This design comes from an exercise in tuning for small area and a short achievable clock period on the open sky130 flow, not from production work.
Where RTL was checked, it was by simulation tests only, not by an equivalence proof against the original.
Some runs may be left out. An edit can pass the tests and still lose a function that they never use.
Only the layout flow was run in run 1; the RTL was not checked for function there.

===== flow/design.v =====
module winograd(clk, inp10, inp11, inp12, inp13, inp20, inp21, inp22, inp23, inp30, inp31, inp32, inp33, inp40, inp41, inp42, inp43, ker10, ker11, ker12, ker20, ker21, ker22, ker30, ker31, ker32, out10, out11, out20, out21);
input clk;
input [7:0] inp10;
input [7:0] inp11;
input [7:0] inp12;
input [7:0] inp13;
input [7:0] inp20;
input [7:0] inp21;
input [7:0] inp22;
input [7:0] inp23;
input [7:0] inp30;
input [7:0] inp31;
input [7:0] inp32;
input [7:0] inp33;
input [7:0] inp40;
input [7:0] inp41;
input [7:0] inp42;
input [7:0] inp43;
input [7:0] ker10;
input [7:0] ker11;
input [7:0] ker12;
input [7:0] ker20;
input [7:0] ker21;
input [7:0] ker22;
input [7:0] ker30;
input [7:0] ker31;
input [7:0] ker32;
output [7:0] out10;
output [7:0] out11;
output [7:0] out20;
output [7:0] out21;
reg r1_ker10_0;
reg r1_ker30_0;
reg r1_ker10_1;
reg r1_ker30_1;
reg r1_ker10_2;
reg r1_ker30_2;
reg r1_ker10_3;
reg r1_ker30_3;
reg r1_ker10_4;
reg r1_ker30_4;
reg r1_n8;
reg r1_ker10_5;
reg r1_ker30_5;
reg r1_ker10_6;
reg r1_ker30_6;
reg r1_n15;
reg r1_ker20_2;
reg r1_n5;
reg r1_n20;
reg r1_ker20_3;
reg r1_n7;
reg r1_ker20_4;
reg r1_ker20_5;
reg r1_ker20_6;
reg r1_ker20_7;
reg r1_n36;
reg r1_ker11_0;
reg r1_ker31_0;
reg r1_ker11_1;
reg r1_ker31_1;
reg r1_ker11_2;
reg r1_ker31_2;
reg r1_ker11_3;
reg r1_ker31_3;
reg r1_n54;
reg r1_ker11_4;
reg r1_ker31_4;
reg r1_ker11_5;
reg r1_ker31_5;
reg r1_ker11_6;
reg r1_ker31_6;
reg r1_n63;
reg r1_ker21_1;
reg r1_n66;
reg r1_n51;
reg r1_ker21_2;
reg r1_n53;
reg r1_ker21_3;
reg r1_ker21_4;
reg r1_ker21_5;
reg r1_ker21_6;
reg r1_ker21_7;
reg r1_n82;
reg r1_ker12_0;
reg r1_ker32_0;
reg r1_ker12_1;
reg r1_ker32_1;
reg r1_ker12_2;
reg r1_ker32_2;
reg r1_ker12_3;
reg r1_ker32_3;
reg r1_ker12_4;
reg r1_ker32_4;
reg r1_n104;
reg r1_ker12_5;
reg r1_ker32_5;
reg r1_ker12_6;
reg r1_ker32_6;
reg r1_n111;
reg r1_ker22_2;
reg r1_n101;
reg r1_n116;
reg r1_ker22_3;
reg r1_n103;
reg r1_ker22_4;
reg r1_ker22_5;
reg r1_ker22_6;
reg r1_ker22_7;
reg r1_n132;
reg r1_n17;
reg r1_n113;
reg r1_n230;
reg r1_n19;
reg r1_n115;
reg r1_n65;
reg r1_n229;
reg r1_n33;
reg r1_n129;
reg r1_n35;
reg r1_n131;
reg r1_n81;
reg r1_inp13_0;
reg r1_inp13_1;
reg r1_inp13_2;
reg r1_inp13_3;
reg r1_n334;
reg r1_n337;
reg r1_n336;
reg r1_inp13_4;
reg r1_inp23_4;
reg r1_inp33_4;
reg r1_n338;
reg r1_inp13_5;
reg r1_inp23_5;
reg r1_inp33_5;
reg r1_n349;
reg r1_n355;
reg r1_inp43_0;
reg r1_inp43_1;
reg r1_inp43_2;
reg r1_inp43_3;
reg r1_n366;
reg r1_n369;
reg r1_n368;
reg r1_inp43_4;
reg r1_n370;
reg r1_inp43_5;
reg r1_n381;
reg r1_n387;
reg r1_inp12_0;
reg r1_inp12_1;
reg r1_inp12_2;
reg r1_inp12_3;
reg r1_n398;
reg r1_n401;
reg r1_n400;
reg r1_inp12_4;
reg r1_inp22_4;
reg r1_inp32_4;
reg r1_n402;
reg r1_inp12_5;
reg r1_inp22_5;
reg r1_inp32_5;
reg r1_n413;
reg r1_n419;
reg r1_inp42_0;
reg r1_inp42_1;
reg r1_inp42_2;
reg r1_inp42_3;
reg r1_n430;
reg r1_n433;
reg r1_n432;
reg r1_inp42_4;
reg r1_n434;
reg r1_inp42_5;
reg r1_n445;
reg r1_n451;
reg r1_inp11_0;
reg r1_inp11_1;
reg r1_inp11_2;
reg r1_inp11_3;
reg r1_n462;
reg r1_n465;
reg r1_n464;
reg r1_inp11_4;
reg r1_inp21_4;
reg r1_inp31_4;
reg r1_n466;
reg r1_inp11_5;
reg r1_inp21_5;
reg r1_inp31_5;
reg r1_n477;
reg r1_n483;
reg r1_inp41_0;
reg r1_inp41_1;
reg r1_inp41_2;
reg r1_inp41_3;
reg r1_n494;
reg r1_n497;
reg r1_n496;
reg r1_inp41_4;
reg r1_n498;
reg r1_inp41_5;
reg r1_n509;
reg r1_n515;
reg r1_inp10_0;
reg r1_inp10_1;
reg r1_inp10_2;
reg r1_inp10_3;
reg r1_inp20_3;
reg r1_inp30_3;
reg r1_n526;
reg r1_n529;
reg r1_n528;
reg r1_inp10_4;
reg r1_inp20_4;
reg r1_inp30_4;
reg r1_n530;
reg r1_inp10_5;
reg r1_inp20_5;
reg r1_inp30_5;
reg r1_n541;
reg r1_n547;
reg r1_inp40_0;
reg r1_inp40_1;
reg r1_inp40_2;
reg r1_inp40_3;
reg r1_n558;
reg r1_n560;
reg r1_inp40_4;
reg r1_inp40_5;
reg r1_n573;
reg r1_n579;
reg r1_n519;
reg r1_n582;
reg r1_n584;
reg r1_n459;
reg r1_n395;
reg r1_n523;
reg r1_n463;
reg r1_n399;
reg r1_n527;
reg r1_n327;
reg r1_n614;
reg r1_n616;
reg r1_n331;
reg r1_n335;
reg r1_n551;
reg r1_n646;
reg r1_n648;
reg r1_n491;
reg r1_n427;
reg r1_n555;
reg r1_n495;
reg r1_n431;
reg r1_n559;
reg r1_n359;
reg r1_n678;
reg r1_n680;
reg r1_n363;
reg r1_n367;
reg r1_n734;
reg r1_n762;
reg r1_n790;
reg r1_n818;
reg r1_n615;
reg r2_n960;
reg r2_n953;
reg r2_n962;
reg r2_n955;
reg r2_n978;
reg r1_n583;
reg r2_n1051;
reg r2_n1044;
reg r2_n1053;
reg r2_n1046;
reg r2_n1069;
reg r1_n679;
reg r2_n1291;
reg r2_n1284;
reg r2_n1293;
reg r2_n1286;
reg r2_n1307;
reg r2_n1308;
reg r1_n647;
reg r2_n1382;
reg r2_n1375;
reg r2_n1384;
reg r2_n1377;
reg r2_n1398;
reg r2_n1399;
reg r2_n1535;
reg r2_n1528;
reg r2_n944;
reg r2_n1275;
reg r2_n1530;
reg r2_n1547;
reg r2_n954;
reg r2_n1285;
reg r2_n1561;
reg r2_n1577;
reg r2_n1634;
reg r2_n1627;
reg r2_n1035;
reg r2_n1366;
reg r2_n1629;
reg r2_n1646;
reg r2_n1045;
reg r2_n1376;
reg r2_n1660;
reg r2_n1676;
reg r2_n1715;
reg r2_n1720;
reg r2_n1628;
reg r2_n1529;
reg r2_n1730;
reg r2_n1721;
reg r2_n1744;
reg r2_n1743;
reg r2_n1758;
reg r2_n1745;
reg r2_n1778;
reg r2_n1822;
reg r2_n1830;
reg r2_n1823;
reg r2_n1842;
reg r2_n1469;
reg r2_n1843;
reg r2_n1854;
reg r2_n1872;
reg r2_n1923;
reg r2_n1925;
reg r2_n1930;
reg r2_n1942;
reg r2_n1956;
reg r2_n1972;
reg r2_n2022;
reg r2_n2024;
reg r2_n2029;
reg r2_n2041;
reg r2_n2055;
reg r2_n2071;
reg r2_n2112;
reg r2_n1924;
reg r2_n2117;
reg r2_n2023;
reg r2_n2127;
reg r2_n2118;
reg r2_n2141;
reg r2_n2157;
reg r2_n2176;
reg r2_n2223;
reg r2_n2218;
reg r2_n2233;
reg r2_n2224;
reg r2_n2247;
reg r2_n2263;
reg r2_n2281;
reg r2_n2264;
reg r3_n2253;
reg r3_n1834;
reg r3_n1736;
reg r2_n1714;
reg r3_n1714;
reg r3_n2163;
reg r3_n1824;
reg r3_n1724;
reg r3_n2181;
reg r3_n2133;
reg r2_n2217;
reg r3_n2217;
reg r2_n2111;
reg r3_n2111;
reg r3_n2287;
reg r3_n1860;
reg r3_n2227;
reg r3_n2239;
reg r3_n2147;
reg r3_n1750;
reg r3_n1877;
reg r3_n1784;
reg r3_n2269;
reg r2_n1816;
reg r3_n1816;
reg r3_n1846;
reg r3_n2121;
reg r3_n1766;
wire n1 = ker10[0] ^ ker30[0];
wire n2 = ker10[0] & ker30[0];
wire n3, n4;
wino_fa f_n3(ker10[1], ker30[1], n2, n3, n4);
wire n5, n6;
wino_fa f_n5(ker10[2], ker30[2], n4, n5, n6);
wire n7, n8;
wino_fa f_n7(ker10[3], ker30[3], n6, n7, n8);
wire n9, n10;
wino_fa f_n9(r1_ker10_4, r1_ker30_4, r1_n8, n9, n10);
wire n11, n12;
wino_fa f_n11(r1_ker10_5, r1_ker30_5, n10, n11, n12);
wire n13, n14;
wino_fa f_n13(r1_ker10_6, r1_ker30_6, n12, n13, n14);
wire n15 = ker10[7] ^ ker30[7];
wire n16 = r1_n15 ^ n14;
wire n17 = ker20[0] ^ n1;
wire n18 = ker20[0] & n1;
wire n19, n20;
wino_fa f_n19(ker20[1], n18, n3, n19, n20);
wire n21, n22;
wino_fa f_n21(r1_ker20_2, r1_n5, r1_n20, n21, n22);
wire n23, n24;
wino_fa f_n23(r1_ker20_3, r1_n7, n22, n23, n24);
wire n25, n26;
wino_fa f_n25(r1_ker20_4, n9, n24, n25, n26);
wire n27, n28;
wino_fa f_n27(r1_ker20_5, n11, n26, n27, n28);
wire n29, n30;
wino_fa f_n29(r1_ker20_6, n13, n28, n29, n30);
wire n31 = r1_ker20_7 ^ n16;
wire n32 = n31 ^ n30;
wire n33 = ker20[0] ^ n1;
wire n34 = ~ker20[0] | n1;
wire n35, n36;
wino_fa f_n35(~ker20[1], n34, n3, n35, n36);
wire n37, n38;
wino_fa f_n37(~r1_ker20_2, r1_n5, r1_n36, n37, n38);
wire n39, n40;
wino_fa f_n39(~r1_ker20_3, r1_n7, n38, n39, n40);
wire n41, n42;
wino_fa f_n41(~r1_ker20_4, n9, n40, n41, n42);
wire n43, n44;
wino_fa f_n43(~r1_ker20_5, n11, n42, n43, n44);
wire n45, n46;
wino_fa f_n45(~r1_ker20_6, n13, n44, n45, n46);
wire n47 = r1_ker20_7 ^ n16;
wire n48 = n47 ^ n46;
wire n49 = ker11[0] ^ ker31[0];
wire n50 = ker11[0] & ker31[0];
wire n51, n52;
wino_fa f_n51(ker11[1], ker31[1], n50, n51, n52);
wire n53, n54;
wino_fa f_n53(ker11[2], ker31[2], n52, n53, n54);
wire n55, n56;
wino_fa f_n55(r1_ker11_3, r1_ker31_3, r1_n54, n55, n56);
wire n57, n58;
wino_fa f_n57(r1_ker11_4, r1_ker31_4, n56, n57, n58);
wire n59, n60;
wino_fa f_n59(r1_ker11_5, r1_ker31_5, n58, n59, n60);
wire n61, n62;
wino_fa f_n61(r1_ker11_6, r1_ker31_6, n60, n61, n62);
wire n63 = ker11[7] ^ ker31[7];
wire n64 = r1_n63 ^ n62;
wire n65 = ker21[0] ^ n49;
wire n66 = ker21[0] & n49;
wire n67, n68;
wino_fa f_n67(r1_ker21_1, r1_n66, r1_n51, n67, n68);
wire n69, n70;
wino_fa f_n69(r1_ker21_2, r1_n53, n68, n69, n70);
wire n71, n72;
wino_fa f_n71(r1_ker21_3, n55, n70, n71, n72);
wire n73, n74;
wino_fa f_n73(r1_ker21_4, n57, n72, n73, n74);
wire n75, n76;
wino_fa f_n75(r1_ker21_5, n59, n74, n75, n76);
wire n77, n78;
wino_fa f_n77(r1_ker21_6, n61, n76, n77, n78);
wire n79 = r1_ker21_7 ^ n64;
wire n80 = n79 ^ n78;
wire n81 = ker21[0] ^ n49;
wire n82 = ~ker21[0] | n49;
wire n83, n84;
wino_fa f_n83(~r1_ker21_1, r1_n82, r1_n51, n83, n84);
wire n85, n86;
wino_fa f_n85(~r1_ker21_2, r1_n53, n84, n85, n86);
wire n87, n88;
wino_fa f_n87(~r1_ker21_3, n55, n86, n87, n88);
wire n89, n90;
wino_fa f_n89(~r1_ker21_4, n57, n88, n89, n90);
wire n91, n92;
wino_fa f_n91(~r1_ker21_5, n59, n90, n91, n92);
wire n93, n94;
wino_fa f_n93(~r1_ker21_6, n61, n92, n93, n94);
wire n95 = r1_ker21_7 ^ n64;
wire n96 = n95 ^ n94;
wire n97 = ker12[0] ^ ker32[0];
wire n98 = ker12[0] & ker32[0];
wire n99, n100;
wino_fa f_n99(ker12[1], ker32[1], n98, n99, n100);
wire n101, n102;
wino_fa f_n101(ker12[2], ker32[2], n100, n101, n102);
wire n103, n104;
wino_fa f_n103(ker12[3], ker32[3], n102, n103, n104);
wire n105, n106;
wino_fa f_n105(r1_ker12_4, r1_ker32_4, r1_n104, n105, n106);
wire n107, n108;
wino_fa f_n107(r1_ker12_5, r1_ker32_5, n106, n107, n108);
wire n109, n110;
wino_fa f_n109(r1_ker12_6, r1_ker32_6, n108, n109, n110);
wire n111 = ker12[7] ^ ker32[7];
wire n112 = r1_n111 ^ n110;
wire n113 = ker22[0] ^ n97;
wire n114 = ker22[0] & n97;
wire n115, n116;
wino_fa f_n115(ker22[1], n114, n99, n115, n116);
wire n117, n118;
wino_fa f_n117(r1_ker22_2, r1_n101, r1_n116, n117, n118);
wire n119, n120;
wino_fa f_n119(r1_ker22_3, r1_n103, n118, n119, n120);
wire n121, n122;
wino_fa f_n121(r1_ker22_4, n105, n120, n121, n122);
wire n123, n124;
wino_fa f_n123(r1_ker22_5, n107, n122, n123, n124);
wire n125, n126;
wino_fa f_n125(r1_ker22_6, n109, n124, n125, n126);
wire n127 = r1_ker22_7 ^ n112;
wire n128 = n127 ^ n126;
wire n129 = ker22[0] ^ n97;
wire n130 = ~ker22[0] | n97;
wire n131, n132;
wino_fa f_n131(~ker22[1], n130, n99, n131, n132);
wire n133, n134;
wino_fa f_n133(~r1_ker22_2, r1_n101, r1_n132, n133, n134);
wire n135, n136;
wino_fa f_n135(~r1_ker22_3, r1_n103, n134, n135, n136);
wire n137, n138;
wino_fa f_n137(~r1_ker22_4, n105, n136, n137, n138);
wire n139, n140;
wino_fa f_n139(~r1_ker22_5, n107, n138, n139, n140);
wire n141, n142;
wino_fa f_n141(~r1_ker22_6, n109, n140, n141, n142);
wire n143 = r1_ker22_7 ^ n112;
wire n144 = n143 ^ n142;
wire n145 = r1_ker30_0 ^ r1_ker32_0;
wire n146 = r1_ker30_0 & r1_ker32_0;
wire n147, n148;
wino_fa f_n147(r1_ker30_1, r1_ker32_1, n146, n147, n148);
wire n149, n150;
wino_fa f_n149(r1_ker30_2, r1_ker32_2, n148, n149, n150);
wire n151, n152;
wino_fa f_n151(r1_ker30_3, r1_ker32_3, n150, n151, n152);
wire n153, n154;
wino_fa f_n153(r1_ker30_4, r1_ker32_4, n152, n153, n154);
wire n155, n156;
wino_fa f_n155(r1_ker30_5, r1_ker32_5, n154, n155, n156);
wire n157 = r1_ker30_6 ^ r1_ker32_6;
wire n158 = n157 ^ n156;
wire n159 = r1_ker31_0 ^ n145;
wire n160 = r1_ker31_0 & n145;
wire n161, n162;
wino_fa f_n161(r1_ker31_1, n160, n147, n161, n162);
wire n163, n164;
wino_fa f_n163(r1_ker31_2, n149, n162, n163, n164);
wire n165, n166;
wino_fa f_n165(r1_ker31_3, n151, n164, n165, n166);
wire n167, n168;
wino_fa f_n167(r1_ker31_4, n153, n166, n167, n168);
wire n169, n170;
wino_fa f_n169(r1_ker31_5, n155, n168, n169, n170);
wire n171 = r1_ker31_6 ^ n158;
wire n172 = n171 ^ n170;
wire n173 = r1_ker31_0 ^ n145;
wire n174 = ~r1_ker31_0 | n145;
wire n175, n176;
wino_fa f_n175(~r1_ker31_1, n174, n147, n175, n176);
wire n177, n178;
wino_fa f_n177(~r1_ker31_2, n149, n176, n177, n178);
wire n179, n180;
wino_fa f_n179(~r1_ker31_3, n151, n178, n179, n180);
wire n181, n182;
wino_fa f_n181(~r1_ker31_4, n153, n180, n181, n182);
wire n183, n184;
wino_fa f_n183(~r1_ker31_5, n155, n182, n183, n184);
wire n185 = r1_ker31_6 ^ n158;
wire n186 = n185 ^ n184;
wire n187 = r1_ker10_0 ^ r1_ker12_0;
wire n188 = r1_ker10_0 & r1_ker12_0;
wire n189, n190;
wino_fa f_n189(r1_ker10_1, r1_ker12_1, n188, n189, n190);
wire n191, n192;
wino_fa f_n191(r1_ker10_2, r1_ker12_2, n190, n191, n192);
wire n193, n194;
wino_fa f_n193(r1_ker10_3, r1_ker12_3, n192, n193, n194);
wire n195, n196;
wino_fa f_n195(r1_ker10_4, r1_ker12_4, n194, n195, n196);
wire n197, n198;
wino_fa f_n197(r1_ker10_5, r1_ker12_5, n196, n197, n198);
wire n199 = r1_ker10_6 ^ r1_ker12_6;
wire n200 = n199 ^ n198;
wire n201 = r1_ker11_0 ^ n187;
wire n202 = r1_ker11_0 & n187;
wire n203, n204;
wino_fa f_n203(r1_ker11_1, n202, n189, n203, n204);
wire n205, n206;
wino_fa f_n205(r1_ker11_2, n191, n204, n205, n206);
wire n207, n208;
wino_fa f_n207(r1_ker11_3, n193, n206, n207, n208);
wire n209, n210;
wino_fa f_n209(r1_ker11_4, n195, n208, n209, n210);
wire n211, n212;
wino_fa f_n211(r1_ker11_5, n197, n210, n211, n212);
wire n213 = r1_ker11_6 ^ n200;
wire n214 = n213 ^ n212;
wire n215 = r1_ker11_0 ^ n187;
wire n216 = ~r1_ker11_0 | n187;
wire n217, n218;
wino_fa f_n217(~r1_ker11_1, n216, n189, n217, n218);
wire n219, n220;
wino_fa f_n219(~r1_ker11_2, n191, n218, n219, n220);
wire n221, n222;
wino_fa f_n221(~r1_ker11_3, n193, n220, n221, n222);
wire n223, n224;
wino_fa f_n223(~r1_ker11_4, n195, n222, n223, n224);
wire n225, n226;
wino_fa f_n225(~r1_ker11_5, n197, n224, n225, n226);
wire n227 = r1_ker11_6 ^ n200;
wire n228 = n227 ^ n226;
wire n229 = n17 ^ n113;
wire n230 = n17 & n113;
wire n231, n232;
wino_fa f_n231(r1_n230, r1_n19, r1_n115, n231, n232);
wire n233, n234;
wino_fa f_n233(n21, n117, n232, n233, n234);
wire n235, n236;
wino_fa f_n235(n23, n119, n234, n235, n236);
wire n237, n238;
wino_fa f_n237(n25, n121, n236, n237, n238);
wire n239, n240;
wino_fa f_n239(n27, n123, n238, n239, n240);
wire n241, n242;
wino_fa f_n241(n29, n125, n240, n241, n242);
wire n243 = n32 ^ n128;
wire n244 = n243 ^ n242;
wire n245 = r1_n65 ^ r1_n229;
wire n246 = r1_n65 & r1_n229;
wire n247, n248;
wino_fa f_n247(n246, n67, n231, n247, n248);
wire n249, n250;
wino_fa f_n249(n69, n233, n248, n249, n250);
wire n251, n252;
wino_fa f_n251(n71, n235, n250, n251, n252);
wire n253, n254;
wino_fa f_n253(n73, n237, n252, n253, n254);
wire n255, n256;
wino_fa f_n255(n75, n239, n254, n255, n256);
wire n257, n258;
wino_fa f_n257(n77, n241, n256, n257, n258);
wire n259 = n80 ^ n244;
wire n260 = n259 ^ n258;
wire n261 = r1_n65 ^ r1_n229;
wire n262 = ~r1_n65 | r1_n229;
wire n263, n264;
wino_fa f_n263(n262, ~n67, n231, n263, n264);
wire n265, n266;
wino_fa f_n265(~n69, n233, n264, n265, n266);
wire n267, n268;
wino_fa f_n267(~n71, n235, n266, n267, n268);
wire n269, n270;
wino_fa f_n269(~n73, n237, n268, n269, n270);
wire n271, n272;
wino_fa f_n271(~n75, n239, n270, n271, n272);
wire n273, n274;
wino_fa f_n273(~n77, n241, n272, n273, n274);
wire n275 = n80 ^ n244;
wire n276 = n275 ^ n274;
wire n277 = r1_n33 ^ r1_n129;
wire n278 = r1_n33 & r1_n129;
wire n279, n280;
wino_fa f_n279(n278, r1_n35, r1_n131, n279, n280);
wire n281, n282;
wino_fa f_n281(n37, n133, n280, n281, n282);
wire n283, n284;
wino_fa f_n283(n39, n135, n282, n283, n284);
wire n285, n286;
wino_fa f_n285(n41, n137, n284, n285, n286);
wire n287, n288;
wino_fa f_n287(n43, n139, n286, n287, n288);
wire n289, n290;
wino_fa f_n289(n45, n141, n288, n289, n290);
wire n291 = n48 ^ n144;
wire n292 = n291 ^ n290;
wire n293 = r1_n81 ^ n277;
wire n294 = r1_n81 & n277;
wire n295, n296;
wino_fa f_n295(n294, n83, n279, n295, n296);
wire n297, n298;
wino_fa f_n297(n85, n281, n296, n297, n298);
wire n299, n300;
wino_fa f_n299(n87, n283, n298, n299, n300);
wire n301, n302;
wino_fa f_n301(n89, n285, n300, n301, n302);
wire n303, n304;
wino_fa f_n303(n91, n287, n302, n303, n304);
wire n305, n306;
wino_fa f_n305(n93, n289, n304, n305, n306);
wire n307 = n96 ^ n292;
wire n308 = n307 ^ n306;
wire n309 = r1_n81 ^ n277;
wire n310 = ~r1_n81 | n277;
wire n311, n312;
wino_fa f_n311(n310, ~n83, n279, n311, n312);
wire n313, n314;
wino_fa f_n313(~n85, n281, n312, n313, n314);
wire n315, n316;
wino_fa f_n315(~n87, n283, n314, n315, n316);
wire n317, n318;
wino_fa f_n317(~n89, n285, n316, n317, n318);
wire n319, n320;
wino_fa f_n319(~n91, n287, n318, n319, n320);
wire n321, n322;
wino_fa f_n321(~n93, n289, n320, n321, n322);
wire n323 = n96 ^ n292;
wire n324 = n323 ^ n322;
wire n325 = inp13[0] ^ inp23[0];
wire n326 = inp13[0] | ~inp23[0];
wire n327 = inp33[0] ^ n325;
wire n328 = inp33[0] & n325;
wire n329, n330;
wino_fa f_n329(inp13[1], ~inp23[1], inp33[1], n329, n330);
wire n331, n332;
wino_fa f_n331(n326, n328, n329, n331, n332);
wire n333, n334;
wino_fa f_n333(inp13[2], ~inp23[2], inp33[2], n333, n334);
wire n335, n336;
wino_fa f_n335(n330, n333, n332, n335, n336);
wire n337, n338;
wino_fa f_n337(inp13[3], ~inp23[3], inp33[3], n337, n338);
wire n339, n340;
wino_fa f_n339(r1_n334, r1_n337, r1_n336, n339, n340);
wire n341, n342;
wino_fa f_n341(r1_inp13_4, ~r1_inp23_4, r1_inp33_4, n341, n342);
wire n343, n344;
wino_fa f_n343(r1_n338, n341, n340, n343, n344);
wire n345, n346;
wino_fa f_n345(r1_inp13_5, ~r1_inp23_5, r1_inp33_5, n345, n346);
wire n347, n348;
wino_fa f_n347(n342, n345, n344, n347, n348);
wire n349, n350;
wino_fa f_n349(inp13[6], ~inp23[6], inp33[6], n349, n350);
wire n351, n352;
wino_fa f_n351(n346, r1_n349, n348, n351, n352);
wire n353 = inp13[7] ^ inp23[7];
wire n354 = inp33[7] ^ n353;
wire n355 = n354 ^ n350;
wire n356 = r1_n355 ^ n352;
wire n357 = inp23[0] ^ inp33[0];
wire n358 = inp23[0] | inp33[0];
wire n359 = inp43[0] ^ n357;
wire n360 = ~inp43[0] & ~n357;
wire n361, n362;
wino_fa f_n361(inp23[1], inp33[1], ~inp43[1], n361, n362);
wire n363, n364;
wino_fa f_n363(n358, n360, n361, n363, n364);
wire n365, n366;
wino_fa f_n365(inp23[2], inp33[2], ~inp43[2], n365, n366);
wire n367, n368;
wino_fa f_n367(n362, n365, n364, n367, n368);
wire n369, n370;
wino_fa f_n369(inp23[3], inp33[3], ~inp43[3], n369, n370);
wire n371, n372;
wino_fa f_n371(r1_n366, r1_n369, r1_n368, n371, n372);
wire n373, n374;
wino_fa f_n373(r1_inp23_4, r1_inp33_4, ~r1_inp43_4, n373, n374);
wire n375, n376;
wino_fa f_n375(r1_n370, n373, n372, n375, n376);
wire n377, n378;
wino_fa f_n377(r1_inp23_5, r1_inp33_5, ~r1_inp43_5, n377, n378);
wire n379, n380;
wino_fa f_n379(n374, n377, n376, n379, n380);
wire n381, n382;
wino_fa f_n381(inp23[6], inp33[6], ~inp43[6], n381, n382);
wire n383, n384;
wino_fa f_n383(n378, r1_n381, n380, n383, n384);
wire n385 = inp23[7] ^ inp33[7];
wire n386 = inp43[7] ^ n385;
wire n387 = n386 ^ n382;
wire n388 = r1_n387 ^ n384;
wire n389 = inp12[0] ^ inp22[0];
wire n390 = inp12[0] | ~inp22[0];
wire n391 = inp32[0] ^ n389;
wire n392 = inp32[0] & n389;
wire n393, n394;
wino_fa f_n393(inp12[1], ~inp22[1], inp32[1], n393, n394);
wire n395, n396;
wino_fa f_n395(n390, n392, n393, n395, n396);
wire n397, n398;
wino_fa f_n397(inp12[2], ~inp22[2], inp32[2], n397, n398);
wire n399, n400;
wino_fa f_n399(n394, n397, n396, n399, n400);
wire n401, n402;
wino_fa f_n401(inp12[3], ~inp22[3], inp32[3], n401, n402);
wire n403, n404;
wino_fa f_n403(r1_n398, r1_n401, r1_n400, n403, n404);
wire n405, n406;
wino_fa f_n405(r1_inp12_4, ~r1_inp22_4, r1_inp32_4, n405, n406);
wire n407, n408;
wino_fa f_n407(r1_n402, n405, n404, n407, n408);
wire n409, n410;
wino_fa f_n409(r1_inp12_5, ~r1_inp22_5, r1_inp32_5, n409, n410);
wire n411, n412;
wino_fa f_n411(n406, n409, n408, n411, n412);
wire n413, n414;
wino_fa f_n413(inp12[6], ~inp22[6], inp32[6], n413, n414);
wire n415, n416;
wino_fa f_n415(n410, r1_n413, n412, n415, n416);
wire n417 = inp12[7] ^ inp22[7];
wire n418 = inp32[7] ^ n417;
wire n419 = n418 ^ n414;
wire n420 = r1_n419 ^ n416;
wire n421 = inp22[0] ^ inp32[0];
wire n422 = inp22[0] | inp32[0];
wire n423 = inp42[0] ^ n421;
wire n424 = ~inp42[0] & ~n421;
wire n425, n426;
wino_fa f_n425(inp22[1], inp32[1], ~inp42[1], n425, n426);
wire n427, n428;
wino_fa f_n427(n422, n424, n425, n427, n428);
wire n429, n430;
wino_fa f_n429(inp22[2], inp32[2], ~inp42[2], n429, n430);
wire n431, n432;
wino_fa f_n431(n426, n429, n428, n431, n432);
wire n433, n434;
wino_fa f_n433(inp22[3], inp32[3], ~inp42[3], n433, n434);
wire n435, n436;
wino_fa f_n435(r1_n430, r1_n433, r1_n432, n435, n436);
wire n437, n438;
wino_fa f_n437(r1_inp22_4, r1_inp32_4, ~r1_inp42_4, n437, n438);
wire n439, n440;
wino_fa f_n439(r1_n434, n437, n436, n439, n440);
wire n441, n442;
wino_fa f_n441(r1_inp22_5, r1_inp32_5, ~r1_inp42_5, n441, n442);
wire n443, n444;
wino_fa f_n443(n438, n441, n440, n443, n444);
wire n445, n446;
wino_fa f_n445(inp22[6], inp32[6], ~inp42[6], n445, n446);
wire n447, n448;
wino_fa f_n447(n442, r1_n445, n444, n447, n448);
wire n449 = inp22[7] ^ inp32[7];
wire n450 = inp42[7] ^ n449;
wire n451 = n450 ^ n446;
wire n452 = r1_n451 ^ n448;
wire n453 = inp11[0] ^ inp21[0];
wire n454 = inp11[0] | ~inp21[0];
wire n455 = inp31[0] ^ n453;
wire n456 = inp31[0] & n453;
wire n457, n458;
wino_fa f_n457(inp11[1], ~inp21[1], inp31[1], n457, n458);
wire n459, n460;
wino_fa f_n459(n454, n456, n457, n459, n460);
wire n461, n462;
wino_fa f_n461(inp11[2], ~inp21[2], inp31[2], n461, n462);
wire n463, n464;
wino_fa f_n463(n458, n461, n460, n463, n464);
wire n465, n466;
wino_fa f_n465(inp11[3], ~inp21[3], inp31[3], n465, n466);
wire n467, n468;
wino_fa f_n467(r1_n462, r1_n465, r1_n464, n467, n468);
wire n469, n470;
wino_fa f_n469(r1_inp11_4, ~r1_inp21_4, r1_inp31_4, n469, n470);
wire n471, n472;
wino_fa f_n471(r1_n466, n469, n468, n471, n472);
wire n473, n474;
wino_fa f_n473(r1_inp11_5, ~r1_inp21_5, r1_inp31_5, n473, n474);
wire n475, n476;
wino_fa f_n475(n470, n473, n472, n475, n476);
wire n477, n478;
wino_fa f_n477(inp11[6], ~inp21[6], inp31[6], n477, n478);
wire n479, n480;
wino_fa f_n479(n474, r1_n477, n476, n479, n480);
wire n481 = inp11[7] ^ inp21[7];
wire n482 = inp31[7] ^ n481;
wire n483 = n482 ^ n478;
wire n484 = r1_n483 ^ n480;
wire n485 = inp21[0] ^ inp31[0];
wire n486 = inp21[0] | inp31[0];
wire n487 = inp41[0] ^ n485;
wire n488 = ~inp41[0] & ~n485;
wire n489, n490;
wino_fa f_n489(inp21[1], inp31[1], ~inp41[1], n489, n490);
wire n491, n492;
wino_fa f_n491(n486, n488, n489, n491, n492);
wire n493, n494;
wino_fa f_n493(inp21[2], inp31[2], ~inp41[2], n493, n494);
wire n495, n496;
wino_fa f_n495(n490, n493, n492, n495, n496);
wire n497, n498;
wino_fa f_n497(inp21[3], inp31[3], ~inp41[3], n497, n498);
wire n499, n500;
wino_fa f_n499(r1_n494, r1_n497, r1_n496, n499, n500);
wire n501, n502;
wino_fa f_n501(r1_inp21_4, r1_inp31_4, ~r1_inp41_4, n501, n502);
wire n503, n504;
wino_fa f_n503(r1_n498, n501, n500, n503, n504);
wire n505, n506;
wino_fa f_n505(r1_inp21_5, r1_inp31_5, ~r1_inp41_5, n505, n506);
wire n507, n508;
wino_fa f_n507(n502, n505, n504, n507, n508);
wire n509, n510;
wino_fa f_n509(inp21[6], inp31[6], ~inp41[6], n509, n510);
wire n511, n512;
wino_fa f_n511(n506, r1_n509, n508, n511, n512);
wire n513 = inp21[7] ^ inp31[7];
wire n514 = inp41[7] ^ n513;
wire n515 = n514 ^ n510;
wire n516 = r1_n515 ^ n512;
wire n517 = inp10[0] ^ inp20[0];
wire n518 = inp10[0] | ~inp20[0];
wire n519 = inp30[0] ^ n517;
wire n520 = inp30[0] & n517;
wire n521, n522;
wino_fa f_n521(inp10[1], ~inp20[1], inp30[1], n521, n522);
wire n523, n524;
wino_fa f_n523(n518, n520, n521, n523, n524);
wire n525, n526;
wino_fa f_n525(inp10[2], ~inp20[2], inp30[2], n525, n526);
wire n527, n528;
wino_fa f_n527(n522, n525, n524, n527, n528);
wire n529, n530;
wino_fa f_n529(inp10[3], ~inp20[3], inp30[3], n529, n530);
wire n531, n532;
wino_fa f_n531(r1_n526, r1_n529, r1_n528, n531, n532);
wire n533, n534;
wino_fa f_n533(r1_inp10_4, ~r1_inp20_4, r1_inp30_4, n533, n534);
wire n535, n536;
wino_fa f_n535(r1_n530, n533, n532, n535, n536);
wire n537, n538;
wino_fa f_n537(r1_inp10_5, ~r1_inp20_5, r1_inp30_5, n537, n538);
wire n539, n540;
wino_fa f_n539(n534, n537, n536, n539, n540);
wire n541, n542;
wino_fa f_n541(inp10[6], ~inp20[6], inp30[6], n541, n542);
wire n543, n544;
wino_fa f_n543(n538, r1_n541, n540, n543, n544);
wire n545 = inp10[7] ^ inp20[7];
wire n546 = inp30[7] ^ n545;
wire n547 = n546 ^ n542;
wire n548 = r1_n547 ^ n544;
wire n549 = inp20[0] ^ inp30[0];
wire n550 = inp20[0] | inp30[0];
wire n551 = inp40[0] ^ n549;
wire n552 = ~inp40[0] & ~n549;
wire n553, n554;
wino_fa f_n553(inp20[1], inp30[1], ~inp40[1], n553, n554);
wire n555, n556;
wino_fa f_n555(n550, n552, n553, n555, n556);
wire n557, n558;
wino_fa f_n557(inp20[2], inp30[2], ~inp40[2], n557, n558);
wire n559, n560;
wino_fa f_n559(n554, n557, n556, n559, n560);
wire n561, n562;
wino_fa f_n561(r1_inp20_3, r1_inp30_3, ~r1_inp40_3, n561, n562);
wire n563, n564;
wino_fa f_n563(r1_n558, n561, r1_n560, n563, n564);
wire n565, n566;
wino_fa f_n565(r1_inp20_4, r1_inp30_4, ~r1_inp40_4, n565, n566);
wire n567, n568;
wino_fa f_n567(n562, n565, n564, n567, n568);
wire n569, n570;
wino_fa f_n569(r1_inp20_5, r1_inp30_5, ~r1_inp40_5, n569, n570);
wire n571, n572;
wino_fa f_n571(n566, n569, n568, n571, n572);
wire n573, n574;
wino_fa f_n573(inp20[6], inp30[6], ~inp40[6], n573, n574);
wire n575, n576;
wino_fa f_n575(n570, r1_n573, n572, n575, n576);
wire n577 = inp20[7] ^ inp30[7];
wire n578 = inp40[7] ^ n577;
wire n579 = n578 ^ n574;
wire n580 = r1_n579 ^ n576;
wire n581 = n455 ^ n391;
wire n582 = n455 | n391;
wire n583 = n519 ^ n581;
wire n584 = ~n519 & ~n581;
wire n585, n586;
wino_fa f_n585(r1_n582, r1_n584, r1_n459, n585, n586);
wire n587, n588;
wino_fa f_n587(r1_n395, ~r1_n523, n585, n587, n588);
wire n589, n590;
wino_fa f_n589(r1_n463, r1_n399, n586, n589, n590);
wire n591, n592;
wino_fa f_n591(~r1_n527, n588, n589, n591, n592);
wire n593, n594;
wino_fa f_n593(n467, n403, n590, n593, n594);
wire n595, n596;
wino_fa f_n595(~n531, n592, n593, n595, n596);
wire n597, n598;
wino_fa f_n597(n471, n407, n594, n597, n598);
wire n599, n600;
wino_fa f_n599(~n535, n596, n597, n599, n600);
wire n601, n602;
wino_fa f_n601(n475, n411, n598, n601, n602);
wire n603, n604;
wino_fa f_n603(~n539, n600, n601, n603, n604);
wire n605, n606;
wino_fa f_n605(n479, n415, n602, n605, n606);
wire n607, n608;
wino_fa f_n607(~n543, n604, n605, n607, n608);
wire n609 = n484 ^ n420;
wire n610 = n548 ^ n609;
wire n611 = n606 ^ n610;
wire n612 = n611 ^ n608;
wire n613 = n455 ^ n391;
wire n614 = n455 | ~n391;
wire n615 = n327 ^ n613;
wire n616 = n327 & n613;
wire n617, n618;
wino_fa f_n617(r1_n614, r1_n616, r1_n459, n617, n618);
wire n619, n620;
wino_fa f_n619(~r1_n395, r1_n331, n617, n619, n620);
wire n621, n622;
wino_fa f_n621(r1_n463, r1_n335, n618, n621, n622);
wire n623, n624;
wino_fa f_n623(~r1_n399, n620, n621, n623, n624);
wire n625, n626;
wino_fa f_n625(n467, n339, n622, n625, n626);
wire n627, n628;
wino_fa f_n627(~n403, n624, n625, n627, n628);
wire n629, n630;
wino_fa f_n629(n471, n343, n626, n629, n630);
wire n631, n632;
wino_fa f_n631(~n407, n628, n629, n631, n632);
wire n633, n634;
wino_fa f_n633(n475, n347, n630, n633, n634);
wire n635, n636;
wino_fa f_n635(~n411, n632, n633, n635, n636);
wire n637, n638;
wino_fa f_n637(n479, n351, n634, n637, n638);
wire n639, n640;
wino_fa f_n639(~n415, n636, n637, n639, n640);
wire n641 = n484 ^ n420;
wire n642 = n356 ^ n641;
wire n643 = n638 ^ n642;
wire n644 = n643 ^ n640;
wire n645 = n487 ^ n423;
wire n646 = n487 | n423;
wire n647 = n551 ^ n645;
wire n648 = ~n551 & ~n645;
wire n649, n650;
wino_fa f_n649(r1_n646, r1_n648, r1_n491, n649, n650);
wire n651, n652;
wino_fa f_n651(r1_n427, ~r1_n555, n649, n651, n652);
wire n653, n654;
wino_fa f_n653(r1_n495, r1_n431, n650, n653, n654);
wire n655, n656;
wino_fa f_n655(~r1_n559, n652, n653, n655, n656);
wire n657, n658;
wino_fa f_n657(n499, n435, n654, n657, n658);
wire n659, n660;
wino_fa f_n659(~n563, n656, n657, n659, n660);
wire n661, n662;
wino_fa f_n661(n503, n439, n658, n661, n662);
wire n663, n664;
wino_fa f_n663(~n567, n660, n661, n663, n664);
wire n665, n666;
wino_fa f_n665(n507, n443, n662, n665, n666);
wire n667, n668;
wino_fa f_n667(~n571, n664, n665, n667, n668);
wire n669, n670;
wino_fa f_n669(n511, n447, n666, n669, n670);
wire n671, n672;
wino_fa f_n671(~n575, n668, n669, n671, n672);
wire n673 = n516 ^ n452;
wire n674 = n580 ^ n673;
wire n675 = n670 ^ n674;
wire n676 = n675 ^ n672;
wire n677 = n487 ^ n423;
wire n678 = n487 | ~n423;
wire n679 = n359 ^ n677;
wire n680 = n359 & n677;
wire n681, n682;
wino_fa f_n681(r1_n678, r1_n680, r1_n491, n681, n682);
wire n683, n684;
wino_fa f_n683(~r1_n427, r1_n363, n681, n683, n684);
wire n685, n686;
wino_fa f_n685(r1_n495, r1_n367, n682, n685, n686);
wire n687, n688;
wino_fa f_n687(~r1_n431, n684, n685, n687, n688);
wire n689, n690;
wino_fa f_n689(n499, n371, n686, n689, n690);
wire n691, n692;
wino_fa f_n691(~n435, n688, n689, n691, n692);
wire n693, n694;
wino_fa f_n693(n503, n375, n690, n693, n694);
wire n695, n696;
wino_fa f_n695(~n439, n692, n693, n695, n696);
wire n697, n698;
wino_fa f_n697(n507, n379, n694, n697, n698);
wire n699, n700;
wino_fa f_n699(~n443, n696, n697, n699, n700);
wire n701, n702;
wino_fa f_n701(n511, n383, n698, n701, n702);
wire n703, n704;
wino_fa f_n703(~n447, n700, n701, n703, n704);
wire n705 = n516 ^ n452;
wire n706 = n388 ^ n705;
wire n707 = n702 ^ n706;
wire n708 = n707 ^ n704;
wire n709 = r1_inp41_0 ^ r1_inp42_0;
wire n710 = r1_inp41_0 | ~r1_inp42_0;
wire n711 = r1_inp43_0 ^ n709;
wire n712 = r1_inp43_0 & n709;
wire n713, n714;
wino_fa f_n713(r1_inp41_1, ~r1_inp42_1, r1_inp43_1, n713, n714);
wire n715, n716;
wino_fa f_n715(n710, n712, n713, n715, n716);
wire n717, n718;
wino_fa f_n717(r1_inp41_2, ~r1_inp42_2, r1_inp43_2, n717, n718);
wire n719, n720;
wino_fa f_n719(n714, n717, n716, n719, n720);
wire n721, n722;
wino_fa f_n721(r1_inp41_3, ~r1_inp42_3, r1_inp43_3, n721, n722);
wire n723, n724;
wino_fa f_n723(n718, n721, n720, n723, n724);
wire n725, n726;
wino_fa f_n725(r1_inp41_4, ~r1_inp42_4, r1_inp43_4, n725, n726);
wire n727, n728;
wino_fa f_n727(n722, n725, n724, n727, n728);
wire n729, n730;
wino_fa f_n729(r1_inp41_5, ~r1_inp42_5, r1_inp43_5, n729, n730);
wire n731, n732;
wino_fa f_n731(n726, n729, n728, n731, n732);
wire n733 = inp41[6] ^ inp42[6];
wire n734 = inp43[6] ^ n733;
wire n735 = r1_n734 ^ n730;
wire n736 = n735 ^ n732;
wire n737 = r1_inp41_0 ^ r1_inp42_0;
wire n738 = r1_inp41_0 | r1_inp42_0;
wire n739 = r1_inp40_0 ^ n737;
wire n740 = ~r1_inp40_0 & ~n737;
wire n741, n742;
wino_fa f_n741(r1_inp41_1, r1_inp42_1, ~r1_inp40_1, n741, n742);
wire n743, n744;
wino_fa f_n743(n738, n740, n741, n743, n744);
wire n745, n746;
wino_fa f_n745(r1_inp41_2, r1_inp42_2, ~r1_inp40_2, n745, n746);
wire n747, n748;
wino_fa f_n747(n742, n745, n744, n747, n748);
wire n749, n750;
wino_fa f_n749(r1_inp41_3, r1_inp42_3, ~r1_inp40_3, n749, n750);
wire n751, n752;
wino_fa f_n751(n746, n749, n748, n751, n752);
wire n753, n754;
wino_fa f_n753(r1_inp41_4, r1_inp42_4, ~r1_inp40_4, n753, n754);
wire n755, n756;
wino_fa f_n755(n750, n753, n752, n755, n756);
wire n757, n758;
wino_fa f_n757(r1_inp41_5, r1_inp42_5, ~r1_inp40_5, n757, n758);
wire n759, n760;
wino_fa f_n759(n754, n757, n756, n759, n760);
wire n761 = inp41[6] ^ inp42[6];
wire n762 = inp40[6] ^ n761;
wire n763 = r1_n762 ^ n758;
wire n764 = n763 ^ n760;
wire n765 = r1_inp11_0 ^ r1_inp12_0;
wire n766 = r1_inp11_0 | ~r1_inp12_0;
wire n767 = r1_inp13_0 ^ n765;
wire n768 = r1_inp13_0 & n765;
wire n769, n770;
wino_fa f_n769(r1_inp11_1, ~r1_inp12_1, r1_inp13_1, n769, n770);
wire n771, n772;
wino_fa f_n771(n766, n768, n769, n771, n772);
wire n773, n774;
wino_fa f_n773(r1_inp11_2, ~r1_inp12_2, r1_inp13_2, n773, n774);
wire n775, n776;
wino_fa f_n775(n770, n773, n772, n775, n776);
wire n777, n778;
wino_fa f_n777(r1_inp11_3, ~r1_inp12_3, r1_inp13_3, n777, n778);
wire n779, n780;
wino_fa f_n779(n774, n777, n776, n779, n780);
wire n781, n782;
wino_fa f_n781(r1_inp11_4, ~r1_inp12_4, r1_inp13_4, n781, n782);
wire n783, n784;
wino_fa f_n783(n778, n781, n780, n783, n784);
wire n785, n786;
wino_fa f_n785(r1_inp11_5, ~r1_inp12_5, r1_inp13_5, n785, n786);
wire n787, n788;
wino_fa f_n787(n782, n785, n784, n787, n788);
wire n789 = inp11[6] ^ inp12[6];
wire n790 = inp13[6] ^ n789;
wire n791 = r1_n790 ^ n786;
wire n792 = n791 ^ n788;
wire n793 = r1_inp11_0 ^ r1_inp12_0;
wire n794 = r1_inp11_0 | r1_inp12_0;
wire n795 = r1_inp10_0 ^ n793;
wire n796 = ~r1_inp10_0 & ~n793;
wire n797, n798;
wino_fa f_n797(r1_inp11_1, r1_inp12_1, ~r1_inp10_1, n797, n798);
wire n799, n800;
wino_fa f_n799(n794, n796, n797, n799, n800);
wire n801, n802;
wino_fa f_n801(r1_inp11_2, r1_inp12_2, ~r1_inp10_2, n801, n802);
wire n803, n804;
wino_fa f_n803(n798, n801, n800, n803, n804);
wire n805, n806;
wino_fa f_n805(r1_inp11_3, r1_inp12_3, ~r1_inp10_3, n805, n806);
wire n807, n808;
wino_fa f_n807(n802, n805, n804, n807, n808);
wire n809, n810;
wino_fa f_n809(r1_inp11_4, r1_inp12_4, ~r1_inp10_4, n809, n810);
wire n811, n812;
wino_fa f_n811(n806, n809, n808, n811, n812);
wire n813, n814;
wino_fa f_n813(r1_inp11_5, r1_inp12_5, ~r1_inp10_5, n813, n814);
wire n815, n816;
wino_fa f_n815(n810, n813, n812, n815, n816);
wire n817 = inp11[6] ^ inp12[6];
wire n818 = inp10[6] ^ n817;
wire n819 = r1_n818 ^ n814;
wire n820 = n819 ^ n816;
wire n821 = ~(r1_n113 & r1_n519);
wire n822 = ~(r1_n113 & r1_n523);
wire n823 = ~(r1_n113 & r1_n527);
wire n824 = ~(r1_n113 & n531);
wire n825 = ~(r1_n113 & n535);
wire n826 = ~(r1_n113 & n539);
wire n827 = ~(r1_n113 & n543);
wire n828 = ~(r1_n115 & r1_n519);
wire n829 = ~(r1_n115 & r1_n523);
wire n830 = ~(r1_n115 & r1_n527);
wire n831 = ~(r1_n115 & n531);
wire n832 = ~(r1_n115 & n535);
wire n833 = ~(r1_n115 & n539);
wire n834 = ~(n117 & r1_n519);
wire n835 = ~(n117 & r1_n523);
wire n836 = ~(n117 & r1_n527);
wire n837 = ~(n117 & n531);
wire n838 = ~(n117 & n535);
wire n839 = ~(n119 & r1_n519);
wire n840 = ~(n119 & r1_n523);
wire n841 = ~(n119 & r1_n527);
wire n842 = ~(n119 & n531);
wire n843 = ~(n121 & r1_n519);
wire n844 = ~(n121 & r1_n523);
wire n845 = ~(n121 & r1_n527);
wire n846 = ~(n123 & r1_n519);
wire n847 = ~(n123 & r1_n523);
wire n848 = ~(n125 & r1_n519);
wire n849 = n822 ^ n828;
wire n850 = ~n822 & ~n828;
wire n851, n852;
wino_fa f_n851(n829, n823, n834, n851, n852);
wire n853 = n850 ^ n851;
wire n854 = n850 & ~n851;
wire n855, n856;
wino_fa f_n855(n830, n835, n824, n855, n856);
wire n857, n858;
wino_fa f_n857(n839, n852, n855, n857, n858);
wire n859 = n854 ^ n857;
wire n860 = n854 & ~n857;
wire n861, n862;
wino_fa f_n861(n836, n831, n840, n861, n862);
wire n863, n864;
wino_fa f_n863(n825, n856, n843, n863, n864);
wire n865, n866;
wino_fa f_n865(n861, n858, n863, n865, n866);
wire n867 = n860 ^ n865;
wire n868 = n860 & ~n865;
wire n869, n870;
wino_fa f_n869(n837, n841, n832, n869, n870);
wire n871, n872;
wino_fa f_n871(n844, n862, n826, n871, n872);
wire n873, n874;
wino_fa f_n873(n869, n846, n864, n873, n874);
wire n875, n876;
wino_fa f_n875(n871, n866, n873, n875, n876);
wire n877 = n868 ^ n875;
wire n878 = n868 & ~n875;
wire n879 = n842 ^ n838;
wire n880 = n845 ^ n879;
wire n881 = n833 ^ n870;
wire n882 = n880 ^ n847;
wire n883 = n881 ^ n882;
wire n884 = n827 ^ n872;
wire n885 = n848 ^ n874;
wire n886 = n883 ^ n884;
wire n887 = n885 ^ n886;
wire n888 = n876 ^ n887;
wire n889 = n878 ^ n888;
wire n890 = ~(n245 & r1_n615);
wire n891 = ~(n245 & n619);
wire n892 = ~(n245 & n623);
wire n893 = ~(n245 & n627);
wire n894 = ~(n245 & n631);
wire n895 = ~(n245 & n635);
wire n896 = ~(n245 & n639);
wire n897 = ~(n245 & n644);
wire n898 = ~(n247 & r1_n615);
wire n899 = ~(n247 & n619);
wire n900 = ~(n247 & n623);
wire n901 = ~(n247 & n627);
wire n902 = ~(n247 & n631);
wire n903 = ~(n247 & n635);
wire n904 = ~(n247 & n639);
wire n905 = ~(n249 & r1_n615);
wire n906 = ~(n249 & n619);
wire n907 = ~(n249 & n623);
wire n908 = ~(n249 & n627);
wire n909 = ~(n249 & n631);
wire n910 = ~(n249 & n635);
wire n911 = ~(n251 & r1_n615);
wire n912 = ~(n251 & n619);
wire n913 = ~(n251 & n623);
wire n914 = ~(n251 & n627);
wire n915 = ~(n251 & n631);
wire n916 = ~(n253 & r1_n615);
wire n917 = ~(n253 & n619);
wire n918 = ~(n253 & n623);
wire n919 = ~(n253 & n627);
wire n920 = ~(n255 & r1_n615);
wire n921 = ~(n255 & n619);
wire n922 = ~(n255 & n623);
wire n923 = ~(n257 & r1_n615);
wire n924 = ~(n257 & n619);
wire n925 = ~(n260 & r1_n615);
wire n926 = n891 ^ n898;
wire n927 = ~n891 & ~n898;
wire n928, n929;
wino_fa f_n928(n899, n892, n905, n928, n929);
wire n930 = n927 ^ n928;
wire n931 = n927 & ~n928;
wire n932, n933;
wino_fa f_n932(n900, n906, n893, n932, n933);
wire n934, n935;
wino_fa f_n934(n911, n929, n932, n934, n935);
wire n936 = n931 ^ n934;
wire n937 = n931 & ~n934;
wire n938, n939;
wino_fa f_n938(n907, n901, n912, n938, n939);
wire n940, n941;
wino_fa f_n940(n894, n933, n916, n940, n941);
wire n942, n943;
wino_fa f_n942(n938, n935, n940, n942, n943);
wire n944 = n937 ^ n942;
wire n945 = n937 & ~n942;
wire n946, n947;
wino_fa f_n946(n908, n913, n902, n946, n947);
wire n948, n949;
wino_fa f_n948(n917, n939, n895, n948, n949);
wire n950, n951;
wino_fa f_n950(n946, n920, n941, n950, n951);
wire n952, n953;
wino_fa f_n952(n948, n943, n950, n952, n953);
wire n954 = n945 ^ n952;
wire n955 = n945 & ~n952;
wire n956, n957;
wino_fa f_n956(n914, n909, n918, n956, n957);
wire n958, n959;
wino_fa f_n958(n903, n947, n921, n958, n959);
wire n960, n961;
wino_fa f_n960(n956, n896, n949, n960, n961);
wire n962, n963;
wino_fa f_n962(n923, n951, n958, n962, n963);
wire n964, n965;
wino_fa f_n964(r2_n960, r2_n953, r2_n962, n964, n965);
wire n966 = r2_n955 ^ n964;
wire n967 = r2_n955 & ~n964;
wire n968 = n915 ^ n919;
wire n969 = n968 ^ n910;
wire n970 = n922 ^ n957;
wire n971 = n969 ^ n970;
wire n972 = n904 ^ n924;
wire n973 = n959 ^ n897;
wire n974 = n971 ^ n925;
wire n975 = n972 ^ n973;
wire n976 = n961 ^ n974;
wire n977 = n975 ^ n963;
wire n978 = n976 ^ n977;
wire n979 = r2_n978 ^ n965;
wire n980 = n979 ^ n967;
wire n981 = ~(n261 & r1_n583);
wire n982 = ~(n261 & n587);
wire n983 = ~(n261 & n591);
wire n984 = ~(n261 & n595);
wire n985 = ~(n261 & n599);
wire n986 = ~(n261 & n603);
wire n987 = ~(n261 & n607);
wire n988 = ~(n261 & n612);
wire n989 = ~(n263 & r1_n583);
wire n990 = ~(n263 & n587);
wire n991 = ~(n263 & n591);
wire n992 = ~(n263 & n595);
wire n993 = ~(n263 & n599);
wire n994 = ~(n263 & n603);
wire n995 = ~(n263 & n607);
wire n996 = ~(n265 & r1_n583);
wire n997 = ~(n265 & n587);
wire n998 = ~(n265 & n591);
wire n999 = ~(n265 & n595);
wire n1000 = ~(n265 & n599);
wire n1001 = ~(n265 & n603);
wire n1002 = ~(n267 & r1_n583);
wire n1003 = ~(n267 & n587);
wire n1004 = ~(n267 & n591);
wire n1005 = ~(n267 & n595);
wire n1006 = ~(n267 & n599);
wire n1007 = ~(n269 & r1_n583);
wire n1008 = ~(n269 & n587);
wire n1009 = ~(n269 & n591);
wire n1010 = ~(n269 & n595);
wire n1011 = ~(n271 & r1_n583);
wire n1012 = ~(n271 & n587);
wire n1013 = ~(n271 & n591);
wire n1014 = ~(n273 & r1_n583);
wire n1015 = ~(n273 & n587);
wire n1016 = ~n276 & r1_n583;
wire n1017 = n982 ^ n989;
wire n1018 = ~n982 & ~n989;
wire n1019, n1020;
wino_fa f_n1019(n990, n983, n996, n1019, n1020);
wire n1021 = n1018 ^ n1019;
wire n1022 = n1018 & ~n1019;
wire n1023, n1024;
wino_fa f_n1023(n991, n997, n984, n1023, n1024);
wire n1025, n1026;
wino_fa f_n1025(n1002, n1020, n1023, n1025, n1026);
wire n1027 = n1022 ^ n1025;
wire n1028 = n1022 & ~n1025;
wire n1029, n1030;
wino_fa f_n1029(n998, n992, n1003, n1029, n1030);
wire n1031, n1032;
wino_fa f_n1031(n985, n1024, n1007, n1031, n1032);
wire n1033, n1034;
wino_fa f_n1033(n1029, n1026, n1031, n1033, n1034);
wire n1035 = n1028 ^ n1033;
wire n1036 = n1028 & ~n1033;
wire n1037, n1038;
wino_fa f_n1037(n999, n1004, n993, n1037, n1038);
wire n1039, n1040;
wino_fa f_n1039(n1008, n1030, n986, n1039, n1040);
wire n1041, n1042;
wino_fa f_n1041(n1037, n1011, n1032, n1041, n1042);
wire n1043, n1044;
wino_fa f_n1043(n1039, n1034, n1041, n1043, n1044);
wire n1045 = n1036 ^ n1043;
wire n1046 = n1036 & ~n1043;
wire n1047, n1048;
wino_fa f_n1047(n1005, n1000, n1009, n1047, n1048);
wire n1049, n1050;
wino_fa f_n1049(n994, n1038, n1012, n1049, n1050);
wire n1051, n1052;
wino_fa f_n1051(n1047, n987, n1040, n1051, n1052);
wire n1053, n1054;
wino_fa f_n1053(n1014, n1042, n1049, n1053, n1054);
wire n1055, n1056;
wino_fa f_n1055(r2_n1051, r2_n1044, r2_n1053, n1055, n1056);
wire n1057 = r2_n1046 ^ n1055;
wire n1058 = r2_n1046 & ~n1055;
wire n1059 = n1006 ^ n1010;
wire n1060 = n1059 ^ n1001;
wire n1061 = n1013 ^ n1048;
wire n1062 = n1060 ^ n1061;
wire n1063 = n995 ^ n1015;
wire n1064 = n1050 ^ n988;
wire n1065 = n1062 ^ n1016;
wire n1066 = n1063 ^ n1064;
wire n1067 = n1052 ^ n1065;
wire n1068 = n1066 ^ n1054;
wire n1069 = n1067 ^ n1068;
wire n1070 = r2_n1069 ^ n1056;
wire n1071 = n1070 ^ n1058;
wire n1072 = ~(r1_n17 & r1_n327);
wire n1073 = ~(r1_n17 & r1_n331);
wire n1074 = ~(r1_n17 & r1_n335);
wire n1075 = ~(r1_n17 & n339);
wire n1076 = ~(r1_n17 & n343);
wire n1077 = ~(r1_n17 & n347);
wire n1078 = ~(r1_n17 & n351);
wire n1079 = ~(r1_n19 & r1_n327);
wire n1080 = ~(r1_n19 & r1_n331);
wire n1081 = ~(r1_n19 & r1_n335);
wire n1082 = ~(r1_n19 & n339);
wire n1083 = ~(r1_n19 & n343);
wire n1084 = ~(r1_n19 & n347);
wire n1085 = ~(n21 & r1_n327);
wire n1086 = ~(n21 & r1_n331);
wire n1087 = ~(n21 & r1_n335);
wire n1088 = ~(n21 & n339);
wire n1089 = ~(n21 & n343);
wire n1090 = ~(n23 & r1_n327);
wire n1091 = ~(n23 & r1_n331);
wire n1092 = ~(n23 & r1_n335);
wire n1093 = ~(n23 & n339);
wire n1094 = ~(n25 & r1_n327);
wire n1095 = ~(n25 & r1_n331);
wire n1096 = ~(n25 & r1_n335);
wire n1097 = ~(n27 & r1_n327);
wire n1098 = ~(n27 & r1_n331);
wire n1099 = ~(n29 & r1_n327);
wire n1100 = n1072 ^ n1073;
wire n1101 = n1072 | n1073;
wire n1102 = n1079 ^ n1100;
wire n1103 = n1079 & ~n1100;
wire n1104 = n1080 ^ n1101;
wire n1105 = n1080 | n1101;
wire n1106, n1107;
wino_fa f_n1106(n1074, n1103, n1085, n1106, n1107);
wire n1108 = n1104 ^ n1106;
wire n1109 = ~n1104 & n1106;
wire n1110 = n1081 ^ n1105;
wire n1111 = n1081 | n1105;
wire n1112, n1113;
wino_fa f_n1112(n1086, n1075, n1090, n1112, n1113);
wire n1114, n1115;
wino_fa f_n1114(~n1110, n1107, n1109, n1114, n1115);
wire n1116 = n1112 ^ n1114;
wire n1117 = n1112 & n1114;
wire n1118 = n1087 ^ n1111;
wire n1119 = n1087 | n1111;
wire n1120, n1121;
wino_fa f_n1120(n1082, ~n1118, n1091, n1120, n1121);
wire n1122, n1123;
wino_fa f_n1122(n1076, n1094, n1113, n1122, n1123);
wire n1124, n1125;
wino_fa f_n1124(n1120, n1115, n1122, n1124, n1125);
wire n1126 = n1117 ^ n1124;
wire n1127 = n1117 & n1124;
wire n1128 = n1088 ^ n1119;
wire n1129 = n1088 | n1119;
wire n1130, n1131;
wino_fa f_n1130(n1092, n1083, n1095, n1130, n1131);
wire n1132, n1133;
wino_fa f_n1132(n1121, n1077, n1097, n1132, n1133);
wire n1134, n1135;
wino_fa f_n1134(~n1128, n1123, n1130, n1134, n1135);
wire n1136, n1137;
wino_fa f_n1136(n1125, n1132, n1134, n1136, n1137);
wire n1138 = n1127 ^ n1136;
wire n1139 = n1127 & n1136;
wire n1140 = n1093 ^ n1129;
wire n1141 = n1089 ^ n1096;
wire n1142 = n1140 ^ n1141;
wire n1143 = n1084 ^ n1098;
wire n1144 = n1131 ^ n1142;
wire n1145 = n1143 ^ n1144;
wire n1146 = n1078 ^ n1099;
wire n1147 = n1133 ^ n1135;
wire n1148 = n1145 ^ n1146;
wire n1149 = n1147 ^ n1148;
wire n1150 = n1137 ^ n1149;
wire n1151 = n1139 ^ n1150;
wire n1152 = ~(r1_n129 & r1_n551);
wire n1153 = ~(r1_n129 & r1_n555);
wire n1154 = ~(r1_n129 & r1_n559);
wire n1155 = ~(r1_n129 & n563);
wire n1156 = ~(r1_n129 & n567);
wire n1157 = ~(r1_n129 & n571);
wire n1158 = ~(r1_n129 & n575);
wire n1159 = ~(r1_n131 & r1_n551);
wire n1160 = ~(r1_n131 & r1_n555);
wire n1161 = ~(r1_n131 & r1_n559);
wire n1162 = ~(r1_n131 & n563);
wire n1163 = ~(r1_n131 & n567);
wire n1164 = ~(r1_n131 & n571);
wire n1165 = ~(n133 & r1_n551);
wire n1166 = ~(n133 & r1_n555);
wire n1167 = ~(n133 & r1_n559);
wire n1168 = ~(n133 & n563);
wire n1169 = ~(n133 & n567);
wire n1170 = ~(n135 & r1_n551);
wire n1171 = ~(n135 & r1_n555);
wire n1172 = ~(n135 & r1_n559);
wire n1173 = ~(n135 & n563);
wire n1174 = ~(n137 & r1_n551);
wire n1175 = ~(n137 & r1_n555);
wire n1176 = ~(n137 & r1_n559);
wire n1177 = ~(n139 & r1_n551);
wire n1178 = ~(n139 & r1_n555);
wire n1179 = ~(n141 & r1_n551);
wire n1180 = n1153 ^ n1159;
wire n1181 = ~n1153 & ~n1159;
wire n1182, n1183;
wino_fa f_n1182(n1160, n1154, n1165, n1182, n1183);
wire n1184 = n1181 ^ n1182;
wire n1185 = n1181 & ~n1182;
wire n1186, n1187;
wino_fa f_n1186(n1161, n1166, n1155, n1186, n1187);
wire n1188, n1189;
wino_fa f_n1188(n1170, n1183, n1186, n1188, n1189);
wire n1190 = n1185 ^ n1188;
wire n1191 = n1185 & ~n1188;
wire n1192, n1193;
wino_fa f_n1192(n1167, n1162, n1171, n1192, n1193);
wire n1194, n1195;
wino_fa f_n1194(n1156, n1187, n1174, n1194, n1195);
wire n1196, n1197;
wino_fa f_n1196(n1192, n1189, n1194, n1196, n1197);
wire n1198 = n1191 ^ n1196;
wire n1199 = n1191 & ~n1196;
wire n1200, n1201;
wino_fa f_n1200(n1168, n1172, n1163, n1200, n1201);
wire n1202, n1203;
wino_fa f_n1202(n1175, n1193, n1157, n1202, n1203);
wire n1204, n1205;
wino_fa f_n1204(n1200, n1177, n1195, n1204, n1205);
wire n1206, n1207;
wino_fa f_n1206(n1202, n1197, n1204, n1206, n1207);
wire n1208 = n1199 ^ n1206;
wire n1209 = n1199 & ~n1206;
wire n1210 = n1173 ^ n1169;
wire n1211 = n1176 ^ n1210;
wire n1212 = n1164 ^ n1201;
wire n1213 = n1211 ^ n1178;
wire n1214 = n1212 ^ n1213;
wire n1215 = n1158 ^ n1203;
wire n1216 = n1179 ^ n1205;
wire n1217 = n1214 ^ n1215;
wire n1218 = n1216 ^ n1217;
wire n1219 = n1207 ^ n1218;
wire n1220 = n1209 ^ n1219;
wire n1221 = ~(n293 & r1_n679);
wire n1222 = ~(n293 & n683);
wire n1223 = ~(n293 & n687);
wire n1224 = ~(n293 & n691);
wire n1225 = ~(n293 & n695);
wire n1226 = ~(n293 & n699);
wire n1227 = ~(n293 & n703);
wire n1228 = ~(n293 & n708);
wire n1229 = ~(n295 & r1_n679);
wire n1230 = ~(n295 & n683);
wire n1231 = ~(n295 & n687);
wire n1232 = ~(n295 & n691);
wire n1233 = ~(n295 & n695);
wire n1234 = ~(n295 & n699);
wire n1235 = ~(n295 & n703);
wire n1236 = ~(n297 & r1_n679);
wire n1237 = ~(n297 & n683);
wire n1238 = ~(n297 & n687);
wire n1239 = ~(n297 & n691);
wire n1240 = ~(n297 & n695);
wire n1241 = ~(n297 & n699);
wire n1242 = ~(n299 & r1_n679);
wire n1243 = ~(n299 & n683);
wire n1244 = ~(n299 & n687);
wire n1245 = ~(n299 & n691);
wire n1246 = ~(n299 & n695);
wire n1247 = ~(n301 & r1_n679);
wire n1248 = ~(n301 & n683);
wire n1249 = ~(n301 & n687);
wire n1250 = ~(n301 & n691);
wire n1251 = ~(n303 & r1_n679);
wire n1252 = ~(n303 & n683);
wire n1253 = ~(n303 & n687);
wire n1254 = ~(n305 & r1_n679);
wire n1255 = ~(n305 & n683);
wire n1256 = ~n308 & r1_n679;
wire n1257 = n1222 ^ n1229;
wire n1258 = ~n1222 & ~n1229;
wire n1259, n1260;
wino_fa f_n1259(n1230, n1223, n1236, n1259, n1260);
wire n1261 = n1258 ^ n1259;
wire n1262 = n1258 & ~n1259;
wire n1263, n1264;
wino_fa f_n1263(n1231, n1237, n1224, n1263, n1264);
wire n1265, n1266;
wino_fa f_n1265(n1242, n1260, n1263, n1265, n1266);
wire n1267 = n1262 ^ n1265;
wire n1268 = n1262 & ~n1265;
wire n1269, n1270;
wino_fa f_n1269(n1238, n1232, n1243, n1269, n1270);
wire n1271, n1272;
wino_fa f_n1271(n1225, n1264, n1247, n1271, n1272);
wire n1273, n1274;
wino_fa f_n1273(n1269, n1266, n1271, n1273, n1274);
wire n1275 = n1268 ^ n1273;
wire n1276 = n1268 & ~n1273;
wire n1277, n1278;
wino_fa f_n1277(n1239, n1244, n1233, n1277, n1278);
wire n1279, n1280;
wino_fa f_n1279(n1248, n1270, n1226, n1279, n1280);
wire n1281, n1282;
wino_fa f_n1281(n1277, n1251, n1272, n1281, n1282);
wire n1283, n1284;
wino_fa f_n1283(n1279, n1274, n1281, n1283, n1284);
wire n1285 = n1276 ^ n1283;
wire n1286 = n1276 & ~n1283;
wire n1287, n1288;
wino_fa f_n1287(n1245, n1240, n1249, n1287, n1288);
wire n1289, n1290;
wino_fa f_n1289(n1234, n1278, n1252, n1289, n1290);
wire n1291, n1292;
wino_fa f_n1291(n1287, n1227, n1280, n1291, n1292);
wire n1293, n1294;
wino_fa f_n1293(n1254, n1282, n1289, n1293, n1294);
wire n1295, n1296;
wino_fa f_n1295(r2_n1291, r2_n1284, r2_n1293, n1295, n1296);
wire n1297 = r2_n1286 ^ n1295;
wire n1298 = r2_n1286 & ~n1295;
wire n1299 = n1246 ^ n1250;
wire n1300 = n1299 ^ n1241;
wire n1301 = n1253 ^ n1288;
wire n1302 = n1300 ^ n1301;
wire n1303 = n1235 ^ n1255;
wire n1304 = n1290 ^ n1228;
wire n1305 = n1302 ^ n1256;
wire n1306 = n1303 ^ n1304;
wire n1307 = n1292 ^ n1305;
wire n1308 = n1306 ^ n1294;
wire n1309 = r2_n1307 ^ r2_n1308;
wire n1310 = n1309 ^ n1296;
wire n1311 = n1310 ^ n1298;
wire n1312 = ~(n309 & r1_n647);
wire n1313 = ~(n309 & n651);
wire n1314 = ~(n309 & n655);
wire n1315 = ~(n309 & n659);
wire n1316 = ~(n309 & n663);
wire n1317 = ~(n309 & n667);
wire n1318 = ~(n309 & n671);
wire n1319 = ~(n309 & n676);
wire n1320 = ~(n311 & r1_n647);
wire n1321 = ~(n311 & n651);
wire n1322 = ~(n311 & n655);
wire n1323 = ~(n311 & n659);
wire n1324 = ~(n311 & n663);
wire n1325 = ~(n311 & n667);
wire n1326 = ~(n311 & n671);
wire n1327 = ~(n313 & r1_n647);
wire n1328 = ~(n313 & n651);
wire n1329 = ~(n313 & n655);
wire n1330 = ~(n313 & n659);
wire n1331 = ~(n313 & n663);
wire n1332 = ~(n313 & n667);
wire n1333 = ~(n315 & r1_n647);
wire n1334 = ~(n315 & n651);
wire n1335 = ~(n315 & n655);
wire n1336 = ~(n315 & n659);
wire n1337 = ~(n315 & n663);
wire n1338 = ~(n317 & r1_n647);
wire n1339 = ~(n317 & n651);
wire n1340 = ~(n317 & n655);
wire n1341 = ~(n317 & n659);
wire n1342 = ~(n319 & r1_n647);
wire n1343 = ~(n319 & n651);
wire n1344 = ~(n319 & n655);
wire n1345 = ~(n321 & r1_n647);
wire n1346 = ~(n321 & n651);
wire n1347 = ~(n324 & r1_n647);
wire n1348 = n1313 ^ n1320;
wire n1349 = ~n1313 & ~n1320;
wire n1350, n1351;
wino_fa f_n1350(n1321, n1314, n1327, n1350, n1351);
wire n1352 = n1349 ^ n1350;
wire n1353 = n1349 & ~n1350;
wire n1354, n1355;
wino_fa f_n1354(n1322, n1328, n1315, n1354, n1355);
wire n1356, n1357;
wino_fa f_n1356(n1333, n1351, n1354, n1356, n1357);
wire n1358 = n1353 ^ n1356;
wire n1359 = n1353 & ~n1356;
wire n1360, n1361;
wino_fa f_n1360(n1329, n1323, n1334, n1360, n1361);
wire n1362, n1363;
wino_fa f_n1362(n1316, n1355, n1338, n1362, n1363);
wire n1364, n1365;
wino_fa f_n1364(n1360, n1357, n1362, n1364, n1365);
wire n1366 = n1359 ^ n1364;
wire n1367 = n1359 & ~n1364;
wire n1368, n1369;
wino_fa f_n1368(n1330, n1335, n1324, n1368, n1369);
wire n1370, n1371;
wino_fa f_n1370(n1339, n1361, n1317, n1370, n1371);
wire n1372, n1373;
wino_fa f_n1372(n1368, n1342, n1363, n1372, n1373);
wire n1374, n1375;
wino_fa f_n1374(n1370, n1365, n1372, n1374, n1375);
wire n1376 = n1367 ^ n1374;
wire n1377 = n1367 & ~n1374;
wire n1378, n1379;
wino_fa f_n1378(n1336, n1331, n1340, n1378, n1379);
wire n1380, n1381;
wino_fa f_n1380(n1325, n1369, n1343, n1380, n1381);
wire n1382, n1383;
wino_fa f_n1382(n1378, n1318, n1371, n1382, n1383);
wire n1384, n1385;
wino_fa f_n1384(n1345, n1373, n1380, n1384, n1385);
wire n1386, n1387;
wino_fa f_n1386(r2_n1382, r2_n1375, r2_n1384, n1386, n1387);
wire n1388 = r2_n1377 ^ n1386;
wire n1389 = r2_n1377 & ~n1386;
wire n1390 = n1337 ^ n1341;
wire n1391 = n1390 ^ n1332;
wire n1392 = n1344 ^ n1379;
wire n1393 = n1391 ^ n1392;
wire n1394 = n1326 ^ n1346;
wire n1395 = n1381 ^ n1319;
wire n1396 = n1393 ^ n1347;
wire n1397 = n1394 ^ n1395;
wire n1398 = n1383 ^ n1396;
wire n1399 = n1397 ^ n1385;
wire n1400 = r2_n1398 ^ r2_n1399;
wire n1401 = n1400 ^ n1387;
wire n1402 = n1401 ^ n1389;
wire n1403 = ~(r1_n33 & r1_n359);
wire n1404 = ~(r1_n33 & r1_n363);
wire n1405 = ~(r1_n33 & r1_n367);
wire n1406 = ~(r1_n33 & n371);
wire n1407 = ~(r1_n33 & n375);
wire n1408 = ~(r1_n33 & n379);
wire n1409 = ~(r1_n33 & n383);
wire n1410 = ~(r1_n35 & r1_n359);
wire n1411 = ~(r1_n35 & r1_n363);
wire n1412 = ~(r1_n35 & r1_n367);
wire n1413 = ~(r1_n35 & n371);
wire n1414 = ~(r1_n35 & n375);
wire n1415 = ~(r1_n35 & n379);
wire n1416 = ~(n37 & r1_n359);
wire n1417 = ~(n37 & r1_n363);
wire n1418 = ~(n37 & r1_n367);
wire n1419 = ~(n37 & n371);
wire n1420 = ~(n37 & n375);
wire n1421 = ~(n39 & r1_n359);
wire n1422 = ~(n39 & r1_n363);
wire n1423 = ~(n39 & r1_n367);
wire n1424 = ~(n39 & n371);
wire n1425 = ~(n41 & r1_n359);
wire n1426 = ~(n41 & r1_n363);
wire n1427 = ~(n41 & r1_n367);
wire n1428 = ~(n43 & r1_n359);
wire n1429 = ~(n43 & r1_n363);
wire n1430 = ~(n45 & r1_n359);
wire n1431 = n1403 ^ n1404;
wire n1432 = n1403 | n1404;
wire n1433 = n1410 ^ n1431;
wire n1434 = n1410 & ~n1431;
wire n1435 = n1411 ^ n1432;
wire n1436 = n1411 | n1432;
wire n1437, n1438;
wino_fa f_n1437(n1405, n1434, n1416, n1437, n1438);
wire n1439 = n1435 ^ n1437;
wire n1440 = ~n1435 & n1437;
wire n1441 = n1412 ^ n1436;
wire n1442 = n1412 | n1436;
wire n1443, n1444;
wino_fa f_n1443(n1417, n1406, n1421, n1443, n1444);
wire n1445, n1446;
wino_fa f_n1445(~n1441, n1438, n1440, n1445, n1446);
wire n1447 = n1443 ^ n1445;
wire n1448 = n1443 & n1445;
wire n1449 = n1418 ^ n1442;
wire n1450 = n1418 | n1442;
wire n1451, n1452;
wino_fa f_n1451(n1413, ~n1449, n1422, n1451, n1452);
wire n1453, n1454;
wino_fa f_n1453(n1407, n1425, n1444, n1453, n1454);
wire n1455, n1456;
wino_fa f_n1455(n1451, n1446, n1453, n1455, n1456);
wire n1457 = n1448 ^ n1455;
wire n1458 = n1448 & n1455;
wire n1459 = n1419 ^ n1450;
wire n1460 = n1419 | n1450;
wire n1461, n1462;
wino_fa f_n1461(n1423, n1414, n1426, n1461, n1462);
wire n1463, n1464;
wino_fa f_n1463(n1452, n1408, n1428, n1463, n1464);
wire n1465, n1466;
wino_fa f_n1465(~n1459, n1454, n1461, n1465, n1466);
wire n1467, n1468;
wino_fa f_n1467(n1456, n1463, n1465, n1467, n1468);
wire n1469 = n1458 ^ n1467;
wire n1470 = n1458 & n1467;
wire n1471 = n1424 ^ n1460;
wire n1472 = n1420 ^ n1427;
wire n1473 = n1471 ^ n1472;
wire n1474 = n1415 ^ n1429;
wire n1475 = n1462 ^ n1473;
wire n1476 = n1474 ^ n1475;
wire n1477 = n1409 ^ n1430;
wire n1478 = n1464 ^ n1466;
wire n1479 = n1476 ^ n1477;
wire n1480 = n1478 ^ n1479;
wire n1481 = n1468 ^ n1480;
wire n1482 = n1470 ^ n1481;
wire n1483 = ~(n201 & n767);
wire n1484 = ~(n201 & n771);
wire n1485 = ~(n201 & n775);
wire n1486 = ~(n201 & n779);
wire n1487 = ~(n201 & n783);
wire n1488 = ~(n201 & n787);
wire n1489 = n201 & ~n792;
wire n1490 = ~(n203 & n767);
wire n1491 = ~(n203 & n771);
wire n1492 = ~(n203 & n775);
wire n1493 = ~(n203 & n779);
wire n1494 = ~(n203 & n783);
wire n1495 = ~(n203 & n787);
wire n1496 = ~(n205 & n767);
wire n1497 = ~(n205 & n771);
wire n1498 = ~(n205 & n775);
wire n1499 = ~(n205 & n779);
wire n1500 = ~(n205 & n783);
wire n1501 = ~(n207 & n767);
wire n1502 = ~(n207 & n771);
wire n1503 = ~(n207 & n775);
wire n1504 = ~(n207 & n779);
wire n1505 = ~(n209 & n767);
wire n1506 = ~(n209 & n771);
wire n1507 = ~(n209 & n775);
wire n1508 = ~(n211 & n767);
wire n1509 = ~(n211 & n771);
wire n1510 = ~(n214 & n767);
wire n1511 = n1221 ^ n890;
wire n1512 = ~n1221 & ~n890;
wire n1513 = n1483 ^ n1512;
wire n1514 = n1483 | n1512;
wire n1515, n1516;
wino_fa f_n1515(~n1513, n926, n1257, n1515, n1516);
wire n1517 = n1484 ^ n1490;
wire n1518 = n1484 | n1490;
wire n1519, n1520;
wino_fa f_n1519(~n1517, n1514, n1516, n1519, n1520);
wire n1521, n1522;
wino_fa f_n1521(n930, n1261, ~n1519, n1521, n1522);
wire n1523 = n1491 ^ n1518;
wire n1524 = n1491 | n1518;
wire n1525, n1526;
wino_fa f_n1525(n1485, n1496, ~n1523, n1525, n1526);
wire n1527, n1528;
wino_fa f_n1527(n1525, n1520, ~n1522, n1527, n1528);
wire n1529, n1530;
wino_fa f_n1529(n936, n1267, ~n1527, n1529, n1530);
wire n1531 = n1492 ^ n1497;
wire n1532 = n1492 | n1497;
wire n1533, n1534;
wino_fa f_n1533(n1524, n1486, n1501, n1533, n1534);
wire n1535, n1536;
wino_fa f_n1535(~n1531, n1526, n1533, n1535, n1536);
wire n1537, n1538;
wino_fa f_n1537(r2_n1535, r2_n1528, ~r2_n944, n1537, n1538);
wire n1539, n1540;
wino_fa f_n1539(r2_n1275, r2_n1530, ~n1537, n1539, n1540);
wire n1541 = n1498 ^ n1532;
wire n1542 = n1498 | n1532;
wire n1543, n1544;
wino_fa f_n1543(n1493, n1502, ~n1541, n1543, n1544);
wire n1545, n1546;
wino_fa f_n1545(n1487, n1505, n1534, n1545, n1546);
wire n1547, n1548;
wino_fa f_n1547(n1543, n1536, n1545, n1547, n1548);
wire n1549, n1550;
wino_fa f_n1549(~r2_n1547, r2_n954, r2_n1285, n1549, n1550);
wire n1551, n1552;
wino_fa f_n1551(~n1538, n1549, n1540, n1551, n1552);
wire n1553 = n1499 ^ n1503;
wire n1554 = n1499 | n1503;
wire n1555, n1556;
wino_fa f_n1555(n1542, n1494, n1506, n1555, n1556);
wire n1557, n1558;
wino_fa f_n1557(n1544, n1488, n1508, n1557, n1558);
wire n1559, n1560;
wino_fa f_n1559(~n1553, n1546, n1555, n1559, n1560);
wire n1561, n1562;
wino_fa f_n1561(n1548, n1557, n1559, n1561, n1562);
wire n1563, n1564;
wino_fa f_n1563(n1550, n966, n1297, n1563, n1564);
wire n1565, n1566;
wino_fa f_n1565(~r2_n1561, n1563, n1552, n1565, n1566);
wire n1567 = n1504 ^ n1554;
wire n1568 = n1500 ^ n1507;
wire n1569 = n1567 ^ n1568;
wire n1570 = n1495 ^ n1509;
wire n1571 = n1556 ^ n1489;
wire n1572 = n1569 ^ n1510;
wire n1573 = n1570 ^ n1571;
wire n1574 = n1572 ^ n1558;
wire n1575 = n1573 ^ n1560;
wire n1576 = n1574 ^ n1575;
wire n1577 = n1576 ^ n1562;
wire n1578 = r2_n1577 ^ n980;
wire n1579 = n1311 ^ n1578;
wire n1580 = n1564 ^ n1579;
wire n1581 = n1580 ^ n1566;
wire n1582 = ~(n215 & n795);
wire n1583 = ~(n215 & n799);
wire n1584 = ~(n215 & n803);
wire n1585 = ~(n215 & n807);
wire n1586 = ~(n215 & n811);
wire n1587 = ~(n215 & n815);
wire n1588 = n215 & ~n820;
wire n1589 = ~(n217 & n795);
wire n1590 = ~(n217 & n799);
wire n1591 = ~(n217 & n803);
wire n1592 = ~(n217 & n807);
wire n1593 = ~(n217 & n811);
wire n1594 = ~(n217 & n815);
wire n1595 = ~(n219 & n795);
wire n1596 = ~(n219 & n799);
wire n1597 = ~(n219 & n803);
wire n1598 = ~(n219 & n807);
wire n1599 = ~(n219 & n811);
wire n1600 = ~(n221 & n795);
wire n1601 = ~(n221 & n799);
wire n1602 = ~(n221 & n803);
wire n1603 = ~(n221 & n807);
wire n1604 = ~(n223 & n795);
wire n1605 = ~(n223 & n799);
wire n1606 = ~(n223 & n803);
wire n1607 = ~(n225 & n795);
wire n1608 = ~(n225 & n799);
wire n1609 = ~n228 & n795;
wire n1610 = n1312 ^ n981;
wire n1611 = ~n1312 & ~n981;
wire n1612 = n1582 ^ n1611;
wire n1613 = n1582 | n1611;
wire n1614, n1615;
wino_fa f_n1614(~n1612, n1017, n1348, n1614, n1615);
wire n1616 = n1583 ^ n1589;
wire n1617 = n1583 | n1589;
wire n1618, n1619;
wino_fa f_n1618(n1613, ~n1616, n1615, n1618, n1619);
wire n1620, n1621;
wino_fa f_n1620(n1021, n1352, ~n1618, n1620, n1621);
wire n1622 = n1590 ^ n1617;
wire n1623 = n1590 | n1617;
wire n1624, n1625;
wino_fa f_n1624(n1584, n1595, ~n1622, n1624, n1625);
wire n1626, n1627;
wino_fa f_n1626(n1624, n1619, ~n1621, n1626, n1627);
wire n1628, n1629;
wino_fa f_n1628(n1027, n1358, ~n1626, n1628, n1629);
wire n1630 = n1591 ^ n1596;
wire n1631 = n1591 | n1596;
wire n1632, n1633;
wino_fa f_n1632(n1623, n1585, n1600, n1632, n1633);
wire n1634, n1635;
wino_fa f_n1634(~n1630, n1625, n1632, n1634, n1635);
wire n1636, n1637;
wino_fa f_n1636(r2_n1634, r2_n1627, ~r2_n1035, n1636, n1637);
wire n1638, n1639;
wino_fa f_n1638(r2_n1366, r2_n1629, ~n1636, n1638, n1639);
wire n1640 = n1597 ^ n1631;
wire n1641 = n1597 | n1631;
wire n1642, n1643;
wino_fa f_n1642(n1592, n1601, ~n1640, n1642, n1643);
wire n1644, n1645;
wino_fa f_n1644(n1586, n1604, n1633, n1644, n1645);
wire n1646, n1647;
wino_fa f_n1646(n1642, n1635, n1644, n1646, n1647);
wire n1648, n1649;
wino_fa f_n1648(~r2_n1646, r2_n1045, r2_n1376, n1648, n1649);
wire n1650, n1651;
wino_fa f_n1650(~n1637, n1648, n1639, n1650, n1651);
wire n1652 = n1598 ^ n1602;
wire n1653 = n1598 | n1602;
wire n1654, n1655;
wino_fa f_n1654(n1641, n1593, n1605, n1654, n1655);
wire n1656, n1657;
wino_fa f_n1656(n1643, n1587, n1607, n1656, n1657);
wire n1658, n1659;
wino_fa f_n1658(~n1652, n1645, n1654, n1658, n1659);
wire n1660, n1661;
wino_fa f_n1660(n1647, n1656, n1658, n1660, n1661);
wire n1662, n1663;
wino_fa f_n1662(n1649, n1057, n1388, n1662, n1663);
wire n1664, n1665;
wino_fa f_n1664(~r2_n1660, n1662, n1651, n1664, n1665);
wire n1666 = n1603 ^ n1653;
wire n1667 = n1599 ^ n1606;
wire n1668 = n1666 ^ n1667;
wire n1669 = n1594 ^ n1608;
wire n1670 = n1655 ^ n1588;
wire n1671 = n1668 ^ n1609;
wire n1672 = n1669 ^ n1670;
wire n1673 = n1671 ^ n1657;
wire n1674 = n1672 ^ n1659;
wire n1675 = n1673 ^ n1674;
wire n1676 = n1675 ^ n1661;
wire n1677 = r2_n1676 ^ n1071;
wire n1678 = n1402 ^ n1677;
wire n1679 = n1663 ^ n1678;
wire n1680 = n1679 ^ n1665;
wire n1681 = ~(r1_ker12_0 & r1_inp10_0);
wire n1682 = ~(r1_ker12_0 & r1_inp10_1);
wire n1683 = ~(r1_ker12_0 & r1_inp10_2);
wire n1684 = ~(r1_ker12_0 & r1_inp10_3);
wire n1685 = ~(r1_ker12_0 & r1_inp10_4);
wire n1686 = ~(r1_ker12_0 & r1_inp10_5);
wire n1687 = ~(r1_ker12_1 & r1_inp10_0);
wire n1688 = ~(r1_ker12_1 & r1_inp10_1);
wire n1689 = ~(r1_ker12_1 & r1_inp10_2);
wire n1690 = ~(r1_ker12_1 & r1_inp10_3);
wire n1691 = ~(r1_ker12_1 & r1_inp10_4);
wire n1692 = ~(r1_ker12_2 & r1_inp10_0);
wire n1693 = ~(r1_ker12_2 & r1_inp10_1);
wire n1694 = ~(r1_ker12_2 & r1_inp10_2);
wire n1695 = ~(r1_ker12_2 & r1_inp10_3);
wire n1696 = ~(r1_ker12_3 & r1_inp10_0);
wire n1697 = ~(r1_ker12_3 & r1_inp10_1);
wire n1698 = ~(r1_ker12_3 & r1_inp10_2);
wire n1699 = ~(r1_ker12_4 & r1_inp10_0);
wire n1700 = ~(r1_ker12_4 & r1_inp10_1);
wire n1701 = ~(r1_ker12_5 & r1_inp10_0);
wire n1702 = n1610 ^ n1511;
wire n1703 = n1610 | ~n1511;
wire n1704, n1705;
wino_fa f_n1704(n1152, n821, n1703, n1704, n1705);
wire n1706, n1707;
wino_fa f_n1706(n1704, n1614, ~n1515, n1706, n1707);
wire n1708 = n1681 ^ n849;
wire n1709 = ~n1681 | ~n849;
wire n1710, n1711;
wino_fa f_n1710(n1180, n1708, ~n1705, n1710, n1711);
wire n1712, n1713;
wino_fa f_n1712(n1710, ~n1707, n1620, n1712, n1713);
wire n1714 = n1521 ^ n1712;
wire n1715 = n1521 & ~n1712;
wire n1716, n1717;
wino_fa f_n1716(n1682, n1687, ~n1709, n1716, n1717);
wire n1718, n1719;
wino_fa f_n1718(~n1716, n853, n1184, n1718, n1719);
wire n1720, n1721;
wino_fa f_n1720(n1711, ~n1718, n1713, n1720, n1721);
wire n1722, n1723;
wino_fa f_n1722(~r2_n1715, r2_n1720, r2_n1628, n1722, n1723);
wire n1724 = r2_n1529 ^ n1722;
wire n1725 = r2_n1529 & ~n1722;
wire n1726, n1727;
wino_fa f_n1726(n1683, n1688, n1692, n1726, n1727);
wire n1728, n1729;
wino_fa f_n1728(n1726, n1717, ~n1719, n1728, n1729);
wire n1730, n1731;
wino_fa f_n1730(n859, n1190, ~n1728, n1730, n1731);
wire n1732, n1733;
wino_fa f_n1732(~r2_n1730, r2_n1721, n1723, n1732, n1733);
wire n1734, n1735;
wino_fa f_n1734(n1725, ~n1638, n1539, n1734, n1735);
wire n1736 = n1732 ^ n1734;
wire n1737 = ~n1732 & n1734;
wire n1738, n1739;
wino_fa f_n1738(n1684, n1689, n1693, n1738, n1739);
wire n1740, n1741;
wino_fa f_n1740(n1696, n1727, n1738, n1740, n1741);
wire n1742, n1743;
wino_fa f_n1742(n1740, n1729, ~n867, n1742, n1743);
wire n1744, n1745;
wino_fa f_n1744(n1198, n1731, ~n1742, n1744, n1745);
wire n1746, n1747;
wino_fa f_n1746(r2_n1744, n1551, n1735, n1746, n1747);
wire n1748, n1749;
wino_fa f_n1748(n1733, n1650, ~n1737, n1748, n1749);
wire n1750 = n1746 ^ n1748;
wire n1751 = n1746 & ~n1748;
wire n1752, n1753;
wino_fa f_n1752(n1685, n1690, n1694, n1752, n1753);
wire n1754, n1755;
wino_fa f_n1754(n1697, n1699, n1739, n1754, n1755);
wire n1756, n1757;
wino_fa f_n1756(n1752, n1741, n1754, n1756, n1757);
wire n1758, n1759;
wino_fa f_n1758(~n1756, n877, n1208, n1758, n1759);
wire n1760, n1761;
wino_fa f_n1760(~r2_n1743, r2_n1758, r2_n1745, n1760, n1761);
wire n1762, n1763;
wino_fa f_n1762(n1760, n1565, n1747, n1762, n1763);
wire n1764, n1765;
wino_fa f_n1764(n1664, n1749, ~n1762, n1764, n1765);
wire n1766 = n1751 ^ n1764;
wire n1767 = n1751 & ~n1764;
wire n1768 = n1686 ^ n1691;
wire n1769 = n1695 ^ n1698;
wire n1770 = n1700 ^ n1701;
wire n1771 = n1768 ^ n1769;
wire n1772 = n1770 ^ n1753;
wire n1773 = n1771 ^ n1772;
wire n1774 = n1755 ^ n1773;
wire n1775 = n1774 ^ n1757;
wire n1776 = n1775 ^ n889;
wire n1777 = n1220 ^ n1759;
wire n1778 = n1776 ^ n1777;
wire n1779 = r2_n1778 ^ n1761;
wire n1780 = n1779 ^ n1680;
wire n1781 = n1581 ^ n1780;
wire n1782 = n1763 ^ n1781;
wire n1783 = n1782 ^ n1765;
wire n1784 = n1783 ^ n1767;
wire n1785 = ~(r1_ker10_0 & r1_inp13_0);
wire n1786 = ~(r1_ker10_0 & r1_inp13_1);
wire n1787 = ~(r1_ker10_0 & r1_inp13_2);
wire n1788 = ~(r1_ker10_0 & r1_inp13_3);
wire n1789 = ~(r1_ker10_0 & r1_inp13_4);
wire n1790 = ~(r1_ker10_0 & r1_inp13_5);
wire n1791 = ~(r1_ker10_1 & r1_inp13_0);
wire n1792 = ~(r1_ker10_1 & r1_inp13_1);
wire n1793 = ~(r1_ker10_1 & r1_inp13_2);
wire n1794 = ~(r1_ker10_1 & r1_inp13_3);
wire n1795 = ~(r1_ker10_1 & r1_inp13_4);
wire n1796 = ~(r1_ker10_2 & r1_inp13_0);
wire n1797 = ~(r1_ker10_2 & r1_inp13_1);
wire n1798 = ~(r1_ker10_2 & r1_inp13_2);
wire n1799 = ~(r1_ker10_2 & r1_inp13_3);
wire n1800 = ~(r1_ker10_3 & r1_inp13_0);
wire n1801 = ~(r1_ker10_3 & r1_inp13_1);
wire n1802 = ~(r1_ker10_3 & r1_inp13_2);
wire n1803 = ~(r1_ker10_4 & r1_inp13_0);
wire n1804 = ~(r1_ker10_4 & r1_inp13_1);
wire n1805 = ~(r1_ker10_5 & r1_inp13_0);
wire n1806 = n1610 ^ n1511;
wire n1807 = n1610 & n1511;
wire n1808, n1809;
wino_fa f_n1808(n1403, n1072, ~n1807, n1808, n1809);
wire n1810, n1811;
wino_fa f_n1810(~n1808, n1515, n1614, n1810, n1811);
wire n1812, n1813;
wino_fa f_n1812(n1785, n1102, n1433, n1812, n1813);
wire n1814, n1815;
wino_fa f_n1814(n1809, n1812, ~n1811, n1814, n1815);
wire n1816, n1817;
wino_fa f_n1816(n1521, n1620, n1814, n1816, n1817);
wire n1818, n1819;
wino_fa f_n1818(n1786, n1791, n1813, n1818, n1819);
wire n1820, n1821;
wino_fa f_n1820(n1108, n1439, n1818, n1820, n1821);
wire n1822, n1823;
wino_fa f_n1822(n1820, n1815, n1817, n1822, n1823);
wire n1824, n1825;
wino_fa f_n1824(r2_n1822, r2_n1529, r2_n1628, n1824, n1825);
wire n1826, n1827;
wino_fa f_n1826(n1787, n1792, n1796, n1826, n1827);
wire n1828, n1829;
wino_fa f_n1828(n1826, n1819, n1821, n1828, n1829);
wire n1830, n1831;
wino_fa f_n1830(n1116, n1447, ~n1828, n1830, n1831);
wire n1832, n1833;
wino_fa f_n1832(~r2_n1830, r2_n1823, n1825, n1832, n1833);
wire n1834, n1835;
wino_fa f_n1834(n1539, n1638, n1832, n1834, n1835);
wire n1836, n1837;
wino_fa f_n1836(n1788, n1793, n1797, n1836, n1837);
wire n1838, n1839;
wino_fa f_n1838(n1800, n1827, n1836, n1838, n1839);
wire n1840, n1841;
wino_fa f_n1840(n1838, n1829, ~n1126, n1840, n1841);
wire n1842, n1843;
wino_fa f_n1842(n1457, n1831, ~n1840, n1842, n1843);
wire n1844, n1845;
wino_fa f_n1844(n1833, n1551, n1650, n1844, n1845);
wire n1846, n1847;
wino_fa f_n1846(~r2_n1842, n1835, n1844, n1846, n1847);
wire n1848, n1849;
wino_fa f_n1848(n1789, n1794, n1798, n1848, n1849);
wire n1850, n1851;
wino_fa f_n1850(n1801, n1803, n1837, n1850, n1851);
wire n1852, n1853;
wino_fa f_n1852(n1848, n1839, n1850, n1852, n1853);
wire n1854, n1855;
wino_fa f_n1854(n1852, n1841, ~n1138, n1854, n1855);
wire n1856, n1857;
wino_fa f_n1856(r2_n1469, r2_n1843, ~r2_n1854, n1856, n1857);
wire n1858, n1859;
wino_fa f_n1858(n1565, n1664, n1845, n1858, n1859);
wire n1860, n1861;
wino_fa f_n1860(~n1856, n1847, n1858, n1860, n1861);
wire n1862 = n1790 ^ n1795;
wire n1863 = n1799 ^ n1802;
wire n1864 = n1804 ^ n1805;
wire n1865 = n1862 ^ n1863;
wire n1866 = n1864 ^ n1849;
wire n1867 = n1865 ^ n1866;
wire n1868 = n1851 ^ n1867;
wire n1869 = n1868 ^ n1853;
wire n1870 = n1869 ^ n1151;
wire n1871 = n1482 ^ n1870;
wire n1872 = n1855 ^ n1871;
wire n1873 = r2_n1872 ^ n1857;
wire n1874 = n1873 ^ n1581;
wire n1875 = n1680 ^ n1874;
wire n1876 = n1859 ^ n1875;
wire n1877 = n1876 ^ n1861;
wire n1878 = ~(n159 & n711);
wire n1879 = ~(n159 & n715);
wire n1880 = ~(n159 & n719);
wire n1881 = ~(n159 & n723);
wire n1882 = ~(n159 & n727);
wire n1883 = ~(n159 & n731);
wire n1884 = n159 & ~n736;
wire n1885 = ~(n161 & n711);
wire n1886 = ~(n161 & n715);
wire n1887 = ~(n161 & n719);
wire n1888 = ~(n161 & n723);
wire n1889 = ~(n161 & n727);
wire n1890 = ~(n161 & n731);
wire n1891 = ~(n163 & n711);
wire n1892 = ~(n163 & n715);
wire n1893 = ~(n163 & n719);
wire n1894 = ~(n163 & n723);
wire n1895 = ~(n163 & n727);
wire n1896 = ~(n165 & n711);
wire n1897 = ~(n165 & n715);
wire n1898 = ~(n165 & n719);
wire n1899 = ~(n165 & n723);
wire n1900 = ~(n167 & n711);
wire n1901 = ~(n167 & n715);
wire n1902 = ~(n167 & n719);
wire n1903 = ~(n169 & n711);
wire n1904 = ~(n169 & n715);
wire n1905 = ~(n172 & n711);
wire n1906 = n1221 ^ n890;
wire n1907 = ~n1221 | n890;
wire n1908 = n1878 ^ n1907;
wire n1909 = n1878 | n1907;
wire n1910, n1911;
wino_fa f_n1910(n1908, ~n1257, n926, n1910, n1911);
wire n1912 = n1879 ^ n1885;
wire n1913 = n1879 | n1885;
wire n1914, n1915;
wino_fa f_n1914(n1912, ~n1909, n1911, n1914, n1915);
wire n1916, n1917;
wino_fa f_n1916(n1261, ~n930, n1914, n1916, n1917);
wire n1918 = n1886 ^ n1913;
wire n1919 = n1886 | n1913;
wire n1920, n1921;
wino_fa f_n1920(n1880, n1891, ~n1918, n1920, n1921);
wire n1922, n1923;
wino_fa f_n1922(~n1920, n1915, n1917, n1922, n1923);
wire n1924, n1925;
wino_fa f_n1924(n1267, ~n936, n1922, n1924, n1925);
wire n1926 = n1887 ^ n1892;
wire n1927 = n1887 | n1892;
wire n1928, n1929;
wino_fa f_n1928(n1919, n1881, n1896, n1928, n1929);
wire n1930, n1931;
wino_fa f_n1930(~n1926, n1921, n1928, n1930, n1931);
wire n1932, n1933;
wino_fa f_n1932(r2_n1923, r2_n1275, r2_n1925, n1932, n1933);
wire n1934, n1935;
wino_fa f_n1934(r2_n1930, r2_n944, ~n1932, n1934, n1935);
wire n1936 = n1893 ^ n1927;
wire n1937 = n1893 | n1927;
wire n1938, n1939;
wino_fa f_n1938(n1888, n1897, ~n1936, n1938, n1939);
wire n1940, n1941;
wino_fa f_n1940(n1882, n1900, n1929, n1940, n1941);
wire n1942, n1943;
wino_fa f_n1942(n1938, n1931, n1940, n1942, n1943);
wire n1944, n1945;
wino_fa f_n1944(r2_n1942, ~r2_n1285, r2_n954, n1944, n1945);
wire n1946, n1947;
wino_fa f_n1946(~n1933, n1944, n1935, n1946, n1947);
wire n1948 = n1894 ^ n1898;
wire n1949 = n1894 | n1898;
wire n1950, n1951;
wino_fa f_n1950(n1937, n1889, n1901, n1950, n1951);
wire n1952, n1953;
wino_fa f_n1952(n1939, n1883, n1903, n1952, n1953);
wire n1954, n1955;
wino_fa f_n1954(~n1948, n1941, n1950, n1954, n1955);
wire n1956, n1957;
wino_fa f_n1956(n1943, n1952, n1954, n1956, n1957);
wire n1958, n1959;
wino_fa f_n1958(r2_n1956, n1945, n966, n1958, n1959);
wire n1960, n1961;
wino_fa f_n1960(~n1297, n1958, n1947, n1960, n1961);
wire n1962 = n1899 ^ n1949;
wire n1963 = n1895 ^ n1902;
wire n1964 = n1962 ^ n1963;
wire n1965 = n1890 ^ n1904;
wire n1966 = n1951 ^ n1884;
wire n1967 = n1964 ^ n1905;
wire n1968 = n1965 ^ n1966;
wire n1969 = n1967 ^ n1953;
wire n1970 = n1968 ^ n1955;
wire n1971 = n1969 ^ n1970;
wire n1972 = n1971 ^ n1957;
wire n1973 = r2_n1972 ^ n1311;
wire n1974 = n980 ^ n1973;
wire n1975 = n1959 ^ n1974;
wire n1976 = n1975 ^ n1961;
wire n1977 = ~(n173 & n739);
wire n1978 = ~(n173 & n743);
wire n1979 = ~(n173 & n747);
wire n1980 = ~(n173 & n751);
wire n1981 = ~(n173 & n755);
wire n1982 = ~(n173 & n759);
wire n1983 = n173 & ~n764;
wire n1984 = ~(n175 & n739);
wire n1985 = ~(n175 & n743);
wire n1986 = ~(n175 & n747);
wire n1987 = ~(n175 & n751);
wire n1988 = ~(n175 & n755);
wire n1989 = ~(n175 & n759);
wire n1990 = ~(n177 & n739);
wire n1991 = ~(n177 & n743);
wire n1992 = ~(n177 & n747);
wire n1993 = ~(n177 & n751);
wire n1994 = ~(n177 & n755);
wire n1995 = ~(n179 & n739);
wire n1996 = ~(n179 & n743);
wire n1997 = ~(n179 & n747);
wire n1998 = ~(n179 & n751);
wire n1999 = ~(n181 & n739);
wire n2000 = ~(n181 & n743);
wire n2001 = ~(n181 & n747);
wire n2002 = ~(n183 & n739);
wire n2003 = ~(n183 & n743);
wire n2004 = ~n186 & n739;
wire n2005 = n1312 ^ n981;
wire n2006 = ~n1312 | n981;
wire n2007 = n1977 ^ n2006;
wire n2008 = n1977 | n2006;
wire n2009, n2010;
wino_fa f_n2009(n2007, ~n1348, n1017, n2009, n2010);
wire n2011 = n1978 ^ n1984;
wire n2012 = n1978 | n1984;
wire n2013, n2014;
wino_fa f_n2013(n2011, ~n2008, n2010, n2013, n2014);
wire n2015, n2016;
wino_fa f_n2015(n1352, ~n1021, n2013, n2015, n2016);
wire n2017 = n1985 ^ n2012;
wire n2018 = n1985 | n2012;
wire n2019, n2020;
wino_fa f_n2019(n1979, n1990, ~n2017, n2019, n2020);
wire n2021, n2022;
wino_fa f_n2021(~n2019, n2014, n2016, n2021, n2022);
wire n2023, n2024;
wino_fa f_n2023(n1358, ~n1027, n2021, n2023, n2024);
wire n2025 = n1986 ^ n1991;
wire n2026 = n1986 | n1991;
wire n2027, n2028;
wino_fa f_n2027(n2018, n1980, n1995, n2027, n2028);
wire n2029, n2030;
wino_fa f_n2029(~n2025, n2020, n2027, n2029, n2030);
wire n2031, n2032;
wino_fa f_n2031(r2_n2022, r2_n1366, r2_n2024, n2031, n2032);
wire n2033, n2034;
wino_fa f_n2033(r2_n2029, r2_n1035, ~n2031, n2033, n2034);
wire n2035 = n1992 ^ n2026;
wire n2036 = n1992 | n2026;
wire n2037, n2038;
wino_fa f_n2037(n1987, n1996, ~n2035, n2037, n2038);
wire n2039, n2040;
wino_fa f_n2039(n1981, n1999, n2028, n2039, n2040);
wire n2041, n2042;
wino_fa f_n2041(n2037, n2030, n2039, n2041, n2042);
wire n2043, n2044;
wino_fa f_n2043(r2_n2041, ~r2_n1376, r2_n1045, n2043, n2044);
wire n2045, n2046;
wino_fa f_n2045(~n2032, n2043, n2034, n2045, n2046);
wire n2047 = n1993 ^ n1997;
wire n2048 = n1993 | n1997;
wire n2049, n2050;
wino_fa f_n2049(n2036, n1988, n2000, n2049, n2050);
wire n2051, n2052;
wino_fa f_n2051(n2038, n1982, n2002, n2051, n2052);
wire n2053, n2054;
wino_fa f_n2053(~n2047, n2040, n2049, n2053, n2054);
wire n2055, n2056;
wino_fa f_n2055(n2042, n2051, n2053, n2055, n2056);
wire n2057, n2058;
wino_fa f_n2057(r2_n2055, n2044, n1057, n2057, n2058);
wire n2059, n2060;
wino_fa f_n2059(~n1388, n2057, n2046, n2059, n2060);
wire n2061 = n1998 ^ n2048;
wire n2062 = n1994 ^ n2001;
wire n2063 = n2061 ^ n2062;
wire n2064 = n1989 ^ n2003;
wire n2065 = n2050 ^ n1983;
wire n2066 = n2063 ^ n2004;
wire n2067 = n2064 ^ n2065;
wire n2068 = n2066 ^ n2052;
wire n2069 = n2067 ^ n2054;
wire n2070 = n2068 ^ n2069;
wire n2071 = n2070 ^ n2056;
wire n2072 = r2_n2071 ^ n1402;
wire n2073 = n1071 ^ n2072;
wire n2074 = n2058 ^ n2073;
wire n2075 = n2074 ^ n2060;
wire n2076 = ~(r1_ker32_0 & r1_inp40_0);
wire n2077 = ~(r1_ker32_0 & r1_inp40_1);
wire n2078 = ~(r1_ker32_0 & r1_inp40_2);
wire n2079 = ~(r1_ker32_0 & r1_inp40_3);
wire n2080 = ~(r1_ker32_0 & r1_inp40_4);
wire n2081 = ~(r1_ker32_0 & r1_inp40_5);
wire n2082 = ~(r1_ker32_1 & r1_inp40_0);
wire n2083 = ~(r1_ker32_1 & r1_inp40_1);
wire n2084 = ~(r1_ker32_1 & r1_inp40_2);
wire n2085 = ~(r1_ker32_1 & r1_inp40_3);
wire n2086 = ~(r1_ker32_1 & r1_inp40_4);
wire n2087 = ~(r1_ker32_2 & r1_inp40_0);
wire n2088 = ~(r1_ker32_2 & r1_inp40_1);
wire n2089 = ~(r1_ker32_2 & r1_inp40_2);
wire n2090 = ~(r1_ker32_2 & r1_inp40_3);
wire n2091 = ~(r1_ker32_3 & r1_inp40_0);
wire n2092 = ~(r1_ker32_3 & r1_inp40_1);
wire n2093 = ~(r1_ker32_3 & r1_inp40_2);
wire n2094 = ~(r1_ker32_4 & r1_inp40_0);
wire n2095 = ~(r1_ker32_4 & r1_inp40_1);
wire n2096 = ~(r1_ker32_5 & r1_inp40_0);
wire n2097 = n2005 ^ n1906;
wire n2098 = n2005 | ~n1906;
wire n2099 = n1152 ^ n821;
wire n2100 = n1152 | ~n821;
wire n2101, n2102;
wino_fa f_n2101(n2099, n2098, n1910, n2101, n2102);
wire n2103 = n2009 ^ n2101;
wire n2104 = ~n2009 & n2101;
wire n2105, n2106;
wino_fa f_n2105(n2076, ~n2100, n1180, n2105, n2106);
wire n2107, n2108;
wino_fa f_n2107(n849, ~n2105, n2102, n2107, n2108);
wire n2109, n2110;
wino_fa f_n2109(n2104, n1916, n2107, n2109, n2110);
wire n2111 = n2015 ^ n2109;
wire n2112 = ~n2015 & n2109;
wire n2113, n2114;
wino_fa f_n2113(n2077, n2082, n2106, n2113, n2114);
wire n2115, n2116;
wino_fa f_n2115(~n1184, n853, n2113, n2115, n2116);
wire n2117, n2118;
wino_fa f_n2117(~n2115, n2108, n2110, n2117, n2118);
wire n2119, n2120;
wino_fa f_n2119(r2_n2112, r2_n1924, r2_n2117, n2119, n2120);
wire n2121 = r2_n2023 ^ n2119;
wire n2122 = ~r2_n2023 & n2119;
wire n2123, n2124;
wino_fa f_n2123(n2078, n2083, n2087, n2123, n2124);
wire n2125, n2126;
wino_fa f_n2125(n2123, n2114, n2116, n2125, n2126);
wire n2127, n2128;
wino_fa f_n2127(~n1190, n859, n2125, n2127, n2128);
wire n2129, n2130;
wino_fa f_n2129(~r2_n2127, r2_n2118, n2120, n2129, n2130);
wire n2131, n2132;
wino_fa f_n2131(n2122, n2129, n2033, n2131, n2132);
wire n2133 = n1934 ^ n2131;
wire n2134 = ~n1934 & n2131;
wire n2135, n2136;
wino_fa f_n2135(n2079, n2084, n2088, n2135, n2136);
wire n2137, n2138;
wino_fa f_n2137(n2091, n2124, n2135, n2137, n2138);
wire n2139, n2140;
wino_fa f_n2139(n2137, n2126, n867, n2139, n2140);
wire n2141, n2142;
wino_fa f_n2141(~n1198, n2128, n2139, n2141, n2142);
wire n2143, n2144;
wino_fa f_n2143(n2130, n2045, n2132, n2143, n2144);
wire n2145, n2146;
wino_fa f_n2145(r2_n2141, n1946, ~n2134, n2145, n2146);
wire n2147 = n2143 ^ n2145;
wire n2148 = n2143 & ~n2145;
wire n2149, n2150;
wino_fa f_n2149(n2080, n2085, n2089, n2149, n2150);
wire n2151, n2152;
wino_fa f_n2151(n2092, n2094, n2136, n2151, n2152);
wire n2153, n2154;
wino_fa f_n2153(n2149, n2138, n2151, n2153, n2154);
wire n2155, n2156;
wino_fa f_n2155(n2153, n877, n2140, n2155, n2156);
wire n2157, n2158;
wino_fa f_n2157(~n1208, n2142, n2155, n2157, n2158);
wire n2159, n2160;
wino_fa f_n2159(r2_n2157, ~n2059, n1960, n2159, n2160);
wire n2161, n2162;
wino_fa f_n2161(~n2144, n2146, n2159, n2161, n2162);
wire n2163 = n2148 ^ n2161;
wire n2164 = n2148 & ~n2161;
wire n2165 = n2081 ^ n2086;
wire n2166 = n2090 ^ n2093;
wire n2167 = n2095 ^ n2096;
wire n2168 = n2165 ^ n2166;
wire n2169 = n2167 ^ n2150;
wire n2170 = n2168 ^ n2169;
wire n2171 = n2152 ^ n2170;
wire n2172 = n2171 ^ n2154;
wire n2173 = n2172 ^ n1220;
wire n2174 = n889 ^ n2156;
wire n2175 = n2173 ^ n2174;
wire n2176 = n2175 ^ n2158;
wire n2177 = r2_n2176 ^ n2075;
wire n2178 = n1976 ^ n2177;
wire n2179 = n2160 ^ n2178;
wire n2180 = n2179 ^ n2162;
wire n2181 = n2180 ^ n2164;
wire n2182 = ~(r1_ker30_0 & r1_inp43_0);
wire n2183 = ~(r1_ker30_0 & r1_inp43_1);
wire n2184 = ~(r1_ker30_0 & r1_inp43_2);
wire n2185 = ~(r1_ker30_0 & r1_inp43_3);
wire n2186 = ~(r1_ker30_0 & r1_inp43_4);
wire n2187 = ~(r1_ker30_0 & r1_inp43_5);
wire n2188 = ~(r1_ker30_1 & r1_inp43_0);
wire n2189 = ~(r1_ker30_1 & r1_inp43_1);
wire n2190 = ~(r1_ker30_1 & r1_inp43_2);
wire n2191 = ~(r1_ker30_1 & r1_inp43_3);
wire n2192 = ~(r1_ker30_1 & r1_inp43_4);
wire n2193 = ~(r1_ker30_2 & r1_inp43_0);
wire n2194 = ~(r1_ker30_2 & r1_inp43_1);
wire n2195 = ~(r1_ker30_2 & r1_inp43_2);
wire n2196 = ~(r1_ker30_2 & r1_inp43_3);
wire n2197 = ~(r1_ker30_3 & r1_inp43_0);
wire n2198 = ~(r1_ker30_3 & r1_inp43_1);
wire n2199 = ~(r1_ker30_3 & r1_inp43_2);
wire n2200 = ~(r1_ker30_4 & r1_inp43_0);
wire n2201 = ~(r1_ker30_4 & r1_inp43_1);
wire n2202 = ~(r1_ker30_5 & r1_inp43_0);
wire n2203 = n2005 ^ n1906;
wire n2204 = n2005 & n1906;
wire n2205 = n1403 ^ n1072;
wire n2206 = ~n1403 | n1072;
wire n2207, n2208;
wino_fa f_n2207(n2205, n2204, ~n1910, n2207, n2208);
wire n2209 = n2009 ^ n2207;
wire n2210 = ~n2009 & n2207;
wire n2211, n2212;
wino_fa f_n2211(n2182, ~n2206, n1433, n2211, n2212);
wire n2213, n2214;
wino_fa f_n2213(n1102, ~n2211, n2208, n2213, n2214);
wire n2215, n2216;
wino_fa f_n2215(~n2210, n1916, n2015, n2215, n2216);
wire n2217 = n2213 ^ n2215;
wire n2218 = n2213 & ~n2215;
wire n2219, n2220;
wino_fa f_n2219(n2183, n2188, n2212, n2219, n2220);
wire n2221, n2222;
wino_fa f_n2221(n1439, ~n1108, n2219, n2221, n2222);
wire n2223, n2224;
wino_fa f_n2223(n2221, ~n2214, n2216, n2223, n2224);
wire n2225, n2226;
wino_fa f_n2225(r2_n1924, r2_n2023, r2_n2223, n2225, n2226);
wire n2227 = r2_n2218 ^ n2225;
wire n2228 = r2_n2218 & ~n2225;
wire n2229, n2230;
wino_fa f_n2229(n2184, n2189, n2193, n2229, n2230);
wire n2231, n2232;
wino_fa f_n2231(n2229, n2220, n2222, n2231, n2232);
wire n2233, n2234;
wino_fa f_n2233(~n1447, n1116, n2231, n2233, n2234);
wire n2235, n2236;
wino_fa f_n2235(r2_n2233, r2_n2224, n2226, n2235, n2236);
wire n2237, n2238;
wino_fa f_n2237(n2228, n1934, n2033, n2237, n2238);
wire n2239 = n2235 ^ n2237;
wire n2240 = ~n2235 & n2237;
wire n2241, n2242;
wino_fa f_n2241(n2185, n2190, n2194, n2241, n2242);
wire n2243, n2244;
wino_fa f_n2243(n2197, n2230, n2241, n2243, n2244);
wire n2245, n2246;
wino_fa f_n2245(n2243, n2232, n1126, n2245, n2246);
wire n2247, n2248;
wino_fa f_n2247(~n1457, n2234, n2245, n2247, n2248);
wire n2249, n2250;
wino_fa f_n2249(n1946, n2045, n2238, n2249, n2250);
wire n2251, n2252;
wino_fa f_n2251(r2_n2247, n2236, ~n2240, n2251, n2252);
wire n2253 = n2249 ^ n2251;
wire n2254 = n2249 & ~n2251;
wire n2255, n2256;
wino_fa f_n2255(n2186, n2191, n2195, n2255, n2256);
wire n2257, n2258;
wino_fa f_n2257(n2198, n2200, n2242, n2257, n2258);
wire n2259, n2260;
wino_fa f_n2259(n2255, n2244, n2257, n2259, n2260);
wire n2261, n2262;
wino_fa f_n2261(n2259, n2246, n1138, n2261, n2262);
wire n2263, n2264;
wino_fa f_n2263(~n1469, n2248, n2261, n2263, n2264);
wire n2265, n2266;
wino_fa f_n2265(n1960, n2059, n2250, n2265, n2266);
wire n2267, n2268;
wino_fa f_n2267(r2_n2263, n2252, ~n2265, n2267, n2268);
wire n2269 = n2254 ^ n2267;
wire n2270 = n2254 & ~n2267;
wire n2271 = n2187 ^ n2192;
wire n2272 = n2196 ^ n2199;
wire n2273 = n2201 ^ n2202;
wire n2274 = n2271 ^ n2272;
wire n2275 = n2273 ^ n2256;
wire n2276 = n2274 ^ n2275;
wire n2277 = n2258 ^ n2276;
wire n2278 = n2277 ^ n2260;
wire n2279 = n2278 ^ n1482;
wire n2280 = n1151 ^ n2262;
wire n2281 = n2279 ^ n2280;
wire n2282 = r2_n2281 ^ r2_n2264;
wire n2283 = n2282 ^ n1976;
wire n2284 = n2075 ^ n2283;
wire n2285 = n2266 ^ n2284;
wire n2286 = n2285 ^ n2268;
wire n2287 = n2286 ^ n2270;
always @(posedge clk) begin
  r1_ker10_0 <= ker10[0];
  r1_ker30_0 <= ker30[0];
  r1_ker10_1 <= ker10[1];
  r1_ker30_1 <= ker30[1];
  r1_ker10_2 <= ker10[2];
  r1_ker30_2 <= ker30[2];
  r1_ker10_3 <= ker10[3];
  r1_ker30_3 <= ker30[3];
  r1_ker10_4 <= ker10[4];
  r1_ker30_4 <= ker30[4];
  r1_n8 <= n8;
  r1_ker10_5 <= ker10[5];
  r1_ker30_5 <= ker30[5];
  r1_ker10_6 <= ker10[6];
  r1_ker30_6 <= ker30[6];
  r1_n15 <= n15;
  r1_ker20_2 <= ker20[2];
  r1_n5 <= n5;
  r1_n20 <= n20;
  r1_ker20_3 <= ker20[3];
  r1_n7 <= n7;
  r1_ker20_4 <= ker20[4];
  r1_ker20_5 <= ker20[5];
  r1_ker20_6 <= ker20[6];
  r1_ker20_7 <= ker20[7];
  r1_n36 <= n36;
  r1_ker11_0 <= ker11[0];
  r1_ker31_0 <= ker31[0];
  r1_ker11_1 <= ker11[1];
  r1_ker31_1 <= ker31[1];
  r1_ker11_2 <= ker11[2];
  r1_ker31_2 <= ker31[2];
  r1_ker11_3 <= ker11[3];
  r1_ker31_3 <= ker31[3];
  r1_n54 <= n54;
  r1_ker11_4 <= ker11[4];
  r1_ker31_4 <= ker31[4];
  r1_ker11_5 <= ker11[5];
  r1_ker31_5 <= ker31[5];
  r1_ker11_6 <= ker11[6];
  r1_ker31_6 <= ker31[6];
  r1_n63 <= n63;
  r1_ker21_1 <= ker21[1];
  r1_n66 <= n66;
  r1_n51 <= n51;
  r1_ker21_2 <= ker21[2];
  r1_n53 <= n53;
  r1_ker21_3 <= ker21[3];
  r1_ker21_4 <= ker21[4];
  r1_ker21_5 <= ker21[5];
  r1_ker21_6 <= ker21[6];
  r1_ker21_7 <= ker21[7];
  r1_n82 <= n82;
  r1_ker12_0 <= ker12[0];
  r1_ker32_0 <= ker32[0];
  r1_ker12_1 <= ker12[1];
  r1_ker32_1 <= ker32[1];
  r1_ker12_2 <= ker12[2];
  r1_ker32_2 <= ker32[2];
  r1_ker12_3 <= ker12[3];
  r1_ker32_3 <= ker32[3];
  r1_ker12_4 <= ker12[4];
  r1_ker32_4 <= ker32[4];
  r1_n104 <= n104;
  r1_ker12_5 <= ker12[5];
  r1_ker32_5 <= ker32[5];
  r1_ker12_6 <= ker12[6];
  r1_ker32_6 <= ker32[6];
  r1_n111 <= n111;
  r1_ker22_2 <= ker22[2];
  r1_n101 <= n101;
  r1_n116 <= n116;
  r1_ker22_3 <= ker22[3];
  r1_n103 <= n103;
  r1_ker22_4 <= ker22[4];
  r1_ker22_5 <= ker22[5];
  r1_ker22_6 <= ker22[6];
  r1_ker22_7 <= ker22[7];
  r1_n132 <= n132;
  r1_n17 <= n17;
  r1_n113 <= n113;
  r1_n230 <= n230;
  r1_n19 <= n19;
  r1_n115 <= n115;
  r1_n65 <= n65;
  r1_n229 <= n229;
  r1_n33 <= n33;
  r1_n129 <= n129;
  r1_n35 <= n35;
  r1_n131 <= n131;
  r1_n81 <= n81;
  r1_inp13_0 <= inp13[0];
  r1_inp13_1 <= inp13[1];
  r1_inp13_2 <= inp13[2];
  r1_inp13_3 <= inp13[3];
  r1_n334 <= n334;
  r1_n337 <= n337;
  r1_n336 <= n336;
  r1_inp13_4 <= inp13[4];
  r1_inp23_4 <= inp23[4];
  r1_inp33_4 <= inp33[4];
  r1_n338 <= n338;
  r1_inp13_5 <= inp13[5];
  r1_inp23_5 <= inp23[5];
  r1_inp33_5 <= inp33[5];
  r1_n349 <= n349;
  r1_n355 <= n355;
  r1_inp43_0 <= inp43[0];
  r1_inp43_1 <= inp43[1];
  r1_inp43_2 <= inp43[2];
  r1_inp43_3 <= inp43[3];
  r1_n366 <= n366;
  r1_n369 <= n369;
  r1_n368 <= n368;
  r1_inp43_4 <= inp43[4];
  r1_n370 <= n370;
  r1_inp43_5 <= inp43[5];
  r1_n381 <= n381;
  r1_n387 <= n387;
  r1_inp12_0 <= inp12[0];
  r1_inp12_1 <= inp12[1];
  r1_inp12_2 <= inp12[2];
  r1_inp12_3 <= inp12[3];
  r1_n398 <= n398;
  r1_n401 <= n401;
  r1_n400 <= n400;
  r1_inp12_4 <= inp12[4];
  r1_inp22_4 <= inp22[4];
  r1_inp32_4 <= inp32[4];
  r1_n402 <= n402;
  r1_inp12_5 <= inp12[5];
  r1_inp22_5 <= inp22[5];
  r1_inp32_5 <= inp32[5];
  r1_n413 <= n413;
  r1_n419 <= n419;
  r1_inp42_0 <= inp42[0];
  r1_inp42_1 <= inp42[1];
  r1_inp42_2 <= inp42[2];
  r1_inp42_3 <= inp42[3];
  r1_n430 <= n430;
  r1_n433 <= n433;
  r1_n432 <= n432;
  r1_inp42_4 <= inp42[4];
  r1_n434 <= n434;
  r1_inp42_5 <= inp42[5];
  r1_n445 <= n445;
  r1_n451 <= n451;
  r1_inp11_0 <= inp11[0];
  r1_inp11_1 <= inp11[1];
  r1_inp11_2 <= inp11[2];
  r1_inp11_3 <= inp11[3];
  r1_n462 <= n462;
  r1_n465 <= n465;
  r1_n464 <= n464;
  r1_inp11_4 <= inp11[4];
  r1_inp21_4 <= inp21[4];
  r1_inp31_4 <= inp31[4];
  r1_n466 <= n466;
  r1_inp11_5 <= inp11[5];
  r1_inp21_5 <= inp21[5];
  r1_inp31_5 <= inp31[5];
  r1_n477 <= n477;
  r1_n483 <= n483;
  r1_inp41_0 <= inp41[0];
  r1_inp41_1 <= inp41[1];
  r1_inp41_2 <= inp41[2];
  r1_inp41_3 <= inp41[3];
  r1_n494 <= n494;
  r1_n497 <= n497;
  r1_n496 <= n496;
  r1_inp41_4 <= inp41[4];
  r1_n498 <= n498;
  r1_inp41_5 <= inp41[5];
  r1_n509 <= n509;
  r1_n515 <= n515;
  r1_inp10_0 <= inp10[0];
  r1_inp10_1 <= inp10[1];
  r1_inp10_2 <= inp10[2];
  r1_inp10_3 <= inp10[3];
  r1_inp20_3 <= inp20[3];
  r1_inp30_3 <= inp30[3];
  r1_n526 <= n526;
  r1_n529 <= n529;
  r1_n528 <= n528;
  r1_inp10_4 <= inp10[4];
  r1_inp20_4 <= inp20[4];
  r1_inp30_4 <= inp30[4];
  r1_n530 <= n530;
  r1_inp10_5 <= inp10[5];
  r1_inp20_5 <= inp20[5];
  r1_inp30_5 <= inp30[5];
  r1_n541 <= n541;
  r1_n547 <= n547;
  r1_inp40_0 <= inp40[0];
  r1_inp40_1 <= inp40[1];
  r1_inp40_2 <= inp40[2];
  r1_inp40_3 <= inp40[3];
  r1_n558 <= n558;
  r1_n560 <= n560;
  r1_inp40_4 <= inp40[4];
  r1_inp40_5 <= inp40[5];
  r1_n573 <= n573;
  r1_n579 <= n579;
  r1_n519 <= n519;
  r1_n582 <= n582;
  r1_n584 <= n584;
  r1_n459 <= n459;
  r1_n395 <= n395;
  r1_n523 <= n523;
  r1_n463 <= n463;
  r1_n399 <= n399;
  r1_n527 <= n527;
  r1_n327 <= n327;
  r1_n614 <= n614;
  r1_n616 <= n616;
  r1_n331 <= n331;
  r1_n335 <= n335;
  r1_n551 <= n551;
  r1_n646 <= n646;
  r1_n648 <= n648;
  r1_n491 <= n491;
  r1_n427 <= n427;
  r1_n555 <= n555;
  r1_n495 <= n495;
  r1_n431 <= n431;
  r1_n559 <= n559;
  r1_n359 <= n359;
  r1_n678 <= n678;
  r1_n680 <= n680;
  r1_n363 <= n363;
  r1_n367 <= n367;
  r1_n734 <= n734;
  r1_n762 <= n762;
  r1_n790 <= n790;
  r1_n818 <= n818;
  r1_n615 <= n615;
  r2_n960 <= n960;
  r2_n953 <= n953;
  r2_n962 <= n962;
  r2_n955 <= n955;
  r2_n978 <= n978;
  r1_n583 <= n583;
  r2_n1051 <= n1051;
  r2_n1044 <= n1044;
  r2_n1053 <= n1053;
  r2_n1046 <= n1046;
  r2_n1069 <= n1069;
  r1_n679 <= n679;
  r2_n1291 <= n1291;
  r2_n1284 <= n1284;
  r2_n1293 <= n1293;
  r2_n1286 <= n1286;
  r2_n1307 <= n1307;
  r2_n1308 <= n1308;
  r1_n647 <= n647;
  r2_n1382 <= n1382;
  r2_n1375 <= n1375;
  r2_n1384 <= n1384;
  r2_n1377 <= n1377;
  r2_n1398 <= n1398;
  r2_n1399 <= n1399;
  r2_n1535 <= n1535;
  r2_n1528 <= n1528;
  r2_n944 <= n944;
  r2_n1275 <= n1275;
  r2_n1530 <= n1530;
  r2_n1547 <= n1547;
  r2_n954 <= n954;
  r2_n1285 <= n1285;
  r2_n1561 <= n1561;
  r2_n1577 <= n1577;
  r2_n1634 <= n1634;
  r2_n1627 <= n1627;
  r2_n1035 <= n1035;
  r2_n1366 <= n1366;
  r2_n1629 <= n1629;
  r2_n1646 <= n1646;
  r2_n1045 <= n1045;
  r2_n1376 <= n1376;
  r2_n1660 <= n1660;
  r2_n1676 <= n1676;
  r2_n1715 <= n1715;
  r2_n1720 <= n1720;
  r2_n1628 <= n1628;
  r2_n1529 <= n1529;
  r2_n1730 <= n1730;
  r2_n1721 <= n1721;
  r2_n1744 <= n1744;
  r2_n1743 <= n1743;
  r2_n1758 <= n1758;
  r2_n1745 <= n1745;
  r2_n1778 <= n1778;
  r2_n1822 <= n1822;
  r2_n1830 <= n1830;
  r2_n1823 <= n1823;
  r2_n1842 <= n1842;
  r2_n1469 <= n1469;
  r2_n1843 <= n1843;
  r2_n1854 <= n1854;
  r2_n1872 <= n1872;
  r2_n1923 <= n1923;
  r2_n1925 <= n1925;
  r2_n1930 <= n1930;
  r2_n1942 <= n1942;
  r2_n1956 <= n1956;
  r2_n1972 <= n1972;
  r2_n2022 <= n2022;
  r2_n2024 <= n2024;
  r2_n2029 <= n2029;
  r2_n2041 <= n2041;
  r2_n2055 <= n2055;
  r2_n2071 <= n2071;
  r2_n2112 <= n2112;
  r2_n1924 <= n1924;
  r2_n2117 <= n2117;
  r2_n2023 <= n2023;
  r2_n2127 <= n2127;
  r2_n2118 <= n2118;
  r2_n2141 <= n2141;
  r2_n2157 <= n2157;
  r2_n2176 <= n2176;
  r2_n2223 <= n2223;
  r2_n2218 <= n2218;
  r2_n2233 <= n2233;
  r2_n2224 <= n2224;
  r2_n2247 <= n2247;
  r2_n2263 <= n2263;
  r2_n2281 <= n2281;
  r2_n2264 <= n2264;
  r3_n2253 <= n2253;
  r3_n1834 <= n1834;
  r3_n1736 <= n1736;
  r2_n1714 <= n1714;
  r3_n1714 <= r2_n1714;
  r3_n2163 <= n2163;
  r3_n1824 <= n1824;
  r3_n1724 <= n1724;
  r3_n2181 <= n2181;
  r3_n2133 <= n2133;
  r2_n2217 <= n2217;
  r3_n2217 <= r2_n2217;
  r2_n2111 <= n2111;
  r3_n2111 <= r2_n2111;
  r3_n2287 <= n2287;
  r3_n1860 <= n1860;
  r3_n2227 <= n2227;
  r3_n2239 <= n2239;
  r3_n2147 <= n2147;
  r3_n1750 <= n1750;
  r3_n1877 <= n1877;
  r3_n1784 <= n1784;
  r3_n2269 <= n2269;
  r2_n1816 <= n1816;
  r3_n1816 <= r2_n1816;
  r3_n1846 <= n1846;
  r3_n2121 <= n2121;
  r3_n1766 <= n1766;
end
assign out10 = {r3_n1784, r3_n1784, r3_n1784, ~r3_n1766, ~r3_n1750, ~r3_n1736, ~r3_n1724, ~r3_n1714};
assign out11 = {~r3_n1877, ~r3_n1877, ~r3_n1877, ~r3_n1860, ~r3_n1846, ~r3_n1834, ~r3_n1824, ~r3_n1816};
assign out20 = {r3_n2181, r3_n2181, r3_n2181, ~r3_n2163, ~r3_n2147, ~r3_n2133, ~r3_n2121, ~r3_n2111};
assign out21 = {r3_n2287, r3_n2287, r3_n2287, ~r3_n2269, ~r3_n2253, ~r3_n2239, ~r3_n2227, ~r3_n2217};
endmodule
module wino_fa(a, b, c, s, co);
input a, b, c;
output s, co;
assign s = a ^ b ^ c;
assign co = (a & b) | (a & c) | (b & c);
endmodule
module winograd_top(clk, rst_n, in_valid,
    inp10, inp11, inp12, inp13, inp20, inp21, inp22, inp23,
    inp30, inp31, inp32, inp33, inp40, inp41, inp42, inp43,
    ker10, ker11, ker12, ker20, ker21, ker22, ker30, ker31, ker32,
    out_valid, out10, out11, out20, out21);
    input clk, rst_n, in_valid;
    input [7:0] inp10, inp11, inp12, inp13;
    input [7:0] inp20, inp21, inp22, inp23;
    input [7:0] inp30, inp31, inp32, inp33;
    input [7:0] inp40, inp41, inp42, inp43;
    input [7:0] ker10, ker11, ker12;
    input [7:0] ker20, ker21, ker22;
    input [7:0] ker30, ker31, ker32;
    output out_valid;
    output [7:0] out10, out11, out20, out21;
    reg [3:1] vld;
    always @(posedge clk) begin
        if (rst_n == 1'b0)
            vld <= {3{1'b0}};
        else
            vld <= {vld[2:1], in_valid};
    end
    assign out_valid = vld[3];
    winograd core(clk, inp10, inp11, inp12, inp13, inp20, inp21, inp22, inp23,
                  inp30, inp31, inp32, inp33, inp40, inp41, inp42, inp43,
                  ker10, ker11, ker12, ker20, ker21, ker22, ker30, ker31, ker32,
                  out10, out11, out20, out21);
endmodule

===== flow/run.sh =====
#!/bin/bash
# synth_recipe.tcl (not shown) runs the flow's synth.tcl, then flattens the netlist and writes it again
# the make line also repeats each setting of config.mk as NAME=value (left out here)
make -C /OpenROAD-flow-scripts/flow DESIGN_CONFIG=/design/flow/config.mk WORK_HOME=/design/flow/orfs CLKGATE_MAP_FILE= SYNTH_SCRIPT=/design/flow/synth_recipe.tcl finish

===== flow/config.mk =====
export PLATFORM = sky130hd
export DESIGN_NAME = winograd_top
export DESIGN_NICKNAME = winograd_top
export VERILOG_FILES = /design/flow/design.v
export SDC_FILE = /design/flow/constraint.sdc
export NUM_CORES = 4
export LEC_CHECK = 0
export CAP_MARGIN = 20
export CORE_MARGIN = 2
export CORE_UTILIZATION = 40
export SLEW_MARGIN = 20
export SYNTH_HIERARCHICAL = 1

===== flow/constraint.sdc =====
create_clock -name core_clock -period 15.5 [get_ports {clk}]
set_input_delay 3.1000 -clock core_clock [delete_from_list [all_inputs] [get_ports {clk}]]
set_output_delay 3.1000 -clock core_clock [all_outputs]
set_load 0.01 [all_outputs]

==> qor.yml, run 1 <==
synth:
  synth_top_area_share_pct: 43.5
  synth_async_sr_flop_share_pct: 0
  synth_cell_types: 18
  yosys.area_share.simple_pct: 7.05
  avgSynthCellArea_sq_um: 11.9
  synth.area.top_cells: "fa_1 (43%), dfxtp_1 (26%), xnor2_1 (7.8%)"
  synth_edf_count: 0
  syn-num-nets: 3253
  synth-xor-area-share_pct: 10.1
drt:
  drc: 0
  drtAntennaViolNets: 0
cts:
  h-tree-depth: 2
  cts_resized: 0
  cts_hold_buf: 0
outcome:
  status: "complete, no violations"
final_layout:
  final_cell_mix: "fa_1 (593), inv_1 (423), nand2_1 (376)"
  drive_above_1_share_pct: 2.89
  final_area_sq_mm: 0.0322
  layout_commonest_cell: "fa_1"
  syn2layout_area_growth_pct: 17.7
  largest_register: "vld"
setup_path:
  crit_arrival_ns: 6.07
  cpMostUsedCell: "fa_1"
  startpoint_type: "register"
  crit_chain: "fa_1 -> fa_1 -> fa_1 -> nand2_1 -> fa_1 -> fa_1 -> fa_1 -> inv_1 -> ha_1 -> inv_1 -> fa_1 -> fa_1 -> xor2_1 -> xnor2_1 -> xnor2_1 -> xnor2_1 -> xnor2_1 -> xnor2_1"
  slowest_stage: "fa_1"
timing:
  setup-tns-final_ns: 0
  fmax_mhz: 178
  clock_skew_ns: 0.0192
  slew_viol_final: 0
floorplanning:
  ios: 236
  die_height_um: 265
  start_util_pct: 40.5
placed_design:
  placed_cells: 3395
  io_buffers: 235
==> run 1: per-module statistics from Yosys, one instance, submodules excluded <==
module / copies in the design / flip-flops and latches / cells
wino_fa: 593 / 0 / 1
winograd: 1 / 354 / 1705
winograd_top: 1 / 3 / 6
==> run 1: metrics by stage <==
| step | util [%] | worst slack, ns |
|---|---|---|
| after global placement | 45.5 | 9.85 |
| after global routing | 47.7 | 9.64 |
| after floorplan | - | 10.21 |
| after CTS | 47.7 | 9.85 |
| final | 47.7 | 9.87 |
| after detailed placement | 45.5 | 9.86 |
==> run 1: layout make-up <==
cell class | count | area [sq um]
clock inverters | 22 | 317
repair buffers | 235 | 2350
clock buffers | 54 | 1180
fillers | 6005 | 35200
diodes | 2 | 5.00
well taps | 873 | 1090
inverters | 423 | 1590
multi-input cells | 1507 | 18500
flip-flops and latches | 357 | 7150
==> run 1: worst paths after layout <==
kind / cells after the start / slack, ns / end / from
min: 0 / 0.32 / core.r3_n1714$_DFF_P_ / core.r2_n1714$_DFF_P_
max: 18 / 9.87 / core.r2_n2176$_DFF_P_ / core.r1_ker22_2$_DFF_P_
min reg2reg: 0 / 0.32 / core.r3_n1714$_DFF_P_ / core.r2_n1714$_DFF_P_
max reg2reg: 18 / 9.87 / core.r2_n2176$_DFF_P_ / core.r1_ker22_2$_DFF_P_
==> run 1: metal layers <==
| metal | track usage [%] | up-vias | routed length, um |
|---|---|---|---|
| met5 | 0 | - | 0 |
| met4 | 9.24 | 0 | 3500 |
| met3 | 2.99 | 106 | 3970 |
| met2 | 39.2 | 493 | 38200 |
| met1 | 30.5 | 8291 | 32300 |
| li1 | - | 7198 | - |
==> run 1: worst register-to-register path, stage by stage, from the launching register on <==
cell     delay, ns
dfxtp_1       0.33
fa_1          0.43
fa_1          0.39
fa_1          0.64
nand2_1       0.12
fa_1          0.47
fa_1          0.40
fa_1          0.56
inv_1         0.05
ha_1          0.28
inv_1         0.11
fa_1          0.45
fa_1          0.39
xor2_1        0.16
xnor2_1       0.18
xnor2_1       0.16
xnor2_1       0.15
xnor2_1       0.15
xnor2_1       0.08
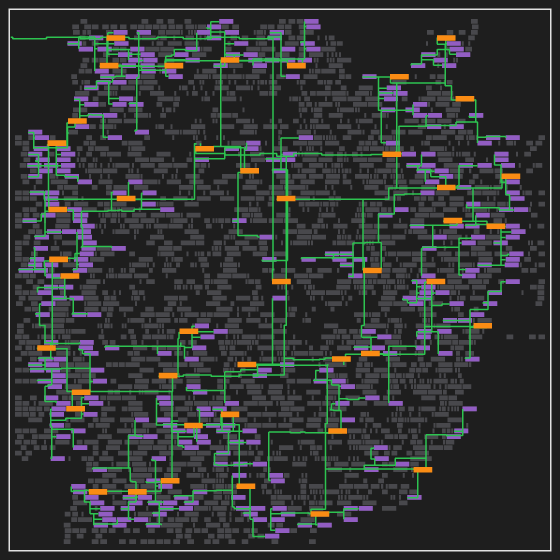
Fig. 1. Routed clock nets over the placement (run 1).
Key: orange = clock-net drivers [count 43]; purple = flip-flops [count 357]; green = clock wires [length 5240 um]
There are 44 routed clock nets. Position of the flops: all over the die.

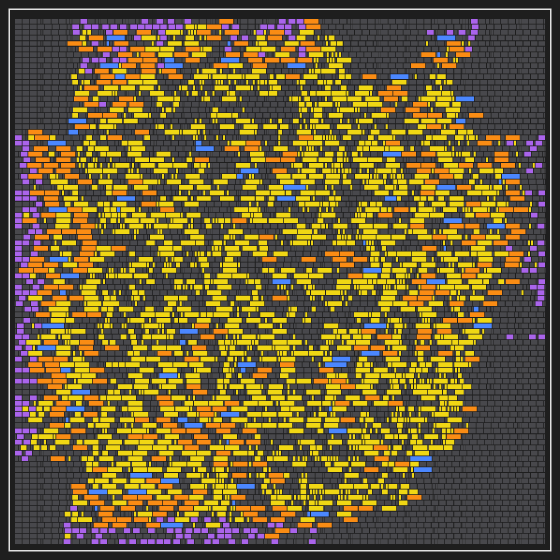
Fig. 2. Cell classes on the final placement (run 1).
Fill, decap, tap and diode cells in gray.
Key: orange = sequential cells [cells 357]; purple = remaining buffers and delay cells [cells 235]; yellow = remaining logic cells [cells 1930]; blue = clock drivers and dummy loads [cells 76]
core area: 0.0674 sq mm
Seq/total area: 22.2%
Final Util: 47.7%

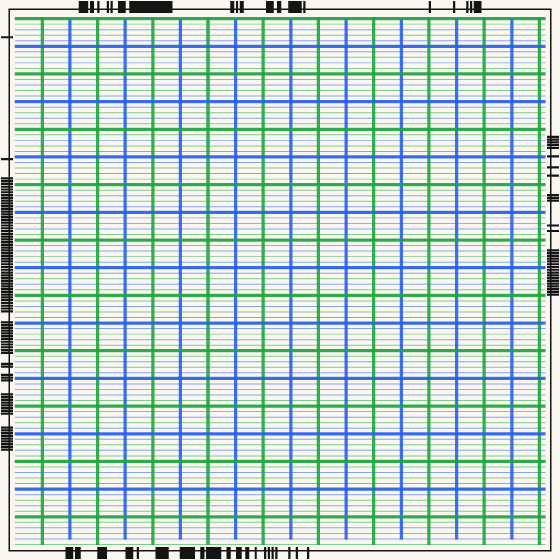
Fig. 3. Supply network (run 1).
Pins as bars on the die edge.
Key: green = VSS; blue = VDD
The core has 95 rows. 19 straps on met5. 96 met1 rails follow the rows. 236 signal pins sit on the boundary. 19 straps on met4.

--- run 2: outline of the changes from run 1 ---
flow/design.v: 3073 -> 3297 lines; modules unchanged: 1
  winograd: edited, 3039 -> 3263 lines
  winograd_top: edited, 28 -> 28 lines
==> module winograd_top as of run 2 <==
module winograd_top(clk, rst_n, in_valid,
    inp10, inp11, inp12, inp13, inp20, inp21, inp22, inp23,
    inp30, inp31, inp32, inp33, inp40, inp41, inp42, inp43,
    ker10, ker11, ker12, ker20, ker21, ker22, ker30, ker31, ker32,
    out_valid, out10, out11, out20, out21);
    input clk, rst_n, in_valid;
    input [7:0] inp10, inp11, inp12, inp13;
    input [7:0] inp20, inp21, inp22, inp23;
    input [7:0] inp30, inp31, inp32, inp33;
    input [7:0] inp40, inp41, inp42, inp43;
    input [7:0] ker10, ker11, ker12;
    input [7:0] ker20, ker21, ker22;
    input [7:0] ker30, ker31, ker32;
    output out_valid;
    output [7:0] out10, out11, out20, out21;
    reg [2:0] vld;
    always @(posedge clk) begin
        if (rst_n == 1'b0)
            vld <= {3{1'b0}};
        else
            vld <= {vld[1:0], in_valid};
    end
    assign out_valid = vld[2];
    winograd core(clk, inp10, inp11, inp12, inp13, inp20, inp21, inp22, inp23,
                  inp30, inp31, inp32, inp33, inp40, inp41, inp42, inp43,
                  ker10, ker11, ker12, ker20, ker21, ker22, ker30, ker31, ker32,
                  out10, out11, out20, out21);
endmodule
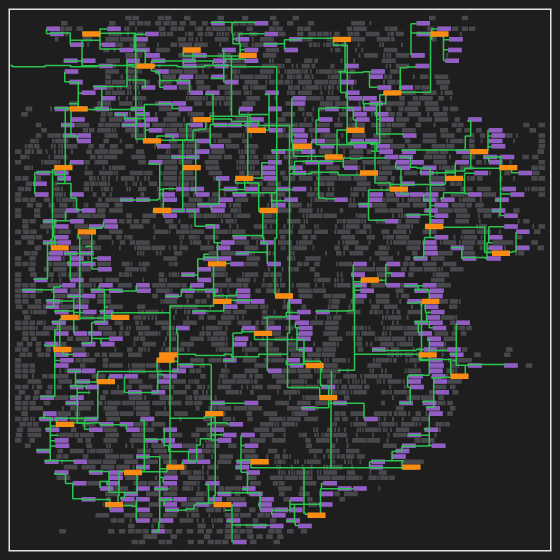
Fig. 4. Routed clock nets over the placement (run 2).
Key: orange = clock-net drivers [count 53]; green = clock wires [length 6410 um]; purple = flip-flops [count 462]
There are 54 routed clock nets. Position of the flops: all over the die.

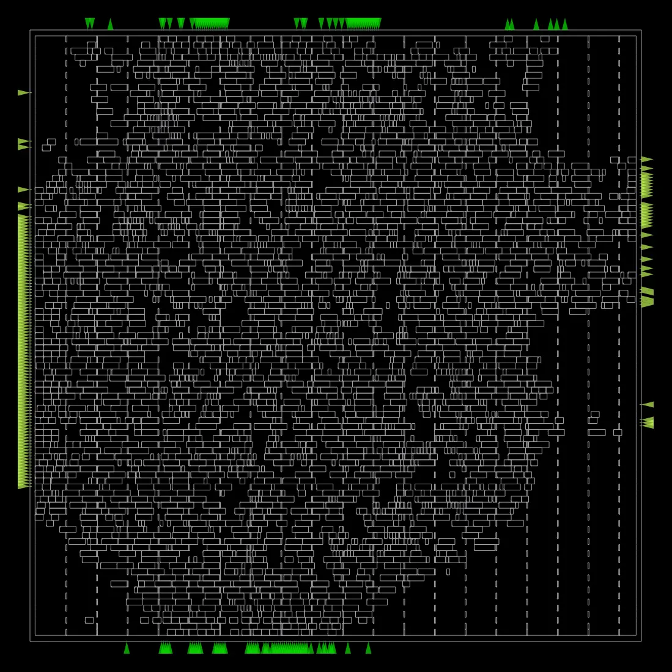
Fig. 5. Placed standard cells (run 2).
tap cells: 959
FF+latch count: 462
Seq/total area: 26.7%
Final Util: 47.6%

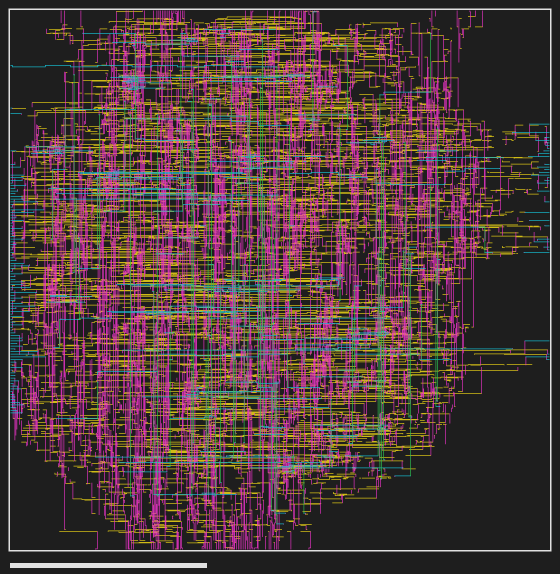
Fig. 6. Signal wires by layer (run 2).
The bar under the picture is 100 um long.
Key: green = M4 [wire length 5470 um]; yellow = M1 [wire length 34.3 mm]; cyan = M3 [wire length 5110 um]; magenta = M2 [wire length 38.7 mm]
Via Count: 16900
gr usage total: 23.2%
Post-Route WL: 83.6 mm
WL/cell: 22.9 um

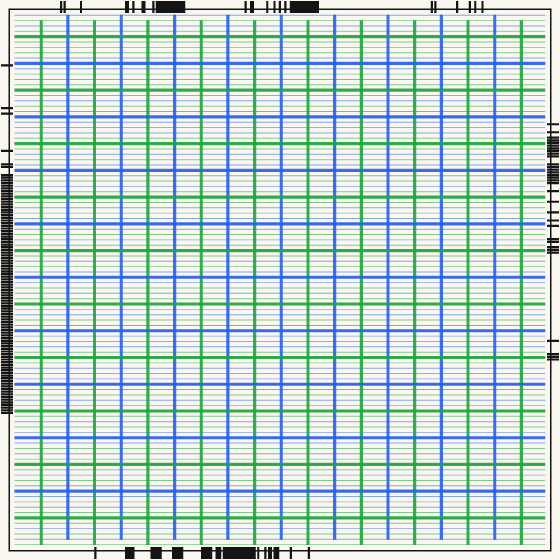
Fig. 7. Supply network (run 2).
Pins as bars on the die edge.
Key: green = VSS; blue = VDD
236 signal pins sit on the boundary. 19 straps on met4.
core area: 0.0727 sq mm

==> run 2 against run 1 <==
  * Still clean on timing, DRC and antenna
  * Global-route usage is 0.086 points lower
  * Worst hold slack improved by 0.11 ns
  * Register-to-register slack worse by 0.17 ns
  * Utilization decreased by 0.11 points
  * Cell count increased by 5.2%
  * Critical path depth down 2
  * Die area rose by 7.2%
  * Synthesized cell count is 3.5% higher
  * Via count increased by 5.1%
  * Critical path type unchanged
==> qor.yml, run 2 <==
final_layout:
  layout_commonest_cell: "fa_1"
  multiInputGateArea_sq_mm: 0.0184  # -0.23%
  seqCellArea_sq_mm: 0.00925  # +29%
  final_area_sq_mm: 0.0346  # +7.6%
  syn2layout_area_growth_pct: 18.1
  final_cell_mix: "fa_1 (593), dfxtp_1 (462), nand2_1 (399)"
setup_path:
  r2r-start: "core.r1_n554$_DFF_P_"
  slowest_stage: "fa_1"
  startpoint: "core.r1_n554$_DFF_P_"
  crit_arrival_ns: 6.25  # +0.18 ns
  r2r_setup_slack_ns: 9.70  # -0.17 ns
  crit_chain: "fa_1 -> fa_1 -> fa_1 -> nand2_1 -> fa_1 -> fa_1 -> fa_1 -> fa_1 -> inv_1 -> ha_1 -> xnor2_1 -> xnor2_1 -> xnor2_1 -> xnor3_1 -> xnor2_1 -> xnor2_1"
synth:
  syn-num-nets: 3331  # +2.4%
  yosys.area_share.simple_pct: 6.42  # -0.63 points
  synth_top_area_share_pct: 40.5  # -2.9 points
  synth_cell_types: 19  # +1
  synth_async_sr_flop_share_pct: 0  # unchanged
  synth-xor-area-share_pct: 9.58  # -0.55 points
cts:
  cts_hold_buf: 0  # unchanged
  h-tree-depth: 2  # unchanged
  cts_resized: 0  # unchanged
timing:
  fmax_mhz: 172  # -3.0%
  setup-tns-final_ns: 0  # unchanged
  clock_skew_ns: 0.0354  # +0.0162 ns
floorplanning:
  die_height_um: 275  # +3.5%
  start_util_pct: 40.3  # -0.23 points
  ios: 236  # unchanged
placed_design:
  placed_cells: 3554  # +4.7%
drt:
  drtAntennaViolNets: 0  # unchanged
outcome:
  status: "complete, no violations"
min_path:
  min_from: "vld[1]$_SDFF_PN0_"
run 2: per-layer routing:
layer	vias to the layer above	global-route usage, %	routed length (um)
met5	-	0	0
met4	0	13.0	5470
met1	8649	30.2	34300
li1	7481	-	-
met2	612	36.8	38700
met3	160	3.97	5110
run 2: layout make-up:
| type | count | area share (%) |
|---|---|---|
| Multi-Input combinational cell | 1510 | 53.3 |
| Sequential cell | 462 | 26.7 |
| Timing Repair Buffer | 236 | 6.82 |
| Clock buffer | 76 | 4.52 |
| Inverter | 387 | 4.20 |
| Tap cell | 959 | 3.47 |
| Clock inverter | 21 | 1.00 |
| Antenna cell | 1 | 0.00723 |
run 2: logic make-up after synthesis:
logic type / after synthesis
xor gates and xnor gates: 308
adders and majority gates: 743
buffers and inverters: 413
DFF: 462
and+or+nand+nor: 459
run 2: metrics by stage:
| step | utilization [%] |
|---|---|
| 2_1_floorplan | - |
| 3_3_place_gp | 45.0 |
| 3_5_place_dp | 45.0 |
| 4_1_cts | 47.6 |
| 5_1_grt | 47.6 |
| 6_report | 47.6 |
run 2: path summary, 6_finish.rpt:
check	endpoint	depth (start not counted)
worst max-delay path	core.r2_n1778$_DFF_P_	16
worst min-delay path	vld[2]$_SDFF_PN0_	1
worst max register to register	core.r2_n1778$_DFF_P_	16
worst min register to register	vld[2]$_SDFF_PN0_	1
run 2: critical path: cells and delay by family, from the launching register on:
family	cells	cell delay, ns
adder cells (fa/ha/maj)	8	3.68
buffers and inverters	1	0.04
AND/OR/NAND/NOR	1	0.14
XOR/XNOR	6	1.42
flip-flops	1	0.31
run 2: modules after synthesis, one instance, submodules excluded:
module	flip-flops and latches	cells	area, sq um
wino_fa	0	1	20.0
winograd	459	1786	17400
winograd_top	3	6	78.8

separate check: timing with driven ports:
In the flow no input, the clock included, has a driving cell. The finished layouts below were timed again as built, in two steps.
Step 1 assumes that a clkbuf_16 drives the clock port and a buf_2 every other input.
Step 2 times the ports against the registers' clock, not the clock port: input delays grow and output delays shrink by t, the midpoint of the rising clock arrivals with the driver on.
a / b / c = ideal ports / drivers / drivers and shift; a / b = the first two.
run	t (ns)	slack for setup (ns)	slew at the worst register clock pin (ns)
run 1	0.635	9.870 / 9.870 / 9.870	0.07 / 0.07
run 2	0.679	9.696 / 9.696 / 9.696	0.07 / 0.07
After both steps every run listed still meets setup and hold.
